Background: an optimization exercise with open tools, aiming at small area, a short achievable clock period and few clock cycles per item. Do not read the settings as production practice. Where RTL was checked, it was by simulation tests only, not by an equivalence proof against the original. Some runs may be left out. An edit can pass the tests and still lose a function that they never use. Function not checked in runs 5 and 11 to 16: the RTL went through the layout flow alone.

`flow/design.v`:
```
module FA (input a, input b, input c, output s, output co);
    assign s = a ^ b ^ c;
    assign co = (a & b) | (c & (a ^ b));
endmodule
module HA (input a, input b, output s, output co);
    assign s = a ^ b;
    assign co = a & b;
endmodule
module GPI (input a, input b, output ng, output np);
    assign ng = ~(a & b);
    assign np = ~(a | b);
endmodule
module MGI (input gh, input ph, input gl, input pl, output g, output p);
    assign g = ~(gh & (ph | gl));
    assign p = ~(ph | pl);
endmodule
module MGP (input gh, input ph, input gl, input pl, output g, output p);
    assign g = ~(gh | (ph & gl));
    assign p = ~(ph & pl);
endmodule
module INV2 (input g, input p, output gn, output pn);
    assign gn = ~g;
    assign pn = ~p;
endmodule
module CSEL (input s, input a, input b, output y);
    assign y = s ? a : b;
endmodule
module CrossProduct (input [10:0] ax,
                     input [10:0] ay,
                     input [10:0] bx,
                     input [10:0] by,
                     input [9:0] nax,
                     input [9:0] nby,
                     output pos);
    wire [9:0] na = nax, nb = nby, mc = ay[9:0], md = bx[9:0];
    wire n1 = ax[10] ^ by[10];    
    wire n2 = ay[10] ^ bx[10];    
    wire x, pa, pb;
    assign pa = n1 ? (n2 & ~x) : (n2 | x);
    assign pb = n1 ? (n2 & x) : (n2 | ~x);
    wire p1, q2, p3, q4, p5, q6, p7, q8, p9, q10, p11, q12, p13, q14, p15, q16;
    wire p17, q18, p19, q20, p21, q22, p23, q24, p25, q26, p27, q28, p29, q30, p31, q32;
    wire p33, q34, p35, q36, p37, q38, p39, q40, p41, q42, p43, q44, p45, q46, p47, q48;
    wire p49, q50, p51, q52, p53, q54, p55, q56, p57, q58, p59, q60, p61, q62, p63, q64;
    wire p65, q66, p67, q68, p69, q70, p71, q72, p73, q74, p75, q76, p77, q78, p79, q80;
    wire p81, q82, p83, q84, p85, q86, p87, q88, p89, q90, p91, q92, p93, q94, p95, q96;
    wire p97, q98, p99, q100, p101, q102, p103, q104, p105, q106, p107, q108, p109, q110, p111, q112;
    wire p113, q114, p115, q116, p117, q118, p119, q120, p121, q122, p123, q124, p125, q126, p127, q128;
    wire p129, q130, p131, q132, p133, q134, p135, q136, p137, q138, p139, q140, p141, q142, p143, q144;
    wire p145, q146, p147, q148, p149, q150, p151, q152, p153, q154, p155, q156, p157, q158, p159, q160;
    wire p161, q162, p163, q164, p165, q166, p167, q168, p169, q170, p171, q172, p173, q174, p175, q176;
    wire p177, q178, p179, q180, p181, q182, p183, q184, p185, q186, p187, q188, p189, q190, p191, q192;
    wire p193, q194, p195, q196, p197, q198, p199, q200, s201, c202, s203, c204, s205, c206, s207, c208;
    wire s209, c210, s211, c212, s213, c214, s215, c216, s217, c218, s219, c220, s221, c222, s223, c224;
    wire s225, c226, s227, c228, s229, c230, s231, c232, s233, c234, s235, c236, s237, c238, s239, c240;
    wire s241, c242, s243, c244, s245, c246, s247, c248, s249, c250, s251, c252, s253, c254, s255, c256;
    wire s257, c258, s259, c260, s261, c262, s263, c264, s265, c266, s267, c268, s269, c270, s271, c272;
    wire s273, c274, s275, c276, s277, c278, s279, c280, s281, c282, s283, c284, s285, c286, s287, c288;
    wire s289, c290, s291, c292, s293, c294, s295, c296, s297, c298, s299, c300, s301, c302, s303, c304;
    wire s305, c306, s307, c308, s309, c310, s311, c312, s313, c314, s315, c316, s317, c318, s319, c320;
    wire s321, c322, s323, c324, s325, c326, s327, c328, s329, c330, s331, c332, s333, c334, s335, c336;
    wire s337, c338, s339, c340, s341, c342, s343, c344, s345, c346, s347, c348, s349, c350, s351, c352;
    wire s353, c354, s355, c356, s357, c358, s359, c360, s361, c362, s363, c364, s365, c366, s367, c368;
    wire s369, c370, s371, c372, s373, c374, s375, c376, s377, c378, s379, c380, s381, c382, s383, c384;
    wire s385, c386, s387, c388, s389, c390, s391, c392, s393, c394, s395, c396, s397, c398, s399, c400;
    wire s401, c402, s403, c404, s405, c406, s407, c408, s409, c410, s411, c412, s413, c414, s415, c416;
    wire s417, c418, s419, c420, s421, c422, s423, c424, s425, c426, s427, c428, s429, c430, s431, c432;
    wire s433, c434, s435, c436, s437, c438, s439, c440, s441, c442, s443, c444, s445, c446, s447, c448;
    wire s449, c450, s451, c452, s453, c454, s455, c456, s457, c458, s459, c460, s461, c462, s463, c464;
    wire s465, c466, s467, c468, s469, c470, s471, c472, s473, c474, s475, c476, s477, c478, s479, c480;
    wire s481, c482, s483, c484, s485, c486, s487, c488, s489, c490, s491, c492, s493, c494, s495, c496;
    wire s497, c498, s499, c500, s501, c502, s503, c504, s505, c506, s507, c508, s509, c510, s511, c512;
    wire s513, c514, s515, c516, s517, c518, s519, c520, s521, c522, s523, c524, s525, c526, s527, c528;
    wire s529, c530, s531, c532, s533, c534, s535, c536, s537, c538, s539, c540, s541, c542, s543, c544;
    wire s545, c546, s547, c548, s549, c550, s551, c552, s553, c554, s555, c556, s557, c558, s559, c560;
    wire s561, c562, s563, c564, g565, t566, g567, t568, g569, t570, g571, t572, g573, t574, g575, t576;
    wire g577, t578, g579, t580, g581, t582, g583, t584, g585, t586, g587, t588, g589, t590, g591, t592;
    wire g593, t594, g595, t596, g597, t598, g599, t600, g601, t602, g603, t604, G605, P606, G607, P608;
    wire G609, P610, G611, P612, G613, P614, G615, P616, G617, P618, G619, P620, G621, P622, G623, P624;
    wire G625, P626, G627, P628, G629, P630, G631, P632, G633, P634, G635, P636, G637, P638, G639, P640;
    wire G641, P642, G643, P644, G645, P646;
    assign p1 = ~(na[0] | nb[0]);
    assign q2 = ~(mc[0] & md[0]);
    assign p3 = ~(na[0] | nb[1]);
    assign q4 = ~(mc[0] & md[1]);
    assign p5 = ~(na[0] | nb[2]);
    assign q6 = ~(mc[0] & md[2]);
    assign p7 = ~(na[0] | nb[3]);
    assign q8 = ~(mc[0] & md[3]);
    assign p9 = ~(na[0] | nb[4]);
    assign q10 = ~(mc[0] & md[4]);
    assign p11 = ~(na[0] | nb[5]);
    assign q12 = ~(mc[0] & md[5]);
    assign p13 = ~(na[0] | nb[6]);
    assign q14 = ~(mc[0] & md[6]);
    assign p15 = ~(na[0] | nb[7]);
    assign q16 = ~(mc[0] & md[7]);
    assign p17 = ~(na[0] | nb[8]);
    assign q18 = ~(mc[0] & md[8]);
    assign p19 = ~(na[0] | nb[9]);
    assign q20 = ~(mc[0] & md[9]);
    assign p21 = ~(na[1] | nb[0]);
    assign q22 = ~(mc[1] & md[0]);
    assign p23 = ~(na[1] | nb[1]);
    assign q24 = ~(mc[1] & md[1]);
    assign p25 = ~(na[1] | nb[2]);
    assign q26 = ~(mc[1] & md[2]);
    assign p27 = ~(na[1] | nb[3]);
    assign q28 = ~(mc[1] & md[3]);
    assign p29 = ~(na[1] | nb[4]);
    assign q30 = ~(mc[1] & md[4]);
    assign p31 = ~(na[1] | nb[5]);
    assign q32 = ~(mc[1] & md[5]);
    assign p33 = ~(na[1] | nb[6]);
    assign q34 = ~(mc[1] & md[6]);
    assign p35 = ~(na[1] | nb[7]);
    assign q36 = ~(mc[1] & md[7]);
    assign p37 = ~(na[1] | nb[8]);
    assign q38 = ~(mc[1] & md[8]);
    assign p39 = ~(na[1] | nb[9]);
    assign q40 = ~(mc[1] & md[9]);
    assign p41 = ~(na[2] | nb[0]);
    assign q42 = ~(mc[2] & md[0]);
    assign p43 = ~(na[2] | nb[1]);
    assign q44 = ~(mc[2] & md[1]);
    assign p45 = ~(na[2] | nb[2]);
    assign q46 = ~(mc[2] & md[2]);
    assign p47 = ~(na[2] | nb[3]);
    assign q48 = ~(mc[2] & md[3]);
    assign p49 = ~(na[2] | nb[4]);
    assign q50 = ~(mc[2] & md[4]);
    assign p51 = ~(na[2] | nb[5]);
    assign q52 = ~(mc[2] & md[5]);
    assign p53 = ~(na[2] | nb[6]);
    assign q54 = ~(mc[2] & md[6]);
    assign p55 = ~(na[2] | nb[7]);
    assign q56 = ~(mc[2] & md[7]);
    assign p57 = ~(na[2] | nb[8]);
    assign q58 = ~(mc[2] & md[8]);
    assign p59 = ~(na[2] | nb[9]);
    assign q60 = ~(mc[2] & md[9]);
    assign p61 = ~(na[3] | nb[0]);
    assign q62 = ~(mc[3] & md[0]);
    assign p63 = ~(na[3] | nb[1]);
    assign q64 = ~(mc[3] & md[1]);
    assign p65 = ~(na[3] | nb[2]);
    assign q66 = ~(mc[3] & md[2]);
    assign p67 = ~(na[3] | nb[3]);
    assign q68 = ~(mc[3] & md[3]);
    assign p69 = ~(na[3] | nb[4]);
    assign q70 = ~(mc[3] & md[4]);
    assign p71 = ~(na[3] | nb[5]);
    assign q72 = ~(mc[3] & md[5]);
    assign p73 = ~(na[3] | nb[6]);
    assign q74 = ~(mc[3] & md[6]);
    assign p75 = ~(na[3] | nb[7]);
    assign q76 = ~(mc[3] & md[7]);
    assign p77 = ~(na[3] | nb[8]);
    assign q78 = ~(mc[3] & md[8]);
    assign p79 = ~(na[3] | nb[9]);
    assign q80 = ~(mc[3] & md[9]);
    assign p81 = ~(na[4] | nb[0]);
    assign q82 = ~(mc[4] & md[0]);
    assign p83 = ~(na[4] | nb[1]);
    assign q84 = ~(mc[4] & md[1]);
    assign p85 = ~(na[4] | nb[2]);
    assign q86 = ~(mc[4] & md[2]);
    assign p87 = ~(na[4] | nb[3]);
    assign q88 = ~(mc[4] & md[3]);
    assign p89 = ~(na[4] | nb[4]);
    assign q90 = ~(mc[4] & md[4]);
    assign p91 = ~(na[4] | nb[5]);
    assign q92 = ~(mc[4] & md[5]);
    assign p93 = ~(na[4] | nb[6]);
    assign q94 = ~(mc[4] & md[6]);
    assign p95 = ~(na[4] | nb[7]);
    assign q96 = ~(mc[4] & md[7]);
    assign p97 = ~(na[4] | nb[8]);
    assign q98 = ~(mc[4] & md[8]);
    assign p99 = ~(na[4] | nb[9]);
    assign q100 = ~(mc[4] & md[9]);
    assign p101 = ~(na[5] | nb[0]);
    assign q102 = ~(mc[5] & md[0]);
    assign p103 = ~(na[5] | nb[1]);
    assign q104 = ~(mc[5] & md[1]);
    assign p105 = ~(na[5] | nb[2]);
    assign q106 = ~(mc[5] & md[2]);
    assign p107 = ~(na[5] | nb[3]);
    assign q108 = ~(mc[5] & md[3]);
    assign p109 = ~(na[5] | nb[4]);
    assign q110 = ~(mc[5] & md[4]);
    assign p111 = ~(na[5] | nb[5]);
    assign q112 = ~(mc[5] & md[5]);
    assign p113 = ~(na[5] | nb[6]);
    assign q114 = ~(mc[5] & md[6]);
    assign p115 = ~(na[5] | nb[7]);
    assign q116 = ~(mc[5] & md[7]);
    assign p117 = ~(na[5] | nb[8]);
    assign q118 = ~(mc[5] & md[8]);
    assign p119 = ~(na[5] | nb[9]);
    assign q120 = ~(mc[5] & md[9]);
    assign p121 = ~(na[6] | nb[0]);
    assign q122 = ~(mc[6] & md[0]);
    assign p123 = ~(na[6] | nb[1]);
    assign q124 = ~(mc[6] & md[1]);
    assign p125 = ~(na[6] | nb[2]);
    assign q126 = ~(mc[6] & md[2]);
    assign p127 = ~(na[6] | nb[3]);
    assign q128 = ~(mc[6] & md[3]);
    assign p129 = ~(na[6] | nb[4]);
    assign q130 = ~(mc[6] & md[4]);
    assign p131 = ~(na[6] | nb[5]);
    assign q132 = ~(mc[6] & md[5]);
    assign p133 = ~(na[6] | nb[6]);
    assign q134 = ~(mc[6] & md[6]);
    assign p135 = ~(na[6] | nb[7]);
    assign q136 = ~(mc[6] & md[7]);
    assign p137 = ~(na[6] | nb[8]);
    assign q138 = ~(mc[6] & md[8]);
    assign p139 = ~(na[6] | nb[9]);
    assign q140 = ~(mc[6] & md[9]);
    assign p141 = ~(na[7] | nb[0]);
    assign q142 = ~(mc[7] & md[0]);
    assign p143 = ~(na[7] | nb[1]);
    assign q144 = ~(mc[7] & md[1]);
    assign p145 = ~(na[7] | nb[2]);
    assign q146 = ~(mc[7] & md[2]);
    assign p147 = ~(na[7] | nb[3]);
    assign q148 = ~(mc[7] & md[3]);
    assign p149 = ~(na[7] | nb[4]);
    assign q150 = ~(mc[7] & md[4]);
    assign p151 = ~(na[7] | nb[5]);
    assign q152 = ~(mc[7] & md[5]);
    assign p153 = ~(na[7] | nb[6]);
    assign q154 = ~(mc[7] & md[6]);
    assign p155 = ~(na[7] | nb[7]);
    assign q156 = ~(mc[7] & md[7]);
    assign p157 = ~(na[7] | nb[8]);
    assign q158 = ~(mc[7] & md[8]);
    assign p159 = ~(na[7] | nb[9]);
    assign q160 = ~(mc[7] & md[9]);
    assign p161 = ~(na[8] | nb[0]);
    assign q162 = ~(mc[8] & md[0]);
    assign p163 = ~(na[8] | nb[1]);
    assign q164 = ~(mc[8] & md[1]);
    assign p165 = ~(na[8] | nb[2]);
    assign q166 = ~(mc[8] & md[2]);
    assign p167 = ~(na[8] | nb[3]);
    assign q168 = ~(mc[8] & md[3]);
    assign p169 = ~(na[8] | nb[4]);
    assign q170 = ~(mc[8] & md[4]);
    assign p171 = ~(na[8] | nb[5]);
    assign q172 = ~(mc[8] & md[5]);
    assign p173 = ~(na[8] | nb[6]);
    assign q174 = ~(mc[8] & md[6]);
    assign p175 = ~(na[8] | nb[7]);
    assign q176 = ~(mc[8] & md[7]);
    assign p177 = ~(na[8] | nb[8]);
    assign q178 = ~(mc[8] & md[8]);
    assign p179 = ~(na[8] | nb[9]);
    assign q180 = ~(mc[8] & md[9]);
    assign p181 = ~(na[9] | nb[0]);
    assign q182 = ~(mc[9] & md[0]);
    assign p183 = ~(na[9] | nb[1]);
    assign q184 = ~(mc[9] & md[1]);
    assign p185 = ~(na[9] | nb[2]);
    assign q186 = ~(mc[9] & md[2]);
    assign p187 = ~(na[9] | nb[3]);
    assign q188 = ~(mc[9] & md[3]);
    assign p189 = ~(na[9] | nb[4]);
    assign q190 = ~(mc[9] & md[4]);
    assign p191 = ~(na[9] | nb[5]);
    assign q192 = ~(mc[9] & md[5]);
    assign p193 = ~(na[9] | nb[6]);
    assign q194 = ~(mc[9] & md[6]);
    assign p195 = ~(na[9] | nb[7]);
    assign q196 = ~(mc[9] & md[7]);
    assign p197 = ~(na[9] | nb[8]);
    assign q198 = ~(mc[9] & md[8]);
    assign p199 = ~(na[9] | nb[9]);
    assign q200 = ~(mc[9] & md[9]);
    FA fs201 (.a(p19), .b(q20), .c(p37), .s(s201), .co(c202));
    HA hs203 (.a(p39), .b(q40), .s(s203), .co(c204));
    FA fs205 (.a(p13), .b(q14), .c(p31), .s(s205), .co(c206));
    FA fs207 (.a(p15), .b(q16), .c(p33), .s(s207), .co(c208));
    FA fs209 (.a(q34), .b(p51), .c(q52), .s(s209), .co(c210));
    HA hs211 (.a(p69), .b(q70), .s(s211), .co(c212));
    FA fs213 (.a(p17), .b(q18), .c(p35), .s(s213), .co(c214));
    FA fs215 (.a(q36), .b(p53), .c(q54), .s(s215), .co(c216));
    FA fs217 (.a(p71), .b(q72), .c(p89), .s(s217), .co(c218));
    FA fs219 (.a(q90), .b(p107), .c(q108), .s(s219), .co(c220));
    HA hs221 (.a(p125), .b(q126), .s(s221), .co(c222));
    FA fs223 (.a(s201), .b(q38), .c(p55), .s(s223), .co(c224));
    FA fs225 (.a(q56), .b(p73), .c(q74), .s(s225), .co(c226));
    FA fs227 (.a(p91), .b(q92), .c(p109), .s(s227), .co(c228));
    FA fs229 (.a(q110), .b(p127), .c(q128), .s(s229), .co(c230));
    FA fs231 (.a(p145), .b(q146), .c(p163), .s(s231), .co(c232));
    HA hs233 (.a(q164), .b(p181), .s(s233), .co(c234));
    FA fs235 (.a(s203), .b(p57), .c(q58), .s(s235), .co(c236));
    FA fs237 (.a(p75), .b(q76), .c(p93), .s(s237), .co(c238));
    FA fs239 (.a(q94), .b(p111), .c(q112), .s(s239), .co(c240));
    FA fs241 (.a(p129), .b(q130), .c(p147), .s(s241), .co(c242));
    FA fs243 (.a(q148), .b(p165), .c(q166), .s(s243), .co(c244));
    FA fs245 (.a(p183), .b(q184), .c(c202), .s(s245), .co(c246));
    FA fs247 (.a(p59), .b(q60), .c(p77), .s(s247), .co(c248));
    FA fs249 (.a(q78), .b(p95), .c(q96), .s(s249), .co(c250));
    FA fs251 (.a(p113), .b(q114), .c(p131), .s(s251), .co(c252));
    FA fs253 (.a(q132), .b(p149), .c(q150), .s(s253), .co(c254));
    FA fs255 (.a(p167), .b(q168), .c(p185), .s(s255), .co(c256));
    FA fs257 (.a(p79), .b(q80), .c(p97), .s(s257), .co(c258));
    FA fs259 (.a(q98), .b(p115), .c(q116), .s(s259), .co(c260));
    FA fs261 (.a(p133), .b(q134), .c(p151), .s(s261), .co(c262));
    FA fs263 (.a(p99), .b(q100), .c(p117), .s(s263), .co(c264));
    FA fs265 (.a(p9), .b(q10), .c(p27), .s(s265), .co(c266));
    FA fs267 (.a(p11), .b(q12), .c(p29), .s(s267), .co(c268));
    FA fs269 (.a(q30), .b(p47), .c(q48), .s(s269), .co(c270));
    HA hs271 (.a(p65), .b(q66), .s(s271), .co(c272));
    FA fs273 (.a(s205), .b(q32), .c(p49), .s(s273), .co(c274));
    FA fs275 (.a(q50), .b(p67), .c(q68), .s(s275), .co(c276));
    FA fs277 (.a(p85), .b(q86), .c(p103), .s(s277), .co(c278));
    HA hs279 (.a(q104), .b(p121), .s(s279), .co(c280));
    FA fs281 (.a(s207), .b(s209), .c(s211), .s(s281), .co(c282));
    FA fs283 (.a(p87), .b(q88), .c(p105), .s(s283), .co(c284));
    FA fs285 (.a(q106), .b(p123), .c(q124), .s(s285), .co(c286));
    FA fs287 (.a(p141), .b(q142), .c(c206), .s(s287), .co(c288));
    FA fs289 (.a(s213), .b(s215), .c(s217), .s(s289), .co(c290));
    FA fs291 (.a(s219), .b(s221), .c(p143), .s(s291), .co(c292));
    FA fs293 (.a(q144), .b(p161), .c(q162), .s(s293), .co(c294));
    FA fs295 (.a(c208), .b(c210), .c(c212), .s(s295), .co(c296));
    FA fs297 (.a(s223), .b(s225), .c(s227), .s(s297), .co(c298));
    FA fs299 (.a(s229), .b(s231), .c(s233), .s(s299), .co(c300));
    FA fs301 (.a(q182), .b(c214), .c(c216), .s(s301), .co(c302));
    FA fs303 (.a(c218), .b(c220), .c(c222), .s(s303), .co(c304));
    FA fs305 (.a(s235), .b(s237), .c(s239), .s(s305), .co(c306));
    FA fs307 (.a(s241), .b(s243), .c(s245), .s(s307), .co(c308));
    FA fs309 (.a(c224), .b(c226), .c(c228), .s(s309), .co(c310));
    FA fs311 (.a(c230), .b(c232), .c(c234), .s(s311), .co(c312));
    FA fs313 (.a(s247), .b(s249), .c(s251), .s(s313), .co(c314));
    FA fs315 (.a(s253), .b(s255), .c(q186), .s(s315), .co(c316));
    FA fs317 (.a(c204), .b(c236), .c(c238), .s(s317), .co(c318));
    FA fs319 (.a(c240), .b(c242), .c(c244), .s(s319), .co(c320));
    FA fs321 (.a(s257), .b(s259), .c(s261), .s(s321), .co(c322));
    FA fs323 (.a(q152), .b(p169), .c(q170), .s(s323), .co(c324));
    FA fs325 (.a(p187), .b(q188), .c(c248), .s(s325), .co(c326));
    FA fs327 (.a(c250), .b(c252), .c(c254), .s(s327), .co(c328));
    FA fs329 (.a(s263), .b(q118), .c(p135), .s(s329), .co(c330));
    FA fs331 (.a(q136), .b(p153), .c(q154), .s(s331), .co(c332));
    FA fs333 (.a(p171), .b(q172), .c(p189), .s(s333), .co(c334));
    FA fs335 (.a(q190), .b(c258), .c(c260), .s(s335), .co(c336));
    FA fs337 (.a(p119), .b(q120), .c(p137), .s(s337), .co(c338));
    FA fs339 (.a(q138), .b(p155), .c(q156), .s(s339), .co(c340));
    FA fs341 (.a(p173), .b(q174), .c(p191), .s(s341), .co(c342));
    FA fs343 (.a(p139), .b(q140), .c(p157), .s(s343), .co(c344));
    HA hs345 (.a(p5), .b(q6), .s(s345), .co(c346));
    FA fs347 (.a(p7), .b(q8), .c(p25), .s(s347), .co(c348));
    FA fs349 (.a(q26), .b(p43), .c(q44), .s(s349), .co(c350));
    FA fs351 (.a(s265), .b(q28), .c(p45), .s(s351), .co(c352));
    FA fs353 (.a(q46), .b(p63), .c(q64), .s(s353), .co(c354));
    HA hs355 (.a(p81), .b(q82), .s(s355), .co(c356));
    FA fs357 (.a(s267), .b(s269), .c(s271), .s(s357), .co(c358));
    FA fs359 (.a(p83), .b(q84), .c(p101), .s(s359), .co(c360));
    assign s361 = ~(q102 ^ c266);
    assign c362 = q102 | c266;
    FA fs363 (.a(s273), .b(s275), .c(s277), .s(s363), .co(c364));
    FA fs365 (.a(s279), .b(q122), .c(c268), .s(s365), .co(c366));
    assign s367 = ~(c270 ^ c272);
    assign c368 = c270 | c272;
    FA fs369 (.a(s281), .b(s283), .c(s285), .s(s369), .co(c370));
    FA fs371 (.a(s287), .b(c274), .c(c276), .s(s371), .co(c372));
    assign s373 = ~(c278 ^ c280);
    assign c374 = c278 | c280;
    FA fs375 (.a(s289), .b(s291), .c(s293), .s(s375), .co(c376));
    FA fs377 (.a(s295), .b(c282), .c(c284), .s(s377), .co(c378));
    assign s379 = ~(c286 ^ c288);
    assign c380 = c286 | c288;
    FA fs381 (.a(s297), .b(s299), .c(s301), .s(s381), .co(c382));
    FA fs383 (.a(s303), .b(c290), .c(c292), .s(s383), .co(c384));
    assign s385 = ~(c294 ^ c296);
    assign c386 = c294 | c296;
    FA fs387 (.a(s305), .b(s307), .c(s309), .s(s387), .co(c388));
    FA fs389 (.a(s311), .b(c298), .c(c300), .s(s389), .co(c390));
    assign s391 = ~(c302 ^ c304);
    assign c392 = c302 | c304;
    FA fs393 (.a(s313), .b(s315), .c(s317), .s(s393), .co(c394));
    FA fs395 (.a(s319), .b(c246), .c(c306), .s(s395), .co(c396));
    FA fs397 (.a(c308), .b(c310), .c(c312), .s(s397), .co(c398));
    FA fs399 (.a(s321), .b(s323), .c(s325), .s(s399), .co(c400));
    FA fs401 (.a(s327), .b(c256), .c(c314), .s(s401), .co(c402));
    FA fs403 (.a(c316), .b(c318), .c(c320), .s(s403), .co(c404));
    FA fs405 (.a(s329), .b(s331), .c(s333), .s(s405), .co(c406));
    FA fs407 (.a(s335), .b(c262), .c(c322), .s(s407), .co(c408));
    FA fs409 (.a(c324), .b(c326), .c(c328), .s(s409), .co(c410));
    FA fs411 (.a(s337), .b(s339), .c(s341), .s(s411), .co(c412));
    FA fs413 (.a(q192), .b(c264), .c(c330), .s(s413), .co(c414));
    FA fs415 (.a(c332), .b(c334), .c(c336), .s(s415), .co(c416));
    FA fs417 (.a(s343), .b(q158), .c(p175), .s(s417), .co(c418));
    FA fs419 (.a(q176), .b(p193), .c(q194), .s(s419), .co(c420));
    FA fs421 (.a(c338), .b(c340), .c(c342), .s(s421), .co(c422));
    FA fs423 (.a(p159), .b(q160), .c(p177), .s(s423), .co(c424));
    FA fs425 (.a(q178), .b(p195), .c(q196), .s(s425), .co(c426));
    HA hs427 (.a(p3), .b(q4), .s(s427), .co(c428));
    FA fs429 (.a(s345), .b(p23), .c(q24), .s(s429), .co(c430));
    HA hs431 (.a(p41), .b(q42), .s(s431), .co(c432));
    FA fs433 (.a(s347), .b(s349), .c(p61), .s(s433), .co(c434));
    assign s435 = ~(q62 ^ c346);
    assign c436 = q62 | c346;
    FA fs437 (.a(s351), .b(s353), .c(s355), .s(s437), .co(c438));
    assign s439 = ~(c348 ^ c350);
    assign c440 = c348 | c350;
    FA fs441 (.a(s357), .b(s359), .c(s361), .s(s441), .co(c442));
    FA fs443 (.a(c352), .b(c354), .c(c356), .s(s443), .co(c444));
    FA fs445 (.a(s363), .b(s365), .c(s367), .s(s445), .co(c446));
    FA fs447 (.a(c358), .b(c360), .c(c362), .s(s447), .co(c448));
    FA fs449 (.a(s369), .b(s371), .c(s373), .s(s449), .co(c450));
    FA fs451 (.a(c364), .b(c366), .c(c368), .s(s451), .co(c452));
    FA fs453 (.a(s375), .b(s377), .c(s379), .s(s453), .co(c454));
    FA fs455 (.a(c370), .b(c372), .c(c374), .s(s455), .co(c456));
    FA fs457 (.a(s381), .b(s383), .c(s385), .s(s457), .co(c458));
    FA fs459 (.a(c376), .b(c378), .c(c380), .s(s459), .co(c460));
    FA fs461 (.a(s387), .b(s389), .c(s391), .s(s461), .co(c462));
    FA fs463 (.a(c382), .b(c384), .c(c386), .s(s463), .co(c464));
    FA fs465 (.a(s393), .b(s395), .c(s397), .s(s465), .co(c466));
    FA fs467 (.a(c388), .b(c390), .c(c392), .s(s467), .co(c468));
    FA fs469 (.a(s399), .b(s401), .c(s403), .s(s469), .co(c470));
    FA fs471 (.a(c394), .b(c396), .c(c398), .s(s471), .co(c472));
    FA fs473 (.a(s405), .b(s407), .c(s409), .s(s473), .co(c474));
    FA fs475 (.a(c400), .b(c402), .c(c404), .s(s475), .co(c476));
    FA fs477 (.a(s411), .b(s413), .c(s415), .s(s477), .co(c478));
    FA fs479 (.a(c406), .b(c408), .c(c410), .s(s479), .co(c480));
    FA fs481 (.a(s417), .b(s419), .c(s421), .s(s481), .co(c482));
    FA fs483 (.a(c412), .b(c414), .c(c416), .s(s483), .co(c484));
    FA fs485 (.a(s423), .b(s425), .c(c344), .s(s485), .co(c486));
    FA fs487 (.a(c418), .b(c420), .c(c422), .s(s487), .co(c488));
    FA fs489 (.a(p179), .b(q180), .c(p197), .s(s489), .co(c490));
    FA fs491 (.a(q198), .b(c424), .c(c426), .s(s491), .co(c492));
    HA hs493 (.a(s427), .b(p21), .s(s493), .co(c494));
    FA fs495 (.a(s429), .b(s431), .c(c428), .s(s495), .co(c496));
    FA fs497 (.a(s433), .b(s435), .c(c430), .s(s497), .co(c498));
    FA fs499 (.a(s437), .b(s439), .c(c434), .s(s499), .co(c500));
    FA fs501 (.a(s441), .b(s443), .c(c438), .s(s501), .co(c502));
    FA fs503 (.a(s445), .b(s447), .c(c442), .s(s503), .co(c504));
    FA fs505 (.a(s449), .b(s451), .c(c446), .s(s505), .co(c506));
    FA fs507 (.a(s453), .b(s455), .c(c450), .s(s507), .co(c508));
    FA fs509 (.a(s457), .b(s459), .c(c454), .s(s509), .co(c510));
    FA fs511 (.a(s461), .b(s463), .c(c458), .s(s511), .co(c512));
    FA fs513 (.a(s465), .b(s467), .c(c462), .s(s513), .co(c514));
    FA fs515 (.a(s469), .b(s471), .c(c466), .s(s515), .co(c516));
    FA fs517 (.a(s473), .b(s475), .c(c470), .s(s517), .co(c518));
    FA fs519 (.a(s477), .b(s479), .c(c474), .s(s519), .co(c520));
    FA fs521 (.a(s481), .b(s483), .c(c478), .s(s521), .co(c522));
    FA fs523 (.a(s485), .b(s487), .c(c482), .s(s523), .co(c524));
    FA fs525 (.a(s489), .b(s491), .c(c486), .s(s525), .co(c526));
    FA fs527 (.a(p199), .b(q200), .c(c490), .s(s527), .co(c528));
    HA hs529 (.a(s493), .b(q22), .s(s529), .co(c530));
    assign s531 = ~(s495 ^ c494);
    assign c532 = s495 | c494;
    FA fs533 (.a(s497), .b(c432), .c(c496), .s(s533), .co(c534));
    FA fs535 (.a(s499), .b(c436), .c(c498), .s(s535), .co(c536));
    FA fs537 (.a(s501), .b(c440), .c(c500), .s(s537), .co(c538));
    FA fs539 (.a(s503), .b(c444), .c(c502), .s(s539), .co(c540));
    FA fs541 (.a(s505), .b(c448), .c(c504), .s(s541), .co(c542));
    FA fs543 (.a(s507), .b(c452), .c(c506), .s(s543), .co(c544));
    FA fs545 (.a(s509), .b(c456), .c(c508), .s(s545), .co(c546));
    FA fs547 (.a(s511), .b(c460), .c(c510), .s(s547), .co(c548));
    FA fs549 (.a(s513), .b(c464), .c(c512), .s(s549), .co(c550));
    FA fs551 (.a(s515), .b(c468), .c(c514), .s(s551), .co(c552));
    FA fs553 (.a(s517), .b(c472), .c(c516), .s(s553), .co(c554));
    FA fs555 (.a(s519), .b(c476), .c(c518), .s(s555), .co(c556));
    FA fs557 (.a(s521), .b(c480), .c(c520), .s(s557), .co(c558));
    FA fs559 (.a(s523), .b(c484), .c(c522), .s(s559), .co(c560));
    FA fs561 (.a(s525), .b(c488), .c(c524), .s(s561), .co(c562));
    FA fs563 (.a(s527), .b(c492), .c(c526), .s(s563), .co(c564));
    GPI ug565 (.a(p1), .b(q2), .ng(g565), .np(t566));
    assign g567 = ~s529;
    assign t568 = 1'b0;
    GPI ug569 (.a(s531), .b(c530), .ng(g569), .np(t570));
    GPI ug571 (.a(s533), .b(c532), .ng(g571), .np(t572));
    GPI ug573 (.a(s535), .b(c534), .ng(g573), .np(t574));
    GPI ug575 (.a(s537), .b(c536), .ng(g575), .np(t576));
    GPI ug577 (.a(s539), .b(c538), .ng(g577), .np(t578));
    GPI ug579 (.a(s541), .b(c540), .ng(g579), .np(t580));
    GPI ug581 (.a(s543), .b(c542), .ng(g581), .np(t582));
    GPI ug583 (.a(s545), .b(c544), .ng(g583), .np(t584));
    GPI ug585 (.a(s547), .b(c546), .ng(g585), .np(t586));
    GPI ug587 (.a(s549), .b(c548), .ng(g587), .np(t588));
    GPI ug589 (.a(s551), .b(c550), .ng(g589), .np(t590));
    GPI ug591 (.a(s553), .b(c552), .ng(g591), .np(t592));
    GPI ug593 (.a(s555), .b(c554), .ng(g593), .np(t594));
    GPI ug595 (.a(s557), .b(c556), .ng(g595), .np(t596));
    GPI ug597 (.a(s559), .b(c558), .ng(g597), .np(t598));
    GPI ug599 (.a(s561), .b(c560), .ng(g599), .np(t600));
    GPI ug601 (.a(s563), .b(c562), .ng(g601), .np(t602));
    GPI ug603 (.a(c528), .b(c564), .ng(g603), .np(t604));
    MGI mG605 (.gh(g603), .ph(t604), .gl(g601), .pl(t602), .g(G605), .p(P606));
    MGI mG607 (.gh(g599), .ph(t600), .gl(g597), .pl(t598), .g(G607), .p(P608));
    MGI mG609 (.gh(g595), .ph(t596), .gl(g593), .pl(t594), .g(G609), .p(P610));
    MGI mG611 (.gh(g591), .ph(t592), .gl(g589), .pl(t590), .g(G611), .p(P612));
    MGI mG613 (.gh(g587), .ph(t588), .gl(g585), .pl(t586), .g(G613), .p(P614));
    MGI mG615 (.gh(g583), .ph(t584), .gl(g581), .pl(t582), .g(G615), .p(P616));
    MGI mG617 (.gh(g579), .ph(t580), .gl(g577), .pl(t578), .g(G617), .p(P618));
    MGI mG619 (.gh(g575), .ph(t576), .gl(g573), .pl(t574), .g(G619), .p(P620));
    MGI mG621 (.gh(g571), .ph(t572), .gl(g569), .pl(t570), .g(G621), .p(P622));
    MGI mG623 (.gh(g567), .ph(t568), .gl(g565), .pl(t566), .g(G623), .p(P624));
    MGP mG625 (.gh(G605), .ph(P606), .gl(G607), .pl(P608), .g(G625), .p(P626));
    MGP mG627 (.gh(G609), .ph(P610), .gl(G611), .pl(P612), .g(G627), .p(P628));
    MGP mG629 (.gh(G613), .ph(P614), .gl(G615), .pl(P616), .g(G629), .p(P630));
    MGP mG631 (.gh(G617), .ph(P618), .gl(G619), .pl(P620), .g(G631), .p(P632));
    MGP mG633 (.gh(G621), .ph(P622), .gl(G623), .pl(P624), .g(G633), .p(P634));
    MGI mG635 (.gh(G625), .ph(P626), .gl(G627), .pl(P628), .g(G635), .p(P636));
    MGI mG637 (.gh(G629), .ph(P630), .gl(G631), .pl(P632), .g(G637), .p(P638));
    INV2 iG639 (.g(G633), .p(P634), .gn(G639), .pn(P640));
    MGP mG641 (.gh(G635), .ph(P636), .gl(G637), .pl(P638), .g(G641), .p(P642));
    INV2 iG643 (.g(G639), .p(P640), .gn(G643), .pn(P644));
    MGI mG645 (.gh(G641), .ph(P642), .gl(G643), .pl(P644), .g(G645), .p(P646));
    assign x = 1'b1;
    CSEL usel (.s(G645), .a(pa), .b(pb), .y(pos));
endmodule
module geofence (clk,
                 reset,
                 X,
                 Y,
                 valid,
                 is_inside);
    input clk;
    input reset;
    input [9:0] X;
    input [9:0] Y;
    output valid;
    output is_inside;
    reg [3:0] cnt;
    reg [9:0] px, py;
    reg [10:0] ux, uy, sx, sy, ex, ey;    
    reg ins, vld;
    wire cs, ce;
    wire [9:0] nsx = ~sx[9:0], nex = ~ex[9:0], nuy = ~uy[9:0];
    CrossProduct C0 (.ax(sx), .ay(sy), .bx(ux), .by(uy), .nax(nsx), .nby(nuy), .pos(cs));
    CrossProduct C1 (.ax(ex), .ay(ey), .bx(ux), .by(uy), .nax(nex), .nby(nuy), .pos(ce));
    assign valid = vld;
    assign is_inside = ins;
    always @(posedge clk or posedge reset) begin
        if (reset) begin
            cnt <= 4'd0;
            vld <= 1'b0;
        end else begin
            cnt <= (cnt == 4'd8) ? 4'd0 : cnt + 4'd1;
            vld <= (cnt == 4'd7);
        end
    end
    wire [10:0] dx = {1'b0, X} - {1'b0, px};
    wire [10:0] dy = {1'b0, Y} - {1'b0, py};
    wire [9:0] lx, ly;    
    assign lx[0] = 1'b0;
    assign ly[0] = 1'b0;
    genvar j;
    generate
        for (j = 1; j < 10; j = j + 1) begin : neg
            assign lx[j] = lx[j-1] | dx[j-1];
            assign ly[j] = ly[j-1] | dy[j-1];
        end
    endgenerate
    wire [9:0] mx = dx[9:0] ^ ({10{dx[10]}} & lx);
    wire [9:0] my = dy[9:0] ^ ({10{dy[10]}} & ly);
    wire place = cnt >= 4'd3 && cnt <= 4'd7;
    always @(posedge clk) begin
        if (cnt == 4'd0) begin
            px <= X;
            py <= Y;
        end
        ux <= {dx[10], mx};
        uy <= {dy[10], my};
        if (cnt == 4'd2 || (place && !cs && !ce)) begin
            sx <= ux;
            sy <= uy;
        end
        if (cnt == 4'd2 || (place && cs && ce)) begin
            ex <= ux;
            ey <= uy;
        end
        if (cnt == 4'd2)
            ins <= 1'b0;
        else if (place && !cs && ce)
            ins <= 1'b1;
    end
endmodule
```
`flow/run.sh`:
```
#!/bin/bash
# synth_recipe.tcl (not shown) runs the flow's synth.tcl, then flattens the netlist and writes it again
# the make line also repeats each setting of config.mk as NAME=value (left out here)
make -C /OpenROAD-flow-scripts/flow DESIGN_CONFIG=/design/flow/config.mk WORK_HOME=/design/flow/orfs CLKGATE_MAP_FILE= SYNTH_SCRIPT=/design/flow/synth_recipe.tcl finish
```
`flow/config.mk`:
```
export PLATFORM = sky130hd
export DESIGN_NAME = geofence
export DESIGN_NICKNAME = geofence
export VERILOG_FILES = /design/flow/design.v
export SDC_FILE = /design/flow/constraint.sdc
export NUM_CORES = 4
export LEC_CHECK = 0
export CAP_MARGIN = 20
export CORE_MARGIN = 2
export CORE_UTILIZATION = 40
export CTS_BUF_LIST = sky130_fd_sc_hd__clkbuf_4 sky130_fd_sc_hd__clkbuf_8
export SETUP_SLACK_MARGIN = 2.0
export SLEW_MARGIN = 20
export SYNTH_HIERARCHICAL = 1
export SYNTH_MINIMUM_KEEP_SIZE = 0
```
`flow/constraint.sdc`:
```
create_clock -name core_clock -period 7.5 [get_ports {clk}]
set_input_delay 1.5000 -clock core_clock [delete_from_list [all_inputs] [get_ports {clk}]]
set_output_delay 1.5000 -clock core_clock [all_outputs]
set_load 0.01 [all_outputs]
```
==> metrics.md, run 1 <==
| Metric | Value |
|---|---|
| Worst-path clk slew | `0.10 ns` |
| Slowest stage delay, CP | `between 0.5 and 0.6 ns` |
| H-Tree Depth | `3` |
| CP Data Arrival Time | `slightly above 6 ns` |
| Least-Margin Pin Slew | `0.663 ns` |
| GPL Wtd Cong | `between 0.8 and 0.9` |
| Cts bufs inserted | `9` |
| Remaining Overflow, GRT | `0` |
| Crit share post-route | `0.790` |
| N_diodes | `0` |
| Final Non-Filler Cells | `~1,900` |
| Crit path kind | `flop to flop` |
| Post-Syn Instances | `roughly 1,400` |
| Final #Nets | `between 1,500 and 2,000` |
| Most common cell after layout, fill and taps aside | `fa_1` |
| Layout area overhead | `10.6%` |
| Startpoint Class | `flop` |
| CTS tree | `built` |
| Post-route antenna net violation count | `0` |
| Synth Warn # | `7` |
| Die area | `37,200 um^2` |
| Clk latency of the worst-skew pair | `0.37 ns` |
| Min cycle time layout | `between 5 and 6 ns` |
| Via density | `roughly 5.1` |
| CP cell instances | `clkinvlp_4 -> buf_6 -> nor2_4 -> fa_1 -> fa_2 -> fa_1 -> fa_2 -> fa_2 -> fa_1 -> fa_1 -> nor2_2 -> nor2_1 -> nand2_1 -> nor2_1 -> nand2_1 -> o21ai_2 -> mux2_4 -> o211ai_1 -> buf_4 -> a21oi_4 -> buf_12` |
| I/O Buffers | `23` |
| Root Driver | `clkbuf_8` |
| Worst-path fanout max | `6` |
| Placed cells | `1,826` |
| Vias in the first global route | `~11,000` |
| Flop2flop setup slack | `1.57 ns` |
| Syn_area_per_cell | `10.2 um^2` |
| Wirelength, routed | `roughly 35,000 um` |
| WL per Instance | `18.2 um` |
| DRC violations left | `0` |
| Unrepaired setup endpoints after global routing | `yes` |
| Commonest non-fill, non-tap cells in the layout | `fa_1, nor2_1, nand2_1` |
| DRT iter0 DRCs | `702` |
| Largest net degree at the start of global routing | `23` |
| # IOs | `24` |
| Max Clock Freq | `0.169 GHz` |
| Via count | `9,791` |
| First-pass GRT wire length | `57,600 um` |
| Setup Total Neg Slack | `0 ns` |
| Drt pass-1 iters | `5` |
| Crit path capture type | `flop` |
| Mapped Area | `14,300 um^2` |
| Status | `finished clean` |
| Syn nets | `1,809` |
| Rel. slew slack | `0.558` |
| HPWL Detailed | `about 26,000 um` |
| Gr usage total | `0.205` |
| Critical Path Slowest Stage Cell | `fa_2` |
Testbench counts for the RTL of run 1, summed over its fixed seeds: cycles 28,800, tests 3,200.
[run 1: per-stage QoR]
stage	setup WS, ns	hold slack (ns)	area, um^2
6_report	1.57	0.478	15800
5_1_grt	1.37	0.479	15800
4_1_cts	1.57	0.468	15600
3_5_place_dp	1.02	0.441	14800
3_3_place_gp	1.10	0.431	14800
2_1_floorplan	1.86	0.426	14300
[run 1: flip-flops by register name, summed over array words and instances, names as in the netlist]
register  count
ux           11
sy           11
ins           1
uy           11
ey           11
cnt           4
sx           11
px           10
vld           1
py           10
ex           11
[run 1: layer usage]
layer,vias up,GRT usage,share of wire
li1,4359,-,-
met1,4945,0.273,0.40
met2,419,0.338,0.48
met3,68,0.0455,0.091
met4,0,0.0590,0.027
met5,-,0,0
[run 1: area by class of cell]
class | instances | area [um^2]
Clock inverter | 7 | 51.3
Timing Repair inverter | 1 | 5.00
Inverter | 139 | 582
Clock buffer | 9 | 124
Timing Repair Buffer | 119 | 1080
Sequential cell | 92 | 2530
Fill cell | 3315 | 19500
Tap cell | 461 | 577
Multi-Input combinational cell | 1090 | 10800
[run 1: critical path: cells and delay by family (launching register included)]
family / cells / cell delay, ns
adders and majority gates: 7 / 3.41
buffers and inverters: 4 / 0.64
and+or+nand+nor: 6 / 0.51
AOI/OAI and AO/OA: 3 / 0.50
DFF: 1 / 0.37
muxes: 1 / 0.20
[run 1: worst paths after layout]
path,cells after the start,to,from
hold reg to reg,0,sy[8],uy[8]
max in group asynchronous,2,cnt[2],reset
setup reg to reg,21,ex[8],uy[8]
setup / recovery,21,ex[8],uy[8]
hold / removal,0,sy[8],uy[8]
min in group asynchronous,2,cnt[1],reset
[run 1: repair_timing]
action                                  CTS  global route
endpoints found under the setup margin   45            45
pin swaps                                11             3
buffers inserted                         56            14
resized for setup                        38            10
gates cloned                              6             0
Fig. 1: run 1, power grid
Bar = 50 um. Pins as bars on the die edge. Tap cells in grey.
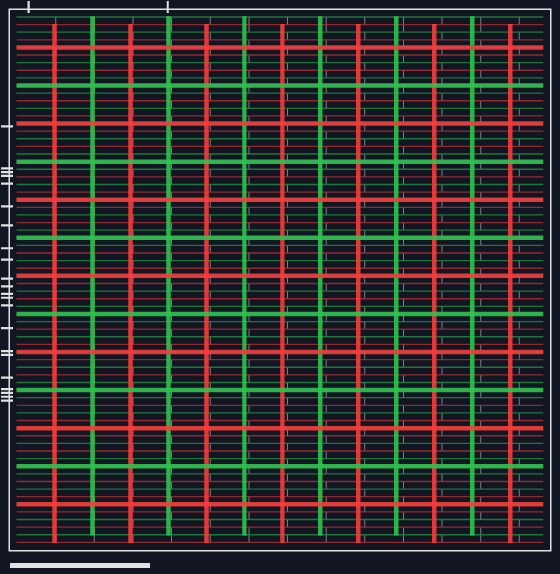
- VDD: green
- VSS: red
- met1 rails: 70
- rows: 69
- met4 straps: 13
- tap cells: 461
Die Y: 193 um
Die Wd: 193 um

Fig. 2: run 1, placement by cell class
Bar = 50 um.
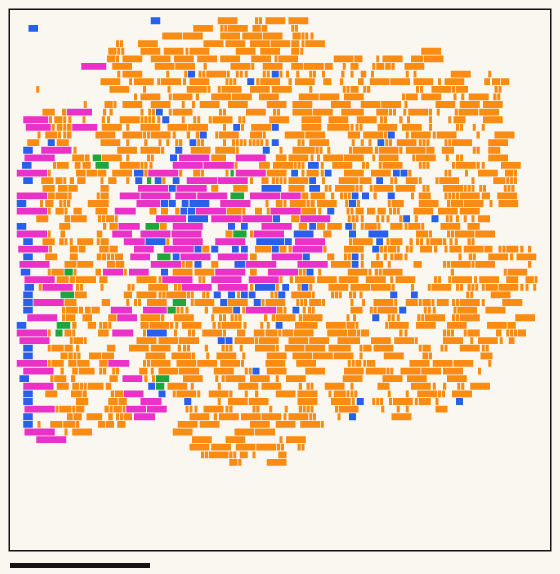
- flip-flops: magenta (cells 92)
- clock drivers and dummy loads: green (cells 16)
- other buffers and delay cells: blue (cells 119)
- all other logic: orange (cells 1,230)
Rows: 69
final core utilization: 0.447
Seq/total area: 0.160
Placeable Area: 35,300 um^2

Fig. 3: run 1, clock distribution
Bar = 50 um.
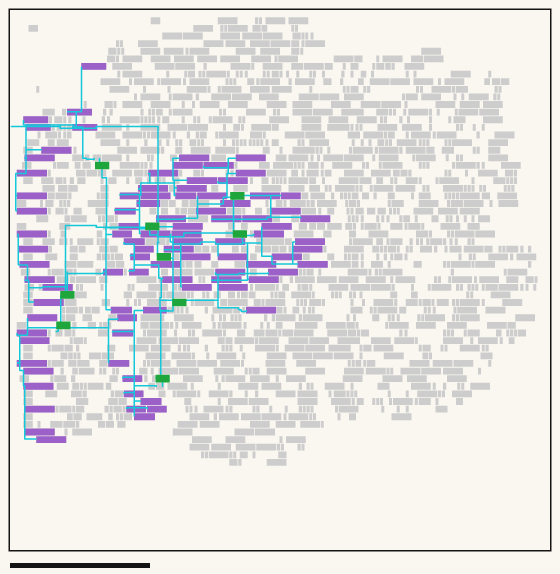
- cells driving clock nets: green (count 9)
- flip-flops: purple (count 92)
- clock wires: cyan (length 1,180 um)
- routed clock nets: 10

Fig. 4: run 1, cell outlines without signal wires
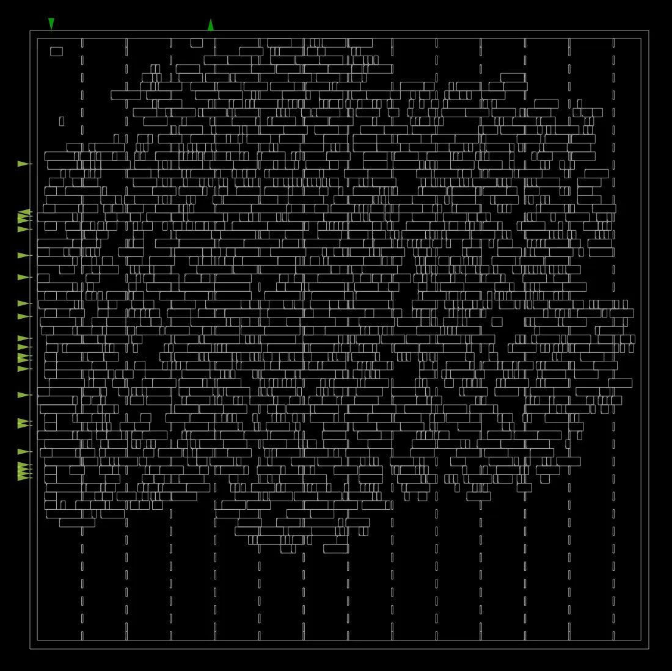

==> run 1 -> run 2 <==
--- a/flow/config.mk
+++ b/flow/config.mk
@@ -9,7 +9,7 @@
 export CORE_MARGIN = 2
 export CORE_UTILIZATION = 40
 export CTS_BUF_LIST = sky130_fd_sc_hd__clkbuf_4 sky130_fd_sc_hd__clkbuf_8
-export SETUP_SLACK_MARGIN = 2.0
+export SETUP_SLACK_MARGIN = 1.5
 export SLEW_MARGIN = 20
 export SYNTH_HIERARCHICAL = 1
 export SYNTH_MINIMUM_KEEP_SIZE = 0
Fig. 5: run 2, cell outlines without signal wires
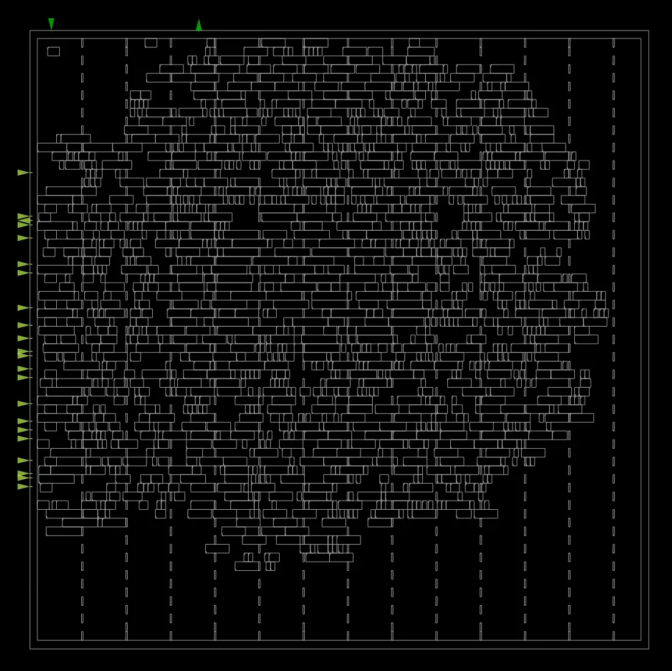
Final Non-Filler Cells: 1,910
# fillers: 3,287

Fig. 6: run 2, the whole layout, all layers
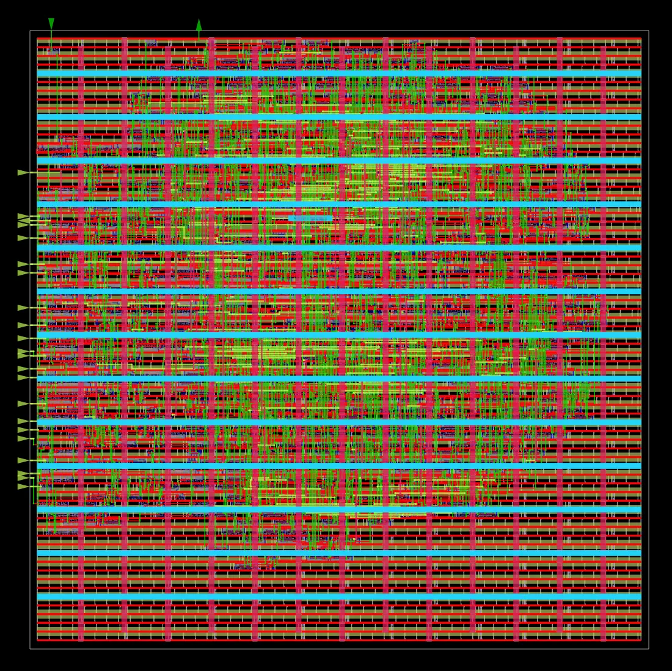
wirelength, routed: 34,400 um
die area: 37,200 um^2

==> metrics.md, run 2 <==
| Metric | Value |
|---|---|
| Largest net degree at the start of global routing | `23 (unchanged)` |
| Crit path capture type | `flop (unchanged)` |
| # IOs | `24 (unchanged)` |
| Worst-path clk slew | `0.11 ns (was 0.10 ns)` |
| Grt peak-use layer | `met2 (unchanged)` |
| Least-Margin Pin Slew | `0.749 ns (was 0.663 ns)` |
| Root Driver | `clkbuf_8 (unchanged)` |
| Placeable Area | `35,300 um^2 (unchanged)` |
| Via count | `9,709 (was 9,791)` |
| WL per Instance | `18.0 um (was 18.2 um)` |
| Die Wd | `193 um (unchanged)` |
| Drt pass-1 iters | `5 (unchanged)` |
| Max Clock Freq | `0.168 GHz (was 0.169 GHz)` |
| Layout area overhead | `10.3% (was 10.6%)` |
| DRC violations left | `0 (unchanged)` |
| Hold depth | `0 (unchanged)` |
| R2r startpoint | `ex[4] (was uy[8])` |
| Setup Total Neg Slack | `0 ns (unchanged)` |
| GR Layer Usage met2 | `0.333 (was 0.338)` |
| CP Data Arrival Time | `6.05 ns (was 6.03 ns)` |
| Fin worst setup slack | `1.56 ns (was 1.57 ns)` |
| Final core utilization | `0.446 (was 0.447)` |
| Post-Syn Instances | `1,398 (unchanged)` |
| First-pass GRT wire length | `56,900 um (was 57,600 um)` |
| Min cycle time layout | `5.94 ns (was 5.93 ns)` |
| Synth Warn # | `7 (unchanged)` |
| Status | `finished clean (unchanged)` |
| Pre-CTS WS | `0.844 ns (was 1.02 ns)` |
| Rel. slew slack | `0.500 (was 0.558)` |
| HP Start | `uy[2] (was uy[8])` |
| Crit path kind | `flop to flop (unchanged)` |
| I/O Buffers | `23 (unchanged)` |
| Via density | `5.08 (was 5.10)` |
| R2R Path End | `ex[9] (was ex[8])` |
| Syn nets | `1,809 (unchanged)` |
| CP cell instances | `clkinvlp_4 -> nor2_2 -> fa_1 -> fa_1 -> fa_1 -> fa_1 -> fa_1 -> fa_1 -> nor2_1 -> nor2_1 -> nand2_1 -> nor2_2 -> nand2_1 -> o21ai_2 -> mux2_4 -> o211ai_1 -> buf_4 -> a21oi_4 -> clkbuf_16 (was clkinvlp_4 -> buf_6 -> nor2_4 -> fa_1 -> fa_2 -> fa_1 -> fa_2 -> fa_2 -> fa_1 -> fa_1 -> nor2_2 -> nor2_1 -> nand2_1 -> nor2_1 -> nand2_1 -> o21ai_2 -> mux2_4 -> o211ai_1 -> buf_4 -> a21oi_4 -> buf_12)` |
==> run 2: through the flow <==
step                      hold WS [ns]  area (um^2)
after global placement           0.432        14700
after global routing             0.487        15700
after detailed placement         0.435        14700
after floorplan                  0.426        14300
final                            0.483        15700
after CTS                        0.481        15600
==> run 2: timing repair <==
action | CTS | global route
setup buffers | 51 | 11
resized for setup | 53 | 29
cloned | 5 | 0
setup endpoints to repair | 45 | 45
pin swaps | 33 | 21
==> run 2: metal layers <==
| layer | part of all wire | wire length, um | vias up |
|---|---|---|---|
| met5 | 0.00032 | 11 | - |
| met4 | 0.031 | 1060 | 2 |
| met3 | 0.081 | 2780 | 72 |
| met2 | 0.47 | 16300 | 380 |
| met1 | 0.41 | 14200 | 4907 |
| li1 | - | - | 4348 |
==> run 2: how the worst max path moves through the flow <==
| stage | from | end | slack [ns] | depth (start not counted) |
|---|---|---|---|---|
| 3_5_place_dp | ux[9] | sx[7] | 0.84 | 17 |
| 6_report | ex[4] | ex[9] | 1.56 | 19 |
| 5_1_grt | uy[8] | ey[0] | 1.37 | 21 |
| 2_1_floorplan | uy[9] | sx[0] | 1.52 | 19 |
| 3_3_place_gp | ux[9] | sy[6] | 0.99 | 17 |
| 4_1_cts | uy[8] | ex[2] | 1.50 | 20 |
==> run 2: cell type report <==
type	instances	area (um^2)
flip-flops and latches	92	2530
inverters	139	602
repair buffers	112	1010
fillers	3287	19600
well taps	461	577
multi-input cells	1090	10800
clock buffers	10	131
clock inverters	6	46.3
==> run 2: worst max-delay path, delay by kind of cell (launching register included) <==
kind | cells | cell delay (ns)
flops | 1 | 0.38
mux | 1 | 0.19
fa+ha+maj | 6 | 3.15
compound gates | 3 | 0.49
simple gates | 6 | 0.79
buf+inv | 3 | 0.65
Fig. 7: run 2, metal layers overlaid
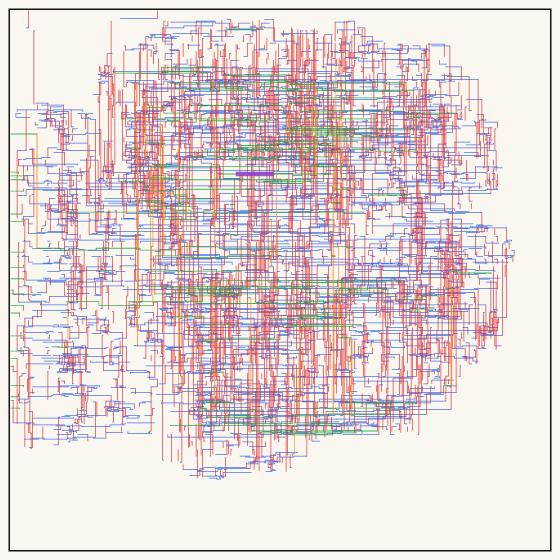

==> run 2 -> run 3 <==
--- a/flow/config.mk
+++ b/flow/config.mk
@@ -9,7 +9,7 @@
 export CORE_MARGIN = 2
 export CORE_UTILIZATION = 40
 export CTS_BUF_LIST = sky130_fd_sc_hd__clkbuf_4 sky130_fd_sc_hd__clkbuf_8
-export SETUP_SLACK_MARGIN = 1.5
+export SETUP_SLACK_MARGIN = 2.5
 export SLEW_MARGIN = 20
 export SYNTH_HIERARCHICAL = 1
 export SYNTH_MINIMUM_KEEP_SIZE = 0
Fig. 8: run 3, metal layers overlaid
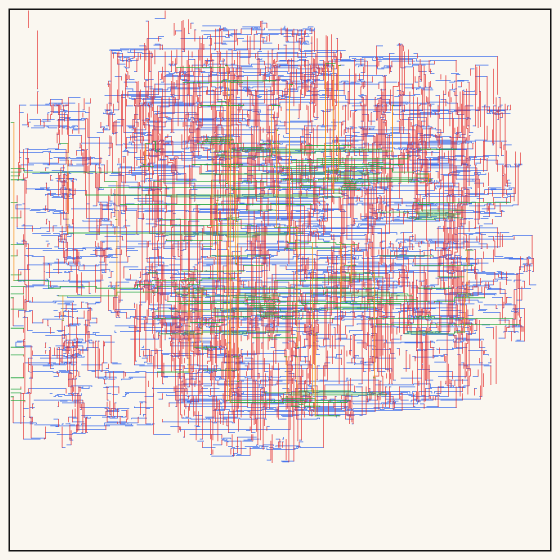
- met1: blue (wire length 14,600 um)
- met2: red (wire length 16,700 um)
- met4: orange (wire length 1,090 um)
- met3: green (wire length 3,140 um)
via count: 9,845
wirelength, routed: 35,500 um
gr usage total: 0.208
WL per Instance: 18.7 um

Fig. 9: run 3, clock distribution
Bar = 50 um.
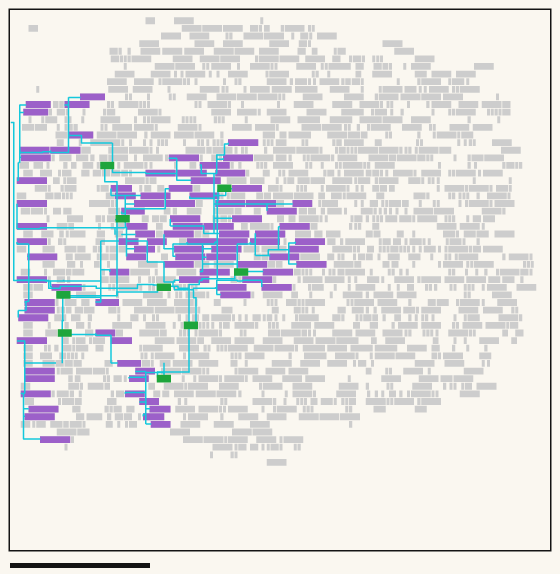
- flip-flops: purple (count 92)
- cells driving clock nets: green (count 9)
- clock wires: cyan (length 1,220 um)
- routed clock nets: 10

==> metrics.md, run 3 <==
| Metric | Value |
|---|---|
| Rows | `69 (unchanged)` |
| Root Driver | `clkbuf_8 (unchanged)` |
| Placeable Area | `35,300 um^2 (unchanged)` |
| Crit share post-route | `0.793 (unchanged)` |
| Fin worst setup slack | `1.56 ns (unchanged)` |
| # fillers | `3,323 (was 3,287)` |
| Vias in the first global route | `10,855 (was 10,725)` |
| Pre-CTS WS | `0.985 ns (was 0.844 ns)` |
| Post-route cell area | `15,700 um^2 (about the same)` |
| Commonest non-fill, non-tap cells in the layout | `fa_1, nor2_1, nand2_1 (unchanged)` |
| Final Non-Filler Cells | `1,901 (was 1,910)` |
| DRC violations left | `0 (unchanged)` |
| Unrepaired setup endpoints after global routing | `yes (unchanged)` |
| Worst-path fanout max | `5 (was 10)` |
| Worst R2R Path Depth | `21 (was 19)` |
| Seq. cell area | `2530 um^2 (about the same)` |
| Crit path kind | `flop to flop (unchanged)` |
| Syn nets | `1,809 (unchanged)` |
| Die Y | `193 um (unchanged)` |
| Status | `finished clean (unchanged)` |
| Hold depth | `0 (unchanged)` |
| Die area | `37,200 um^2 (unchanged)` |
| Rel. slew slack | `0.489 (was 0.500)` |
| Max Clock Freq | `0.168 GHz (unchanged)` |
| Clk latency of the worst-skew pair | `0.38 ns (about the same)` |
| Hold WS | `0.478 ns (was 0.483 ns)` |
| Min cycle time layout | `5.94 ns (unchanged)` |
| First-pass GRT wire length | `58,200 um (was 56,900 um)` |
## run 3: changes by cell type in the layout (fill, tap and decap cells not counted), moves of 2 or more
cell	change
buf_4	-9
inv_1	+8
clkinvlp_4	-6
dfxtp_2	-5
nor2_1	-5
nor2_2	+4
dfxtp_4	+3
fa_1	-3
fa_2	+3
inv_4	-3
dfxtp_1	+2
## run 3: worst max-delay path: stages (launching register included)
cell	delay (ns)
dfxtp_4	0.37
clkinvlp_4	0.18
buf_12	0.19
nor2_4	0.08
fa_2	0.44
fa_2	0.55
fa_1	0.42
fa_2	0.54
fa_2	0.44
fa_2	0.55
fa_1	0.44
nor2_2	0.13
o21ai_2	0.07
a21oi_2	0.12
o21ai_2	0.07
a21oi_2	0.13
o21ai_2	0.09
mux2_4	0.23
o211ai_1	0.09
buf_4	0.18
a21oi_4	0.19
clkbuf_16	0.18
## run 3: metal layers
layer,share of wire,vias up,global-route usage,wire [um]
li1,-,4331,-,-
met1,0.41,5053,0.276,14600
met2,0.47,391,0.333,16700
met3,0.088,70,0.0509,3140
met4,0.031,0,0.0743,1090
met5,0,-,0,0
## run 3: area by class of cell
type | instances | area share
flip-flops and latches | 92 | 0.161
inverters | 139 | 0.0366
clock inverters | 7 | 0.00510
repair inverters | 1 | 0.000319
multi-input cells | 1090 | 0.693
well taps | 461 | 0.0368
clock buffers | 9 | 0.00789
repair buffers | 102 | 0.0591
## run 3: worst paths after layout
path / from / endpoint / slack [ns]
max: uy[9] / ey[1] / 1.56
min: uy[8] / ey[8] / 0.48
max reg2reg: uy[9] / ey[1] / 1.56
min reg2reg: uy[8] / ey[8] / 0.48
max in group asynchronous: reset / cnt[2] / 6.01
min in group asynchronous: reset / cnt[1] / 1.32
## run 3: timing repair
action,in CTS,in global routing
pin swaps,31,5
endpoints found under the setup margin,45,45
buffers inserted,46,7
resized for setup,50,11
gates cloned,5,1
Fig. 10: run 3, the whole layout, all layers
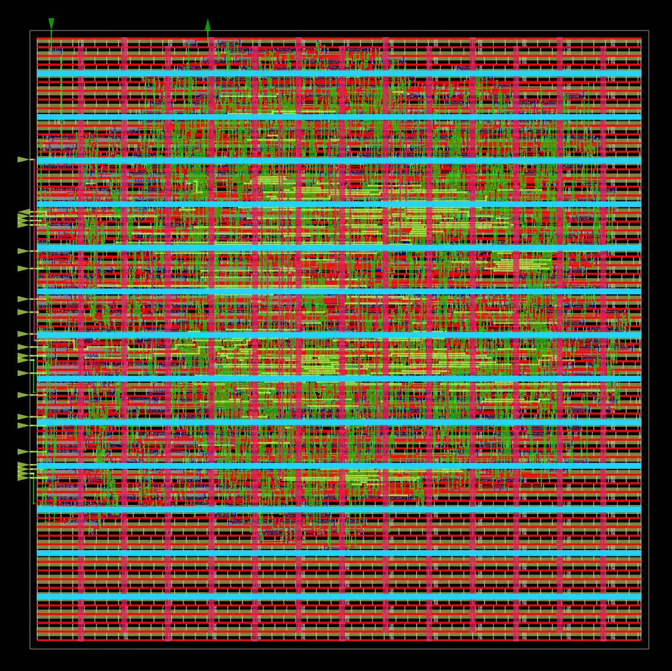

==> run 3 -> run 4 <==
==> flow/flow/run.sh (new file) <==
#!/bin/bash
# The standard layout (standard.sh), with one change: the input and output
# ports are buffered with sky130_fd_sc_hd__buf_1 instead of the default port
# buffer cell. standard.sh's full output goes to flow.log; ORFS keeps each
# step's own log under orfs/logs/.
set -o pipefail
export BUFFER_PORTS_ARGS="-buffer_cell sky130_fd_sc_hd__buf_1"
bash standard.sh > flow.log 2>&1
==> flow/standard.sh (new file) <==
#!/bin/bash
# synth_recipe.tcl (not shown) runs the flow's synth.tcl, then flattens the netlist and writes it again
# the make line also repeats each setting of config.mk as NAME=value (left out here)
make -C /OpenROAD-flow-scripts/flow DESIGN_CONFIG=/design/flow/config.mk WORK_HOME=/design/flow/orfs CLKGATE_MAP_FILE= SYNTH_SCRIPT=/design/flow/synth_recipe.tcl "${@:-finish}"
removed: flow/run.sh
Fig. 11: run 4, the whole layout, all layers
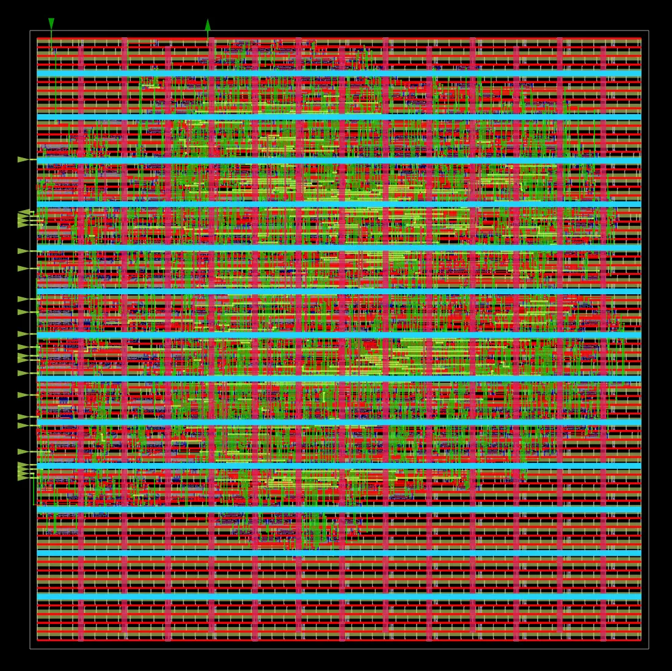
post-route cell area: 15,600 um^2
wirelength, routed: 35,000 um
final core utilization: 0.441

==> metrics.md, run 4 <==
| Metric | Value |
|---|---|
| # fillers | `3,274 (was 3,323)` |
| Most common cell after layout, fill and taps aside | `fa_1 (unchanged)` |
| N_diodes | `0 (unchanged)` |
| DRC violations left | `0 (unchanged)` |
| HP Start | `uy[5] (was uy[8])` |
| Final #Nets | `1,855 (was 1,846)` |
| Min cycle time layout | `5.94 ns (about the same)` |
| Mapped Area | `14,300 um^2 (unchanged)` |
| Cts bufs inserted | `9 (unchanged)` |
| Rows | `69 (unchanged)` |
| Remaining Overflow, GRT | `0 (unchanged)` |
| CTS tree | `built (unchanged)` |
| Hold EP | `ey[5] (was ey[8])` |
| Final Non-Filler Cells | `1,910 (was 1,901)` |
| Status | `finished clean (unchanged)` |
| First-pass GRT wire length | `57,900 um (was 58,200 um)` |
| Flop2flop setup slack | `1.56 ns (about the same)` |
| Crit path kind | `flop to flop (unchanged)` |
| Seq. cell area | `2520 um^2 (was 2530 um^2)` |
| Die Wd | `193 um (unchanged)` |
| Rel. slew slack | `0.465 (was 0.489)` |
| Die area | `37,200 um^2 (unchanged)` |
| Placed cells | `1,828 (was 1,826)` |
| CP delay by family, top | `adder cells (unchanged)` |
| Syn nets | `1,809 (unchanged)` |
| Die Y | `193 um (unchanged)` |
| Critical Path Slowest Stage Cell | `fa_1 (was fa_2)` |
| Least-Margin Pin Slew | `0.801 ns (was 0.765 ns)` |
| Post-route antenna net violation count | `0 (unchanged)` |
| HPWL Detailed | `26,600 um (was 26,700 um)` |
| Vias in the first global route | `10,833 (was 10,855)` |
| Unrepaired setup endpoints after global routing | `yes (unchanged)` |
| Critical path buffers and inverters | `3 (was 4)` |
| Crit share post-route | `0.792 (was 0.793)` |
| Gr usage total | `0.206 (was 0.208)` |
| Most frequent CP cell | `fa_1 (was fa_2)` |
| Largest net degree at the start of global routing | `23 (unchanged)` |
| CP Data Arrival Time | `6.08 ns (was 6.06 ns)` |
| Worst R2R Path Depth | `19 (was 21)` |
| Max Clock Freq | `0.168 GHz (about the same)` |
| Root Driver | `clkbuf_8 (unchanged)` |
| H-Tree Depth | `3 (unchanged)` |
| Synth Warn # | `7 (unchanged)` |
| Layout area overhead | `9.22% (was 9.96%)` |
| Drt pass-1 iters | `5 (unchanged)` |
| R2R Path End | `ey[9] (was ey[1])` |
| Commonest non-fill, non-tap cells in the layout | `fa_1, nor2_1, nand2_1 (unchanged)` |
| WL per Instance | `18.3 um (was 18.7 um)` |
Fig. 12: run 4, placement by cell class
Bar = 50 um.
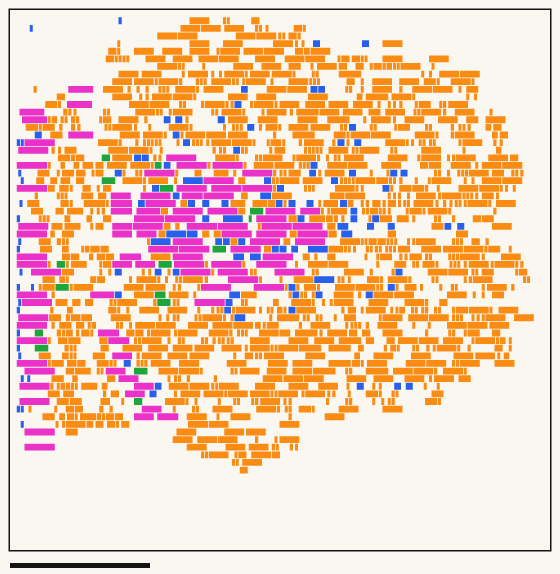
- flip-flops: magenta (cells 92)
- other buffers and delay cells: blue (cells 111)
- all other logic: orange (cells 1,230)
- clock drivers and dummy loads: green (cells 16)
Seq/total area: 0.162

run 4: layout make-up:
class,count,share of cell area
multi-input combinational,1090,0.697
clock buffer,9,0.00795
sequential,92,0.162
clock inverter,7,0.00369
inverter,139,0.0373
timing repair buffer,111,0.0547
timing repair inverter,1,0.000321
tap,461,0.0370
run 4: worst max path at each step:
stage / startpoint / endpoint / slack (ns) / depth (start not counted)
after floorplan: sx[0] / ex[0] / 1.86 / 19
after global placement: uy[9] / ey[9] / 1.08 / 18
after detailed placement: uy[9] / ex[9] / 1.04 / 18
after CTS: uy[9] / ey[9] / 1.62 / 22
after global routing: sx[3] / ey[9] / 1.35 / 19
final: ex[4] / ey[9] / 1.56 / 19
run 4: stage by stage:
stage	area [um^2]	hold slack, ns	utilization	setup slack (ns)
6_report	15600	0.482	0.441	1.56
5_1_grt	15600	0.498	0.441	1.35
4_1_cts	15400	0.488	0.437	1.62
3_5_place_dp	14600	0.442	0.415	1.04
3_3_place_gp	14600	0.431	0.415	1.08
2_1_floorplan	14300	0.426	-	1.86
run 4: per-layer routing:
| layer | vias up | GRT usage | wire, um | part of all wire |
|---|---|---|---|---|
| li1 | 4344 | - | - | - |
| met1 | 4967 | 0.280 | 14300 | 0.41 |
| met2 | 420 | 0.343 | 16900 | 0.48 |
| met3 | 69 | 0.0324 | 2890 | 0.083 |
| met4 | 0 | 0.0584 | 890 | 0.025 |
| met5 | - | 0 | 0 | 0 |
run 4: repair_timing:
action,4_1_cts,5_1_grt
endpoints found under the setup margin,45,45
pin swaps,14,7
cloned,5,0
setup buffers,48,13
gates resized for setup,43,18
Fig. 13: run 4, metal layers overlaid
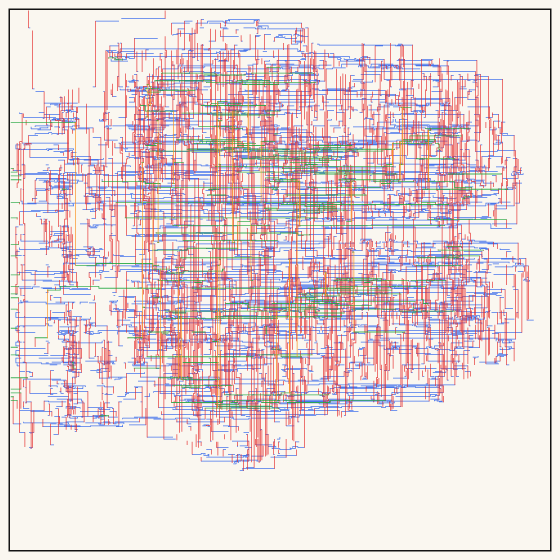

==> run 4 -> run 5 <==
--- a/flow/design.v
+++ b/flow/design.v
@@ -25,16 +25,18 @@
 module CSEL (input s, input a, input b, output y);
     assign y = s ? a : b;
 endmodule
-module CrossProduct (input [10:0] ax,
-                     input [10:0] ay,
-                     input [10:0] bx,
-                     input [10:0] by,
+module CrossProduct (input ax_sign,
                      input [9:0] nax,
+                     input ay_sign,
+                     input [9:0] ay,
+                     input bx_sign,
+                     input [9:0] bx,
+                     input by_sign,
                      input [9:0] nby,
                      output pos);
-    wire [9:0] na = nax, nb = nby, mc = ay[9:0], md = bx[9:0];
-    wire n1 = ax[10] ^ by[10];    
-    wire n2 = ay[10] ^ bx[10];    
+    wire [9:0] na = nax, nb = nby, mc = ay, md = bx;
+    wire n1 = ax_sign ^ by_sign;    
+    wire n2 = ay_sign ^ bx_sign;    
     wire x, pa, pb;
     assign pa = n1 ? (n2 & ~x) : (n2 | x);
     assign pb = n1 ? (n2 & x) : (n2 | ~x);
@@ -529,12 +531,17 @@
     output is_inside;
     reg [3:0] cnt;
     reg [9:0] px, py;
-    reg [10:0] ux, uy, sx, sy, ex, ey;    
+    reg ux_s, uy_s, sx_s, sy_s, ex_s, ey_s;    
+    reg [9:0] ux_m, uy_n;                      
+    reg [9:0] sx_n, sy_m, ex_n, ey_m;          
     reg ins, vld;
     wire cs, ce;
-    wire [9:0] nsx = ~sx[9:0], nex = ~ex[9:0], nuy = ~uy[9:0];
-    CrossProduct C0 (.ax(sx), .ay(sy), .bx(ux), .by(uy), .nax(nsx), .nby(nuy), .pos(cs));
-    CrossProduct C1 (.ax(ex), .ay(ey), .bx(ux), .by(uy), .nax(nex), .nby(nuy), .pos(ce));
+    CrossProduct C0 (.ax_sign(sx_s), .nax(sx_n), .ay_sign(sy_s), .ay(sy_m),
+                     .bx_sign(ux_s), .bx(ux_m), .by_sign(uy_s), .nby(uy_n),
+                     .pos(cs));
+    CrossProduct C1 (.ax_sign(ex_s), .nax(ex_n), .ay_sign(ey_s), .ay(ey_m),
+                     .bx_sign(ux_s), .bx(ux_m), .by_sign(uy_s), .nby(uy_n),
+                     .pos(ce));
     assign valid = vld;
     assign is_inside = ins;
     always @(posedge clk or posedge reset) begin
@@ -566,15 +573,21 @@
             px <= X;
             py <= Y;
         end
-        ux <= {dx[10], mx};
-        uy <= {dy[10], my};
+        ux_s <= dx[10];
+        uy_s <= dy[10];
+        ux_m <= mx;
+        uy_n <= ~my;
         if (cnt == 4'd2 || (place && !cs && !ce)) begin
-            sx <= ux;
-            sy <= uy;
+            sx_s <= ux_s;
+            sy_s <= uy_s;
+            sx_n <= ~ux_m;
+            sy_m <= ~uy_n;
         end
         if (cnt == 4'd2 || (place && cs && ce)) begin
-            ex <= ux;
-            ey <= uy;
+            ex_s <= ux_s;
+            ey_s <= uy_s;
+            ex_n <= ~ux_m;
+            ey_m <= ~uy_n;
         end
         if (cnt == 4'd2)
             ins <= 1'b0;
==> flow/run.sh (new file) <==
#!/bin/bash
# synth_recipe.tcl (not shown) runs the flow's synth.tcl, then flattens the netlist and writes it again
# the make line also repeats each setting of config.mk as NAME=value (left out here)
make -C /OpenROAD-flow-scripts/flow DESIGN_CONFIG=/design/flow/config.mk WORK_HOME=/design/flow/orfs CLKGATE_MAP_FILE= SYNTH_SCRIPT=/design/flow/synth_recipe.tcl finish
removed: flow/flow/run.sh
removed: flow/standard.sh
Fig. 14: run 5, metal layers overlaid
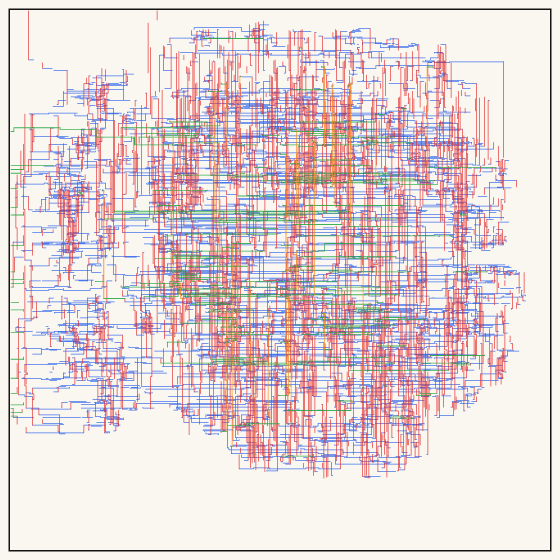
- met3: green (wire length 2,740 um)
- met2: red (wire length 17,400 um)
- met4: orange (wire length 1,360 um)
- met1: blue (wire length 14,600 um)
WL per Instance: 18.9 um
gr usage total: 0.202
wirelength, routed: 36,100 um
via count: 9,955

==> metrics.md, run 5 <==
| Metric | Value |
|---|---|
| Status | `finished clean (unchanged)` |
| Post-DP Area | `14,900 um^2 (was 14,600 um^2)` |
| Setup Total Neg Slack | `0 ns (unchanged)` |
| Synth Warn # | `7 (unchanged)` |
| Startpoint Class | `flop (unchanged)` |
| Worst-path clk slew | `0.10 ns (about the same)` |
| Hold depth | `1 (was 0)` |
| Critical Path Slowest Stage Cell | `edfxtp_1 (was fa_1)` |
| Die Y | `193 um (about the same)` |
| Seq. cell area | `2530 um^2 (was 2520 um^2)` |
| H-Tree Depth | `3 (unchanged)` |
| Clk latency of the worst-skew pair | `0.38 ns (about the same)` |
| Area of the multi-input gates | `10,900 um^2 (about the same)` |
| Root Driver | `clkbuf_8 (unchanged)` |
| Rows | `69 (unchanged)` |
| Die Wd | `193 um (about the same)` |
| Unrepaired setup endpoints after global routing | `yes (unchanged)` |
| R2R Path End | `sx_n[9] (was ey[9])` |
| # IOs | `24 (unchanged)` |
| Via density | `5.20 (was 5.13)` |
| CP Data Arrival Time | `6.31 ns (was 6.08 ns)` |
| Least-Margin Pin Slew | `0.782 ns (was 0.801 ns)` |
| I/O Buffers | `23 (unchanged)` |
| DRT iter0 DRCs | `745 (was 663)` |
| Worst R2R Path Depth | `18 (was 19)` |
| Vias in the first global route | `10,957 (was 10,833)` |
| DRC violations left | `0 (unchanged)` |
| Post-route antenna net violation count | `0 (unchanged)` |
| HP Start | `cnt[0] (was uy[5])` |
| CTS tree | `built (unchanged)` |
| Post-Syn Instances | `1,421 (was 1,398)` |
| Slowest stage delay, CP | `0.74 ns (was 0.56 ns)` |
| Remaining Overflow, GRT | `0 (unchanged)` |
| Most common cell after layout, fill and taps aside | `fa_1 (unchanged)` |
| Placeable Area | `35,500 um^2 (was 35,300 um^2)` |
| Layout area overhead | `8.95% (was 9.22%)` |
| Crit path capture type | `flop (unchanged)` |
| Max Clock Freq | `0.161 GHz (was 0.168 GHz)` |
| Commonest non-fill, non-tap cells in the layout | `fa_1, nor2_1, nand2_1 (unchanged)` |
| Final #Nets | `1,860 (was 1,855)` |
| # fillers | `3,353 (was 3,274)` |
Fig. 15: run 5, the whole layout, all layers
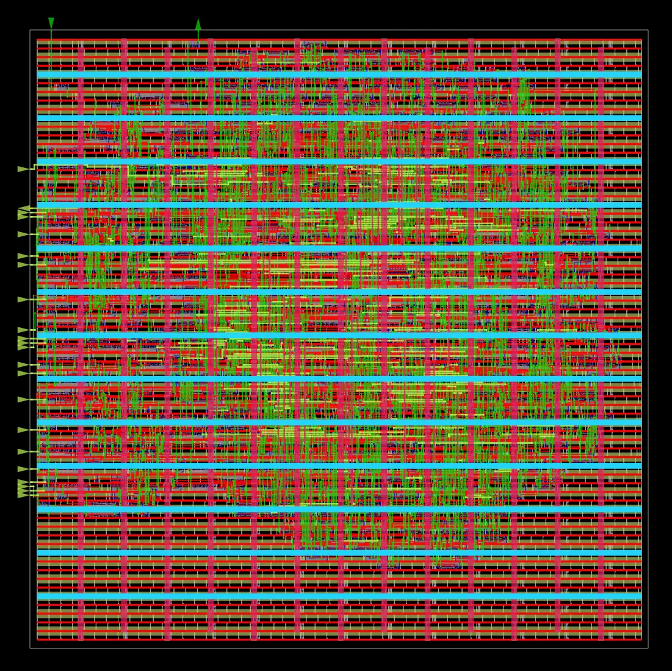
final core utilization: 0.441
die area: 37,400 um^2

==> run 5: area by class of cell <==
| type | count | share of cell area |
|---|---|---|
| repair buffers | 102 | 0.0594 |
| well taps | 461 | 0.0369 |
| clock inverters | 6 | 0.00448 |
| flip-flops and latches | 92 | 0.162 |
| clock buffers | 10 | 0.00880 |
| inverters | 132 | 0.0317 |
| multi-input cells | 1112 | 0.697 |
==> run 5: critical path: cells and delay by family (launching register included) <==
family | cells | cell delay, ns
AND/OR/NAND/NOR | 3 | 0.62
flip-flops | 1 | 0.74
adder cells (fa/ha/maj) | 6 | 3.19
AO/OA/AOI/OAI | 6 | 0.79
buffers and inverters | 2 | 0.28
multiplexers | 1 | 0.32
==> run 5: routing by layer <==
| layer | track usage | wire length [um] | share of wire |
|---|---|---|---|
| met4 | 0.0735 | 1360 | 0.038 |
| met5 | 0 | 0 | 0 |
| met1 | 0.262 | 14600 | 0.40 |
| met2 | 0.339 | 17400 | 0.48 |
| met3 | 0.0375 | 2740 | 0.076 |
==> run 5: worst max path at each step <==
stage                  from      end  slack (ns)  cells past startpoint
global placement    uy_n[9]  sy_m[4]        1.09                     18
detailed placement  uy_n[8]  sx_n[0]        1.05                     18
floorplan           sx_n[1]  sx_n[0]        1.49                     18
global route        sx_n[1]  sy_m[6]        1.17                     19
finish              sx_n[6]  sx_n[9]        1.29                     18
CTS                 sx_n[1]  sx_n[9]        1.32                     19
==> run 5: stage by stage <==
| stage | utilization | worst slack [ns] | instances | hold WS, ns |
|---|---|---|---|---|
| floorplan | - | 1.49 | 1421 | 0.448 |
| global placement | 0.421 | 1.09 | 1853 | 0.473 |
| detailed placement | 0.421 | 1.05 | 1853 | 0.477 |
| CTS | 0.436 | 1.32 | 1894 | 0.498 |
| global route | 0.441 | 1.17 | 1915 | 0.529 |
| finish | 0.441 | 1.29 | 1915 | 0.491 |
==> run 5: what timing repair did <==
action | 4_1_cts | 5_1_grt
cloned | 3 | 0
setup endpoints to repair | 45 | 45
gates resized for setup | 32 | 8
buffers inserted | 22 | 21
pin swaps | 0 | 3
Fig. 16: run 5, clock distribution
Bar = 50 um.
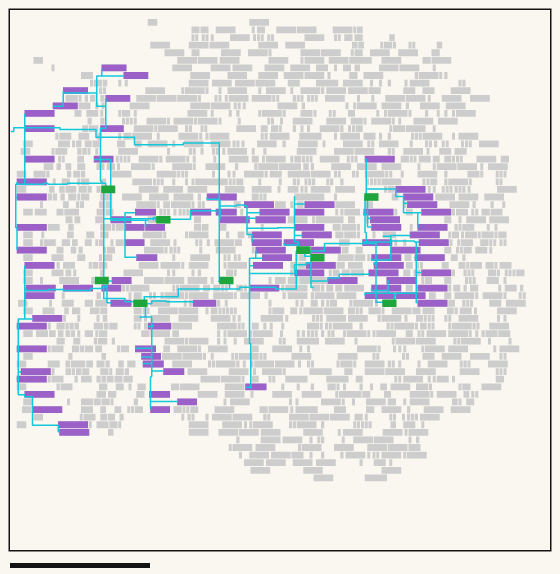

==> run 6: a larger rewrite; changed files in full <==
==> flow/design.v <==
module Mul (input signed [10:0] A,
            input signed [10:0] B,
            output signed [20:0] out);
    assign out = A * B;
endmodule
module CrossProduct (input [10:0] ax,
                     input [10:0] ay,
                     input [10:0] bx,
                     input [10:0] by,
                     output pos);
    wire [9:0] ma = ax[9:0], mb = by[9:0], mc = ay[9:0], md = bx[9:0];
    wire n1 = ax[10] ^ by[10];    
    wire n2 = ay[10] ^ bx[10];    
    wire gt;
    assign pos = n1 ? (n2 & ~gt) : (n2 | gt);
    wire p1, q2, p3, q4, p5, q6, p7, q8, p9, q10, p11, q12, p13, q14, p15, q16;
    wire p17, q18, p19, q20, p21, q22, p23, q24, p25, q26, p27, q28, p29, q30, p31, q32;
    wire p33, q34, p35, q36, p37, q38, p39, q40, p41, q42, p43, q44, p45, q46, p47, q48;
    wire p49, q50, p51, q52, p53, q54, p55, q56, p57, q58, p59, q60, p61, q62, p63, q64;
    wire p65, q66, p67, q68, p69, q70, p71, q72, p73, q74, p75, q76, p77, q78, p79, q80;
    wire p81, q82, p83, q84, p85, q86, p87, q88, p89, q90, p91, q92, p93, q94, p95, q96;
    wire p97, q98, p99, q100, p101, q102, p103, q104, p105, q106, p107, q108, p109, q110, p111, q112;
    wire p113, q114, p115, q116, p117, q118, p119, q120, p121, q122, p123, q124, p125, q126, p127, q128;
    wire p129, q130, p131, q132, p133, q134, p135, q136, p137, q138, p139, q140, p141, q142, p143, q144;
    wire p145, q146, p147, q148, p149, q150, p151, q152, p153, q154, p155, q156, p157, q158, p159, q160;
    wire p161, q162, p163, q164, p165, q166, p167, q168, p169, q170, p171, q172, p173, q174, p175, q176;
    wire p177, q178, p179, q180, p181, q182, p183, q184, p185, q186, p187, q188, p189, q190, p191, q192;
    wire p193, q194, p195, q196, p197, q198, p199, q200, s201, c202, s203, c204, s205, c206, s207, c208;
    wire s209, c210, s211, c212, s213, c214, s215, c216, s217, c218, s219, c220, s221, c222, s223, c224;
    wire s225, c226, s227, c228, s229, c230, s231, c232, s233, c234, s235, c236, s237, c238, s239, c240;
    wire s241, c242, s243, c244, s245, c246, s247, c248, s249, c250, s251, c252, s253, c254, s255, c256;
    wire s257, c258, s259, c260, s261, c262, s263, c264, s265, c266, s267, c268, s269, c270, s271, c272;
    wire s273, c274, s275, c276, s277, c278, s279, c280, s281, c282, s283, c284, s285, c286, s287, c288;
    wire s289, c290, s291, c292, s293, c294, s295, c296, s297, c298, s299, c300, s301, c302, s303, c304;
    wire s305, c306, s307, c308, s309, c310, s311, c312, s313, c314, s315, c316, s317, c318, s319, c320;
    wire s321, c322, s323, c324, s325, c326, s327, c328, s329, c330, s331, c332, s333, c334, s335, c336;
    wire s337, c338, s339, c340, s341, c342, s343, c344, s345, c346, s347, c348, s349, c350, s351, c352;
    wire s353, c354, s355, c356, s357, c358, s359, c360, s361, c362, s363, c364, s365, c366, s367, c368;
    wire s369, c370, s371, c372, s373, c374, s375, c376, s377, c378, s379, c380, s381, c382, s383, c384;
    wire s385, c386, s387, c388, s389, c390, s391, c392, s393, c394, s395, c396, s397, c398, s399, c400;
    wire s401, c402, s403, c404, s405, c406, s407, c408, s409, c410, s411, c412, s413, c414, s415, c416;
    wire s417, c418, s419, c420, s421, c422, s423, c424, s425, c426, s427, c428, s429, c430, s431, c432;
    wire s433, c434, s435, c436, s437, c438, s439, c440, s441, c442, s443, c444, s445, c446, s447, c448;
    wire s449, c450, s451, c452, s453, c454, s455, c456, s457, c458, s459, c460, s461, c462, s463, c464;
    wire s465, c466, s467, c468, s469, c470, s471, c472, s473, c474, s475, c476, s477, c478, s479, c480;
    wire s481, c482, s483, c484, s485, c486, s487, c488, s489, c490, s491, c492, s493, c494, s495, c496;
    wire s497, c498, s499, c500, s501, c502, s503, c504, s505, c506, s507, c508, s509, c510, s511, c512;
    wire s513, c514, s515, c516, s517, c518, s519, c520, s521, c522, s523, c524, s525, c526, s527, c528;
    wire s529, c530, s531, c532, s533, c534, s535, c536, s537, c538, s539, c540, s541, c542, s543, c544;
    wire s545, c546, s547, c548, s549, c550, s551, c552, s553, c554, s555, c556, s557, c558, s559, c560;
    wire s561, c562, s563, c564, g565, t566, g567, t568, g569, t570, g571, t572, g573, t574, g575, t576;
    wire g577, t578, g579, t580, g581, t582, g583, t584, g585, t586, g587, t588, g589, t590, g591, t592;
    wire g593, t594, g595, t596, g597, t598, g599, t600, g601, t602, g603, t604, g605, t606, G607, P608;
    wire G609, P610, G611, P612, G613, P614, G615, P616, G617, P618, G619, P620, G621, P622, G623, P624;
    wire G625, P626, G627, P628, G629, P630, G631, P632, G633, P634, G635, P636, G637, P638, G639, P640;
    wire G641, P642, G643, P644, G645, P646;
    assign p1 = ma[0] & mb[0];
    assign q2 = ~(mc[0] & md[0]);
    assign p3 = ma[0] & mb[1];
    assign q4 = ~(mc[0] & md[1]);
    assign p5 = ma[0] & mb[2];
    assign q6 = ~(mc[0] & md[2]);
    assign p7 = ma[0] & mb[3];
    assign q8 = ~(mc[0] & md[3]);
    assign p9 = ma[0] & mb[4];
    assign q10 = ~(mc[0] & md[4]);
    assign p11 = ma[0] & mb[5];
    assign q12 = ~(mc[0] & md[5]);
    assign p13 = ma[0] & mb[6];
    assign q14 = ~(mc[0] & md[6]);
    assign p15 = ma[0] & mb[7];
    assign q16 = ~(mc[0] & md[7]);
    assign p17 = ma[0] & mb[8];
    assign q18 = ~(mc[0] & md[8]);
    assign p19 = ma[0] & mb[9];
    assign q20 = ~(mc[0] & md[9]);
    assign p21 = ma[1] & mb[0];
    assign q22 = ~(mc[1] & md[0]);
    assign p23 = ma[1] & mb[1];
    assign q24 = ~(mc[1] & md[1]);
    assign p25 = ma[1] & mb[2];
    assign q26 = ~(mc[1] & md[2]);
    assign p27 = ma[1] & mb[3];
    assign q28 = ~(mc[1] & md[3]);
    assign p29 = ma[1] & mb[4];
    assign q30 = ~(mc[1] & md[4]);
    assign p31 = ma[1] & mb[5];
    assign q32 = ~(mc[1] & md[5]);
    assign p33 = ma[1] & mb[6];
    assign q34 = ~(mc[1] & md[6]);
    assign p35 = ma[1] & mb[7];
    assign q36 = ~(mc[1] & md[7]);
    assign p37 = ma[1] & mb[8];
    assign q38 = ~(mc[1] & md[8]);
    assign p39 = ma[1] & mb[9];
    assign q40 = ~(mc[1] & md[9]);
    assign p41 = ma[2] & mb[0];
    assign q42 = ~(mc[2] & md[0]);
    assign p43 = ma[2] & mb[1];
    assign q44 = ~(mc[2] & md[1]);
    assign p45 = ma[2] & mb[2];
    assign q46 = ~(mc[2] & md[2]);
    assign p47 = ma[2] & mb[3];
    assign q48 = ~(mc[2] & md[3]);
    assign p49 = ma[2] & mb[4];
    assign q50 = ~(mc[2] & md[4]);
    assign p51 = ma[2] & mb[5];
    assign q52 = ~(mc[2] & md[5]);
    assign p53 = ma[2] & mb[6];
    assign q54 = ~(mc[2] & md[6]);
    assign p55 = ma[2] & mb[7];
    assign q56 = ~(mc[2] & md[7]);
    assign p57 = ma[2] & mb[8];
    assign q58 = ~(mc[2] & md[8]);
    assign p59 = ma[2] & mb[9];
    assign q60 = ~(mc[2] & md[9]);
    assign p61 = ma[3] & mb[0];
    assign q62 = ~(mc[3] & md[0]);
    assign p63 = ma[3] & mb[1];
    assign q64 = ~(mc[3] & md[1]);
    assign p65 = ma[3] & mb[2];
    assign q66 = ~(mc[3] & md[2]);
    assign p67 = ma[3] & mb[3];
    assign q68 = ~(mc[3] & md[3]);
    assign p69 = ma[3] & mb[4];
    assign q70 = ~(mc[3] & md[4]);
    assign p71 = ma[3] & mb[5];
    assign q72 = ~(mc[3] & md[5]);
    assign p73 = ma[3] & mb[6];
    assign q74 = ~(mc[3] & md[6]);
    assign p75 = ma[3] & mb[7];
    assign q76 = ~(mc[3] & md[7]);
    assign p77 = ma[3] & mb[8];
    assign q78 = ~(mc[3] & md[8]);
    assign p79 = ma[3] & mb[9];
    assign q80 = ~(mc[3] & md[9]);
    assign p81 = ma[4] & mb[0];
    assign q82 = ~(mc[4] & md[0]);
    assign p83 = ma[4] & mb[1];
    assign q84 = ~(mc[4] & md[1]);
    assign p85 = ma[4] & mb[2];
    assign q86 = ~(mc[4] & md[2]);
    assign p87 = ma[4] & mb[3];
    assign q88 = ~(mc[4] & md[3]);
    assign p89 = ma[4] & mb[4];
    assign q90 = ~(mc[4] & md[4]);
    assign p91 = ma[4] & mb[5];
    assign q92 = ~(mc[4] & md[5]);
    assign p93 = ma[4] & mb[6];
    assign q94 = ~(mc[4] & md[6]);
    assign p95 = ma[4] & mb[7];
    assign q96 = ~(mc[4] & md[7]);
    assign p97 = ma[4] & mb[8];
    assign q98 = ~(mc[4] & md[8]);
    assign p99 = ma[4] & mb[9];
    assign q100 = ~(mc[4] & md[9]);
    assign p101 = ma[5] & mb[0];
    assign q102 = ~(mc[5] & md[0]);
    assign p103 = ma[5] & mb[1];
    assign q104 = ~(mc[5] & md[1]);
    assign p105 = ma[5] & mb[2];
    assign q106 = ~(mc[5] & md[2]);
    assign p107 = ma[5] & mb[3];
    assign q108 = ~(mc[5] & md[3]);
    assign p109 = ma[5] & mb[4];
    assign q110 = ~(mc[5] & md[4]);
    assign p111 = ma[5] & mb[5];
    assign q112 = ~(mc[5] & md[5]);
    assign p113 = ma[5] & mb[6];
    assign q114 = ~(mc[5] & md[6]);
    assign p115 = ma[5] & mb[7];
    assign q116 = ~(mc[5] & md[7]);
    assign p117 = ma[5] & mb[8];
    assign q118 = ~(mc[5] & md[8]);
    assign p119 = ma[5] & mb[9];
    assign q120 = ~(mc[5] & md[9]);
    assign p121 = ma[6] & mb[0];
    assign q122 = ~(mc[6] & md[0]);
    assign p123 = ma[6] & mb[1];
    assign q124 = ~(mc[6] & md[1]);
    assign p125 = ma[6] & mb[2];
    assign q126 = ~(mc[6] & md[2]);
    assign p127 = ma[6] & mb[3];
    assign q128 = ~(mc[6] & md[3]);
    assign p129 = ma[6] & mb[4];
    assign q130 = ~(mc[6] & md[4]);
    assign p131 = ma[6] & mb[5];
    assign q132 = ~(mc[6] & md[5]);
    assign p133 = ma[6] & mb[6];
    assign q134 = ~(mc[6] & md[6]);
    assign p135 = ma[6] & mb[7];
    assign q136 = ~(mc[6] & md[7]);
    assign p137 = ma[6] & mb[8];
    assign q138 = ~(mc[6] & md[8]);
    assign p139 = ma[6] & mb[9];
    assign q140 = ~(mc[6] & md[9]);
    assign p141 = ma[7] & mb[0];
    assign q142 = ~(mc[7] & md[0]);
    assign p143 = ma[7] & mb[1];
    assign q144 = ~(mc[7] & md[1]);
    assign p145 = ma[7] & mb[2];
    assign q146 = ~(mc[7] & md[2]);
    assign p147 = ma[7] & mb[3];
    assign q148 = ~(mc[7] & md[3]);
    assign p149 = ma[7] & mb[4];
    assign q150 = ~(mc[7] & md[4]);
    assign p151 = ma[7] & mb[5];
    assign q152 = ~(mc[7] & md[5]);
    assign p153 = ma[7] & mb[6];
    assign q154 = ~(mc[7] & md[6]);
    assign p155 = ma[7] & mb[7];
    assign q156 = ~(mc[7] & md[7]);
    assign p157 = ma[7] & mb[8];
    assign q158 = ~(mc[7] & md[8]);
    assign p159 = ma[7] & mb[9];
    assign q160 = ~(mc[7] & md[9]);
    assign p161 = ma[8] & mb[0];
    assign q162 = ~(mc[8] & md[0]);
    assign p163 = ma[8] & mb[1];
    assign q164 = ~(mc[8] & md[1]);
    assign p165 = ma[8] & mb[2];
    assign q166 = ~(mc[8] & md[2]);
    assign p167 = ma[8] & mb[3];
    assign q168 = ~(mc[8] & md[3]);
    assign p169 = ma[8] & mb[4];
    assign q170 = ~(mc[8] & md[4]);
    assign p171 = ma[8] & mb[5];
    assign q172 = ~(mc[8] & md[5]);
    assign p173 = ma[8] & mb[6];
    assign q174 = ~(mc[8] & md[6]);
    assign p175 = ma[8] & mb[7];
    assign q176 = ~(mc[8] & md[7]);
    assign p177 = ma[8] & mb[8];
    assign q178 = ~(mc[8] & md[8]);
    assign p179 = ma[8] & mb[9];
    assign q180 = ~(mc[8] & md[9]);
    assign p181 = ma[9] & mb[0];
    assign q182 = ~(mc[9] & md[0]);
    assign p183 = ma[9] & mb[1];
    assign q184 = ~(mc[9] & md[1]);
    assign p185 = ma[9] & mb[2];
    assign q186 = ~(mc[9] & md[2]);
    assign p187 = ma[9] & mb[3];
    assign q188 = ~(mc[9] & md[3]);
    assign p189 = ma[9] & mb[4];
    assign q190 = ~(mc[9] & md[4]);
    assign p191 = ma[9] & mb[5];
    assign q192 = ~(mc[9] & md[5]);
    assign p193 = ma[9] & mb[6];
    assign q194 = ~(mc[9] & md[6]);
    assign p195 = ma[9] & mb[7];
    assign q196 = ~(mc[9] & md[7]);
    assign p197 = ma[9] & mb[8];
    assign q198 = ~(mc[9] & md[8]);
    assign p199 = ma[9] & mb[9];
    assign q200 = ~(mc[9] & md[9]);
    assign s201 = p19 ^ q20 ^ p37;
    assign c202 = (p19 & q20) | (p37 & (p19 ^ q20));
    assign s203 = p39 ^ q40;
    assign c204 = p39 & q40;
    assign s205 = p13 ^ q14 ^ p31;
    assign c206 = (p13 & q14) | (p31 & (p13 ^ q14));
    assign s207 = p15 ^ q16 ^ p33;
    assign c208 = (p15 & q16) | (p33 & (p15 ^ q16));
    assign s209 = q34 ^ p51 ^ q52;
    assign c210 = (q34 & p51) | (q52 & (q34 ^ p51));
    assign s211 = p69 ^ q70;
    assign c212 = p69 & q70;
    assign s213 = p17 ^ q18 ^ p35;
    assign c214 = (p17 & q18) | (p35 & (p17 ^ q18));
    assign s215 = q36 ^ p53 ^ q54;
    assign c216 = (q36 & p53) | (q54 & (q36 ^ p53));
    assign s217 = p71 ^ q72 ^ p89;
    assign c218 = (p71 & q72) | (p89 & (p71 ^ q72));
    assign s219 = q90 ^ p107 ^ q108;
    assign c220 = (q90 & p107) | (q108 & (q90 ^ p107));
    assign s221 = p125 ^ q126;
    assign c222 = p125 & q126;
    assign s223 = s201 ^ q38 ^ p55;
    assign c224 = (s201 & q38) | (p55 & (s201 ^ q38));
    assign s225 = q56 ^ p73 ^ q74;
    assign c226 = (q56 & p73) | (q74 & (q56 ^ p73));
    assign s227 = p91 ^ q92 ^ p109;
    assign c228 = (p91 & q92) | (p109 & (p91 ^ q92));
    assign s229 = q110 ^ p127 ^ q128;
    assign c230 = (q110 & p127) | (q128 & (q110 ^ p127));
    assign s231 = p145 ^ q146 ^ p163;
    assign c232 = (p145 & q146) | (p163 & (p145 ^ q146));
    assign s233 = q164 ^ p181;
    assign c234 = q164 & p181;
    assign s235 = s203 ^ p57 ^ q58;
    assign c236 = (s203 & p57) | (q58 & (s203 ^ p57));
    assign s237 = p75 ^ q76 ^ p93;
    assign c238 = (p75 & q76) | (p93 & (p75 ^ q76));
    assign s239 = q94 ^ p111 ^ q112;
    assign c240 = (q94 & p111) | (q112 & (q94 ^ p111));
    assign s241 = p129 ^ q130 ^ p147;
    assign c242 = (p129 & q130) | (p147 & (p129 ^ q130));
    assign s243 = q148 ^ p165 ^ q166;
    assign c244 = (q148 & p165) | (q166 & (q148 ^ p165));
    assign s245 = p183 ^ q184 ^ c202;
    assign c246 = (p183 & q184) | (c202 & (p183 ^ q184));
    assign s247 = p59 ^ q60 ^ p77;
    assign c248 = (p59 & q60) | (p77 & (p59 ^ q60));
    assign s249 = q78 ^ p95 ^ q96;
    assign c250 = (q78 & p95) | (q96 & (q78 ^ p95));
    assign s251 = p113 ^ q114 ^ p131;
    assign c252 = (p113 & q114) | (p131 & (p113 ^ q114));
    assign s253 = q132 ^ p149 ^ q150;
    assign c254 = (q132 & p149) | (q150 & (q132 ^ p149));
    assign s255 = p167 ^ q168 ^ p185;
    assign c256 = (p167 & q168) | (p185 & (p167 ^ q168));
    assign s257 = p79 ^ q80 ^ p97;
    assign c258 = (p79 & q80) | (p97 & (p79 ^ q80));
    assign s259 = q98 ^ p115 ^ q116;
    assign c260 = (q98 & p115) | (q116 & (q98 ^ p115));
    assign s261 = p133 ^ q134 ^ p151;
    assign c262 = (p133 & q134) | (p151 & (p133 ^ q134));
    assign s263 = p99 ^ q100 ^ p117;
    assign c264 = (p99 & q100) | (p117 & (p99 ^ q100));
    assign s265 = p9 ^ q10 ^ p27;
    assign c266 = (p9 & q10) | (p27 & (p9 ^ q10));
    assign s267 = p11 ^ q12 ^ p29;
    assign c268 = (p11 & q12) | (p29 & (p11 ^ q12));
    assign s269 = q30 ^ p47 ^ q48;
    assign c270 = (q30 & p47) | (q48 & (q30 ^ p47));
    assign s271 = p65 ^ q66;
    assign c272 = p65 & q66;
    assign s273 = s205 ^ q32 ^ p49;
    assign c274 = (s205 & q32) | (p49 & (s205 ^ q32));
    assign s275 = q50 ^ p67 ^ q68;
    assign c276 = (q50 & p67) | (q68 & (q50 ^ p67));
    assign s277 = p85 ^ q86 ^ p103;
    assign c278 = (p85 & q86) | (p103 & (p85 ^ q86));
    assign s279 = q104 ^ p121;
    assign c280 = q104 & p121;
    assign s281 = s207 ^ s209 ^ s211;
    assign c282 = (s207 & s209) | (s211 & (s207 ^ s209));
    assign s283 = p87 ^ q88 ^ p105;
    assign c284 = (p87 & q88) | (p105 & (p87 ^ q88));
    assign s285 = q106 ^ p123 ^ q124;
    assign c286 = (q106 & p123) | (q124 & (q106 ^ p123));
    assign s287 = p141 ^ q142 ^ c206;
    assign c288 = (p141 & q142) | (c206 & (p141 ^ q142));
    assign s289 = s213 ^ s215 ^ s217;
    assign c290 = (s213 & s215) | (s217 & (s213 ^ s215));
    assign s291 = s219 ^ s221 ^ p143;
    assign c292 = (s219 & s221) | (p143 & (s219 ^ s221));
    assign s293 = q144 ^ p161 ^ q162;
    assign c294 = (q144 & p161) | (q162 & (q144 ^ p161));
    assign s295 = c208 ^ c210 ^ c212;
    assign c296 = (c208 & c210) | (c212 & (c208 ^ c210));
    assign s297 = s223 ^ s225 ^ s227;
    assign c298 = (s223 & s225) | (s227 & (s223 ^ s225));
    assign s299 = s229 ^ s231 ^ s233;
    assign c300 = (s229 & s231) | (s233 & (s229 ^ s231));
    assign s301 = q182 ^ c214 ^ c216;
    assign c302 = (q182 & c214) | (c216 & (q182 ^ c214));
    assign s303 = c218 ^ c220 ^ c222;
    assign c304 = (c218 & c220) | (c222 & (c218 ^ c220));
    assign s305 = s235 ^ s237 ^ s239;
    assign c306 = (s235 & s237) | (s239 & (s235 ^ s237));
    assign s307 = s241 ^ s243 ^ s245;
    assign c308 = (s241 & s243) | (s245 & (s241 ^ s243));
    assign s309 = c224 ^ c226 ^ c228;
    assign c310 = (c224 & c226) | (c228 & (c224 ^ c226));
    assign s311 = c230 ^ c232 ^ c234;
    assign c312 = (c230 & c232) | (c234 & (c230 ^ c232));
    assign s313 = s247 ^ s249 ^ s251;
    assign c314 = (s247 & s249) | (s251 & (s247 ^ s249));
    assign s315 = s253 ^ s255 ^ q186;
    assign c316 = (s253 & s255) | (q186 & (s253 ^ s255));
    assign s317 = c204 ^ c236 ^ c238;
    assign c318 = (c204 & c236) | (c238 & (c204 ^ c236));
    assign s319 = c240 ^ c242 ^ c244;
    assign c320 = (c240 & c242) | (c244 & (c240 ^ c242));
    assign s321 = s257 ^ s259 ^ s261;
    assign c322 = (s257 & s259) | (s261 & (s257 ^ s259));
    assign s323 = q152 ^ p169 ^ q170;
    assign c324 = (q152 & p169) | (q170 & (q152 ^ p169));
    assign s325 = p187 ^ q188 ^ c248;
    assign c326 = (p187 & q188) | (c248 & (p187 ^ q188));
    assign s327 = c250 ^ c252 ^ c254;
    assign c328 = (c250 & c252) | (c254 & (c250 ^ c252));
    assign s329 = s263 ^ q118 ^ p135;
    assign c330 = (s263 & q118) | (p135 & (s263 ^ q118));
    assign s331 = q136 ^ p153 ^ q154;
    assign c332 = (q136 & p153) | (q154 & (q136 ^ p153));
    assign s333 = p171 ^ q172 ^ p189;
    assign c334 = (p171 & q172) | (p189 & (p171 ^ q172));
    assign s335 = q190 ^ c258 ^ c260;
    assign c336 = (q190 & c258) | (c260 & (q190 ^ c258));
    assign s337 = p119 ^ q120 ^ p137;
    assign c338 = (p119 & q120) | (p137 & (p119 ^ q120));
    assign s339 = q138 ^ p155 ^ q156;
    assign c340 = (q138 & p155) | (q156 & (q138 ^ p155));
    assign s341 = p173 ^ q174 ^ p191;
    assign c342 = (p173 & q174) | (p191 & (p173 ^ q174));
    assign s343 = p139 ^ q140 ^ p157;
    assign c344 = (p139 & q140) | (p157 & (p139 ^ q140));
    assign s345 = p5 ^ q6;
    assign c346 = p5 & q6;
    assign s347 = p7 ^ q8 ^ p25;
    assign c348 = (p7 & q8) | (p25 & (p7 ^ q8));
    assign s349 = q26 ^ p43 ^ q44;
    assign c350 = (q26 & p43) | (q44 & (q26 ^ p43));
    assign s351 = s265 ^ q28 ^ p45;
    assign c352 = (s265 & q28) | (p45 & (s265 ^ q28));
    assign s353 = q46 ^ p63 ^ q64;
    assign c354 = (q46 & p63) | (q64 & (q46 ^ p63));
    assign s355 = p81 ^ q82;
    assign c356 = p81 & q82;
    assign s357 = s267 ^ s269 ^ s271;
    assign c358 = (s267 & s269) | (s271 & (s267 ^ s269));
    assign s359 = p83 ^ q84 ^ p101;
    assign c360 = (p83 & q84) | (p101 & (p83 ^ q84));
    assign s361 = ~(q102 ^ c266);
    assign c362 = q102 | c266;
    assign s363 = s273 ^ s275 ^ s277;
    assign c364 = (s273 & s275) | (s277 & (s273 ^ s275));
    assign s365 = s279 ^ q122 ^ c268;
    assign c366 = (s279 & q122) | (c268 & (s279 ^ q122));
    assign s367 = ~(c270 ^ c272);
    assign c368 = c270 | c272;
    assign s369 = s281 ^ s283 ^ s285;
    assign c370 = (s281 & s283) | (s285 & (s281 ^ s283));
    assign s371 = s287 ^ c274 ^ c276;
    assign c372 = (s287 & c274) | (c276 & (s287 ^ c274));
    assign s373 = ~(c278 ^ c280);
    assign c374 = c278 | c280;
    assign s375 = s289 ^ s291 ^ s293;
    assign c376 = (s289 & s291) | (s293 & (s289 ^ s291));
    assign s377 = s295 ^ c282 ^ c284;
    assign c378 = (s295 & c282) | (c284 & (s295 ^ c282));
    assign s379 = ~(c286 ^ c288);
    assign c380 = c286 | c288;
    assign s381 = s297 ^ s299 ^ s301;
    assign c382 = (s297 & s299) | (s301 & (s297 ^ s299));
    assign s383 = s303 ^ c290 ^ c292;
    assign c384 = (s303 & c290) | (c292 & (s303 ^ c290));
    assign s385 = ~(c294 ^ c296);
    assign c386 = c294 | c296;
    assign s387 = s305 ^ s307 ^ s309;
    assign c388 = (s305 & s307) | (s309 & (s305 ^ s307));
    assign s389 = s311 ^ c298 ^ c300;
    assign c390 = (s311 & c298) | (c300 & (s311 ^ c298));
    assign s391 = ~(c302 ^ c304);
    assign c392 = c302 | c304;
    assign s393 = s313 ^ s315 ^ s317;
    assign c394 = (s313 & s315) | (s317 & (s313 ^ s315));
    assign s395 = s319 ^ c246 ^ c306;
    assign c396 = (s319 & c246) | (c306 & (s319 ^ c246));
    assign s397 = c308 ^ c310 ^ c312;
    assign c398 = (c308 & c310) | (c312 & (c308 ^ c310));
    assign s399 = s321 ^ s323 ^ s325;
    assign c400 = (s321 & s323) | (s325 & (s321 ^ s323));
    assign s401 = s327 ^ c256 ^ c314;
    assign c402 = (s327 & c256) | (c314 & (s327 ^ c256));
    assign s403 = c316 ^ c318 ^ c320;
    assign c404 = (c316 & c318) | (c320 & (c316 ^ c318));
    assign s405 = s329 ^ s331 ^ s333;
    assign c406 = (s329 & s331) | (s333 & (s329 ^ s331));
    assign s407 = s335 ^ c262 ^ c322;
    assign c408 = (s335 & c262) | (c322 & (s335 ^ c262));
    assign s409 = c324 ^ c326 ^ c328;
    assign c410 = (c324 & c326) | (c328 & (c324 ^ c326));
    assign s411 = s337 ^ s339 ^ s341;
    assign c412 = (s337 & s339) | (s341 & (s337 ^ s339));
    assign s413 = q192 ^ c264 ^ c330;
    assign c414 = (q192 & c264) | (c330 & (q192 ^ c264));
    assign s415 = c332 ^ c334 ^ c336;
    assign c416 = (c332 & c334) | (c336 & (c332 ^ c334));
    assign s417 = s343 ^ q158 ^ p175;
    assign c418 = (s343 & q158) | (p175 & (s343 ^ q158));
    assign s419 = q176 ^ p193 ^ q194;
    assign c420 = (q176 & p193) | (q194 & (q176 ^ p193));
    assign s421 = c338 ^ c340 ^ c342;
    assign c422 = (c338 & c340) | (c342 & (c338 ^ c340));
    assign s423 = p159 ^ q160 ^ p177;
    assign c424 = (p159 & q160) | (p177 & (p159 ^ q160));
    assign s425 = q178 ^ p195 ^ q196;
    assign c426 = (q178 & p195) | (q196 & (q178 ^ p195));
    assign s427 = p3 ^ q4;
    assign c428 = p3 & q4;
    assign s429 = s345 ^ p23 ^ q24;
    assign c430 = (s345 & p23) | (q24 & (s345 ^ p23));
    assign s431 = p41 ^ q42;
    assign c432 = p41 & q42;
    assign s433 = s347 ^ s349 ^ p61;
    assign c434 = (s347 & s349) | (p61 & (s347 ^ s349));
    assign s435 = ~(q62 ^ c346);
    assign c436 = q62 | c346;
    assign s437 = s351 ^ s353 ^ s355;
    assign c438 = (s351 & s353) | (s355 & (s351 ^ s353));
    assign s439 = ~(c348 ^ c350);
    assign c440 = c348 | c350;
    assign s441 = s357 ^ s359 ^ s361;
    assign c442 = (s357 & s359) | (s361 & (s357 ^ s359));
    assign s443 = c352 ^ c354 ^ c356;
    assign c444 = (c352 & c354) | (c356 & (c352 ^ c354));
    assign s445 = s363 ^ s365 ^ s367;
    assign c446 = (s363 & s365) | (s367 & (s363 ^ s365));
    assign s447 = c358 ^ c360 ^ c362;
    assign c448 = (c358 & c360) | (c362 & (c358 ^ c360));
    assign s449 = s369 ^ s371 ^ s373;
    assign c450 = (s369 & s371) | (s373 & (s369 ^ s371));
    assign s451 = c364 ^ c366 ^ c368;
    assign c452 = (c364 & c366) | (c368 & (c364 ^ c366));
    assign s453 = s375 ^ s377 ^ s379;
    assign c454 = (s375 & s377) | (s379 & (s375 ^ s377));
    assign s455 = c370 ^ c372 ^ c374;
    assign c456 = (c370 & c372) | (c374 & (c370 ^ c372));
    assign s457 = s381 ^ s383 ^ s385;
    assign c458 = (s381 & s383) | (s385 & (s381 ^ s383));
    assign s459 = c376 ^ c378 ^ c380;
    assign c460 = (c376 & c378) | (c380 & (c376 ^ c378));
    assign s461 = s387 ^ s389 ^ s391;
    assign c462 = (s387 & s389) | (s391 & (s387 ^ s389));
    assign s463 = c382 ^ c384 ^ c386;
    assign c464 = (c382 & c384) | (c386 & (c382 ^ c384));
    assign s465 = s393 ^ s395 ^ s397;
    assign c466 = (s393 & s395) | (s397 & (s393 ^ s395));
    assign s467 = c388 ^ c390 ^ c392;
    assign c468 = (c388 & c390) | (c392 & (c388 ^ c390));
    assign s469 = s399 ^ s401 ^ s403;
    assign c470 = (s399 & s401) | (s403 & (s399 ^ s401));
    assign s471 = c394 ^ c396 ^ c398;
    assign c472 = (c394 & c396) | (c398 & (c394 ^ c396));
    assign s473 = s405 ^ s407 ^ s409;
    assign c474 = (s405 & s407) | (s409 & (s405 ^ s407));
    assign s475 = c400 ^ c402 ^ c404;
    assign c476 = (c400 & c402) | (c404 & (c400 ^ c402));
    assign s477 = s411 ^ s413 ^ s415;
    assign c478 = (s411 & s413) | (s415 & (s411 ^ s413));
    assign s479 = c406 ^ c408 ^ c410;
    assign c480 = (c406 & c408) | (c410 & (c406 ^ c408));
    assign s481 = s417 ^ s419 ^ s421;
    assign c482 = (s417 & s419) | (s421 & (s417 ^ s419));
    assign s483 = c412 ^ c414 ^ c416;
    assign c484 = (c412 & c414) | (c416 & (c412 ^ c414));
    assign s485 = s423 ^ s425 ^ c344;
    assign c486 = (s423 & s425) | (c344 & (s423 ^ s425));
    assign s487 = c418 ^ c420 ^ c422;
    assign c488 = (c418 & c420) | (c422 & (c418 ^ c420));
    assign s489 = p179 ^ q180 ^ p197;
    assign c490 = (p179 & q180) | (p197 & (p179 ^ q180));
    assign s491 = q198 ^ c424 ^ c426;
    assign c492 = (q198 & c424) | (c426 & (q198 ^ c424));
    assign s493 = s427 ^ p21;
    assign c494 = s427 & p21;
    assign s495 = s429 ^ s431 ^ c428;
    assign c496 = (s429 & s431) | (c428 & (s429 ^ s431));
    assign s497 = s433 ^ s435 ^ c430;
    assign c498 = (s433 & s435) | (c430 & (s433 ^ s435));
    assign s499 = s437 ^ s439 ^ c434;
    assign c500 = (s437 & s439) | (c434 & (s437 ^ s439));
    assign s501 = s441 ^ s443 ^ c438;
    assign c502 = (s441 & s443) | (c438 & (s441 ^ s443));
    assign s503 = s445 ^ s447 ^ c442;
    assign c504 = (s445 & s447) | (c442 & (s445 ^ s447));
    assign s505 = s449 ^ s451 ^ c446;
    assign c506 = (s449 & s451) | (c446 & (s449 ^ s451));
    assign s507 = s453 ^ s455 ^ c450;
    assign c508 = (s453 & s455) | (c450 & (s453 ^ s455));
    assign s509 = s457 ^ s459 ^ c454;
    assign c510 = (s457 & s459) | (c454 & (s457 ^ s459));
    assign s511 = s461 ^ s463 ^ c458;
    assign c512 = (s461 & s463) | (c458 & (s461 ^ s463));
    assign s513 = s465 ^ s467 ^ c462;
    assign c514 = (s465 & s467) | (c462 & (s465 ^ s467));
    assign s515 = s469 ^ s471 ^ c466;
    assign c516 = (s469 & s471) | (c466 & (s469 ^ s471));
    assign s517 = s473 ^ s475 ^ c470;
    assign c518 = (s473 & s475) | (c470 & (s473 ^ s475));
    assign s519 = s477 ^ s479 ^ c474;
    assign c520 = (s477 & s479) | (c474 & (s477 ^ s479));
    assign s521 = s481 ^ s483 ^ c478;
    assign c522 = (s481 & s483) | (c478 & (s481 ^ s483));
    assign s523 = s485 ^ s487 ^ c482;
    assign c524 = (s485 & s487) | (c482 & (s485 ^ s487));
    assign s525 = s489 ^ s491 ^ c486;
    assign c526 = (s489 & s491) | (c486 & (s489 ^ s491));
    assign s527 = p199 ^ q200 ^ c490;
    assign c528 = (p199 & q200) | (c490 & (p199 ^ q200));
    assign s529 = s493 ^ q22;
    assign c530 = s493 & q22;
    assign s531 = ~(s495 ^ c494);
    assign c532 = s495 | c494;
    assign s533 = s497 ^ c432 ^ c496;
    assign c534 = (s497 & c432) | (c496 & (s497 ^ c432));
    assign s535 = s499 ^ c436 ^ c498;
    assign c536 = (s499 & c436) | (c498 & (s499 ^ c436));
    assign s537 = s501 ^ c440 ^ c500;
    assign c538 = (s501 & c440) | (c500 & (s501 ^ c440));
    assign s539 = s503 ^ c444 ^ c502;
    assign c540 = (s503 & c444) | (c502 & (s503 ^ c444));
    assign s541 = s505 ^ c448 ^ c504;
    assign c542 = (s505 & c448) | (c504 & (s505 ^ c448));
    assign s543 = s507 ^ c452 ^ c506;
    assign c544 = (s507 & c452) | (c506 & (s507 ^ c452));
    assign s545 = s509 ^ c456 ^ c508;
    assign c546 = (s509 & c456) | (c508 & (s509 ^ c456));
    assign s547 = s511 ^ c460 ^ c510;
    assign c548 = (s511 & c460) | (c510 & (s511 ^ c460));
    assign s549 = s513 ^ c464 ^ c512;
    assign c550 = (s513 & c464) | (c512 & (s513 ^ c464));
    assign s551 = s515 ^ c468 ^ c514;
    assign c552 = (s515 & c468) | (c514 & (s515 ^ c468));
    assign s553 = s517 ^ c472 ^ c516;
    assign c554 = (s517 & c472) | (c516 & (s517 ^ c472));
    assign s555 = s519 ^ c476 ^ c518;
    assign c556 = (s519 & c476) | (c518 & (s519 ^ c476));
    assign s557 = s521 ^ c480 ^ c520;
    assign c558 = (s521 & c480) | (c520 & (s521 ^ c480));
    assign s559 = s523 ^ c484 ^ c522;
    assign c560 = (s523 & c484) | (c522 & (s523 ^ c484));
    assign s561 = s525 ^ c488 ^ c524;
    assign c562 = (s525 & c488) | (c524 & (s525 ^ c488));
    assign s563 = s527 ^ c492 ^ c526;
    assign c564 = (s527 & c492) | (c526 & (s527 ^ c492));
    assign g565 = p1 & q2;
    assign t566 = p1 | q2;
    assign g567 = s529 & 1'b1;
    assign t568 = s529 | 1'b1;
    assign g569 = s531 & c530;
    assign t570 = s531 | c530;
    assign g571 = s533 & c532;
    assign t572 = s533 | c532;
    assign g573 = s535 & c534;
    assign t574 = s535 | c534;
    assign g575 = s537 & c536;
    assign t576 = s537 | c536;
    assign g577 = s539 & c538;
    assign t578 = s539 | c538;
    assign g579 = s541 & c540;
    assign t580 = s541 | c540;
    assign g581 = s543 & c542;
    assign t582 = s543 | c542;
    assign g583 = s545 & c544;
    assign t584 = s545 | c544;
    assign g585 = s547 & c546;
    assign t586 = s547 | c546;
    assign g587 = s549 & c548;
    assign t588 = s549 | c548;
    assign g589 = s551 & c550;
    assign t590 = s551 | c550;
    assign g591 = s553 & c552;
    assign t592 = s553 | c552;
    assign g593 = s555 & c554;
    assign t594 = s555 | c554;
    assign g595 = s557 & c556;
    assign t596 = s557 | c556;
    assign g597 = s559 & c558;
    assign t598 = s559 | c558;
    assign g599 = s561 & c560;
    assign t600 = s561 | c560;
    assign g601 = s563 & c562;
    assign t602 = s563 | c562;
    assign g603 = c528 & c564;
    assign t604 = c528 | c564;
    assign g605 = 1'b1 & 1'b0;
    assign t606 = 1'b1 | 1'b0;
    assign G607 = g567 | (t568 & g565);
    assign P608 = t568 & t566;
    assign G609 = g569 | (t570 & G607);
    assign P610 = t570 & P608;
    assign G611 = g573 | (t574 & g571);
    assign P612 = t574 & t572;
    assign G613 = g575 | (t576 & G611);
    assign P614 = t576 & P612;
    assign G615 = G613 | (P614 & G609);
    assign P616 = P614 & P610;
    assign G617 = g579 | (t580 & g577);
    assign P618 = t580 & t578;
    assign G619 = g581 | (t582 & G617);
    assign P620 = t582 & P618;
    assign G621 = g585 | (t586 & g583);
    assign P622 = t586 & t584;
    assign G623 = G621 | (P622 & G619);
    assign P624 = P622 & P620;
    assign G625 = G623 | (P624 & G615);
    assign P626 = P624 & P616;
    assign G627 = g589 | (t590 & g587);
    assign P628 = t590 & t588;
    assign G629 = g591 | (t592 & G627);
    assign P630 = t592 & P628;
    assign G631 = g595 | (t596 & g593);
    assign P632 = t596 & t594;
    assign G633 = G631 | (P632 & G629);
    assign P634 = P632 & P630;
    assign G635 = g599 | (t600 & g597);
    assign P636 = t600 & t598;
    assign G637 = g601 | (t602 & G635);
    assign P638 = t602 & P636;
    assign G639 = g605 | (t606 & g603);
    assign P640 = t606 & t604;
    assign G641 = G639 | (P640 & G637);
    assign P642 = P640 & P638;
    assign G643 = G641 | (P642 & G633);
    assign P644 = P642 & P634;
    assign G645 = G643 | (P644 & G625);
    assign P646 = P644 & P626;
    assign gt = G645;
endmodule
module geofence (clk,
                 reset,
                 X,
                 Y,
                 valid,
                 is_inside);
    input clk;
    input reset;
    input [9:0] X;
    input [9:0] Y;
    output valid;
    output is_inside;
    reg [3:0] cnt;
    reg [9:0] px, py;
    reg [10:0] ux, uy, sx, sy, ex, ey;    
    reg ins, vld;
    wire cs, ce;
    CrossProduct C0 (.ax(sx), .ay(sy), .bx(ux), .by(uy), .pos(cs));
    CrossProduct C1 (.ax(ex), .ay(ey), .bx(ux), .by(uy), .pos(ce));
    assign valid = vld;
    assign is_inside = ins;
    always @(posedge clk or posedge reset) begin
        if (reset) begin
            cnt <= 4'd0;
            vld <= 1'b0;
        end else begin
            cnt <= (cnt == 4'd8) ? 4'd0 : cnt + 4'd1;
            vld <= (cnt == 4'd7);
        end
    end
    wire [10:0] dx = {1'b0, X} - {1'b0, px};
    wire [10:0] dy = {1'b0, Y} - {1'b0, py};
    wire [9:0] nx = px - X;
    wire [9:0] ny = py - Y;
    wire place = cnt >= 4'd3 && cnt <= 4'd7;
    always @(posedge clk) begin
        if (cnt == 4'd0) begin
            px <= X;
            py <= Y;
        end
        ux <= {dx[10], dx[10] ? nx : dx[9:0]};
        uy <= {dy[10], dy[10] ? ny : dy[9:0]};
        if (cnt == 4'd2 || (place && !cs && !ce)) begin
            sx <= ux;
            sy <= uy;
        end
        if (cnt == 4'd2 || (place && cs && ce)) begin
            ex <= ux;
            ey <= uy;
        end
        if (cnt == 4'd2)
            ins <= 1'b0;
        else if (place && !cs && ce)
            ins <= 1'b1;
    end
endmodule
==> flow/config.mk <==
export PLATFORM = sky130hd
export DESIGN_NAME = geofence
export DESIGN_NICKNAME = geofence
export VERILOG_FILES = /design/flow/design.v
export SDC_FILE = /design/flow/constraint.sdc
export NUM_CORES = 4
export LEC_CHECK = 0
export CAP_MARGIN = 20
export CORE_MARGIN = 2
export CORE_UTILIZATION = 40
export SLEW_MARGIN = 20
Fig. 17: run 6, clock distribution
Bar = 50 um.
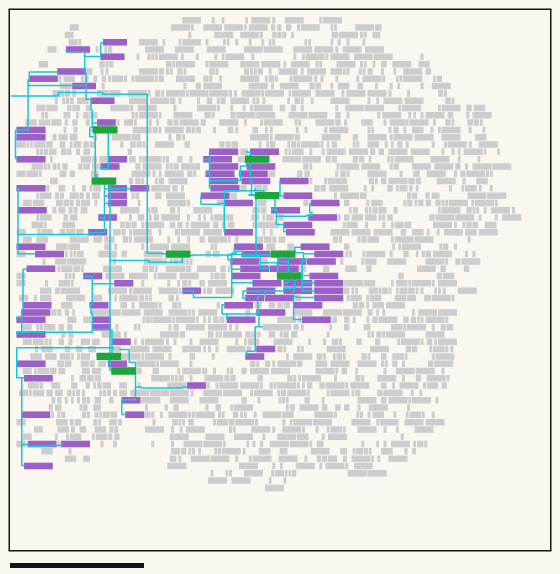
- clock wires: cyan (length 1,270 um)
- flip-flops: purple (count 92)
- cells driving clock nets: green (count 9)
- routed clock nets: 10
clk latency of the worst-skew pair: 0.35 ns
Worst Skew: 0.0115 ns

==> metrics.md, run 6 <==
| Metric | Value |
|---|---|
| WL per Instance | `17.8 um (was 18.9 um)` |
| First-pass GRT wire length | `62,000 um (was 58,400 um)` |
| Syn_area_per_cell | `9.49 um^2 (was 10.1 um^2)` |
| Most frequent CP cell | `fa_1 (unchanged)` |
| CP Data Arrival Time | `7.15 ns (was 6.31 ns)` |
| Least-Margin Pin Slew | `0.990 ns (was 0.782 ns)` |
| Critical Path Slowest Stage Cell | `fa_1 (was edfxtp_1)` |
| Crit path depth | `20 (was 18)` |
| Worst-path clk slew | `0.07 ns (was 0.10 ns)` |
| Post-CTS setup buffers | `0 (was 22)` |
| Rel. slew slack | `0.339 (was 0.478)` |
| Worst R2R Path Depth | `20 (was 18)` |
| Hold depth | `1 (unchanged)` |
| Most common cell after layout, fill and taps aside | `inv_1 (was fa_1)` |
| Drt pass-1 iters | `5 (unchanged)` |
| Die area | `40,400 um^2 (was 37,400 um^2)` |
| Via count | `10,614 (was 9,955)` |
| Fin worst setup slack | `0.374 ns (was 1.29 ns)` |
| DRC violations left | `0 (unchanged)` |
| Vias in the first global route | `11,437 (was 10,957)` |
| Unrepaired setup endpoints after global routing | `no (was yes)` |
| Final #Nets | `2,048 (was 1,860)` |
| Crit path kind | `flop to flop (unchanged)` |
| Post-route cell area | `16,700 um^2 (was 15,600 um^2)` |
| Pre-CTS WS | `0.380 ns (was 1.05 ns)` |
| Cts bufs inserted | `9 (unchanged)` |
| Slowest stage delay, CP | `0.57 ns (was 0.74 ns)` |
| Synth Warn # | `1 (was 7)` |
| HPWL Detailed | `29,800 um (was 28,500 um)` |
| Setup Total Neg Slack | `0 ns (unchanged)` |
| Die Wd | `201 um (was 193 um)` |
| Post-DP Area | `16,400 um^2 (was 14,900 um^2)` |
| Status | `finished clean (unchanged)` |
| Post-cts resize count | `0 (was 32)` |
| # IOs | `24 (unchanged)` |
| CP cell instances | `and2_1 -> fa_1 -> fa_1 -> fa_1 -> inv_1 -> fa_1 -> fa_1 -> inv_1 -> fa_1 -> fa_1 -> nand2_1 -> maj3_1 -> o211ai_1 -> a21oi_1 -> o2111ai_1 -> a21oi_1 -> mux2i_1 -> inv_1 -> o41ai_4 -> buf_4 (was nor2_1 -> fa_1 -> fa_1 -> fa_1 -> fa_1 -> fa_1 -> fa_1 -> nand2_1 -> o21ai_2 -> a21oi_2 -> o21ai_2 -> a21oi_2 -> o21ai_2 -> mux2_4 -> or3_4 -> a21oi_4 -> buf_4 -> buf_12)` |
| Syn nets | `2,068 (was 1,832)` |
| N_diodes | `0 (unchanged)` |
| H-Tree Depth | `3 (unchanged)` |
| Gr usage total | `0.197 (was 0.202)` |
| Max Clock Freq | `0.140 GHz (was 0.161 GHz)` |
| DRT iter0 DRCs | `597 (was 745)` |
| Critical path buffers and inverters | `4 (was 2)` |
| Min cycle time layout | `7.13 ns (was 6.21 ns)` |
| GPL Wtd Cong | `0.849 (was 0.865)` |
| Crit path capture type | `flop (unchanged)` |
Testbench counts for the RTL of run 6, summed over its fixed seeds: cycles 28,800, tests 3,200.
Fig. 18: run 6, cell outlines without signal wires
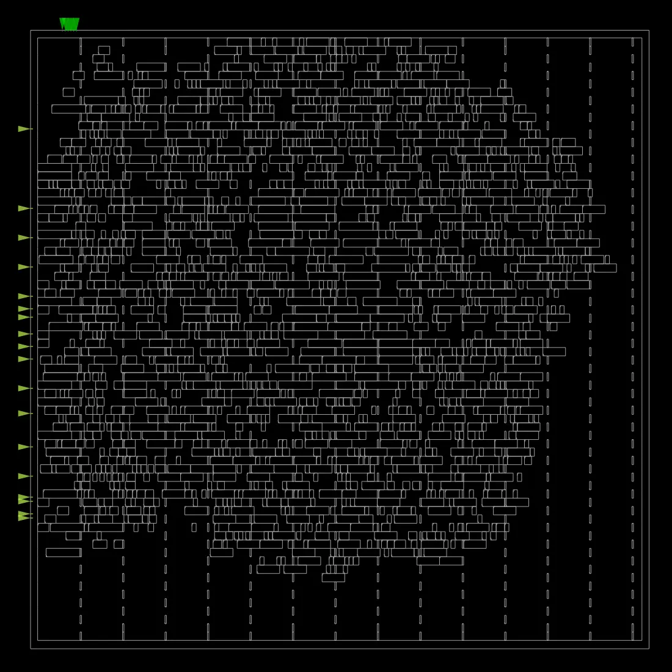
# fillers: 3,741
Placeable Area: 38,500 um^2
Rows: 72
Well Taps: 518
FFs & Latches: 92

[run 6: kinds of logic (layout without fill, tap and decap cells)]
| logic type | count (synthesis) | count (layout) | synth area share |
|---|---|---|---|
| DFF | 92 | 92 | 0.161 |
| muxes | 14 | 14 | 0.00918 |
| AOI/OAI and AO/OA | 135 | 135 | 0.0567 |
| xor gates and xnor gates | 18 | 18 | 0.0102 |
| buffers and inverters | 463 | 448 | 0.112 |
| adders and majority gates | 414 | 414 | 0.490 |
| and+or+nand+nor | 501 | 501 | 0.160 |
[run 6: layout make-up]
cell class	instances	area [um^2]	area share
flip-flops and latches	92	2510	0.150
well taps	518	648	0.0388
inverters	376	1410	0.0846
clock buffers	9	225	0.0135
clock inverters	7	100	0.00600
multi-input cells	1082	11300	0.678
repair buffers	56	490	0.0294
[run 6: metrics by stage]
step | cells | util | hold WS (ns)
finish | 2140 | 0.434 | 0.485
global route | 2140 | 0.434 | 0.508
CTS | 2140 | 0.434 | 0.490
detailed placement | 2124 | 0.425 | 0.481
global placement | 2124 | 0.425 | 0.473
floorplan | 1637 | - | 0.444
[run 6: metal layers]
| layer | share of wire | global-route usage | wire length [um] |
|---|---|---|---|
| met5 | 0.00021 | 0 | 8 |
| met4 | 0.027 | 0.0587 | 1020 |
| met3 | 0.054 | 0.0276 | 2030 |
| met2 | 0.49 | 0.329 | 18500 |
| met1 | 0.43 | 0.268 | 16500 |
[run 6: worst paths after layout]
path / startpoint / to / slack [ns]
worst min-delay path: cnt[0] / cnt[0] / 0.48
max in group asynchronous: reset / cnt[1] / 5.98
worst max register to register: ex[0] / ex[0] / 0.37
worst min register to register: cnt[0] / cnt[0] / 0.48
min in group asynchronous: reset / vld / 1.35
worst max-delay path: ex[0] / ex[0] / 0.37
Fig. 19: run 6, power grid
Bar = 50 um. Pins as bars on the die edge. Tap cells in grey.
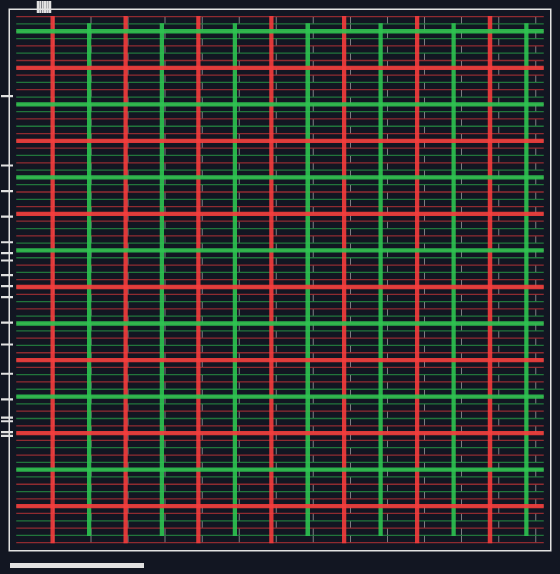

## Run 7: files that changed since run 6, shown whole
==> flow/design.v <==
module BoothEnc (input [9:0] m,
                 output [5:0] one,
                 output [5:0] two,
                 output [5:0] neg);
    wire [12:0] b = {2'b00, m, 1'b0};    
    genvar i;
    generate
        for (i = 0; i < 6; i = i + 1) begin : dig
            assign one[i] = b[2*i+1] ^ b[2*i];
            assign two[i] = (b[2*i+2] & ~b[2*i+1] & ~b[2*i]) | (~b[2*i+2] & b[2*i+1] & b[2*i]);
            assign neg[i] = b[2*i+2];
        end
    endgenerate
endmodule
module FA (input a, input b, input c, output s, output co);
    assign s = a ^ b ^ c;
    assign co = (a & b) | (c & (a ^ b));
endmodule
module HA (input a, input b, output s, output co);
    assign s = a ^ b;
    assign co = a & b;
endmodule
module CrossProduct (input [10:0] ax,
                     input [10:0] ay,
                     input bx_sign,
                     input [5:0] bx_one,
                     input [5:0] bx_two,
                     input [5:0] bx_neg,
                     input by_sign,
                     input [5:0] by_one,
                     input [5:0] by_two,
                     input [5:0] by_neg,
                     output pos);
    wire [9:0] ma = ax[9:0], mc = ay[9:0];
    wire n1 = ax[10] ^ by_sign;    
    wire n2 = ay[10] ^ bx_sign;    
    wire gt;
    assign pos = n1 ? (n2 & ~gt) : (n2 | gt);
    wire pp1, pp2, pp3, pp4, pp5, pp6, pp7, pp8, pp9, pp10, pp11, ns12, nc13, pp14, pp15, pp16;
    wire pp17, pp18, pp19, pp20, pp21, pp22, pp23, pp24, ns25, nc26, pp27, pp28, pp29, pp30, pp31, pp32;
    wire pp33, pp34, pp35, pp36, pp37, ns38, nc39, pp40, pp41, pp42, pp43, pp44, pp45, pp46, pp47, pp48;
    wire pp49, pp50, ns51, nc52, pp53, pp54, pp55, pp56, pp57, pp58, pp59, pp60, pp61, pp62, pp63, ns64;
    wire nc65, pp66, pp67, pp68, pp69, pp70, pp71, pp72, pp73, pp74, pp75, pp76, pp77, pp78, pp79, pp80;
    wire pp81, pp82, pp83, pp84, pp85, pp86, ns87, nc88, pp89, pp90, pp91, pp92, pp93, pp94, pp95, pp96;
    wire pp97, pp98, pp99, ns100, nc101, pp102, pp103, pp104, pp105, pp106, pp107, pp108, pp109, pp110, pp111, pp112;
    wire ns113, nc114, pp115, pp116, pp117, pp118, pp119, pp120, pp121, pp122, pp123, pp124, pp125, ns126, nc127, pp128;
    wire pp129, pp130, pp131, pp132, pp133, pp134, pp135, pp136, pp137, pp138, ns139, nc140, pp141, pp142, pp143, pp144;
    wire pp145, pp146, pp147, pp148, pp149, pp150, s151, c152, s153, c154, s155, c156, s157, c158, s159, c160;
    wire s161, c162, s163, c164, s165, c166, s167, c168, s169, c170, s171, c172, s173, c174, s175, c176;
    wire s177, c178, s179, c180, s181, c182, s183, c184, s185, c186, s187, c188, s189, c190, s191, c192;
    wire s193, c194, s195, c196, s197, c198, s199, c200, s201, c202, s203, c204, s205, c206, s207, c208;
    wire s209, c210, s211, c212, s213, c214, s215, c216, s217, c218, s219, c220, s221, c222, s223, c224;
    wire s225, c226, s227, c228, s229, c230, s231, c232, s233, c234, s235, c236, s237, c238, s239, c240;
    wire s241, c242, s243, c244, s245, c246, s247, c248, s249, c250, s251, c252, s253, c254, s255, c256;
    wire s257, c258, s259, c260, s261, c262, s263, c264, s265, c266, s267, c268, s269, c270, s271, c272;
    wire s273, c274, s275, c276, s277, c278, s279, c280, s281, c282, s283, c284, s285, c286, s287, c288;
    wire s289, c290, s291, c292, s293, c294, s295, c296, s297, c298, s299, c300, s301, c302, s303, c304;
    wire s305, c306, s307, c308, s309, c310, s311, c312, s313, c314, s315, c316, s317, c318, s319, c320;
    wire s321, c322, s323, c324, s325, c326, s327, c328, s329, c330, s331, c332, s333, c334, s335, c336;
    wire s337, c338, s339, c340, s341, c342, s343, c344, s345, c346, s347, c348, s349, c350, s351, c352;
    wire s353, c354, s355, c356, s357, c358, s359, c360, s361, c362, s363, c364, s365, c366, s367, c368;
    wire s369, c370, s371, c372, s373, c374, s375, c376, s377, c378, s379, c380, s381, c382, s383, c384;
    wire s385, c386, s387, c388, s389, c390, s391, c392, s393, c394, s395, c396, s397, c398, s399, c400;
    wire s401, c402, s403, c404, s405, c406, s407, c408, s409, c410, s411, c412, s413, c414, s415, c416;
    wire s417, c418, s419, c420, s421, c422, s423, c424, s425, c426, s427, c428, g429, t430, g431, t432;
    wire g433, t434, g435, t436, g437, t438, g439, t440, g441, t442, g443, t444, g445, t446, g447, t448;
    wire g449, t450, g451, t452, g453, t454, g455, t456, g457, t458, g459, t460, g461, t462, g463, t464;
    wire g465, t466, g467, t468, G469, P470, G471, P472, G473, P474, G475, P476, G477, P478, G479, P480;
    wire G481, P482, G483, P484, G485, P486, G487, P488, G489, P490, G491, P492, G493, P494, G495, P496;
    wire G497, P498, G499, P500, G501, P502, G503, P504, G505, P506;
    assign pp1 = ((by_one[0] & ma[0])) ^ by_neg[0];
    assign pp2 = ((by_one[0] & ma[1]) | (by_two[0] & ma[0])) ^ by_neg[0];
    assign pp3 = ((by_one[0] & ma[2]) | (by_two[0] & ma[1])) ^ by_neg[0];
    assign pp4 = ((by_one[0] & ma[3]) | (by_two[0] & ma[2])) ^ by_neg[0];
    assign pp5 = ((by_one[0] & ma[4]) | (by_two[0] & ma[3])) ^ by_neg[0];
    assign pp6 = ((by_one[0] & ma[5]) | (by_two[0] & ma[4])) ^ by_neg[0];
    assign pp7 = ((by_one[0] & ma[6]) | (by_two[0] & ma[5])) ^ by_neg[0];
    assign pp8 = ((by_one[0] & ma[7]) | (by_two[0] & ma[6])) ^ by_neg[0];
    assign pp9 = ((by_one[0] & ma[8]) | (by_two[0] & ma[7])) ^ by_neg[0];
    assign pp10 = ((by_one[0] & ma[9]) | (by_two[0] & ma[8])) ^ by_neg[0];
    assign pp11 = ((by_two[0] & ma[9])) ^ by_neg[0];
    assign ns12 = ~(by_neg[0]);
    assign nc13 = by_neg[0];
    assign pp14 = ((by_one[1] & ma[0])) ^ by_neg[1];
    assign pp15 = ((by_one[1] & ma[1]) | (by_two[1] & ma[0])) ^ by_neg[1];
    assign pp16 = ((by_one[1] & ma[2]) | (by_two[1] & ma[1])) ^ by_neg[1];
    assign pp17 = ((by_one[1] & ma[3]) | (by_two[1] & ma[2])) ^ by_neg[1];
    assign pp18 = ((by_one[1] & ma[4]) | (by_two[1] & ma[3])) ^ by_neg[1];
    assign pp19 = ((by_one[1] & ma[5]) | (by_two[1] & ma[4])) ^ by_neg[1];
    assign pp20 = ((by_one[1] & ma[6]) | (by_two[1] & ma[5])) ^ by_neg[1];
    assign pp21 = ((by_one[1] & ma[7]) | (by_two[1] & ma[6])) ^ by_neg[1];
    assign pp22 = ((by_one[1] & ma[8]) | (by_two[1] & ma[7])) ^ by_neg[1];
    assign pp23 = ((by_one[1] & ma[9]) | (by_two[1] & ma[8])) ^ by_neg[1];
    assign pp24 = ((by_two[1] & ma[9])) ^ by_neg[1];
    assign ns25 = ~(by_neg[1]);
    assign nc26 = by_neg[1];
    assign pp27 = ((by_one[2] & ma[0])) ^ by_neg[2];
    assign pp28 = ((by_one[2] & ma[1]) | (by_two[2] & ma[0])) ^ by_neg[2];
    assign pp29 = ((by_one[2] & ma[2]) | (by_two[2] & ma[1])) ^ by_neg[2];
    assign pp30 = ((by_one[2] & ma[3]) | (by_two[2] & ma[2])) ^ by_neg[2];
    assign pp31 = ((by_one[2] & ma[4]) | (by_two[2] & ma[3])) ^ by_neg[2];
    assign pp32 = ((by_one[2] & ma[5]) | (by_two[2] & ma[4])) ^ by_neg[2];
    assign pp33 = ((by_one[2] & ma[6]) | (by_two[2] & ma[5])) ^ by_neg[2];
    assign pp34 = ((by_one[2] & ma[7]) | (by_two[2] & ma[6])) ^ by_neg[2];
    assign pp35 = ((by_one[2] & ma[8]) | (by_two[2] & ma[7])) ^ by_neg[2];
    assign pp36 = ((by_one[2] & ma[9]) | (by_two[2] & ma[8])) ^ by_neg[2];
    assign pp37 = ((by_two[2] & ma[9])) ^ by_neg[2];
    assign ns38 = ~(by_neg[2]);
    assign nc39 = by_neg[2];
    assign pp40 = ((by_one[3] & ma[0])) ^ by_neg[3];
    assign pp41 = ((by_one[3] & ma[1]) | (by_two[3] & ma[0])) ^ by_neg[3];
    assign pp42 = ((by_one[3] & ma[2]) | (by_two[3] & ma[1])) ^ by_neg[3];
    assign pp43 = ((by_one[3] & ma[3]) | (by_two[3] & ma[2])) ^ by_neg[3];
    assign pp44 = ((by_one[3] & ma[4]) | (by_two[3] & ma[3])) ^ by_neg[3];
    assign pp45 = ((by_one[3] & ma[5]) | (by_two[3] & ma[4])) ^ by_neg[3];
    assign pp46 = ((by_one[3] & ma[6]) | (by_two[3] & ma[5])) ^ by_neg[3];
    assign pp47 = ((by_one[3] & ma[7]) | (by_two[3] & ma[6])) ^ by_neg[3];
    assign pp48 = ((by_one[3] & ma[8]) | (by_two[3] & ma[7])) ^ by_neg[3];
    assign pp49 = ((by_one[3] & ma[9]) | (by_two[3] & ma[8])) ^ by_neg[3];
    assign pp50 = ((by_two[3] & ma[9])) ^ by_neg[3];
    assign ns51 = ~(by_neg[3]);
    assign nc52 = by_neg[3];
    assign pp53 = ((by_one[4] & ma[0])) ^ by_neg[4];
    assign pp54 = ((by_one[4] & ma[1]) | (by_two[4] & ma[0])) ^ by_neg[4];
    assign pp55 = ((by_one[4] & ma[2]) | (by_two[4] & ma[1])) ^ by_neg[4];
    assign pp56 = ((by_one[4] & ma[3]) | (by_two[4] & ma[2])) ^ by_neg[4];
    assign pp57 = ((by_one[4] & ma[4]) | (by_two[4] & ma[3])) ^ by_neg[4];
    assign pp58 = ((by_one[4] & ma[5]) | (by_two[4] & ma[4])) ^ by_neg[4];
    assign pp59 = ((by_one[4] & ma[6]) | (by_two[4] & ma[5])) ^ by_neg[4];
    assign pp60 = ((by_one[4] & ma[7]) | (by_two[4] & ma[6])) ^ by_neg[4];
    assign pp61 = ((by_one[4] & ma[8]) | (by_two[4] & ma[7])) ^ by_neg[4];
    assign pp62 = ((by_one[4] & ma[9]) | (by_two[4] & ma[8])) ^ by_neg[4];
    assign pp63 = ((by_two[4] & ma[9])) ^ by_neg[4];
    assign ns64 = ~(by_neg[4]);
    assign nc65 = by_neg[4];
    assign pp66 = (by_one[5] & ma[0]);
    assign pp67 = (by_one[5] & ma[1]);
    assign pp68 = (by_one[5] & ma[2]);
    assign pp69 = (by_one[5] & ma[3]);
    assign pp70 = (by_one[5] & ma[4]);
    assign pp71 = (by_one[5] & ma[5]);
    assign pp72 = (by_one[5] & ma[6]);
    assign pp73 = (by_one[5] & ma[7]);
    assign pp74 = (by_one[5] & ma[8]);
    assign pp75 = (by_one[5] & ma[9]);
    assign pp76 = ((bx_one[0] & mc[0])) ^ ~bx_neg[0];
    assign pp77 = ((bx_one[0] & mc[1]) | (bx_two[0] & mc[0])) ^ ~bx_neg[0];
    assign pp78 = ((bx_one[0] & mc[2]) | (bx_two[0] & mc[1])) ^ ~bx_neg[0];
    assign pp79 = ((bx_one[0] & mc[3]) | (bx_two[0] & mc[2])) ^ ~bx_neg[0];
    assign pp80 = ((bx_one[0] & mc[4]) | (bx_two[0] & mc[3])) ^ ~bx_neg[0];
    assign pp81 = ((bx_one[0] & mc[5]) | (bx_two[0] & mc[4])) ^ ~bx_neg[0];
    assign pp82 = ((bx_one[0] & mc[6]) | (bx_two[0] & mc[5])) ^ ~bx_neg[0];
    assign pp83 = ((bx_one[0] & mc[7]) | (bx_two[0] & mc[6])) ^ ~bx_neg[0];
    assign pp84 = ((bx_one[0] & mc[8]) | (bx_two[0] & mc[7])) ^ ~bx_neg[0];
    assign pp85 = ((bx_one[0] & mc[9]) | (bx_two[0] & mc[8])) ^ ~bx_neg[0];
    assign pp86 = ((bx_two[0] & mc[9])) ^ ~bx_neg[0];
    assign ns87 = ~(~bx_neg[0]);
    assign nc88 = ~bx_neg[0];
    assign pp89 = ((bx_one[1] & mc[0])) ^ ~bx_neg[1];
    assign pp90 = ((bx_one[1] & mc[1]) | (bx_two[1] & mc[0])) ^ ~bx_neg[1];
    assign pp91 = ((bx_one[1] & mc[2]) | (bx_two[1] & mc[1])) ^ ~bx_neg[1];
    assign pp92 = ((bx_one[1] & mc[3]) | (bx_two[1] & mc[2])) ^ ~bx_neg[1];
    assign pp93 = ((bx_one[1] & mc[4]) | (bx_two[1] & mc[3])) ^ ~bx_neg[1];
    assign pp94 = ((bx_one[1] & mc[5]) | (bx_two[1] & mc[4])) ^ ~bx_neg[1];
    assign pp95 = ((bx_one[1] & mc[6]) | (bx_two[1] & mc[5])) ^ ~bx_neg[1];
    assign pp96 = ((bx_one[1] & mc[7]) | (bx_two[1] & mc[6])) ^ ~bx_neg[1];
    assign pp97 = ((bx_one[1] & mc[8]) | (bx_two[1] & mc[7])) ^ ~bx_neg[1];
    assign pp98 = ((bx_one[1] & mc[9]) | (bx_two[1] & mc[8])) ^ ~bx_neg[1];
    assign pp99 = ((bx_two[1] & mc[9])) ^ ~bx_neg[1];
    assign ns100 = ~(~bx_neg[1]);
    assign nc101 = ~bx_neg[1];
    assign pp102 = ((bx_one[2] & mc[0])) ^ ~bx_neg[2];
    assign pp103 = ((bx_one[2] & mc[1]) | (bx_two[2] & mc[0])) ^ ~bx_neg[2];
    assign pp104 = ((bx_one[2] & mc[2]) | (bx_two[2] & mc[1])) ^ ~bx_neg[2];
    assign pp105 = ((bx_one[2] & mc[3]) | (bx_two[2] & mc[2])) ^ ~bx_neg[2];
    assign pp106 = ((bx_one[2] & mc[4]) | (bx_two[2] & mc[3])) ^ ~bx_neg[2];
    assign pp107 = ((bx_one[2] & mc[5]) | (bx_two[2] & mc[4])) ^ ~bx_neg[2];
    assign pp108 = ((bx_one[2] & mc[6]) | (bx_two[2] & mc[5])) ^ ~bx_neg[2];
    assign pp109 = ((bx_one[2] & mc[7]) | (bx_two[2] & mc[6])) ^ ~bx_neg[2];
    assign pp110 = ((bx_one[2] & mc[8]) | (bx_two[2] & mc[7])) ^ ~bx_neg[2];
    assign pp111 = ((bx_one[2] & mc[9]) | (bx_two[2] & mc[8])) ^ ~bx_neg[2];
    assign pp112 = ((bx_two[2] & mc[9])) ^ ~bx_neg[2];
    assign ns113 = ~(~bx_neg[2]);
    assign nc114 = ~bx_neg[2];
    assign pp115 = ((bx_one[3] & mc[0])) ^ ~bx_neg[3];
    assign pp116 = ((bx_one[3] & mc[1]) | (bx_two[3] & mc[0])) ^ ~bx_neg[3];
    assign pp117 = ((bx_one[3] & mc[2]) | (bx_two[3] & mc[1])) ^ ~bx_neg[3];
    assign pp118 = ((bx_one[3] & mc[3]) | (bx_two[3] & mc[2])) ^ ~bx_neg[3];
    assign pp119 = ((bx_one[3] & mc[4]) | (bx_two[3] & mc[3])) ^ ~bx_neg[3];
    assign pp120 = ((bx_one[3] & mc[5]) | (bx_two[3] & mc[4])) ^ ~bx_neg[3];
    assign pp121 = ((bx_one[3] & mc[6]) | (bx_two[3] & mc[5])) ^ ~bx_neg[3];
    assign pp122 = ((bx_one[3] & mc[7]) | (bx_two[3] & mc[6])) ^ ~bx_neg[3];
    assign pp123 = ((bx_one[3] & mc[8]) | (bx_two[3] & mc[7])) ^ ~bx_neg[3];
    assign pp124 = ((bx_one[3] & mc[9]) | (bx_two[3] & mc[8])) ^ ~bx_neg[3];
    assign pp125 = ((bx_two[3] & mc[9])) ^ ~bx_neg[3];
    assign ns126 = ~(~bx_neg[3]);
    assign nc127 = ~bx_neg[3];
    assign pp128 = ((bx_one[4] & mc[0])) ^ ~bx_neg[4];
    assign pp129 = ((bx_one[4] & mc[1]) | (bx_two[4] & mc[0])) ^ ~bx_neg[4];
    assign pp130 = ((bx_one[4] & mc[2]) | (bx_two[4] & mc[1])) ^ ~bx_neg[4];
    assign pp131 = ((bx_one[4] & mc[3]) | (bx_two[4] & mc[2])) ^ ~bx_neg[4];
    assign pp132 = ((bx_one[4] & mc[4]) | (bx_two[4] & mc[3])) ^ ~bx_neg[4];
    assign pp133 = ((bx_one[4] & mc[5]) | (bx_two[4] & mc[4])) ^ ~bx_neg[4];
    assign pp134 = ((bx_one[4] & mc[6]) | (bx_two[4] & mc[5])) ^ ~bx_neg[4];
    assign pp135 = ((bx_one[4] & mc[7]) | (bx_two[4] & mc[6])) ^ ~bx_neg[4];
    assign pp136 = ((bx_one[4] & mc[8]) | (bx_two[4] & mc[7])) ^ ~bx_neg[4];
    assign pp137 = ((bx_one[4] & mc[9]) | (bx_two[4] & mc[8])) ^ ~bx_neg[4];
    assign pp138 = ((bx_two[4] & mc[9])) ^ ~bx_neg[4];
    assign ns139 = ~(~bx_neg[4]);
    assign nc140 = ~bx_neg[4];
    assign pp141 = ~((bx_one[5] & mc[0]));
    assign pp142 = ~((bx_one[5] & mc[1]));
    assign pp143 = ~((bx_one[5] & mc[2]));
    assign pp144 = ~((bx_one[5] & mc[3]));
    assign pp145 = ~((bx_one[5] & mc[4]));
    assign pp146 = ~((bx_one[5] & mc[5]));
    assign pp147 = ~((bx_one[5] & mc[6]));
    assign pp148 = ~((bx_one[5] & mc[7]));
    assign pp149 = ~((bx_one[5] & mc[8]));
    assign pp150 = ~((bx_one[5] & mc[9]));
    FA fs151 (.a(pp7), .b(pp18), .c(pp29), .s(s151), .co(c152));
    HA hs153 (.a(pp8), .b(pp19), .s(s153), .co(c154));
    FA fs155 (.a(pp9), .b(pp20), .c(pp31), .s(s155), .co(c156));
    FA fs157 (.a(pp42), .b(pp53), .c(nc65), .s(s157), .co(c158));
    HA hs159 (.a(pp84), .b(pp95), .s(s159), .co(c160));
    FA fs161 (.a(pp10), .b(pp21), .c(pp32), .s(s161), .co(c162));
    FA fs163 (.a(pp43), .b(pp54), .c(pp85), .s(s163), .co(c164));
    HA hs165 (.a(pp96), .b(pp107), .s(s165), .co(c166));
    FA fs167 (.a(pp11), .b(pp22), .c(pp33), .s(s167), .co(c168));
    FA fs169 (.a(pp44), .b(pp55), .c(pp66), .s(s169), .co(c170));
    FA fs171 (.a(pp86), .b(pp97), .c(pp108), .s(s171), .co(c172));
    FA fs173 (.a(ns12), .b(pp23), .c(pp34), .s(s173), .co(c174));
    FA fs175 (.a(pp45), .b(pp56), .c(pp67), .s(s175), .co(c176));
    FA fs177 (.a(ns87), .b(pp98), .c(pp109), .s(s177), .co(c178));
    FA fs179 (.a(pp24), .b(pp35), .c(pp46), .s(s179), .co(c180));
    FA fs181 (.a(pp57), .b(pp68), .c(pp99), .s(s181), .co(c182));
    HA hs183 (.a(pp110), .b(pp121), .s(s183), .co(c184));
    FA fs185 (.a(ns25), .b(pp36), .c(pp47), .s(s185), .co(c186));
    FA fs187 (.a(pp58), .b(pp69), .c(ns100), .s(s187), .co(c188));
    HA hs189 (.a(pp111), .b(pp122), .s(s189), .co(c190));
    FA fs191 (.a(pp37), .b(pp48), .c(pp59), .s(s191), .co(c192));
    HA hs193 (.a(ns38), .b(pp49), .s(s193), .co(c194));
    HA hs195 (.a(pp3), .b(pp14), .s(s195), .co(c196));
    FA fs197 (.a(pp5), .b(pp16), .c(pp27), .s(s197), .co(c198));
    HA hs199 (.a(nc39), .b(pp80), .s(s199), .co(c200));
    FA fs201 (.a(pp6), .b(pp17), .c(pp28), .s(s201), .co(c202));
    HA hs203 (.a(pp81), .b(pp92), .s(s203), .co(c204));
    FA fs205 (.a(s151), .b(pp40), .c(nc52), .s(s205), .co(c206));
    FA fs207 (.a(pp82), .b(pp93), .c(pp104), .s(s207), .co(c208));
    HA hs209 (.a(pp115), .b(nc127), .s(s209), .co(c210));
    FA fs211 (.a(s153), .b(pp30), .c(pp41), .s(s211), .co(c212));
    FA fs213 (.a(pp83), .b(pp94), .c(pp105), .s(s213), .co(c214));
    assign s215 = ~(pp116 ^ c152);
    assign c216 = pp116 | c152;
    FA fs217 (.a(s155), .b(s157), .c(s159), .s(s217), .co(c218));
    FA fs219 (.a(pp106), .b(pp117), .c(pp128), .s(s219), .co(c220));
    assign s221 = ~(nc140 ^ c154);
    assign c222 = nc140 | c154;
    FA fs223 (.a(s161), .b(s163), .c(s165), .s(s223), .co(c224));
    FA fs225 (.a(pp118), .b(pp129), .c(c156), .s(s225), .co(c226));
    assign s227 = ~(c158 ^ c160);
    assign c228 = c158 | c160;
    FA fs229 (.a(s167), .b(s169), .c(s171), .s(s229), .co(c230));
    FA fs231 (.a(pp119), .b(pp130), .c(pp141), .s(s231), .co(c232));
    FA fs233 (.a(c162), .b(c164), .c(c166), .s(s233), .co(c234));
    FA fs235 (.a(s173), .b(s175), .c(s177), .s(s235), .co(c236));
    FA fs237 (.a(pp120), .b(pp131), .c(pp142), .s(s237), .co(c238));
    FA fs239 (.a(c168), .b(c170), .c(c172), .s(s239), .co(c240));
    FA fs241 (.a(s179), .b(s181), .c(s183), .s(s241), .co(c242));
    FA fs243 (.a(pp132), .b(pp143), .c(c174), .s(s243), .co(c244));
    assign s245 = ~(c176 ^ c178);
    assign c246 = c176 | c178;
    FA fs247 (.a(s185), .b(s187), .c(s189), .s(s247), .co(c248));
    FA fs249 (.a(pp133), .b(pp144), .c(c180), .s(s249), .co(c250));
    assign s251 = ~(c182 ^ c184);
    assign c252 = c182 | c184;
    FA fs253 (.a(s191), .b(pp70), .c(pp112), .s(s253), .co(c254));
    FA fs255 (.a(pp123), .b(pp134), .c(pp145), .s(s255), .co(c256));
    FA fs257 (.a(c186), .b(c188), .c(c190), .s(s257), .co(c258));
    FA fs259 (.a(s193), .b(pp60), .c(pp71), .s(s259), .co(c260));
    FA fs261 (.a(ns113), .b(pp124), .c(pp135), .s(s261), .co(c262));
    assign s263 = ~(pp146 ^ c192);
    assign c264 = pp146 | c192;
    FA fs265 (.a(pp50), .b(pp61), .c(pp72), .s(s265), .co(c266));
    FA fs267 (.a(pp125), .b(pp136), .c(pp147), .s(s267), .co(c268));
    FA fs269 (.a(ns51), .b(pp62), .c(pp73), .s(s269), .co(c270));
    HA hs271 (.a(ns126), .b(pp137), .s(s271), .co(c272));
    HA hs273 (.a(pp1), .b(nc13), .s(s273), .co(c274));
    FA fs275 (.a(s195), .b(nc26), .c(pp78), .s(s275), .co(c276));
    FA fs277 (.a(pp4), .b(pp15), .c(pp79), .s(s277), .co(c278));
    HA hs279 (.a(pp90), .b(c196), .s(s279), .co(c280));
    FA fs281 (.a(s197), .b(s199), .c(pp91), .s(s281), .co(c282));
    assign s283 = ~(pp102 ^ nc114);
    assign c284 = pp102 | nc114;
    FA fs285 (.a(s201), .b(s203), .c(pp103), .s(s285), .co(c286));
    assign s287 = ~(c198 ^ c200);
    assign c288 = c198 | c200;
    FA fs289 (.a(s205), .b(s207), .c(s209), .s(s289), .co(c290));
    assign s291 = ~(c202 ^ c204);
    assign c292 = c202 | c204;
    FA fs293 (.a(s211), .b(s213), .c(s215), .s(s293), .co(c294));
    FA fs295 (.a(c206), .b(c208), .c(c210), .s(s295), .co(c296));
    FA fs297 (.a(s217), .b(s219), .c(s221), .s(s297), .co(c298));
    FA fs299 (.a(c212), .b(c214), .c(c216), .s(s299), .co(c300));
    FA fs301 (.a(s223), .b(s225), .c(s227), .s(s301), .co(c302));
    FA fs303 (.a(c218), .b(c220), .c(c222), .s(s303), .co(c304));
    FA fs305 (.a(s229), .b(s231), .c(s233), .s(s305), .co(c306));
    FA fs307 (.a(c224), .b(c226), .c(c228), .s(s307), .co(c308));
    FA fs309 (.a(s235), .b(s237), .c(s239), .s(s309), .co(c310));
    FA fs311 (.a(c230), .b(c232), .c(c234), .s(s311), .co(c312));
    FA fs313 (.a(s241), .b(s243), .c(s245), .s(s313), .co(c314));
    FA fs315 (.a(c236), .b(c238), .c(c240), .s(s315), .co(c316));
    FA fs317 (.a(s247), .b(s249), .c(s251), .s(s317), .co(c318));
    FA fs319 (.a(c242), .b(c244), .c(c246), .s(s319), .co(c320));
    FA fs321 (.a(s253), .b(s255), .c(s257), .s(s321), .co(c322));
    FA fs323 (.a(c248), .b(c250), .c(c252), .s(s323), .co(c324));
    FA fs325 (.a(s259), .b(s261), .c(s263), .s(s325), .co(c326));
    FA fs327 (.a(c254), .b(c256), .c(c258), .s(s327), .co(c328));
    FA fs329 (.a(s265), .b(s267), .c(c194), .s(s329), .co(c330));
    FA fs331 (.a(c260), .b(c262), .c(c264), .s(s331), .co(c332));
    FA fs333 (.a(s269), .b(s271), .c(pp148), .s(s333), .co(c334));
    assign s335 = ~(c266 ^ c268);
    assign c336 = c266 | c268;
    FA fs337 (.a(pp63), .b(pp74), .c(pp138), .s(s337), .co(c338));
    FA fs339 (.a(pp149), .b(c270), .c(c272), .s(s339), .co(c340));
    FA fs341 (.a(ns64), .b(pp75), .c(ns139), .s(s341), .co(c342));
    assign s343 = ~pp150;
    assign c344 = pp150;
    HA hs345 (.a(s273), .b(pp76), .s(s345), .co(c346));
    FA fs347 (.a(pp2), .b(pp77), .c(c274), .s(s347), .co(c348));
    FA fs349 (.a(s275), .b(pp89), .c(nc101), .s(s349), .co(c350));
    FA fs351 (.a(s277), .b(s279), .c(c276), .s(s351), .co(c352));
    FA fs353 (.a(s281), .b(s283), .c(c278), .s(s353), .co(c354));
    FA fs355 (.a(s285), .b(s287), .c(c282), .s(s355), .co(c356));
    FA fs357 (.a(s289), .b(s291), .c(c286), .s(s357), .co(c358));
    FA fs359 (.a(s293), .b(s295), .c(c290), .s(s359), .co(c360));
    FA fs361 (.a(s297), .b(s299), .c(c294), .s(s361), .co(c362));
    FA fs363 (.a(s301), .b(s303), .c(c298), .s(s363), .co(c364));
    FA fs365 (.a(s305), .b(s307), .c(c302), .s(s365), .co(c366));
    FA fs367 (.a(s309), .b(s311), .c(c306), .s(s367), .co(c368));
    FA fs369 (.a(s313), .b(s315), .c(c310), .s(s369), .co(c370));
    FA fs371 (.a(s317), .b(s319), .c(c314), .s(s371), .co(c372));
    FA fs373 (.a(s321), .b(s323), .c(c318), .s(s373), .co(c374));
    FA fs375 (.a(s325), .b(s327), .c(c322), .s(s375), .co(c376));
    FA fs377 (.a(s329), .b(s331), .c(c326), .s(s377), .co(c378));
    FA fs379 (.a(s333), .b(s335), .c(c330), .s(s379), .co(c380));
    FA fs381 (.a(s337), .b(s339), .c(c334), .s(s381), .co(c382));
    FA fs383 (.a(s341), .b(s343), .c(c338), .s(s383), .co(c384));
    HA hs385 (.a(c342), .b(c344), .s(s385), .co(c386));
    HA hs387 (.a(s345), .b(nc88), .s(s387), .co(c388));
    assign s389 = ~(s347 ^ c346);
    assign c390 = s347 | c346;
    assign s391 = ~(s349 ^ c348);
    assign c392 = s349 | c348;
    assign s393 = ~(s351 ^ c350);
    assign c394 = s351 | c350;
    FA fs395 (.a(s353), .b(c280), .c(c352), .s(s395), .co(c396));
    FA fs397 (.a(s355), .b(c284), .c(c354), .s(s397), .co(c398));
    FA fs399 (.a(s357), .b(c288), .c(c356), .s(s399), .co(c400));
    FA fs401 (.a(s359), .b(c292), .c(c358), .s(s401), .co(c402));
    FA fs403 (.a(s361), .b(c296), .c(c360), .s(s403), .co(c404));
    FA fs405 (.a(s363), .b(c300), .c(c362), .s(s405), .co(c406));
    FA fs407 (.a(s365), .b(c304), .c(c364), .s(s407), .co(c408));
    FA fs409 (.a(s367), .b(c308), .c(c366), .s(s409), .co(c410));
    FA fs411 (.a(s369), .b(c312), .c(c368), .s(s411), .co(c412));
    FA fs413 (.a(s371), .b(c316), .c(c370), .s(s413), .co(c414));
    FA fs415 (.a(s373), .b(c320), .c(c372), .s(s415), .co(c416));
    FA fs417 (.a(s375), .b(c324), .c(c374), .s(s417), .co(c418));
    FA fs419 (.a(s377), .b(c328), .c(c376), .s(s419), .co(c420));
    FA fs421 (.a(s379), .b(c332), .c(c378), .s(s421), .co(c422));
    FA fs423 (.a(s381), .b(c336), .c(c380), .s(s423), .co(c424));
    FA fs425 (.a(s383), .b(c340), .c(c382), .s(s425), .co(c426));
    assign s427 = ~(s385 ^ c384);
    assign c428 = s385 | c384;
    assign g429 = s387 & 1'b1;
    assign t430 = s387 | 1'b1;
    assign g431 = s389 & c388;
    assign t432 = s389 | c388;
    assign g433 = s391 & c390;
    assign t434 = s391 | c390;
    assign g435 = s393 & c392;
    assign t436 = s393 | c392;
    assign g437 = s395 & c394;
    assign t438 = s395 | c394;
    assign g439 = s397 & c396;
    assign t440 = s397 | c396;
    assign g441 = s399 & c398;
    assign t442 = s399 | c398;
    assign g443 = s401 & c400;
    assign t444 = s401 | c400;
    assign g445 = s403 & c402;
    assign t446 = s403 | c402;
    assign g447 = s405 & c404;
    assign t448 = s405 | c404;
    assign g449 = s407 & c406;
    assign t450 = s407 | c406;
    assign g451 = s409 & c408;
    assign t452 = s409 | c408;
    assign g453 = s411 & c410;
    assign t454 = s411 | c410;
    assign g455 = s413 & c412;
    assign t456 = s413 | c412;
    assign g457 = s415 & c414;
    assign t458 = s415 | c414;
    assign g459 = s417 & c416;
    assign t460 = s417 | c416;
    assign g461 = s419 & c418;
    assign t462 = s419 | c418;
    assign g463 = s421 & c420;
    assign t464 = s421 | c420;
    assign g465 = s423 & c422;
    assign t466 = s423 | c422;
    assign g467 = s425 & c424;
    assign t468 = s425 | c424;
    assign G469 = g431 | (t432 & g429);
    assign P470 = t432 & t430;
    assign G471 = g433 | (t434 & G469);
    assign P472 = t434 & P470;
    assign G473 = g437 | (t438 & g435);
    assign P474 = t438 & t436;
    assign G475 = G473 | (P474 & G471);
    assign P476 = P474 & P472;
    assign G477 = g441 | (t442 & g439);
    assign P478 = t442 & t440;
    assign G479 = g443 | (t444 & G477);
    assign P480 = t444 & P478;
    assign G481 = g447 | (t448 & g445);
    assign P482 = t448 & t446;
    assign G483 = G481 | (P482 & G479);
    assign P484 = P482 & P480;
    assign G485 = G483 | (P484 & G475);
    assign P486 = P484 & P476;
    assign G487 = g451 | (t452 & g449);
    assign P488 = t452 & t450;
    assign G489 = g453 | (t454 & G487);
    assign P490 = t454 & P488;
    assign G491 = g457 | (t458 & g455);
    assign P492 = t458 & t456;
    assign G493 = G491 | (P492 & G489);
    assign P494 = P492 & P490;
    assign G495 = g461 | (t462 & g459);
    assign P496 = t462 & t460;
    assign G497 = g463 | (t464 & G495);
    assign P498 = t464 & P496;
    assign G499 = g467 | (t468 & g465);
    assign P500 = t468 & t466;
    assign G501 = G499 | (P500 & G497);
    assign P502 = P500 & P498;
    assign G503 = G501 | (P502 & G493);
    assign P504 = P502 & P494;
    assign G505 = G503 | (P504 & G485);
    assign P506 = P504 & P486;
    assign gt = ~(s427 ^ c426 ^ G505);
endmodule
module geofence (clk,
                 reset,
                 X,
                 Y,
                 valid,
                 is_inside);
    input clk;
    input reset;
    input [9:0] X;
    input [9:0] Y;
    output valid;
    output is_inside;
    reg [3:0] cnt;
    reg [9:0] px, py;
    reg [10:0] ux, uy, sx, sy, ex, ey;    
    reg ins, vld;
    wire cs, ce;
    wire [5:0] ux_one, ux_two, ux_neg, uy_one, uy_two, uy_neg;
    BoothEnc BX (.m(ux[9:0]), .one(ux_one), .two(ux_two), .neg(ux_neg));
    BoothEnc BY (.m(uy[9:0]), .one(uy_one), .two(uy_two), .neg(uy_neg));
    CrossProduct C0 (.ax(sx), .ay(sy),
                     .bx_sign(ux[10]), .bx_one(ux_one), .bx_two(ux_two), .bx_neg(ux_neg),
                     .by_sign(uy[10]), .by_one(uy_one), .by_two(uy_two), .by_neg(uy_neg),
                     .pos(cs));
    CrossProduct C1 (.ax(ex), .ay(ey),
                     .bx_sign(ux[10]), .bx_one(ux_one), .bx_two(ux_two), .bx_neg(ux_neg),
                     .by_sign(uy[10]), .by_one(uy_one), .by_two(uy_two), .by_neg(uy_neg),
                     .pos(ce));
    assign valid = vld;
    assign is_inside = ins;
    always @(posedge clk or posedge reset) begin
        if (reset) begin
            cnt <= 4'd0;
            vld <= 1'b0;
        end else begin
            cnt <= (cnt == 4'd8) ? 4'd0 : cnt + 4'd1;
            vld <= (cnt == 4'd7);
        end
    end
    wire [10:0] dx = {1'b0, X} - {1'b0, px};
    wire [10:0] dy = {1'b0, Y} - {1'b0, py};
    wire [9:0] nx = px - X;
    wire [9:0] ny = py - Y;
    wire place = cnt >= 4'd3 && cnt <= 4'd7;
    always @(posedge clk) begin
        if (cnt == 4'd0) begin
            px <= X;
            py <= Y;
        end
        ux <= {dx[10], dx[10] ? nx : dx[9:0]};
        uy <= {dy[10], dy[10] ? ny : dy[9:0]};
        if (cnt == 4'd2 || (place && !cs && !ce)) begin
            sx <= ux;
            sy <= uy;
        end
        if (cnt == 4'd2 || (place && cs && ce)) begin
            ex <= ux;
            ey <= uy;
        end
        if (cnt == 4'd2)
            ins <= 1'b0;
        else if (place && !cs && ce)
            ins <= 1'b1;
    end
endmodule
==> flow/config.mk <==
export PLATFORM = sky130hd
export DESIGN_NAME = geofence
export DESIGN_NICKNAME = geofence
export VERILOG_FILES = /design/flow/design.v
export SDC_FILE = /design/flow/constraint.sdc
export NUM_CORES = 4
export LEC_CHECK = 0
export CAP_MARGIN = 20
export CORE_MARGIN = 2
export CORE_UTILIZATION = 40
export SETUP_SLACK_MARGIN = 3.0
export SLEW_MARGIN = 20
export SYNTH_HIERARCHICAL = 1
export SYNTH_MINIMUM_KEEP_SIZE = 0
Fig. 20: run 7, power grid
Bar = 50 um. Pins as bars on the die edge. Tap cells in grey.
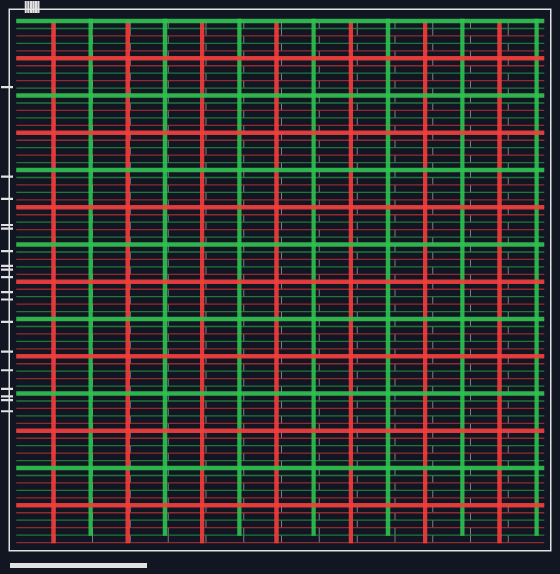
- VSS: red
- VDD: green
- met5 straps: 14
- rows: 70

Fig. 21: run 7, cell outlines without signal wires
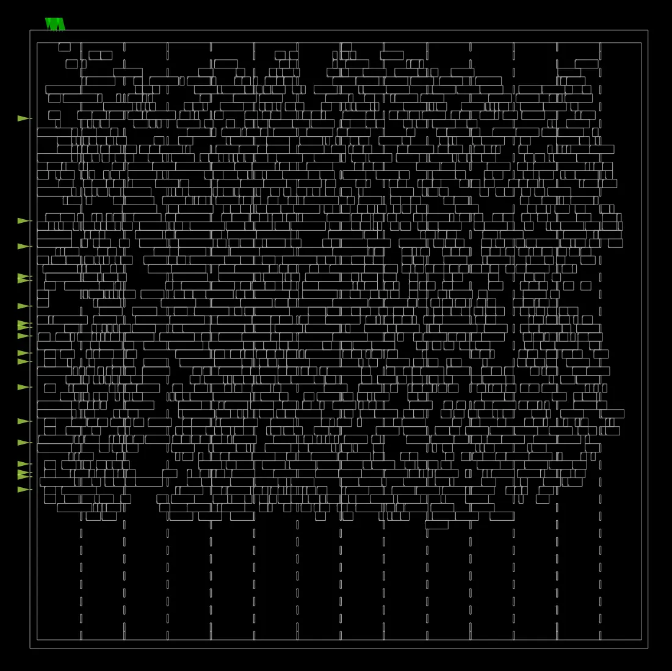
final core utilization: 0.459
Final Non-Filler Cells: 1,947

==> metrics.md, run 7 <==
| Metric | Value |
|---|---|
| Via density | `5.73 (was 4.96)` |
| Flop2flop setup slack | `1.55 ns (was 0.37 ns)` |
| Mapped Area | `14,900 um^2 (was 15,500 um^2)` |
| Syn nets | `1,820 (was 2,068)` |
| Setup Total Neg Slack | `0 ns (unchanged)` |
| Wirelength, routed | `40,100 um (was 38,000 um)` |
| CP Data Arrival Time | `5.98 ns (was 7.15 ns)` |
| Critical Path Slowest Stage Cell | `fa_2 (was fa_1)` |
| I/O Buffers | `23 (unchanged)` |
| Status | `finished clean (unchanged)` |
| Largest net degree at the start of global routing | `48 (was 23)` |
| HP Start | `cnt[0] (unchanged)` |
| Unrepaired setup endpoints after global routing | `yes (was no)` |
| DRC violations left | `0 (unchanged)` |
| Crit path kind | `flop to flop (unchanged)` |
| Worst Skew | `0.0103 ns (was 0.0115 ns)` |
| CP cell instances | `buf_12 -> nand3b_1 -> o21ai_4 -> buf_6 -> buf_6 -> a22oi_2 -> xnor2_1 -> fa_1 -> fa_2 -> fa_2 -> fa_2 -> fa_1 -> nor2_1 -> or3_4 -> or4_4 -> a21oi_2 -> o211ai_1 -> nor2_2 -> o211ai_1 -> a21oi_4 -> buf_12 (was and2_1 -> fa_1 -> fa_1 -> fa_1 -> inv_1 -> fa_1 -> fa_1 -> inv_1 -> fa_1 -> fa_1 -> nand2_1 -> maj3_1 -> o211ai_1 -> a21oi_1 -> o2111ai_1 -> a21oi_1 -> mux2i_1 -> inv_1 -> o41ai_4 -> buf_4)` |
| # IOs | `24 (unchanged)` |
| Worst R2R Path Depth | `21 (was 20)` |
| Vias in the first global route | `11,894 (was 11,437)` |
Testbench counts for the RTL of run 7, summed over its fixed seeds: cycles 28,800, tests 3,200.
[run 7: cell count changes in the layout (fill, tap and decap cells not counted), sizes merged, moves of 8 or more]
cell   change
ha        +14
buf       +51
and2     -172
nand2    -158
a22oi    +184
o22ai     +10
nor2b      -9
a21o       +8
a21oi     +16
xnor2    +174
fa       -106
inv      -227
xor2      +59
[run 7: layer usage]
metal / GRT usage / wire (um) / vias to the layer above
met1: 0.287 / 16400 / 5633
met2: 0.362 / 19400 / 472
met3: 0.0256 / 3070 / 72
met4: 0.0699 / 1180 / 2
li1: - / - / 4986
met5: 0 / 13 / -
[run 7: timing repair]
action,in CTS,in global routing
gates resized for setup,105,23
endpoints found under the setup margin,45,45
hold endpoints to repair,0,0
hold buffers,0,0
setup buffers,31,6
pin swaps,57,21
gates cloned,15,0
[run 7: worst max path at each step]
stage	endpoint	slack, ns	cells past startpoint
3_5_place_dp	sx[1]	0.93	17
2_1_floorplan	ex[0]	1.91	18
6_report	ey[8]	1.55	21
4_1_cts	ey[8]	1.60	22
3_3_place_gp	sy[0]	1.02	17
5_1_grt	ey[0]	1.32	19
[run 7: critical path, delay by kind of cell, from the launching register on]
kind | cells | cell delay, ns
AOI/OAI and AO/OA | 6 | 0.76
and+or+nand+nor | 5 | 1.34
adders and majority gates | 5 | 2.43
xor gates and xnor gates | 1 | 0.21
DFF | 1 | 0.35
buffers and inverters | 4 | 0.56
[run 7: final cells by class]
class                      count  area, um^2
fill                        3435       19800
multi-input combinational   1111       11800
sequential                    92        2560
timing repair buffer         109        1060
tap                          468         586
inverter                     151         571
clock buffer                  10         239
clock inverter                 6        63.8
[run 7: through the flow]
stage	setup slack (ns)	utilization	hold slack, ns
4_1_cts	1.60	0.455	0.492
3_5_place_dp	0.928	0.424	0.476
2_1_floorplan	1.91	-	0.448
5_1_grt	1.32	0.459	0.518
3_3_place_gp	1.02	0.424	0.472
6_report	1.55	0.459	0.491
==> run 7 -> run 8 <==
--- a/flow/config.mk
+++ b/flow/config.mk
@@ -5,6 +5,7 @@
 export SDC_FILE = /design/flow/constraint.sdc
 export NUM_CORES = 4
 export LEC_CHECK = 0
+export ABC_CLOCK_PERIOD_IN_PS = 4000
 export CAP_MARGIN = 20
 export CORE_MARGIN = 2
 export CORE_UTILIZATION = 40
Fig. 22: run 8, placement by cell class
Bar = 50 um.
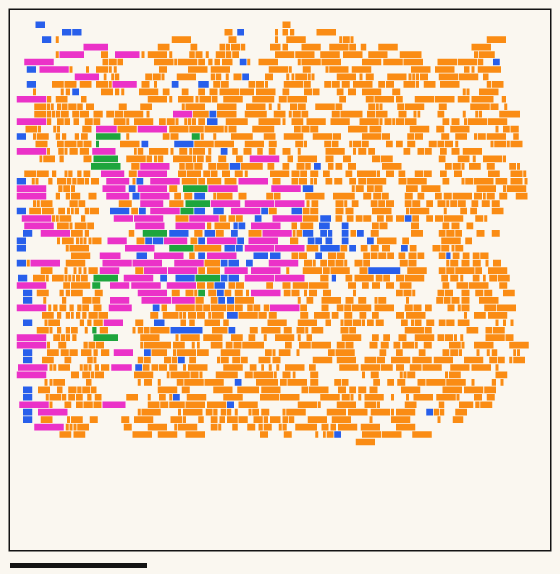
- clock drivers and dummy loads: green (cells 16)
- all other logic: orange (cells 1,262)
- flip-flops: magenta (cells 92)
- other buffers and delay cells: blue (cells 109)

Fig. 23: run 8, clock distribution
Bar = 50 um.
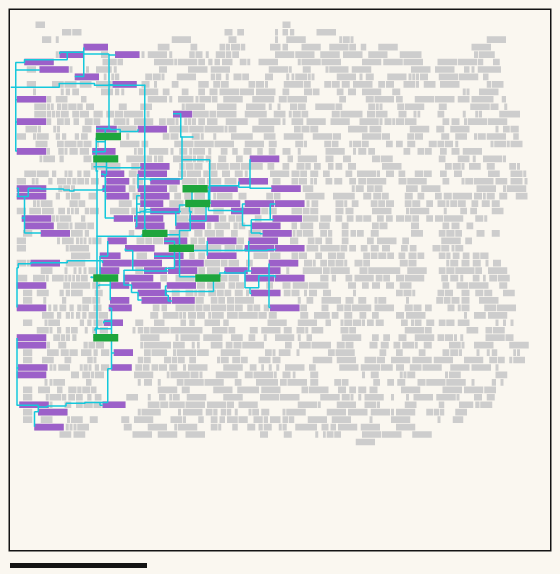
- cells driving clock nets: green (count 9)
- flip-flops: purple (count 92)
- clock wires: cyan (length 1,190 um)
- routed clock nets: 10
Worst Skew: 0.0103 ns
clk latency of the worst-skew pair: 0.34 ns

==> metrics.md, run 8 <==
| Metric | Value |
|---|---|
| Min cycle time layout | `5.95 ns (unchanged)` |
| Via count | `11,165 (unchanged)` |
| Remaining Overflow, GRT | `0 (unchanged)` |
| CP cell instances | `buf_12 -> nand3b_1 -> o21ai_4 -> buf_6 -> buf_6 -> a22oi_2 -> xnor2_1 -> fa_1 -> fa_2 -> fa_2 -> fa_2 -> fa_1 -> nor2_1 -> or3_4 -> or4_4 -> a21oi_2 -> o211ai_1 -> nor2_2 -> o211ai_1 -> a21oi_4 -> buf_12 (unchanged)` |
| WL per Instance | `20.6 um (unchanged)` |
| Syn_area_per_cell | `10.1 um^2 (unchanged)` |
| Most frequent CP cell | `fa_2 (unchanged)` |
| # IOs | `24 (unchanged)` |
| Critical Path Slowest Stage Cell | `fa_2 (unchanged)` |
| Vias in the first global route | `11,894 (unchanged)` |
| Rel. slew slack | `0.533 (unchanged)` |
| Mapped Area | `14,900 um^2 (unchanged)` |
| Cts bufs inserted | `9 (unchanged)` |
| Least-Margin Pin Slew | `0.700 ns (unchanged)` |
| Crit share post-route | `0.793 (unchanged)` |
| Root Driver | `clkbuf_16 (unchanged)` |
| Status | `finished clean (unchanged)` |
| Post-route cell area | `16,900 um^2 (unchanged)` |
| Placeable Area | `36,700 um^2 (unchanged)` |
| Rows | `70 (unchanged)` |
| Wirelength, routed | `40,100 um (unchanged)` |
| I/O Buffers | `23 (unchanged)` |
| Largest net degree at the start of global routing | `48 (unchanged)` |
| N_diodes | `0 (unchanged)` |
| DRC violations left | `0 (unchanged)` |
| Post-CTS Hold Buffers | `0 (unchanged)` |
| Final #Nets | `1,813 (unchanged)` |
-- run 8: cell counts in the layout (fill, tap and decap cells not counted) --
No cell type changed its count.
-- run 8: final timing paths --
kind	to	slack [ns]	depth (start not counted)
max in group asynchronous	cnt[2]	5.96	2
worst min register to register	cnt[0]	0.49	1
worst min-delay path	cnt[0]	0.49	1
worst max register to register	ey[8]	1.55	21
min in group asynchronous	vld	1.36	2
worst max-delay path	ey[8]	1.55	21
-- run 8: what timing repair did --
| item | CTS | global route |
|---|---|---|
| gates resized for setup | 105 | 23 |
| endpoints found under the setup margin | 45 | 45 |
| buffers inserted | 31 | 6 |
| gates cloned | 15 | 0 |
| pin swaps | 57 | 21 |
-- run 8: stage by stage --
| step | instances | hold slack [ns] | util |
|---|---|---|---|
| finish | 1947 | 0.491 | 0.459 |
| detailed placement | 1879 | 0.476 | 0.424 |
| floorplan | 1481 | 0.448 | - |
| global placement | 1879 | 0.472 | 0.424 |
| CTS | 1941 | 0.492 | 0.455 |
| global route | 1947 | 0.518 | 0.459 |
-- run 8: routing by layer --
| layer | vias to the layer above | share of wire | track usage |
|---|---|---|---|
| met1 | 5633 | 0.41 | 0.287 |
| met2 | 472 | 0.48 | 0.362 |
| met4 | 2 | 0.029 | 0.0699 |
| met5 | - | 0.00032 | 0 |
| li1 | 4986 | - | - |
| met3 | 72 | 0.076 | 0.0256 |
-- run 8: critical path, delay by kind of cell (launching register included) --
family | cells | cell delay, ns
xor+xnor | 1 | 0.21
flops | 1 | 0.35
fa+ha+maj | 5 | 2.43
compound gates | 6 | 0.76
buf+inv | 4 | 0.56
simple gates | 5 | 1.34
-- run 8: cell type report --
cell class	count	area [um^2]
fill	3435	19800
inverter	151	571
clock inverter	6	63.8
sequential	92	2560
tap	468	586
multi-input combinational	1111	11800
clock buffer	10	239
timing repair buffer	109	1060
Fig. 24: run 8, metal layers overlaid
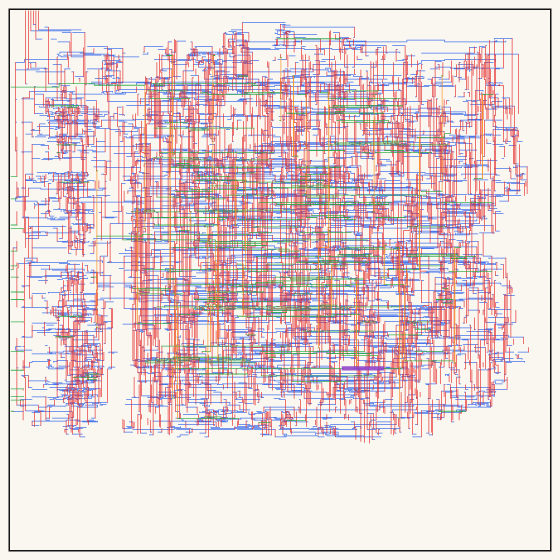

==> run 8 -> run 9 <==
==> flow/config.mk (replaced) <==
export PLATFORM = sky130hd
export DESIGN_NAME = geofence
export DESIGN_NICKNAME = geofence
export VERILOG_FILES = /design/flow/design.v
export SDC_FILE = /design/flow/constraint.sdc
export NUM_CORES = 4
export LEC_CHECK = 0
export CAP_MARGIN = 20
export CORE_MARGIN = 2
export CORE_UTILIZATION = 40
export SETUP_SLACK_MARGIN = 2.0
export SLEW_MARGIN = 20
export SYNTH_HIERARCHICAL = 1
export SYNTH_MINIMUM_KEEP_SIZE = 0
Fig. 25: run 9, metal layers overlaid
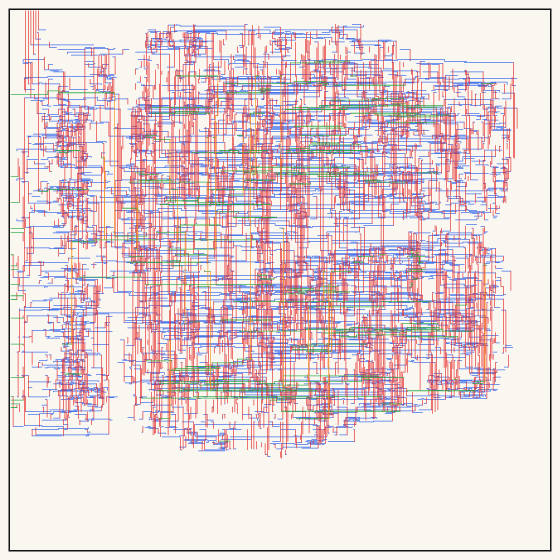
- met1: blue (wire length 16,400 um)
- met4: orange (wire length 805 um)
- met3: green (wire length 2,450 um)
- met2: red (wire length 18,600 um)

==> metrics.md, run 9 <==
| Metric | Value |
|---|---|
| CTS tree | `built (unchanged)` |
| Crit share post-route | `0.811 (was 0.793)` |
| Wirelength, routed | `38,200 um (was 40,100 um)` |
| GPL Wtd Cong | `0.833 (was 0.848)` |
| Setup Total Neg Slack | `0 ns (unchanged)` |
| Post-route cell area | `16,500 um^2 (was 16,900 um^2)` |
| Via count | `10,916 (was 11,165)` |
| Unrepaired setup endpoints after global routing | `yes (unchanged)` |
| Final core utilization | `0.450 (was 0.459)` |
| Most common cell after layout, fill and taps aside | `fa_1 (unchanged)` |
| CP Data Arrival Time | `6.13 ns (was 5.98 ns)` |
| Rows | `70 (unchanged)` |
| Slowest stage delay, CP | `0.58 ns (was 0.59 ns)` |
| Critical Path Slowest Stage Cell | `fa_1 (was fa_2)` |
| CP cell instances | `buf_8 -> o22ai_2 -> buf_6 -> a22oi_1 -> xnor2_1 -> fa_1 -> fa_1 -> fa_1 -> fa_1 -> fa_1 -> o22ai_1 -> or4_4 -> o2111ai_1 -> o211ai_1 -> nor2_4 -> o211ai_1 -> a21oi_4 -> buf_12 (was buf_12 -> nand3b_1 -> o21ai_4 -> buf_6 -> buf_6 -> a22oi_2 -> xnor2_1 -> fa_1 -> fa_2 -> fa_2 -> fa_2 -> fa_1 -> nor2_1 -> or3_4 -> or4_4 -> a21oi_2 -> o211ai_1 -> nor2_2 -> o211ai_1 -> a21oi_4 -> buf_12)` |
| Synth Warn # | `7 (unchanged)` |
| # fillers | `3,448 (was 3,435)` |
| Seq. cell area | `2540 um^2 (was 2560 um^2)` |
| Commonest non-fill, non-tap cells in the layout | `fa_1, a22oi_1, xnor2_1 (unchanged)` |
| Min cycle time layout | `6.08 ns (was 5.95 ns)` |
| Crit path from | `uy[3] (was uy[9])` |
| Cts bufs inserted | `9 (unchanged)` |
| HP Start | `cnt[0] (unchanged)` |
| WL per Instance | `19.8 um (was 20.6 um)` |
| Post-route antenna net violation count | `0 (unchanged)` |
| Via density | `5.65 (was 5.73)` |
| Status | `finished clean (unchanged)` |
| Most frequent CP cell | `fa_1 (was fa_2)` |
| H-Tree Depth | `3 (unchanged)` |
| Crit path capture type | `flop (unchanged)` |
| # IOs | `24 (unchanged)` |
| Root Driver | `clkbuf_16 (unchanged)` |
| Rel. slew slack | `0.523 (was 0.533)` |
| Largest net degree at the start of global routing | `49 (was 48)` |
| Post-Syn Instances | `1,481 (unchanged)` |
| DRC violations left | `0 (unchanged)` |
| Syn_area_per_cell | `10.1 um^2 (unchanged)` |
| Vias in the first global route | `11,603 (was 11,894)` |
Fig. 26: run 9, power grid
Bar = 50 um. Pins as bars on the die edge. Tap cells in grey.
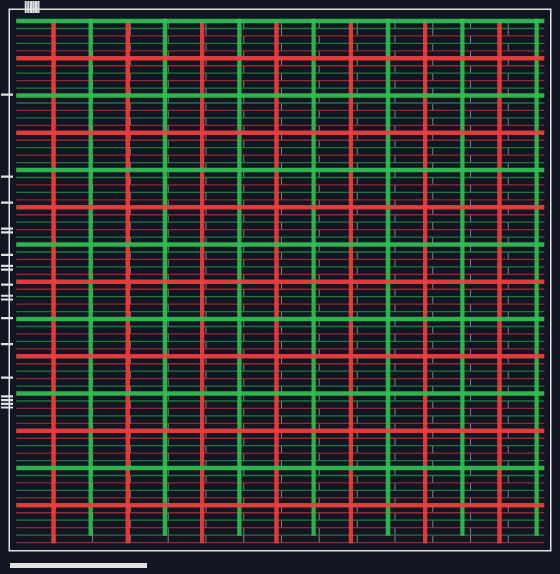
- VSS: red
- VDD: green
- rows: 70
- met1 rails: 71
- met5 straps: 14
Placeable Area: 36,700 um^2
Die Y: 197 um
Die Wd: 197 um

[run 9: routing by layer]
layer,GRT usage,vias up,part of all wire,wire length (um)
met5,0,-,0,0
met4,0.0574,0,0.021,804
met3,0.0271,46,0.064,2450
met2,0.343,381,0.49,18600
met1,0.276,5532,0.43,16400
li1,-,4957,-,-
[run 9: path summary, 6_finish.rpt]
path                           to  slack [ns]  depth (start not counted)
setup / recovery            ey[8]        1.42                         18
hold / removal             cnt[0]        0.49                          1
setup reg to reg            ey[8]        1.42                         18
hold reg to reg            cnt[0]        0.49                          1
max in group asynchronous  cnt[2]        5.94                          2
min in group asynchronous  cnt[3]        1.37                          2
[run 9: critical path, delay by kind of cell (launching register included)]
family | cells | cell delay [ns]
flip-flops | 1 | 0.37
buffers and inverters | 3 | 0.54
AND/OR/NAND/NOR | 2 | 0.85
adder cells (fa/ha/maj) | 5 | 2.68
AO/OA/AOI/OAI | 7 | 1.09
XOR/XNOR | 1 | 0.25
[run 9: repair_timing]
action                     CTS  global route
pin swaps                   26            40
gates resized for setup     50            31
gates cloned                 4             0
setup endpoints to repair   45            45
setup buffers               18             7
[run 9: final cells by class]
cell class / count / area share
clock buffer: 10 / 0.0139
clock inverter: 6 / 0.00674
inverter: 151 / 0.0345
multi-input combinational: 1110 / 0.703
sequential: 92 / 0.154
tap: 468 / 0.0354
timing repair buffer: 95 / 0.0523
[run 9: per-stage QoR]
stage / setup slack (ns) / instances / hold WS [ns]
floorplan: 1.91 / 1481 / 0.448
global placement: 0.844 / 1887 / 0.470
detailed placement: 0.747 / 1887 / 0.476
CTS: 1.47 / 1925 / 0.486
global route: 1.20 / 1932 / 0.509
finish: 1.42 / 1932 / 0.485
Fig. 27: run 9, clock distribution
Bar = 50 um.
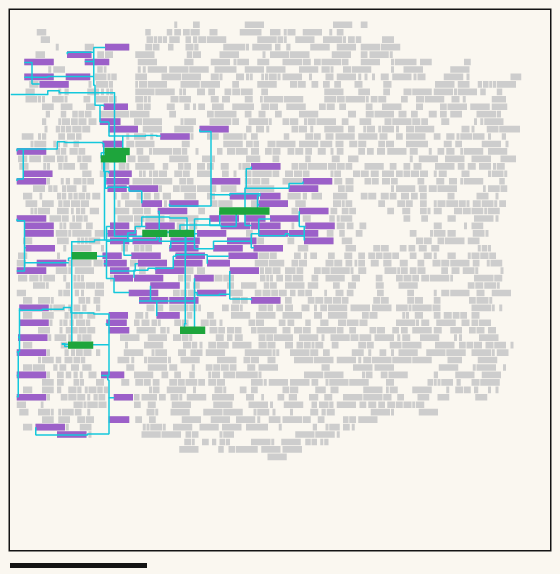

==> run 9 -> run 10 <==
--- a/flow/config.mk
+++ b/flow/config.mk
@@ -8,7 +8,6 @@
 export CAP_MARGIN = 20
 export CORE_MARGIN = 2
 export CORE_UTILIZATION = 40
-export SETUP_SLACK_MARGIN = 2.0
 export SLEW_MARGIN = 20
 export SYNTH_HIERARCHICAL = 1
 export SYNTH_MINIMUM_KEEP_SIZE = 0
Fig. 28: run 10, clock distribution
Bar = 50 um.
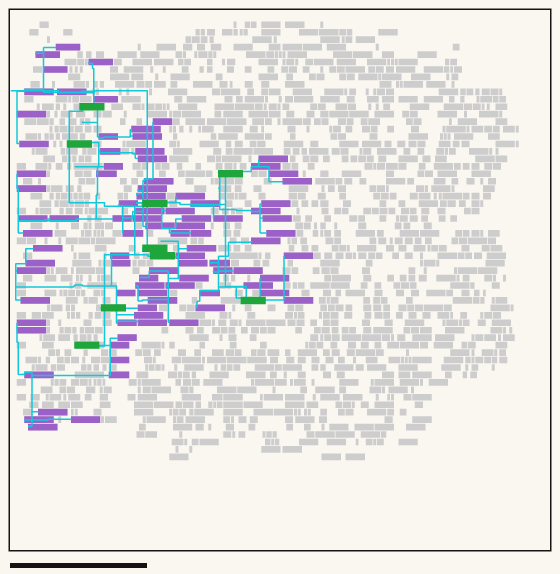
- cells driving clock nets: green (count 9)
- clock wires: cyan (length 1,240 um)
- flip-flops: purple (count 92)
- routed clock nets: 10
clk latency of the worst-skew pair: 0.36 ns
Worst Skew: 0.00896 ns

Fig. 29: run 10, metal layers overlaid
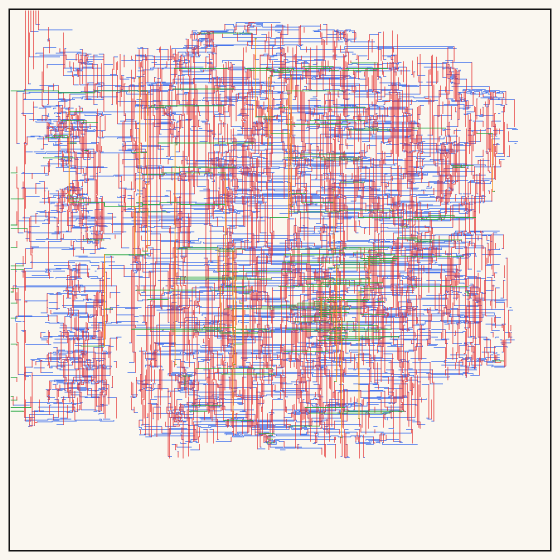
- met2: red (wire length 18,500 um)
- met1: blue (wire length 16,600 um)
- met4: orange (wire length 832 um)
- met3: green (wire length 2,070 um)
WL per Instance: 19.9 um
via count: 10,813

==> metrics.md, run 10 <==
| Metric | Value |
|---|---|
| # IOs | `24 (unchanged)` |
| CTS tree | `built (unchanged)` |
| Cts bufs inserted | `9 (unchanged)` |
| Gr usage total | `0.206 (was 0.204)` |
| Most common cell after layout, fill and taps aside | `fa_1 (unchanged)` |
| Layout area overhead | `7.09% (was 10.7%)` |
| Rel. slew slack | `0.426 (was 0.523)` |
| Placeable Area | `36,700 um^2 (unchanged)` |
| Mapped Area | `14,900 um^2 (unchanged)` |
| # fillers | `3,455 (was 3,448)` |
| Most frequent CP cell | `fa_1 (unchanged)` |
| Post-cts resize count | `0 (was 50)` |
| Die area | `38,900 um^2 (unchanged)` |
| First-pass GRT wire length | `62,800 um (was 62,400 um)` |
| CP Data Arrival Time | `6.93 ns (was 6.13 ns)` |
| Wirelength, routed | `38,000 um (was 38,200 um)` |
| Post-route antenna net violation count | `0 (unchanged)` |
| R2R Path End | `sy[3] (was ey[8])` |
| Unrepaired setup endpoints after global routing | `no (was yes)` |
| Crit path depth | `18 (unchanged)` |
| N_diodes | `0 (unchanged)` |
| Status | `finished clean (unchanged)` |
| Worst-path clk slew | `0.07 ns (about the same)` |
| Critical path buffers and inverters | `1 (was 3)` |
| Vias in the first global route | `11,494 (was 11,603)` |
| Max Clock Freq | `0.144 GHz (was 0.164 GHz)` |
| GPL Wtd Cong | `0.857 (was 0.833)` |
| Critical Path Slowest Stage Cell | `a21o_1 (was fa_1)` |
| Root Driver | `clkbuf_16 (unchanged)` |
| Worst R2R Path Depth | `18 (unchanged)` |
| Post-CTS setup buffers | `0 (was 18)` |
| Post-Syn Instances | `1,481 (unchanged)` |
| Crit path capture type | `flop (unchanged)` |
| DRT iter0 DRCs | `916 (was 867)` |
| I/O Buffers | `23 (unchanged)` |
| Post-CTS Hold Buffers | `0 (unchanged)` |
| Via density | `5.66 (was 5.65)` |
| Seq. cell area | `2520 um^2 (was 2540 um^2)` |
| Area of the multi-input gates | `11,300 um^2 (was 11,600 um^2)` |
| Least-Margin Pin Slew | `0.861 ns (was 0.705 ns)` |
| Die Y | `197 um (unchanged)` |
| Crit path kind | `flop to flop (unchanged)` |
| Min cycle time layout | `6.95 ns (was 6.08 ns)` |
| DRC violations left | `0 (unchanged)` |
| Drt pass-1 iters | `7 (was 6)` |
| Remaining Overflow, GRT | `0 (unchanged)` |
| H-Tree Depth | `3 (unchanged)` |
| Slowest stage delay, CP | `0.73 ns (was 0.58 ns)` |
## run 10: worst min path at each step
stage / from / endpoint / slack, ns / depth (start not counted)
after floorplan: cnt[0] / cnt[0] / 0.45 / 1
after global placement: cnt[0] / cnt[0] / 0.47 / 1
after detailed placement: cnt[0] / cnt[0] / 0.48 / 1
after CTS: cnt[0] / cnt[0] / 0.49 / 1
after global routing: cnt[0] / cnt[0] / 0.50 / 1
final: cnt[0] / cnt[0] / 0.49 / 1
## run 10: worst register-to-register path, stage by stage (launching register included)
cell and delay (ns):
dfxtp_2 0.62, nand2b_1 0.12, o21ai_1 0.58, buf_4 0.35, a22oi_1 0.11, xor2_1 0.18
ha_1 0.32, fa_1 0.41, fa_1 0.52, fa_1 0.42, fa_1 0.55, nor2_1 0.05
or3_4 0.40, or4_4 0.56, a211o_1 0.24, o211ai_1 0.09, nor2_1 0.10, nor3_1 0.23
a21o_1 0.73
## run 10: metrics by stage
stage	utilization	setup WS [ns]	hold WS, ns	instance area, um^2
2_1_floorplan	-	0.729	0.448	14900
3_3_place_gp	0.425	0.799	0.470	15600
3_5_place_dp	0.425	0.608	0.479	15600
4_1_cts	0.435	0.560	0.490	16000
5_1_grt	0.435	0.174	0.498	16000
6_report	0.435	0.547	0.490	16000
## run 10: layer usage
| layer | share of wire | GRT usage |
|---|---|---|
| met5 | 0 | 0 |
| met4 | 0.022 | 0.0554 |
| met3 | 0.055 | 0.0179 |
| met2 | 0.49 | 0.348 |
| met1 | 0.44 | 0.284 |
## run 10: final cells by class
cell class                 count  area share
multi-input combinational   1107       0.707
timing repair buffer          75      0.0396
clock inverter                 7      0.0102
tap                          468      0.0366
inverter                     151      0.0355
sequential                    92       0.157
clock buffer                   9      0.0141
Fig. 30: run 10, power grid
Bar = 50 um. Pins as bars on the die edge. Tap cells in grey.
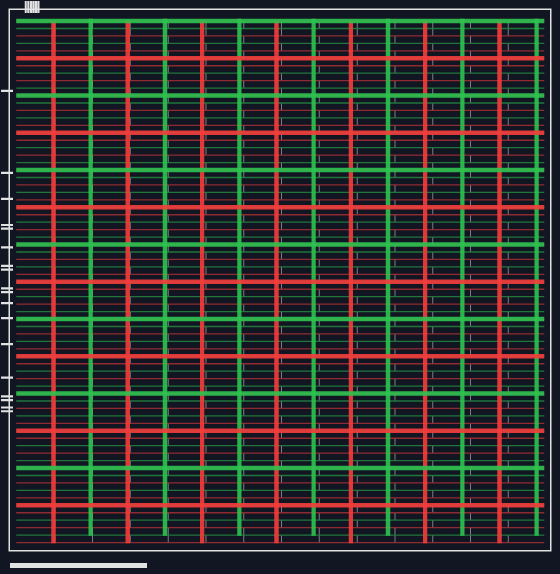

==> run 10 -> run 11 <==
--- a/flow/design.v
+++ b/flow/design.v
@@ -469,9 +469,8 @@
     reg [10:0] ux, uy, sx, sy, ex, ey;    
     reg ins, vld;
     wire cs, ce;
-    wire [5:0] ux_one, ux_two, ux_neg, uy_one, uy_two, uy_neg;
-    BoothEnc BX (.m(ux[9:0]), .one(ux_one), .two(ux_two), .neg(ux_neg));
-    BoothEnc BY (.m(uy[9:0]), .one(uy_one), .two(uy_two), .neg(uy_neg));
+    reg [5:0] ux_one, ux_two, ux_neg, uy_one, uy_two, uy_neg;
+    wire [5:0] dx_one, dx_two, dx_neg, dy_one, dy_two, dy_neg;
     CrossProduct C0 (.ax(sx), .ay(sy),
                      .bx_sign(ux[10]), .bx_one(ux_one), .bx_two(ux_two), .bx_neg(ux_neg),
                      .by_sign(uy[10]), .by_one(uy_one), .by_two(uy_two), .by_neg(uy_neg),
@@ -495,14 +494,24 @@
     wire [10:0] dy = {1'b0, Y} - {1'b0, py};
     wire [9:0] nx = px - X;
     wire [9:0] ny = py - Y;
+    wire [9:0] mx = dx[10] ? nx : dx[9:0];
+    wire [9:0] my = dy[10] ? ny : dy[9:0];
     wire place = cnt >= 4'd3 && cnt <= 4'd7;
+    BoothEnc BX (.m(mx), .one(dx_one), .two(dx_two), .neg(dx_neg));
+    BoothEnc BY (.m(my), .one(dy_one), .two(dy_two), .neg(dy_neg));
     always @(posedge clk) begin
         if (cnt == 4'd0) begin
             px <= X;
             py <= Y;
         end
-        ux <= {dx[10], dx[10] ? nx : dx[9:0]};
-        uy <= {dy[10], dy[10] ? ny : dy[9:0]};
+        ux <= {dx[10], mx};
+        uy <= {dy[10], my};
+        ux_one <= dx_one;
+        ux_two <= dx_two;
+        ux_neg <= dx_neg;
+        uy_one <= dy_one;
+        uy_two <= dy_two;
+        uy_neg <= dy_neg;
         if (cnt == 4'd2 || (place && !cs && !ce)) begin
             sx <= ux;
             sy <= uy;
--- a/flow/config.mk
+++ b/flow/config.mk
@@ -5,9 +5,11 @@
 export SDC_FILE = /design/flow/constraint.sdc
 export NUM_CORES = 4
 export LEC_CHECK = 0
+export ABC_CLOCK_PERIOD_IN_PS = 4000
 export CAP_MARGIN = 20
 export CORE_MARGIN = 2
 export CORE_UTILIZATION = 40
+export SETUP_SLACK_MARGIN = 3.0
 export SLEW_MARGIN = 20
 export SYNTH_HIERARCHICAL = 1
 export SYNTH_MINIMUM_KEEP_SIZE = 0
Fig. 31: run 11, power grid
Bar = 50 um. Pins as bars on the die edge. Tap cells in grey.
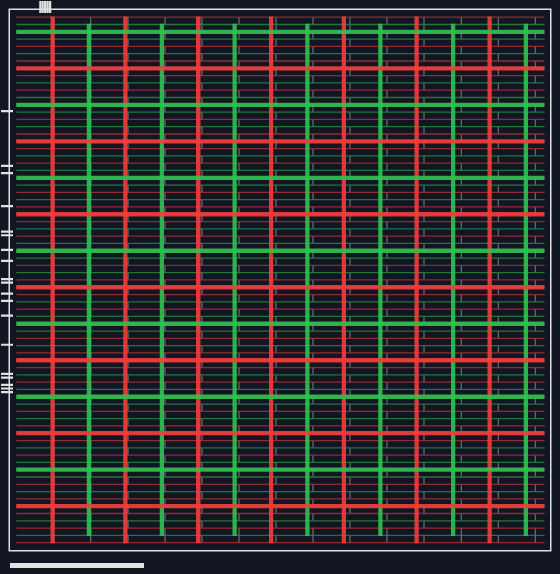
- VSS: red
- VDD: green
- tap cells: 518
- met1 rails: 73
- signal pins: 24
- met4 straps: 14
- rows: 72

==> metrics.md, run 11 <==
| Metric | Value |
|---|---|
| Status | `finished clean (unchanged)` |
| Final Non-Filler Cells | `2,108 (was 1,909)` |
| Most frequent CP cell | `fa_1 (unchanged)` |
| Post-CTS Hold Buffers | `0 (unchanged)` |
| Post-Syn Instances | `1,513 (was 1,481)` |
| Crit path capture type | `flop (unchanged)` |
| Crit share post-route | `0.786 (was 0.927)` |
| Crit path from | `ex[7] (was ux[5])` |
| GPL Wtd Cong | `0.823 (was 0.857)` |
| Worst-path fanout max | `4 (was 22)` |
| Commonest non-fill, non-tap cells in the layout | `fa_1, xnor2_1, a22oi_1 (was fa_1, a22oi_1, xnor2_1)` |
| Fin worst setup slack | `1.60 ns (was 0.547 ns)` |
| # IOs | `24 (unchanged)` |
| Most common cell after layout, fill and taps aside | `fa_1 (unchanged)` |
| Syn_area_per_cell | `10.3 um^2 (was 10.1 um^2)` |
| I/O Buffers | `23 (unchanged)` |
| Critical Path Slowest Stage Cell | `fa_1 (was a21o_1)` |
| Worst-path clk slew | `0.06 ns (was 0.07 ns)` |
| Via count | `11,790 (was 10,813)` |
| Slowest stage delay, CP | `0.58 ns (was 0.73 ns)` |
| Final #Nets | `1,916 (was 1,775)` |
| WL per Instance | `20.4 um (was 19.9 um)` |
| Die Wd | `201 um (was 197 um)` |
| Startpoint Class | `flop (unchanged)` |
| CP delay by family, top | `adder cells (unchanged)` |
| # fillers | `3,535 (was 3,455)` |
| CP cell instances | `buf_6 -> a22oi_2 -> xnor2_1 -> fa_1 -> fa_2 -> fa_1 -> fa_1 -> fa_1 -> nor2_1 -> or3_4 -> or4_4 -> o2111ai_1 -> o211ai_1 -> nor2_2 -> o211ai_1 -> buf_4 -> a21oi_4 -> buf_6 (was nand2b_1 -> o21ai_1 -> buf_4 -> a22oi_1 -> xor2_1 -> ha_1 -> fa_1 -> fa_1 -> fa_1 -> fa_1 -> nor2_1 -> or3_4 -> or4_4 -> a211o_1 -> o211ai_1 -> nor2_1 -> nor3_1 -> a21o_1)` |
| Post-route antenna net violation count | `0 (unchanged)` |
| H-Tree Depth | `4 (was 3)` |
| R2r startpoint | `ex[7] (was ux[5])` |
| Pre-CTS WS | `0.905 ns (was 0.608 ns)` |
| Min cycle time layout | `5.90 ns (was 6.95 ns)` |
| Largest net degree at the start of global routing | `27 (unchanged)` |
| Die Y | `201 um (was 197 um)` |
| First-pass GRT wire length | `68,300 um (was 62,800 um)` |
| Syn nets | `1,852 (was 1,820)` |
| Least-Margin Pin Slew | `0.802 ns (was 0.861 ns)` |
| Placed cells | `1,952 (was 1,893)` |
| Mapped Area | `15,600 um^2 (was 14,900 um^2)` |
| Cts bufs inserted | `17 (was 9)` |
| Drt pass-1 iters | `5 (was 7)` |
| N_diodes | `0 (unchanged)` |
| CTS tree | `built (unchanged)` |
| Remaining Overflow, GRT | `0 (unchanged)` |
Fig. 32: run 11, placement by cell class
Bar = 50 um.
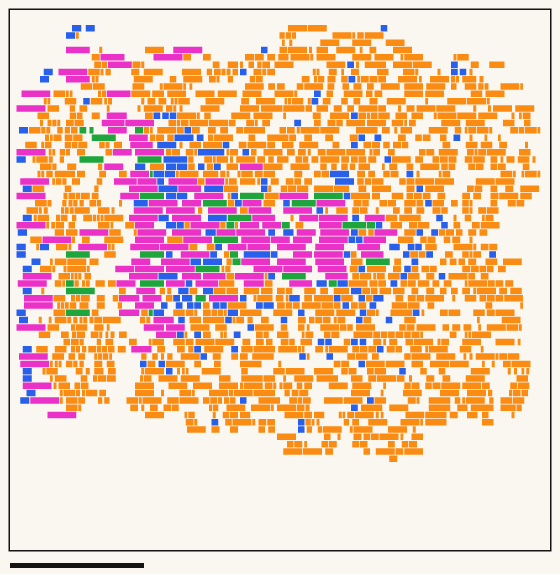
- other buffers and delay cells: blue (cells 173)
- clock drivers and dummy loads: green (cells 32)
- flip-flops: magenta (cells 124)
- all other logic: orange (cells 1,261)

run 11: cell types whose count changed in the layout (fill, tap and decap cells not counted), moves of 7 or more:
cell,delta
a22oi_1,-36
xnor2_1,-7
dfxtp_4,+17
clkbuf_16,+9
fa_2,+22
xnor2_2,+7
buf_12,+8
a22oi_2,+36
buf_4,+62
fa_1,-22
dfxtp_1,+13
buf_6,+24
run 11: worst paths after layout:
path	cells past startpoint	to	slack, ns
setup / recovery	18	ey[5]	1.60
hold / removal	0	ex[1]	0.43
min in group asynchronous	2	vld	1.27
setup reg to reg	18	ey[5]	1.60
max in group asynchronous	2	cnt[2]	6.05
hold reg to reg	0	ex[1]	0.43
run 11: per-stage QoR:
step | hold slack (ns) | cell area [um^2]
2_1_floorplan | 0.404 | 15800
3_3_place_gp | 0.416 | 16200
3_5_place_dp | 0.412 | 16200
4_1_cts | 0.425 | 17900
5_1_grt | 0.439 | 18500
6_report | 0.428 | 18500
run 11: layer usage:
metal / vias to the layer above / share of wire / routed length (um) / track usage
li1: 5245 / - / - / -
met1: 6003 / 0.42 / 18200 / 0.288
met4: 0 / 0.030 / 1270 / 0.0622
met5: - / 0 / 0 / 0
met3: 75 / 0.070 / 3030 / 0.0431
met2: 467 / 0.48 / 20600 / 0.355
run 11: worst reg2reg max path, cell delays in order (launching register included):
cell and delay (ns):
edfxtp_1 0.54, buf_6 0.20, a22oi_2 0.13, xnor2_1 0.16, fa_1 0.47, fa_2 0.42
fa_1 0.51, fa_1 0.44, fa_1 0.58, nor2_1 0.06, or3_4 0.38, or4_4 0.45
o2111ai_1 0.10, o211ai_1 0.14, nor2_2 0.24, o211ai_1 0.23, buf_4 0.21, a21oi_4 0.22
buf_6 0.16
run 11: timing repair:
item                       CTS  global route
setup endpoints to repair   45            51
pin swaps                   25            73
gates resized for setup     78            74
buffers inserted           101            18
cloned                       4             1
run 11: area by class of cell:
| type | instances | share of cell area |
|---|---|---|
| timing repair buffer | 173 | 0.0879 |
| clock buffer | 17 | 0.0230 |
| tap | 518 | 0.0351 |
| inverter | 151 | 0.0317 |
| clock inverter | 15 | 0.00880 |
| sequential | 124 | 0.174 |
| multi-input combinational | 1110 | 0.639 |
Fig. 33: run 11, the whole layout, all layers
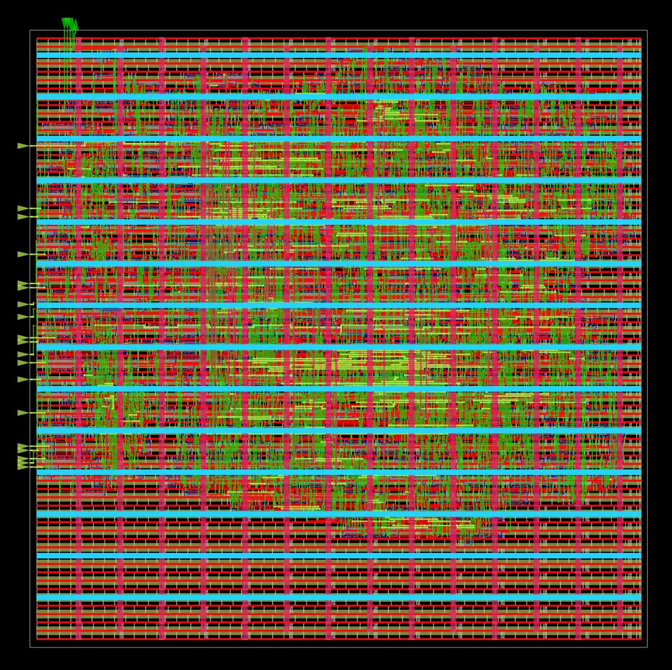

==> run 11 -> run 12 <==
--- a/flow/design.v
+++ b/flow/design.v
@@ -466,16 +466,22 @@
     output is_inside;
     reg [3:0] cnt;
     reg [9:0] px, py;
-    reg [10:0] ux, uy, sx, sy, ex, ey;    
+    reg [10:0] ux, uy, upx, upy, sx, sy, ex, ey;    
+    reg sel_s, sel_e;
     reg ins, vld;
+    wire [10:0] scx = sel_s ? upx : sx;
+    wire [10:0] scy = sel_s ? upy : sy;
+    wire [10:0] ecx = sel_e ? upx : ex;
+    wire [10:0] ecy = sel_e ? upy : ey;
     wire cs, ce;
-    reg [5:0] ux_one, ux_two, ux_neg, uy_one, uy_two, uy_neg;
-    wire [5:0] dx_one, dx_two, dx_neg, dy_one, dy_two, dy_neg;
-    CrossProduct C0 (.ax(sx), .ay(sy),
+    wire [5:0] ux_one, ux_two, ux_neg, uy_one, uy_two, uy_neg;
+    BoothEnc BX (.m(ux[9:0]), .one(ux_one), .two(ux_two), .neg(ux_neg));
+    BoothEnc BY (.m(uy[9:0]), .one(uy_one), .two(uy_two), .neg(uy_neg));
+    CrossProduct C0 (.ax(scx), .ay(scy),
                      .bx_sign(ux[10]), .bx_one(ux_one), .bx_two(ux_two), .bx_neg(ux_neg),
                      .by_sign(uy[10]), .by_one(uy_one), .by_two(uy_two), .by_neg(uy_neg),
                      .pos(cs));
-    CrossProduct C1 (.ax(ex), .ay(ey),
+    CrossProduct C1 (.ax(ecx), .ay(ecy),
                      .bx_sign(ux[10]), .bx_one(ux_one), .bx_two(ux_two), .bx_neg(ux_neg),
                      .by_sign(uy[10]), .by_one(uy_one), .by_two(uy_two), .by_neg(uy_neg),
                      .pos(ce));
@@ -494,32 +500,22 @@
     wire [10:0] dy = {1'b0, Y} - {1'b0, py};
     wire [9:0] nx = px - X;
     wire [9:0] ny = py - Y;
-    wire [9:0] mx = dx[10] ? nx : dx[9:0];
-    wire [9:0] my = dy[10] ? ny : dy[9:0];
     wire place = cnt >= 4'd3 && cnt <= 4'd7;
-    BoothEnc BX (.m(mx), .one(dx_one), .two(dx_two), .neg(dx_neg));
-    BoothEnc BY (.m(my), .one(dy_one), .two(dy_two), .neg(dy_neg));
     always @(posedge clk) begin
         if (cnt == 4'd0) begin
             px <= X;
             py <= Y;
         end
-        ux <= {dx[10], mx};
-        uy <= {dy[10], my};
-        ux_one <= dx_one;
-        ux_two <= dx_two;
-        ux_neg <= dx_neg;
-        uy_one <= dy_one;
-        uy_two <= dy_two;
-        uy_neg <= dy_neg;
-        if (cnt == 4'd2 || (place && !cs && !ce)) begin
-            sx <= ux;
-            sy <= uy;
-        end
-        if (cnt == 4'd2 || (place && cs && ce)) begin
-            ex <= ux;
-            ey <= uy;
-        end
+        ux <= {dx[10], dx[10] ? nx : dx[9:0]};
+        uy <= {dy[10], dy[10] ? ny : dy[9:0]};
+        upx <= ux;
+        upy <= uy;
+        sx <= scx;
+        sy <= scy;
+        ex <= ecx;
+        ey <= ecy;
+        sel_s <= cnt == 4'd2 || (place && !cs && !ce);
+        sel_e <= cnt == 4'd2 || (place && cs && ce);
         if (cnt == 4'd2)
             ins <= 1'b0;
         else if (place && !cs && ce)
==> flow/config.mk (replaced) <==
export PLATFORM = sky130hd
export DESIGN_NAME = geofence
export DESIGN_NICKNAME = geofence
export VERILOG_FILES = /design/flow/design.v
export SDC_FILE = /design/flow/constraint.sdc
export NUM_CORES = 4
export LEC_CHECK = 0
export CAP_MARGIN = 20
export CORE_MARGIN = 2
export CORE_UTILIZATION = 40
export SETUP_SLACK_MARGIN = 2.0
export SLEW_MARGIN = 20
export SYNTH_HIERARCHICAL = 1
export SYNTH_MINIMUM_KEEP_SIZE = 0
Fig. 34: run 12, the whole layout, all layers
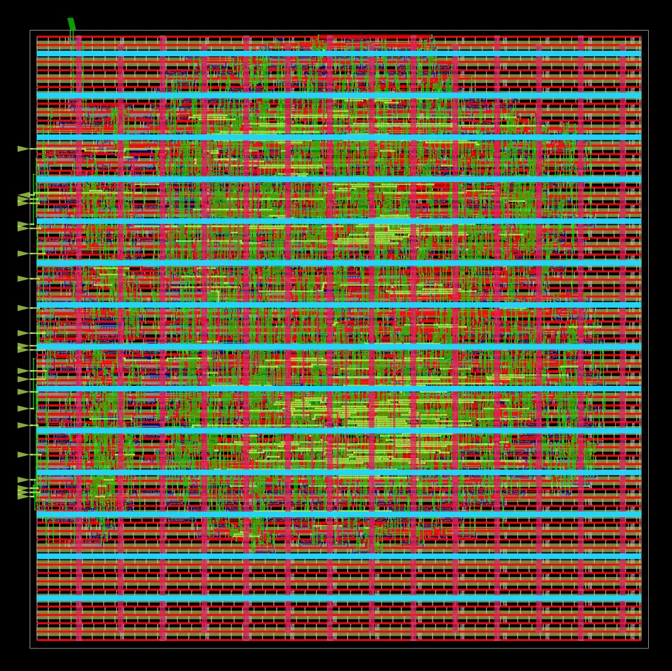
Die Y: 201 um
die area: 40,300 um^2
Final Non-Filler Cells: 2,112

==> metrics.md, run 12 <==
| Metric | Value |
|---|---|
| Syn nets | `1,892 (was 1,852)` |
| Worst-path fanout max | `6 (was 4)` |
| Rel. slew slack | `0.404 (was 0.450)` |
| Startpoint Class | `flop (unchanged)` |
| Min cycle time layout | `5.57 ns (was 5.90 ns)` |
| Gr usage total | `0.213 (was 0.215)` |
| Rows | `72 (unchanged)` |
| Setup Total Neg Slack | `0 ns (unchanged)` |
| Cts bufs inserted | `17 (unchanged)` |
| Fin worst setup slack | `1.93 ns (was 1.60 ns)` |
| CTS tree | `built (unchanged)` |
| Wirelength, routed | `42,900 um (was 43,100 um)` |
| Max Clock Freq | `0.180 GHz (was 0.170 GHz)` |
| Vias in the first global route | `12,316 (was 12,514)` |
| Pre-CTS WS | `1.22 ns (was 0.905 ns)` |
| R2r startpoint | `sel_e (was ex[7])` |
| Hold WS | `0.403 ns (was 0.428 ns)` |
| Worst R2R Path Depth | `18 (unchanged)` |
| HPWL Detailed | `29,600 um (was 30,400 um)` |
| Status | `finished clean (unchanged)` |
| Synth Warn # | `7 (unchanged)` |
| H-Tree Depth | `4 (unchanged)` |
| GPL Wtd Cong | `0.854 (was 0.823)` |
| Crit share post-route | `0.742 (was 0.786)` |
| First-pass GRT wire length | `67,700 um (was 68,300 um)` |
| Post-Syn Instances | `1,553 (was 1,513)` |
| Via count | `11,662 (was 11,790)` |
| Die Wd | `201 um (about the same)` |
| Syn_area_per_cell | `9.96 um^2 (was 10.3 um^2)` |
| Worst-path clk slew | `0.05 ns (was 0.06 ns)` |
| Worst Skew | `0.00745 ns (was 0.0146 ns)` |
| Root Driver | `clkbuf_16 (unchanged)` |
| Flop2flop setup slack | `1.93 ns (was 1.60 ns)` |
| Post-route antenna net violation count | `0 (unchanged)` |
| Crit path kind | `flop to flop (unchanged)` |
| Via density | `5.52 (was 5.59)` |
Fig. 35: run 12, placement by cell class
Bar = 50 um.
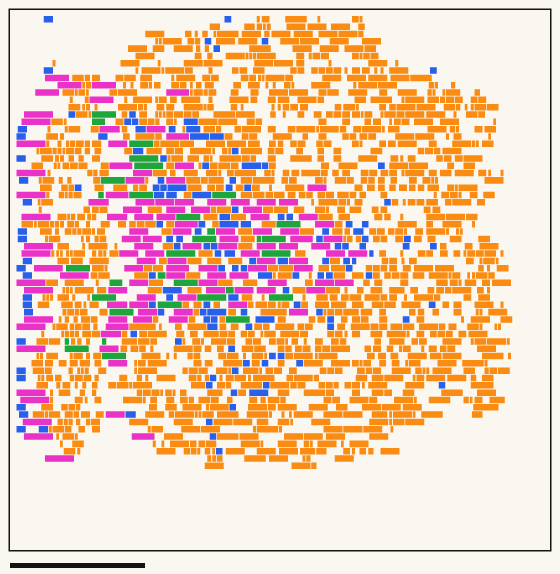
- clock drivers and dummy loads: green (cells 32)
- flip-flops: magenta (cells 116)
- all other logic: orange (cells 1,304)
- other buffers and delay cells: blue (cells 142)
final core utilization: 0.475
post-route cell area: 18,200 um^2
Placeable Area: 38,400 um^2
Seq/total area: 0.142

run 12: routing by layer:
layer | up-vias | track usage | part of all wire
met5 | - | 0 | 0
met4 | 0 | 0.0587 | 0.019
met3 | 62 | 0.0300 | 0.074
met2 | 438 | 0.364 | 0.49
met1 | 5879 | 0.283 | 0.42
li1 | 5283 | - | -
run 12: through the flow:
stage               utilization  std cells  cell area [um^2]
finish                    0.475       2112             18200
detailed placement        0.419       1993             16100
global route              0.475       2112             18200
CTS                       0.465       2096             17800
global placement          0.419       1993             16100
floorplan                     -       1553             15500
run 12: worst max-delay path by stage:
| stage | slack (ns) | startpoint | to |
|---|---|---|---|
| after floorplan | 2.00 | sel_s | ins |
| after global placement | 1.23 | ux[1] | ins |
| after detailed placement | 1.22 | ux[1] | ins |
| after CTS | 1.99 | sel_s | ins |
| after global routing | 1.74 | uy[8] | sel_e |
| final | 1.93 | sel_e | sel_e |
run 12: layout make-up:
| cell class | instances | area, um^2 | area share |
|---|---|---|---|
| Sequential cell | 116 | 2590 | 0.142 |
| Timing Repair Buffer | 142 | 1310 | 0.0716 |
| Tap cell | 518 | 648 | 0.0355 |
| Clock inverter | 12 | 198 | 0.0108 |
| Clock buffer | 20 | 478 | 0.0262 |
| Inverter | 151 | 567 | 0.0311 |
| Multi-Input combinational cell | 1153 | 12500 | 0.683 |
run 12: critical path: stages (launching register included):
cell	delay (ns)
dfxtp_4	0.37
buf_12	0.13
buf_6	0.14
mux2_4	0.35
buf_4	0.16
a22oi_1	0.18
xnor2_1	0.18
fa_1	0.50
fa_1	0.52
fa_1	0.44
fa_1	0.52
fa_1	0.58
o22ai_1	0.09
or4_4	0.48
a21oi_2	0.13
o211ai_1	0.10
nor2_2	0.27
o211ai_1	0.15
a21oi_1	0.18
run 12: what timing repair did:
action / 4_1_cts / 5_1_grt
gates resized for setup: 113 / 65
endpoints found under the hold margin: 0 / 0
setup endpoints to repair: 3 / 3
gates cloned: 5 / 3
setup buffers: 66 / 13
hold buffers: 0 / 0
pin swaps: 87 / 63
Fig. 36: run 12, clock distribution
Bar = 50 um.
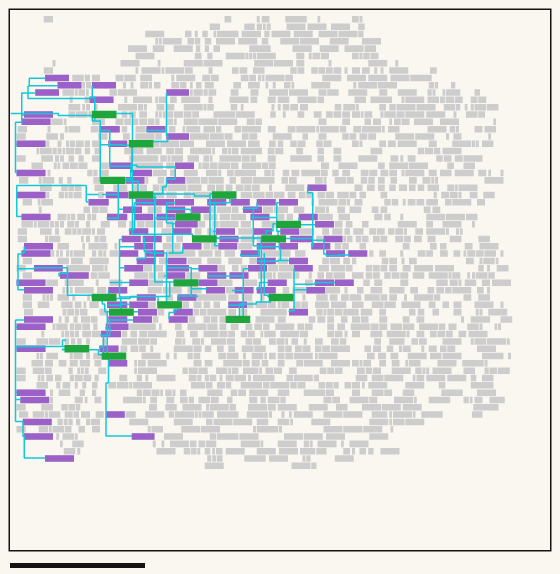

==> run 12 -> run 13 <==
--- a/flow/config.mk
+++ b/flow/config.mk
@@ -8,7 +8,7 @@
 export CAP_MARGIN = 20
 export CORE_MARGIN = 2
 export CORE_UTILIZATION = 40
-export SETUP_SLACK_MARGIN = 2.0
+export SETUP_SLACK_MARGIN = 3.0
 export SLEW_MARGIN = 20
 export SYNTH_HIERARCHICAL = 1
 export SYNTH_MINIMUM_KEEP_SIZE = 0
Fig. 37: run 13, clock distribution
Bar = 50 um.
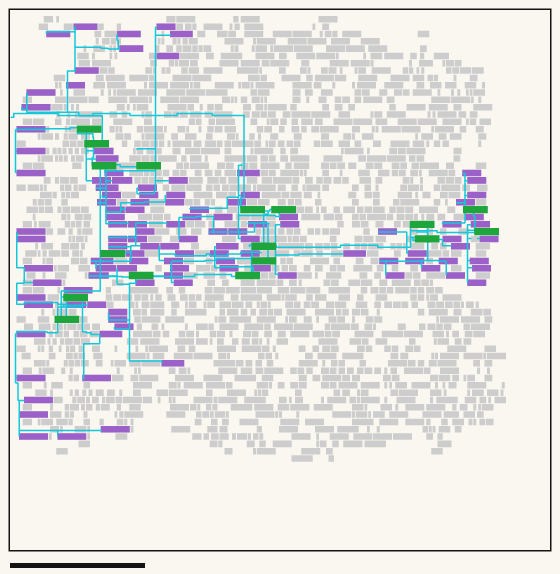
- flip-flops: purple (count 116)
- clock wires: cyan (length 1,700 um)
- cells driving clock nets: green (count 17)
- routed clock nets: 18

==> metrics.md, run 13 <==
| Metric | Value |
|---|---|
| Remaining Overflow, GRT | `0 (unchanged)` |
| Largest net degree at the start of global routing | `48 (unchanged)` |
| Worst R2R Path Depth | `18 (unchanged)` |
| Final #Nets | `1,919 (was 1,920)` |
| CP Data Arrival Time | `5.95 ns (was 5.90 ns)` |
| Final Non-Filler Cells | `2,111 (was 2,112)` |
| Placeable Area | `38,400 um^2 (unchanged)` |
| Met1 GRT Util | `0.283 (about the same)` |
| Worst Skew | `0.0149 ns (was 0.00745 ns)` |
| Hold depth | `0 (unchanged)` |
| Rows | `72 (unchanged)` |
| Layout area overhead | `16.7% (was 17.9%)` |
| Min cycle time layout | `5.59 ns (was 5.57 ns)` |
| Status | `finished clean (unchanged)` |
| Hold EP | `upy[8] (was upy[10])` |
| Via density | `5.62 (was 5.52)` |
| Mapped Area | `15,500 um^2 (unchanged)` |
| GR Layer Usage met2 | `0.357 (was 0.364)` |
| Least-Margin Pin Slew | `0.721 ns (was 0.880 ns)` |
| Gr usage total | `0.215 (was 0.213)` |
| H-Tree Depth | `4 (unchanged)` |
| Vias in the first global route | `12,584 (was 12,316)` |
| Post-route antenna net violation count | `0 (unchanged)` |
| Die area | `40,300 um^2 (unchanged)` |
| Crit path capture type | `flop (unchanged)` |
| Grt peak-use layer | `met2 (unchanged)` |
| N_diodes | `0 (unchanged)` |
| Most common cell after layout, fill and taps aside | `fa_1 (unchanged)` |
| Worst-path clk slew | `0.06 ns (was 0.05 ns)` |
| Startpoint Class | `flop (unchanged)` |
| Syn nets | `1,892 (unchanged)` |
| GR met3 Demand/Resource | `0.0433 (was 0.0300)` |
| Synth Warn # | `7 (unchanged)` |
| DRC violations left | `0 (unchanged)` |
| Seq. cell area | `2590 um^2 (about the same)` |
| Root Driver | `clkbuf_16 (unchanged)` |
| DRT iter0 DRCs | `1,067 (was 894)` |
| HPWL Detailed | `29,900 um (was 29,600 um)` |
| Crit path kind | `flop to flop (unchanged)` |
| # fillers | `3,592 (was 3,531)` |
| HP Start | `uy[8] (was uy[10])` |
| Max Clock Freq | `0.179 GHz (was 0.180 GHz)` |
| CTS tree | `built (unchanged)` |
| R2r startpoint | `sel_s (was sel_e)` |
| Area of the multi-input gates | `12,400 um^2 (was 12,500 um^2)` |
| Crit share post-route | `0.745 (was 0.742)` |
| Worst-path fanout max | `12 (was 6)` |
| Drt pass-1 iters | `6 (was 8)` |
| Cts bufs inserted | `17 (unchanged)` |
| R2R Path End | `ins (was sel_e)` |
| Rel. slew slack | `0.517 (was 0.404)` |
| Post-Syn Instances | `1,553 (unchanged)` |
| First-pass GRT wire length | `68,300 um (was 67,700 um)` |
| Via count | `11,856 (was 11,662)` |
| Commonest non-fill, non-tap cells in the layout | `fa_1, xnor2_1, a22oi_1 (unchanged)` |
| Clk latency of the worst-skew pair | `0.42 ns (was 0.41 ns)` |
Fig. 38: run 13, the whole layout, all layers
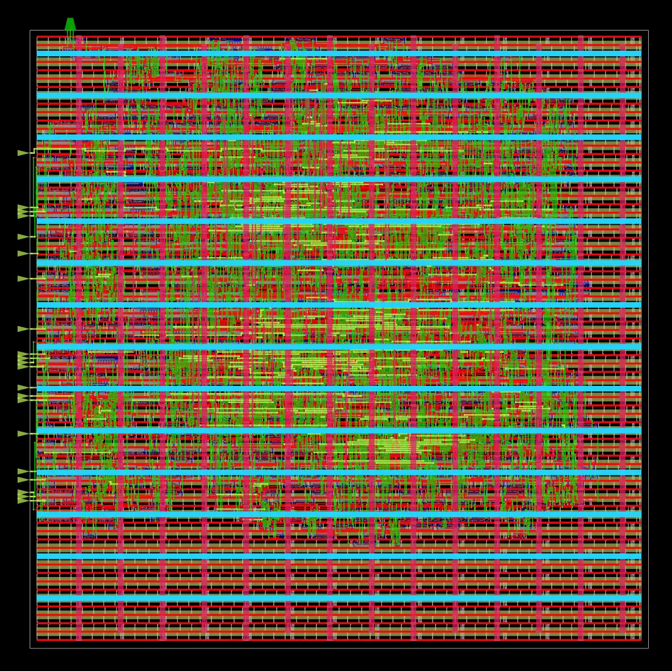
wirelength, routed: 42,800 um
final core utilization: 0.470
Die Wd: 201 um

[run 13: final cells by class]
type                            instances  share of cell area
Clock inverter                         13             0.00818
Sequential cell                       116               0.144
Inverter                              151              0.0314
Clock buffer                           19              0.0257
Timing Repair Buffer                  136              0.0686
Tap cell                              518              0.0359
Multi-Input combinational cell       1158               0.687
[run 13: routing by layer]
layer	vias up	share of wire
li1	5298	-
met1	6001	0.42
met2	469	0.48
met3	88	0.069
met4	0	0.032
met5	-	0
[run 13: worst max-delay path by stage]
stage / startpoint / endpoint / cells past startpoint
5_1_grt: sel_s / ins / 19
3_3_place_gp: uy[5] / ins / 19
3_5_place_dp: uy[5] / ins / 19
4_1_cts: sel_s / ins / 19
2_1_floorplan: sel_s / ins / 19
6_report: sel_s / ins / 18
[run 13: through the flow]
step                      hold WS [ns]  setup WS (ns)  cell area, um^2
after floorplan                  0.352           2.25            15800
after global placement           0.382           1.16            16200
after detailed placement         0.385           1.04            16200
after CTS                        0.391           2.01            17700
after global routing             0.395           1.74            18100
final                            0.385           1.91            18100
[run 13: what timing repair did]
action | in CTS | in global routing
endpoints found under the setup margin | 3 | 3
gates resized for setup | 87 | 35
hold buffers | 0 | 0
pin swaps | 41 | 21
buffers inserted | 58 | 16
gates cloned | 7 | 3
[run 13: worst max-delay path: stages, from the launching register on]
cell and delay (ns):
dfxtp_4 0.41, buf_12 0.16, buf_12 0.11, mux2_4 0.38, a22oi_1 0.23, xor2_1 0.20, fa_1 0.46, fa_1 0.48
fa_1 0.57, fa_1 0.44, fa_1 0.58, o22ai_1 0.11, or4_4 0.57, a211o_1 0.25, o211ai_1 0.15, nor2_2 0.08
nor3_2 0.14, a21oi_1 0.09, nor2_1 0.08
Fig. 39: run 13, placement by cell class
Bar = 50 um.
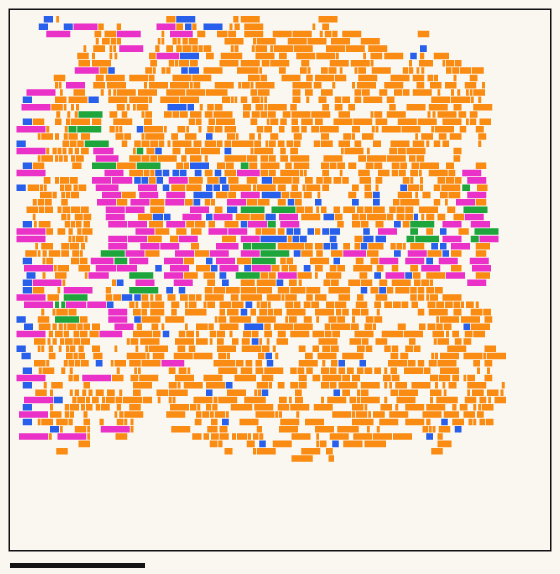

==> run 13 -> run 14 <==
--- a/flow/design.v
+++ b/flow/design.v
@@ -20,6 +20,22 @@
     assign s = a ^ b;
     assign co = a & b;
 endmodule
+module GPI (input a, input b, output ng, output np);
+    assign ng = ~(a & b);
+    assign np = ~(a | b);
+endmodule
+module MGI (input gh, input ph, input gl, input pl, output g, output p);
+    assign g = ~(gh & (ph | gl));
+    assign p = ~(ph | pl);
+endmodule
+module MGP (input gh, input ph, input gl, input pl, output g, output p);
+    assign g = ~(gh | (ph & gl));
+    assign p = ~(ph & pl);
+endmodule
+module INV2 (input g, input p, output gn, output pn);
+    assign gn = ~g;
+    assign pn = ~p;
+endmodule
 module CrossProduct (input [10:0] ax,
                      input [10:0] ay,
                      input bx_sign,
@@ -67,7 +83,7 @@
     wire g449, t450, g451, t452, g453, t454, g455, t456, g457, t458, g459, t460, g461, t462, g463, t464;
     wire g465, t466, g467, t468, G469, P470, G471, P472, G473, P474, G475, P476, G477, P478, G479, P480;
     wire G481, P482, G483, P484, G485, P486, G487, P488, G489, P490, G491, P492, G493, P494, G495, P496;
-    wire G497, P498, G499, P500, G501, P502, G503, P504, G505, P506;
+    wire G497, P498, G499, P500, G501, P502, G503, P504, G505, P506, G507, P508, G509, P510;
     assign pp1 = ((by_one[0] & ma[0])) ^ by_neg[0];
     assign pp2 = ((by_one[0] & ma[1]) | (by_two[0] & ma[0])) ^ by_neg[0];
     assign pp3 = ((by_one[0] & ma[2]) | (by_two[0] & ma[1])) ^ by_neg[0];
@@ -372,85 +388,49 @@
     FA fs425 (.a(s383), .b(c340), .c(c382), .s(s425), .co(c426));
     assign s427 = ~(s385 ^ c384);
     assign c428 = s385 | c384;
-    assign g429 = s387 & 1'b1;
-    assign t430 = s387 | 1'b1;
-    assign g431 = s389 & c388;
-    assign t432 = s389 | c388;
-    assign g433 = s391 & c390;
-    assign t434 = s391 | c390;
-    assign g435 = s393 & c392;
-    assign t436 = s393 | c392;
-    assign g437 = s395 & c394;
-    assign t438 = s395 | c394;
-    assign g439 = s397 & c396;
-    assign t440 = s397 | c396;
-    assign g441 = s399 & c398;
-    assign t442 = s399 | c398;
-    assign g443 = s401 & c400;
-    assign t444 = s401 | c400;
-    assign g445 = s403 & c402;
-    assign t446 = s403 | c402;
-    assign g447 = s405 & c404;
-    assign t448 = s405 | c404;
-    assign g449 = s407 & c406;
-    assign t450 = s407 | c406;
-    assign g451 = s409 & c408;
-    assign t452 = s409 | c408;
-    assign g453 = s411 & c410;
-    assign t454 = s411 | c410;
-    assign g455 = s413 & c412;
-    assign t456 = s413 | c412;
-    assign g457 = s415 & c414;
-    assign t458 = s415 | c414;
-    assign g459 = s417 & c416;
-    assign t460 = s417 | c416;
-    assign g461 = s419 & c418;
-    assign t462 = s419 | c418;
-    assign g463 = s421 & c420;
-    assign t464 = s421 | c420;
-    assign g465 = s423 & c422;
-    assign t466 = s423 | c422;
-    assign g467 = s425 & c424;
-    assign t468 = s425 | c424;
-    assign G469 = g431 | (t432 & g429);
-    assign P470 = t432 & t430;
-    assign G471 = g433 | (t434 & G469);
-    assign P472 = t434 & P470;
-    assign G473 = g437 | (t438 & g435);
-    assign P474 = t438 & t436;
-    assign G475 = G473 | (P474 & G471);
-    assign P476 = P474 & P472;
-    assign G477 = g441 | (t442 & g439);
-    assign P478 = t442 & t440;
-    assign G479 = g443 | (t444 & G477);
-    assign P480 = t444 & P478;
-    assign G481 = g447 | (t448 & g445);
-    assign P482 = t448 & t446;
-    assign G483 = G481 | (P482 & G479);
-    assign P484 = P482 & P480;
-    assign G485 = G483 | (P484 & G475);
-    assign P486 = P484 & P476;
-    assign G487 = g451 | (t452 & g449);
-    assign P488 = t452 & t450;
-    assign G489 = g453 | (t454 & G487);
-    assign P490 = t454 & P488;
-    assign G491 = g457 | (t458 & g455);
-    assign P492 = t458 & t456;
-    assign G493 = G491 | (P492 & G489);
-    assign P494 = P492 & P490;
-    assign G495 = g461 | (t462 & g459);
-    assign P496 = t462 & t460;
-    assign G497 = g463 | (t464 & G495);
-    assign P498 = t464 & P496;
-    assign G499 = g467 | (t468 & g465);
-    assign P500 = t468 & t466;
-    assign G501 = G499 | (P500 & G497);
-    assign P502 = P500 & P498;
-    assign G503 = G501 | (P502 & G493);
-    assign P504 = P502 & P494;
-    assign G505 = G503 | (P504 & G485);
-    assign P506 = P504 & P486;
-    assign gt = ~(s427 ^ c426 ^ G505);
+    assign g429 = ~s387;
+    assign t430 = 1'b0;
+    GPI ug431 (.a(s389), .b(c388), .ng(g431), .np(t432));
+    GPI ug433 (.a(s391), .b(c390), .ng(g433), .np(t434));
+    GPI ug435 (.a(s393), .b(c392), .ng(g435), .np(t436));
+    GPI ug437 (.a(s395), .b(c394), .ng(g437), .np(t438));
+    GPI ug439 (.a(s397), .b(c396), .ng(g439), .np(t440));
+    GPI ug441 (.a(s399), .b(c398), .ng(g441), .np(t442));
+    GPI ug443 (.a(s401), .b(c400), .ng(g443), .np(t444));
+    GPI ug445 (.a(s403), .b(c402), .ng(g445), .np(t446));
+    GPI ug447 (.a(s405), .b(c404), .ng(g447), .np(t448));
+    GPI ug449 (.a(s407), .b(c406), .ng(g449), .np(t450));
+    GPI ug451 (.a(s409), .b(c408), .ng(g451), .np(t452));
+    GPI ug453 (.a(s411), .b(c410), .ng(g453), .np(t454));
+    GPI ug455 (.a(s413), .b(c412), .ng(g455), .np(t456));
+    GPI ug457 (.a(s415), .b(c414), .ng(g457), .np(t458));
+    GPI ug459 (.a(s417), .b(c416), .ng(g459), .np(t460));
+    GPI ug461 (.a(s419), .b(c418), .ng(g461), .np(t462));
+    GPI ug463 (.a(s421), .b(c420), .ng(g463), .np(t464));
+    GPI ug465 (.a(s423), .b(c422), .ng(g465), .np(t466));
+    GPI ug467 (.a(s425), .b(c424), .ng(g467), .np(t468));
+    MGI mG469 (.gh(g467), .ph(t468), .gl(g465), .pl(t466), .g(G469), .p(P470));
+    MGI mG471 (.gh(g463), .ph(t464), .gl(g461), .pl(t462), .g(G471), .p(P472));
+    MGI mG473 (.gh(g459), .ph(t460), .gl(g457), .pl(t458), .g(G473), .p(P474));
+    MGI mG475 (.gh(g455), .ph(t456), .gl(g453), .pl(t454), .g(G475), .p(P476));
+    MGI mG477 (.gh(g451), .ph(t452), .gl(g449), .pl(t450), .g(G477), .p(P478));
+    MGI mG479 (.gh(g447), .ph(t448), .gl(g445), .pl(t446), .g(G479), .p(P480));
+    MGI mG481 (.gh(g443), .ph(t444), .gl(g441), .pl(t442), .g(G481), .p(P482));
+    MGI mG483 (.gh(g439), .ph(t440), .gl(g437), .pl(t438), .g(G483), .p(P484));
+    MGI mG485 (.gh(g435), .ph(t436), .gl(g433), .pl(t434), .g(G485), .p(P486));
+    MGI mG487 (.gh(g431), .ph(t432), .gl(g429), .pl(t430), .g(G487), .p(P488));
+    MGP mG489 (.gh(G469), .ph(P470), .gl(G471), .pl(P472), .g(G489), .p(P490));
+    MGP mG491 (.gh(G473), .ph(P474), .gl(G475), .pl(P476), .g(G491), .p(P492));
+    MGP mG493 (.gh(G477), .ph(P478), .gl(G479), .pl(P480), .g(G493), .p(P494));
+    MGP mG495 (.gh(G481), .ph(P482), .gl(G483), .pl(P484), .g(G495), .p(P496));
+    MGP mG497 (.gh(G485), .ph(P486), .gl(G487), .pl(P488), .g(G497), .p(P498));
+    MGI mG499 (.gh(G489), .ph(P490), .gl(G491), .pl(P492), .g(G499), .p(P500));
+    MGI mG501 (.gh(G493), .ph(P494), .gl(G495), .pl(P496), .g(G501), .p(P502));
+    INV2 iG503 (.g(G497), .p(P498), .gn(G503), .pn(P504));
+    MGP mG505 (.gh(G499), .ph(P500), .gl(G501), .pl(P502), .g(G505), .p(P506));
+    INV2 iG507 (.g(G503), .p(P504), .gn(G507), .pn(P508));
+    MGI mG509 (.gh(G505), .ph(P506), .gl(G507), .pl(P508), .g(G509), .p(P510));
+    assign gt = ~(s427 ^ c426 ^ G509);
 endmodule
 module geofence (clk,
                  reset,
--- a/flow/config.mk
+++ b/flow/config.mk
@@ -8,7 +8,7 @@
 export CAP_MARGIN = 20
 export CORE_MARGIN = 2
 export CORE_UTILIZATION = 40
-export SETUP_SLACK_MARGIN = 3.0
+export SETUP_SLACK_MARGIN = 1.0
 export SLEW_MARGIN = 20
 export SYNTH_HIERARCHICAL = 1
 export SYNTH_MINIMUM_KEEP_SIZE = 0
Fig. 40: run 14, placement by cell class
Bar = 50 um.
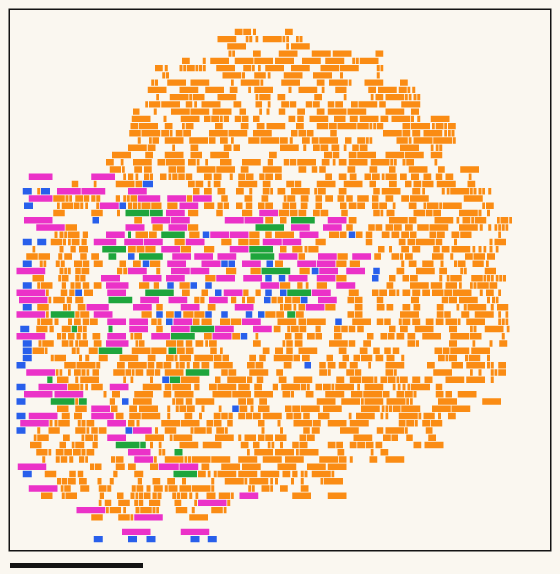
- other buffers and delay cells: blue (cells 61)
- flip-flops: magenta (cells 116)
- clock drivers and dummy loads: green (cells 32)
- all other logic: orange (cells 1,360)
Placeable Area: 38,800 um^2
post-route cell area: 16,900 um^2
Seq/total area: 0.153

==> metrics.md, run 14 <==
| Metric | Value |
|---|---|
| Final #Nets | `1,895 (was 1,919)` |
| CP Data Arrival Time | `6.49 ns (was 5.95 ns)` |
| GPL Wtd Cong | `0.849 (was 0.872)` |
| H-Tree Depth | `4 (unchanged)` |
| Post-Syn Instances | `1,611 (was 1,553)` |
| Post-CTS setup buffers | `0 (was 58)` |
| Rel. slew slack | `0.476 (was 0.517)` |
| Commonest non-fill, non-tap cells in the layout | `fa_1, xnor2_1, a22oi_1 (unchanged)` |
| Via count | `11,153 (was 11,856)` |
| Synth Warn # | `7 (unchanged)` |
| HPWL Detailed | `29,300 um (was 29,900 um)` |
| Drt pass-1 iters | `6 (unchanged)` |
| Status | `finished clean (unchanged)` |
| Post-route antenna net violation count | `0 (unchanged)` |
| Gr usage total | `0.199 (was 0.215)` |
| Vias in the first global route | `12,030 (was 12,584)` |
| Crit path capture type | `flop (unchanged)` |
| Crit path kind | `flop to flop (unchanged)` |
| Rows | `72 (unchanged)` |
| First-pass GRT wire length | `64,600 um (was 68,300 um)` |
| Die area | `41,100 um^2 (was 40,300 um^2)` |
| Largest net degree at the start of global routing | `28 (was 48)` |
| CTS tree | `built (unchanged)` |
| DRT iter0 DRCs | `717 (was 1,067)` |
| Syn nets | `1,950 (was 1,892)` |
| # fillers | `3,728 (was 3,592)` |
| Remaining Overflow, GRT | `0 (unchanged)` |
| Most common cell after layout, fill and taps aside | `fa_1 (unchanged)` |
| Worst-path fanout max | `20 (was 12)` |
| Root Driver | `clkbuf_16 (unchanged)` |
| Worst-path clk slew | `0.06 ns (about the same)` |
| Setup Total Neg Slack | `0 ns (unchanged)` |
| Crit share post-route | `0.823 (was 0.745)` |
| Slowest stage delay, CP | `0.57 ns (was 0.58 ns)` |
| WL per Instance | `18.6 um (was 20.3 um)` |
| Min cycle time layout | `6.17 ns (was 5.59 ns)` |
| CP delay by family, top | `adder cells (unchanged)` |
| Least-Margin Pin Slew | `0.786 ns (was 0.721 ns)` |
| Critical path buffers and inverters | `2 (unchanged)` |
| Layout area overhead | `6.79% (was 16.7%)` |
| Via density | `5.34 (was 5.62)` |
| N_diodes | `0 (unchanged)` |
| Syn_area_per_cell | `9.80 um^2 (was 9.96 um^2)` |
| Cts bufs inserted | `17 (unchanged)` |
| Max Clock Freq | `0.162 GHz (was 0.179 GHz)` |
| DRC violations left | `0 (unchanged)` |
| CP cell instances | `buf_4 -> nand3b_1 -> o21ai_1 -> buf_4 -> a22oi_1 -> xnor2_1 -> ha_1 -> fa_1 -> fa_1 -> fa_1 -> fa_1 -> nor2_1 -> nor2_1 -> nand2_1 -> nor2_1 -> nand2_1 -> o21ai_2 -> xor2_1 -> xnor2_1 -> mux2i_1 -> nor3_1 -> a21oi_1 -> nor2_1 (was buf_12 -> buf_12 -> mux2_4 -> a22oi_1 -> xor2_1 -> fa_1 -> fa_1 -> fa_1 -> fa_1 -> fa_1 -> o22ai_1 -> or4_4 -> a211o_1 -> o211ai_1 -> nor2_2 -> nor3_2 -> a21oi_1 -> nor2_1)` |
| Wirelength, routed | `38,800 um (was 42,800 um)` |
| Unrepaired setup endpoints after global routing | `yes (unchanged)` |
Fig. 41: run 14, power grid
Bar = 50 um. Pins as bars on the die edge. Tap cells in grey.
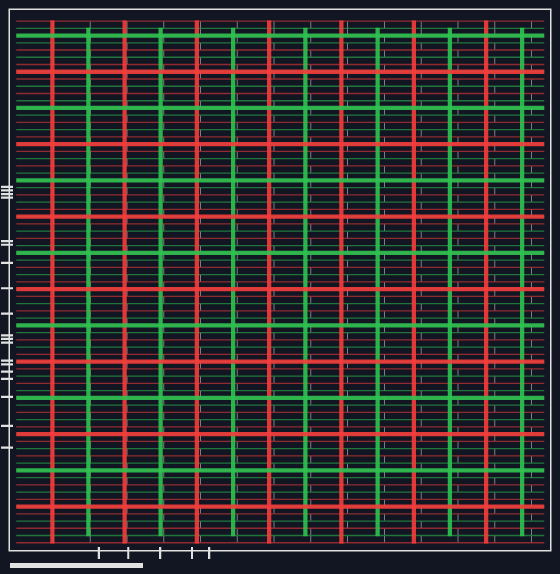
- VSS: red
- VDD: green
- rows: 72
- tap cells: 518
Die Y: 203 um
Die Wd: 203 um

-- run 14: final cells by class --
cell class	count	area [um^2]	share of cell area
Sequential cell	116	2570	0.153
Clock inverter	13	169	0.0100
Multi-Input combinational cell	1193	11900	0.705
Timing Repair Buffer	61	519	0.0308
Inverter	167	627	0.0372
Tap cell	518	648	0.0384
Clock buffer	19	443	0.0263
-- run 14: stage by stage --
step	hold slack, ns	setup WS, ns	cells	util
final	0.387	1.33	2087	0.434
after global placement	0.376	1.07	2055	0.418
after floorplan	0.352	1.82	1611	-
after CTS	0.389	1.02	2087	0.433
after detailed placement	0.381	1.06	2055	0.418
after global routing	0.394	0.994	2087	0.434
-- run 14: final timing paths --
kind | start | to | slack, ns | depth (start not counted)
min in group asynchronous | reset | vld | 1.27 | 2
worst max register to register | ux[5] | ins | 1.33 | 23
worst min-delay path | ux[8] | upx[8] | 0.39 | 0
worst min register to register | ux[8] | upx[8] | 0.39 | 0
max in group asynchronous | reset | cnt[2] | 6.06 | 2
worst max-delay path | ux[5] | ins | 1.33 | 23
-- run 14: repair_timing --
action                     in CTS  in global routing
resized for setup               0                 14
hold buffers                    0                  0
setup endpoints to repair       0                  3
-- run 14: layer usage --
layer / vias up / part of all wire / global-route usage
li1: 5167 / - / -
met1: 5583 / 0.45 / 0.268
met2: 334 / 0.48 / 0.328
met3: 69 / 0.047 / 0.0247
met4: 0 / 0.029 / 0.0735
met5: - / 0 / 0
Fig. 42: run 14, the whole layout, all layers
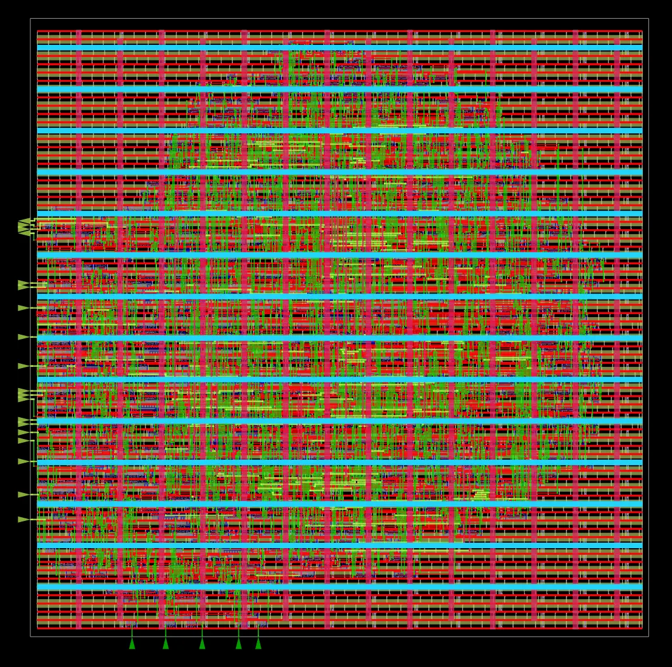

==> run 14 -> run 15 <==
--- a/flow/config.mk
+++ b/flow/config.mk
@@ -8,7 +8,6 @@
 export CAP_MARGIN = 20
 export CORE_MARGIN = 2
 export CORE_UTILIZATION = 40
-export SETUP_SLACK_MARGIN = 1.0
 export SLEW_MARGIN = 20
 export SYNTH_HIERARCHICAL = 1
 export SYNTH_MINIMUM_KEEP_SIZE = 0
Fig. 43: run 15, the whole layout, all layers
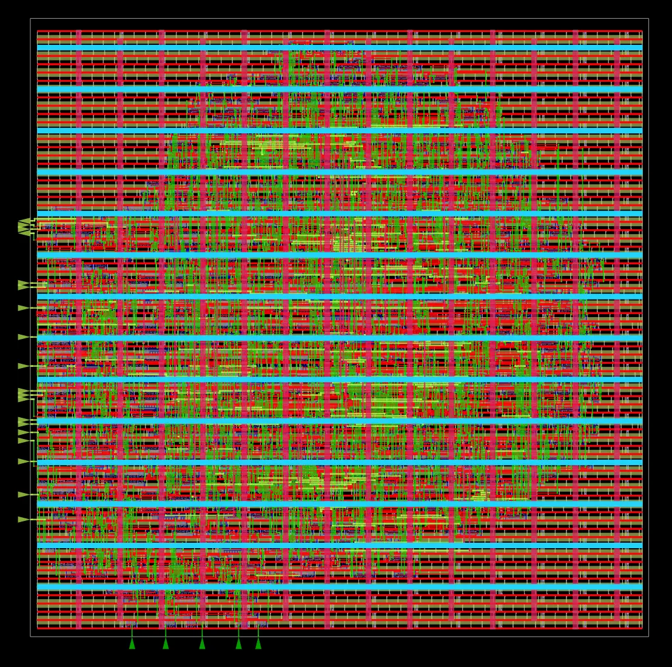
wirelength, routed: 38,800 um
Final Non-Filler Cells: 2,087
die area: 41,100 um^2
post-route cell area: 16,800 um^2

==> metrics.md, run 15 <==
| Metric | Value |
|---|---|
| Status | `finished clean (unchanged)` |
| Worst-path clk slew | `0.06 ns (about the same)` |
| Via density | `5.34 (unchanged)` |
| Root Driver | `clkbuf_16 (unchanged)` |
| # IOs | `24 (unchanged)` |
| Syn nets | `1,950 (unchanged)` |
| GPL Wtd Cong | `0.849 (unchanged)` |
| Layout area overhead | `6.53% (was 6.79%)` |
| Hold EP | `upx[8] (unchanged)` |
| DRC violations left | `0 (unchanged)` |
| Via count | `11,153 (unchanged)` |
| Crit path capture type | `flop (unchanged)` |
| H-Tree Depth | `4 (unchanged)` |
| Least-Margin Pin Slew | `0.938 ns (was 0.786 ns)` |
| Die Y | `203 um (unchanged)` |
| Rel. slew slack | `0.370 (was 0.476)` |
| Unrepaired setup endpoints after global routing | `no (was yes)` |
| HPWL Detailed | `29,300 um (unchanged)` |
| Flop2flop setup slack | `0.95 ns (was 1.33 ns)` |
| CTS tree | `built (unchanged)` |
| Final #Nets | `1,895 (unchanged)` |
| Drt pass-1 iters | `6 (unchanged)` |
| Startpoint Class | `flop (unchanged)` |
| WL per Instance | `18.6 um (about the same)` |
| Die Wd | `203 um (unchanged)` |
| Post-CTS setup buffers | `0 (unchanged)` |
| Syn_area_per_cell | `9.80 um^2 (unchanged)` |
Fig. 44: run 15, clock distribution
Bar = 50 um.
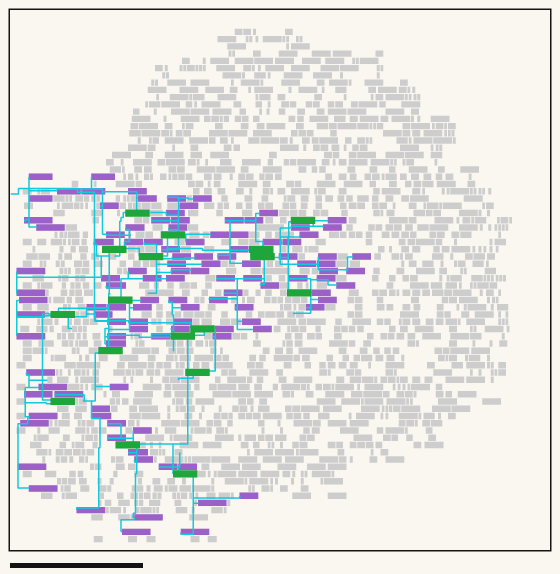
- clock wires: cyan (length 1,600 um)
- cells driving clock nets: green (count 17)
- flip-flops: purple (count 116)
- routed clock nets: 18
Worst Skew: 0.0135 ns
clk latency of the worst-skew pair: 0.42 ns

==> run 15: worst max-delay path, cell delays in order, from the launching register on <==
cell	delay, ns
dfxtp_1	0.84
mux2_2	0.54
a22oi_1	0.25
xnor2_1	0.17
fa_1	0.47
fa_1	0.53
fa_1	0.54
fa_1	0.52
fa_1	0.57
nor2_1	0.04
nor2_1	0.15
nand2_1	0.08
nor2_1	0.35
nand2_1	0.12
o21ai_2	0.30
xor2_1	0.21
xnor2_1	0.17
mux2i_1	0.26
nor3_1	0.09
a21oi_1	0.17
nor2_1	0.06
==> run 15: metrics by stage <==
step / util / worst slack [ns] / std cells
6_report: 0.433 / 0.953 / 2087
3_3_place_gp: 0.418 / 1.07 / 2055
5_1_grt: 0.433 / 0.585 / 2087
4_1_cts: 0.433 / 1.02 / 2087
2_1_floorplan: - / 1.82 / 1611
3_5_place_dp: 0.418 / 1.06 / 2055
==> run 15: how the worst max path moves through the flow <==
stage          slack, ns  cells after the start  end
2_1_floorplan       1.82                     22  ins
3_3_place_gp        1.07                     20  ins
3_5_place_dp        1.06                     20  ins
4_1_cts             1.02                     20  ins
5_1_grt             0.58                     21  ins
6_report            0.95                     20  ins
==> run 15: layout make-up <==
class / instances / area, um^2
fillers: 3730 / 22000
flip-flops and latches: 116 / 2550
clock inverters: 13 / 169
multi-input cells: 1193 / 11900
clock buffers: 19 / 443
well taps: 518 / 648
repair buffers: 61 / 515
inverters: 167 / 627
==> run 15: routing by layer <==
metal | GRT usage | routed length [um]
met5 | 0 | 0
met4 | 0.0735 | 1230
met3 | 0.0247 | 2050
met2 | 0.328 | 18300
met1 | 0.268 | 17200
Fig. 45: run 15, placement by cell class
Bar = 50 um.
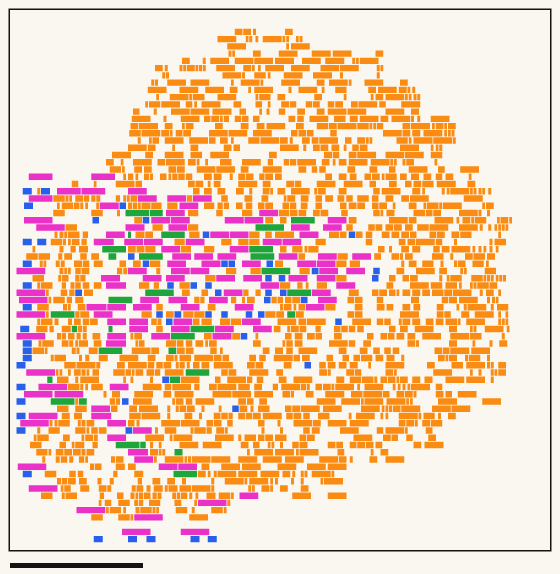

==> run 15 -> run 16 <==
--- a/flow/config.mk
+++ b/flow/config.mk
@@ -8,6 +8,7 @@
 export CAP_MARGIN = 20
 export CORE_MARGIN = 2
 export CORE_UTILIZATION = 40
+export SETUP_SLACK_MARGIN = 3.0
 export SLEW_MARGIN = 20
 export SYNTH_HIERARCHICAL = 1
 export SYNTH_MINIMUM_KEEP_SIZE = 0
Fig. 46: run 16, placement by cell class
Bar = 50 um.
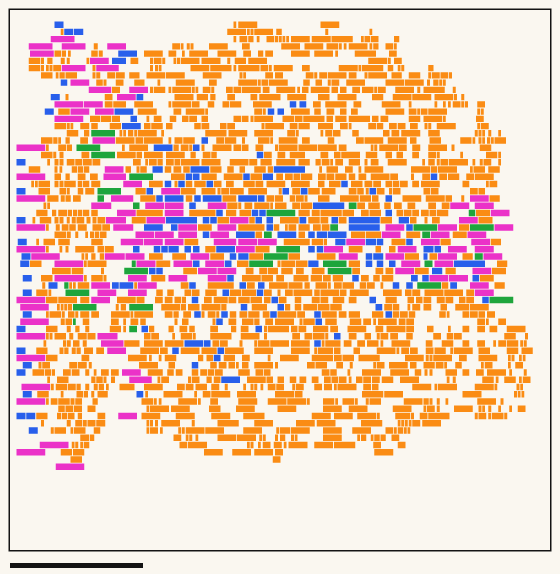
- clock drivers and dummy loads: green (cells 32)
- other buffers and delay cells: blue (cells 158)
- flip-flops: magenta (cells 116)
- all other logic: orange (cells 1,368)
Seq/total area: 0.137
final core utilization: 0.485

Fig. 47: run 16, metal layers overlaid
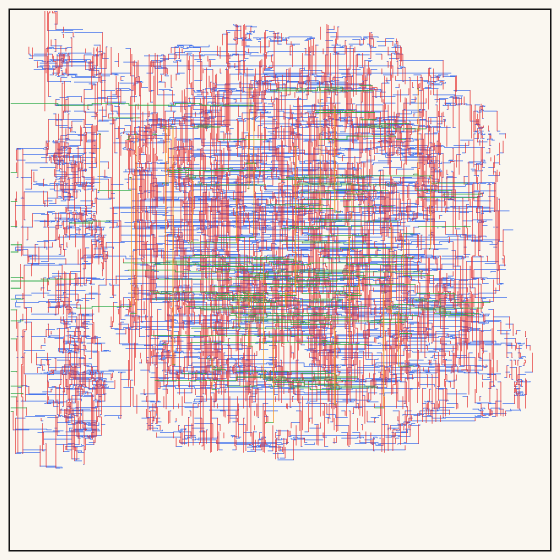
- met2: red (wire length 20.7 mm)
- met3: green (wire length 2,950 um)
- met1: blue (wire length 17,600 um)
- met4: orange (wire length 953 um)
WL per Instance: 19.3 um
gr usage total: 0.213
via count: 11,923
wirelength, routed: 42,300 um

==> metrics.md, run 16 <==
| Metric | Value |
|---|---|
| Layout area overhead | `19.3% (was 6.53%)` |
| Unrepaired setup endpoints after global routing | `yes (was no)` |
| Crit path kind | `flop to flop (unchanged)` |
| Drt pass-1 iters | `5 (was 6)` |
| H-Tree Depth | `4 (unchanged)` |
| CP Data Arrival Time | `6.04 ns (was 6.86 ns)` |
| Placeable Area | `38,800 um^2 (unchanged)` |
| Post-route antenna net violation count | `0 (unchanged)` |
| DRC violations left | `0 (unchanged)` |
| # IOs | `24 (unchanged)` |
| Die Wd | `203 um (unchanged)` |
| Least-Margin Pin Slew | `0.721 ns (was 0.938 ns)` |
| Critical Path Slowest Stage Cell | `fa_1 (was dfxtp_1)` |
| Worst R2R Path Depth | `23 (was 20)` |
| Final #Nets | `2,000 (was 1,895)` |
| Clk latency of the worst-skew pair | `0.42 ns (about the same)` |
| Status | `finished clean (unchanged)` |
| Root Driver | `clkbuf_16 (unchanged)` |
| DRT iter0 DRCs | `944 (was 724)` |
| Min cycle time layout | `5.72 ns (was 6.55 ns)` |
| Flop2flop setup slack | `1.78 ns (was 0.95 ns)` |
| R2R Path End | `ins (unchanged)` |
| Syn_area_per_cell | `9.80 um^2 (unchanged)` |
| Max Clock Freq | `0.175 GHz (was 0.153 GHz)` |
| First-pass GRT wire length | `68,500 um (was 64,600 um)` |
| Crit path capture type | `flop (unchanged)` |
| CP delay by family, top | `adder cells (unchanged)` |
| Rows | `72 (unchanged)` |
| I/O Buffers | `23 (unchanged)` |
| Hold WS | `0.399 ns (was 0.387 ns)` |
| R2r startpoint | `ux[5] (was sel_s)` |
| Cts bufs inserted | `17 (unchanged)` |
| HP Start | `uy[10] (was ux[8])` |
| Post-CTS Hold Buffers | `0 (unchanged)` |
| HPWL Detailed | `29,100 um (was 29,300 um)` |
| Vias in the first global route | `12,701 (was 12,030)` |
run 16: layout make-up:
cell class | instances | area (um^2) | area share
clock buffer | 19 | 454 | 0.0241
clock inverter | 13 | 124 | 0.00657
inverter | 167 | 627 | 0.0333
multi-input combinational | 1201 | 12800 | 0.677
sequential | 116 | 2590 | 0.137
tap | 518 | 648 | 0.0344
timing repair buffer | 158 | 1640 | 0.0870
run 16: timing repair:
action / 4_1_cts / 5_1_grt
setup buffers: 69 / 24
pin swaps: 23 / 21
hold endpoints to repair: 0 / 0
cloned: 14 / 1
gates resized for setup: 82 / 29
setup endpoints to repair: 3 / 3
run 16: stage by stage:
step | instances | util | cell area (um^2)
after floorplan | 1611 | - | 16400
after global placement | 2052 | 0.428 | 16600
after detailed placement | 2052 | 0.428 | 16600
after CTS | 2167 | 0.477 | 18500
after global routing | 2192 | 0.485 | 18800
final | 2192 | 0.485 | 18800
run 16: worst max-delay path by stage:
stage	from	cells past startpoint	slack (ns)	endpoint
2_1_floorplan	sel_s	21	2.30	sel_s
3_5_place_dp	ux[3]	19	0.94	sel_e
5_1_grt	sel_e	20	1.51	sel_e
3_3_place_gp	ux[3]	21	1.05	ins
4_1_cts	sel_e	20	1.72	sel_e
6_report	ux[5]	23	1.78	ins
run 16: routing by layer:
layer  GRT usage  part of all wire  wire length, um  vias up
met3      0.0414             0.070             2950       64
li1            -                 -                -     5388
met2       0.358              0.49            20700      425
met1       0.279              0.42            17600     6046
met4      0.0589             0.023              952        0
met5           0                 0                0        -

==> screenshots <==
Cell outlines without signal wires.
(a)
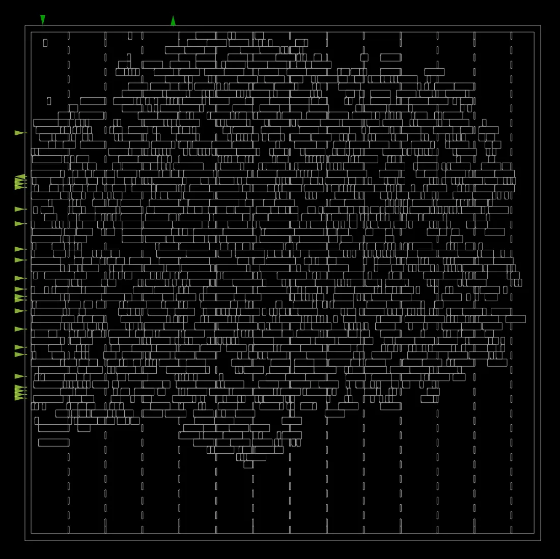
(b)
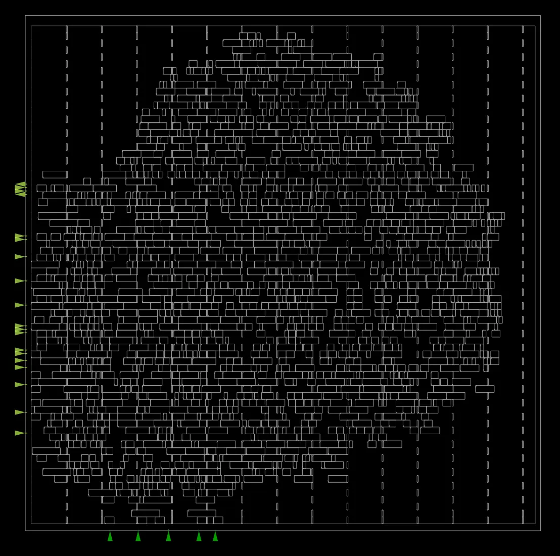
(c)
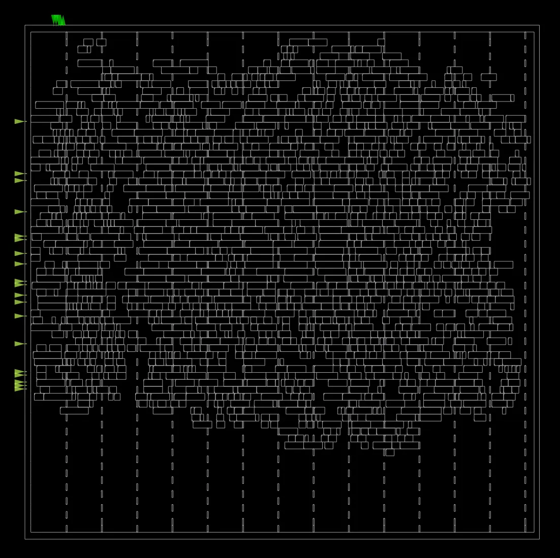
(b) -> run 15
(a) -> run 4
(c) -> run 11
The one with the fewest sequential cells is (a).


==> gallery <==
Cell outlines without signal wires.
picture 1
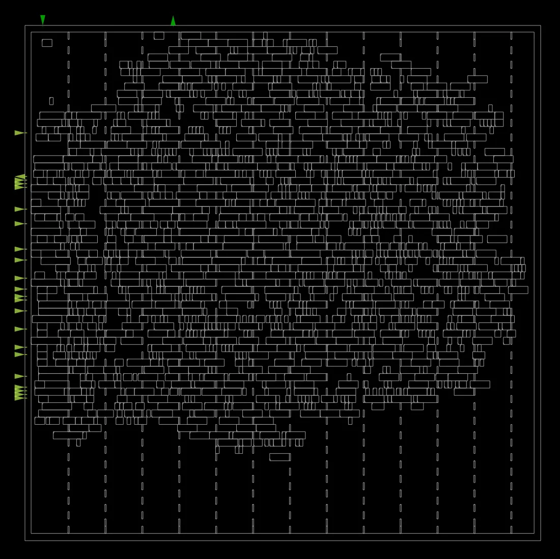
picture 2
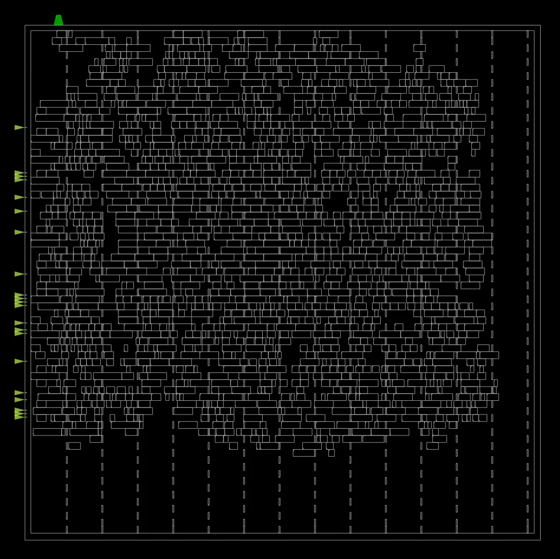
picture 3
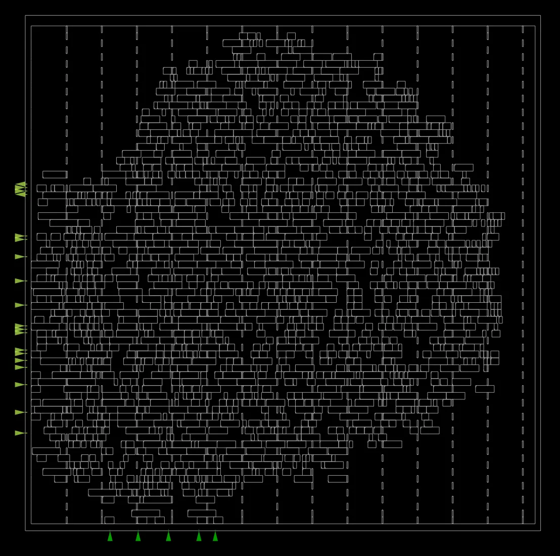
picture 3 -> run 14
picture 2 -> run 13
picture 1 -> run 3
Of these, fewest sequential cells: picture 1

## what the ideal ports hide
The results above use ideal ports. As a check the final layouts listed here were re-extracted and re-timed, cells and wires unchanged. Step 1: set_driving_cell puts a clkbuf_16 on clk and a buf_2 on each other input, an assumption about the parent block. Step 2 times the ports against the registers' clock, not the clock port: input delays grow and output delays shrink by t, the midpoint of the rising clock arrivals with the driver on. a / b / c = ideal / step 1 / step 2; a / b = the first two.
run | t (ns) | slack for setup (ns) | cell pins on the clock port's net
run 1 | 0.398 | 1.573 / 1.573 / 1.573 | 1
run 2 | 0.403 | 1.556 / 1.556 / 1.556 | 1
run 3 | 0.404 | 1.556 / 1.556 / 1.556 | 1
run 4 | 0.404 | 1.561 / 1.561 / 1.561 | 1
run 5 | 0.418 | 1.287 / 1.287 / 1.287 | 1
run 6 | 0.386 | 0.374 / 0.374 / 0.374 | 1
run 7 | 0.373 | 1.553 / 1.553 / 1.553 | 1
run 8 | 0.373 | 1.553 / 1.553 / 1.553 | 1
run 9 | 0.379 | 1.418 / 1.418 / 1.418 | 1
run 10 | 0.394 | 0.547 / 0.547 / 0.547 | 1
run 11 | 0.458 | 1.603 / 1.603 / 1.603 | 1
run 12 | 0.453 | 1.931 / 1.931 / 1.931 | 1
run 13 | 0.459 | 1.913 / 1.913 / 1.913 | 1
run 14 | 0.460 | 1.326 / 1.326 / 1.326 | 1
run 15 | 0.457 | 0.953 / 0.953 / 0.953 | 1
run 16 | 0.465 | 1.779 / 1.779 / 1.779 | 1
After both steps every run listed still meets setup and hold.
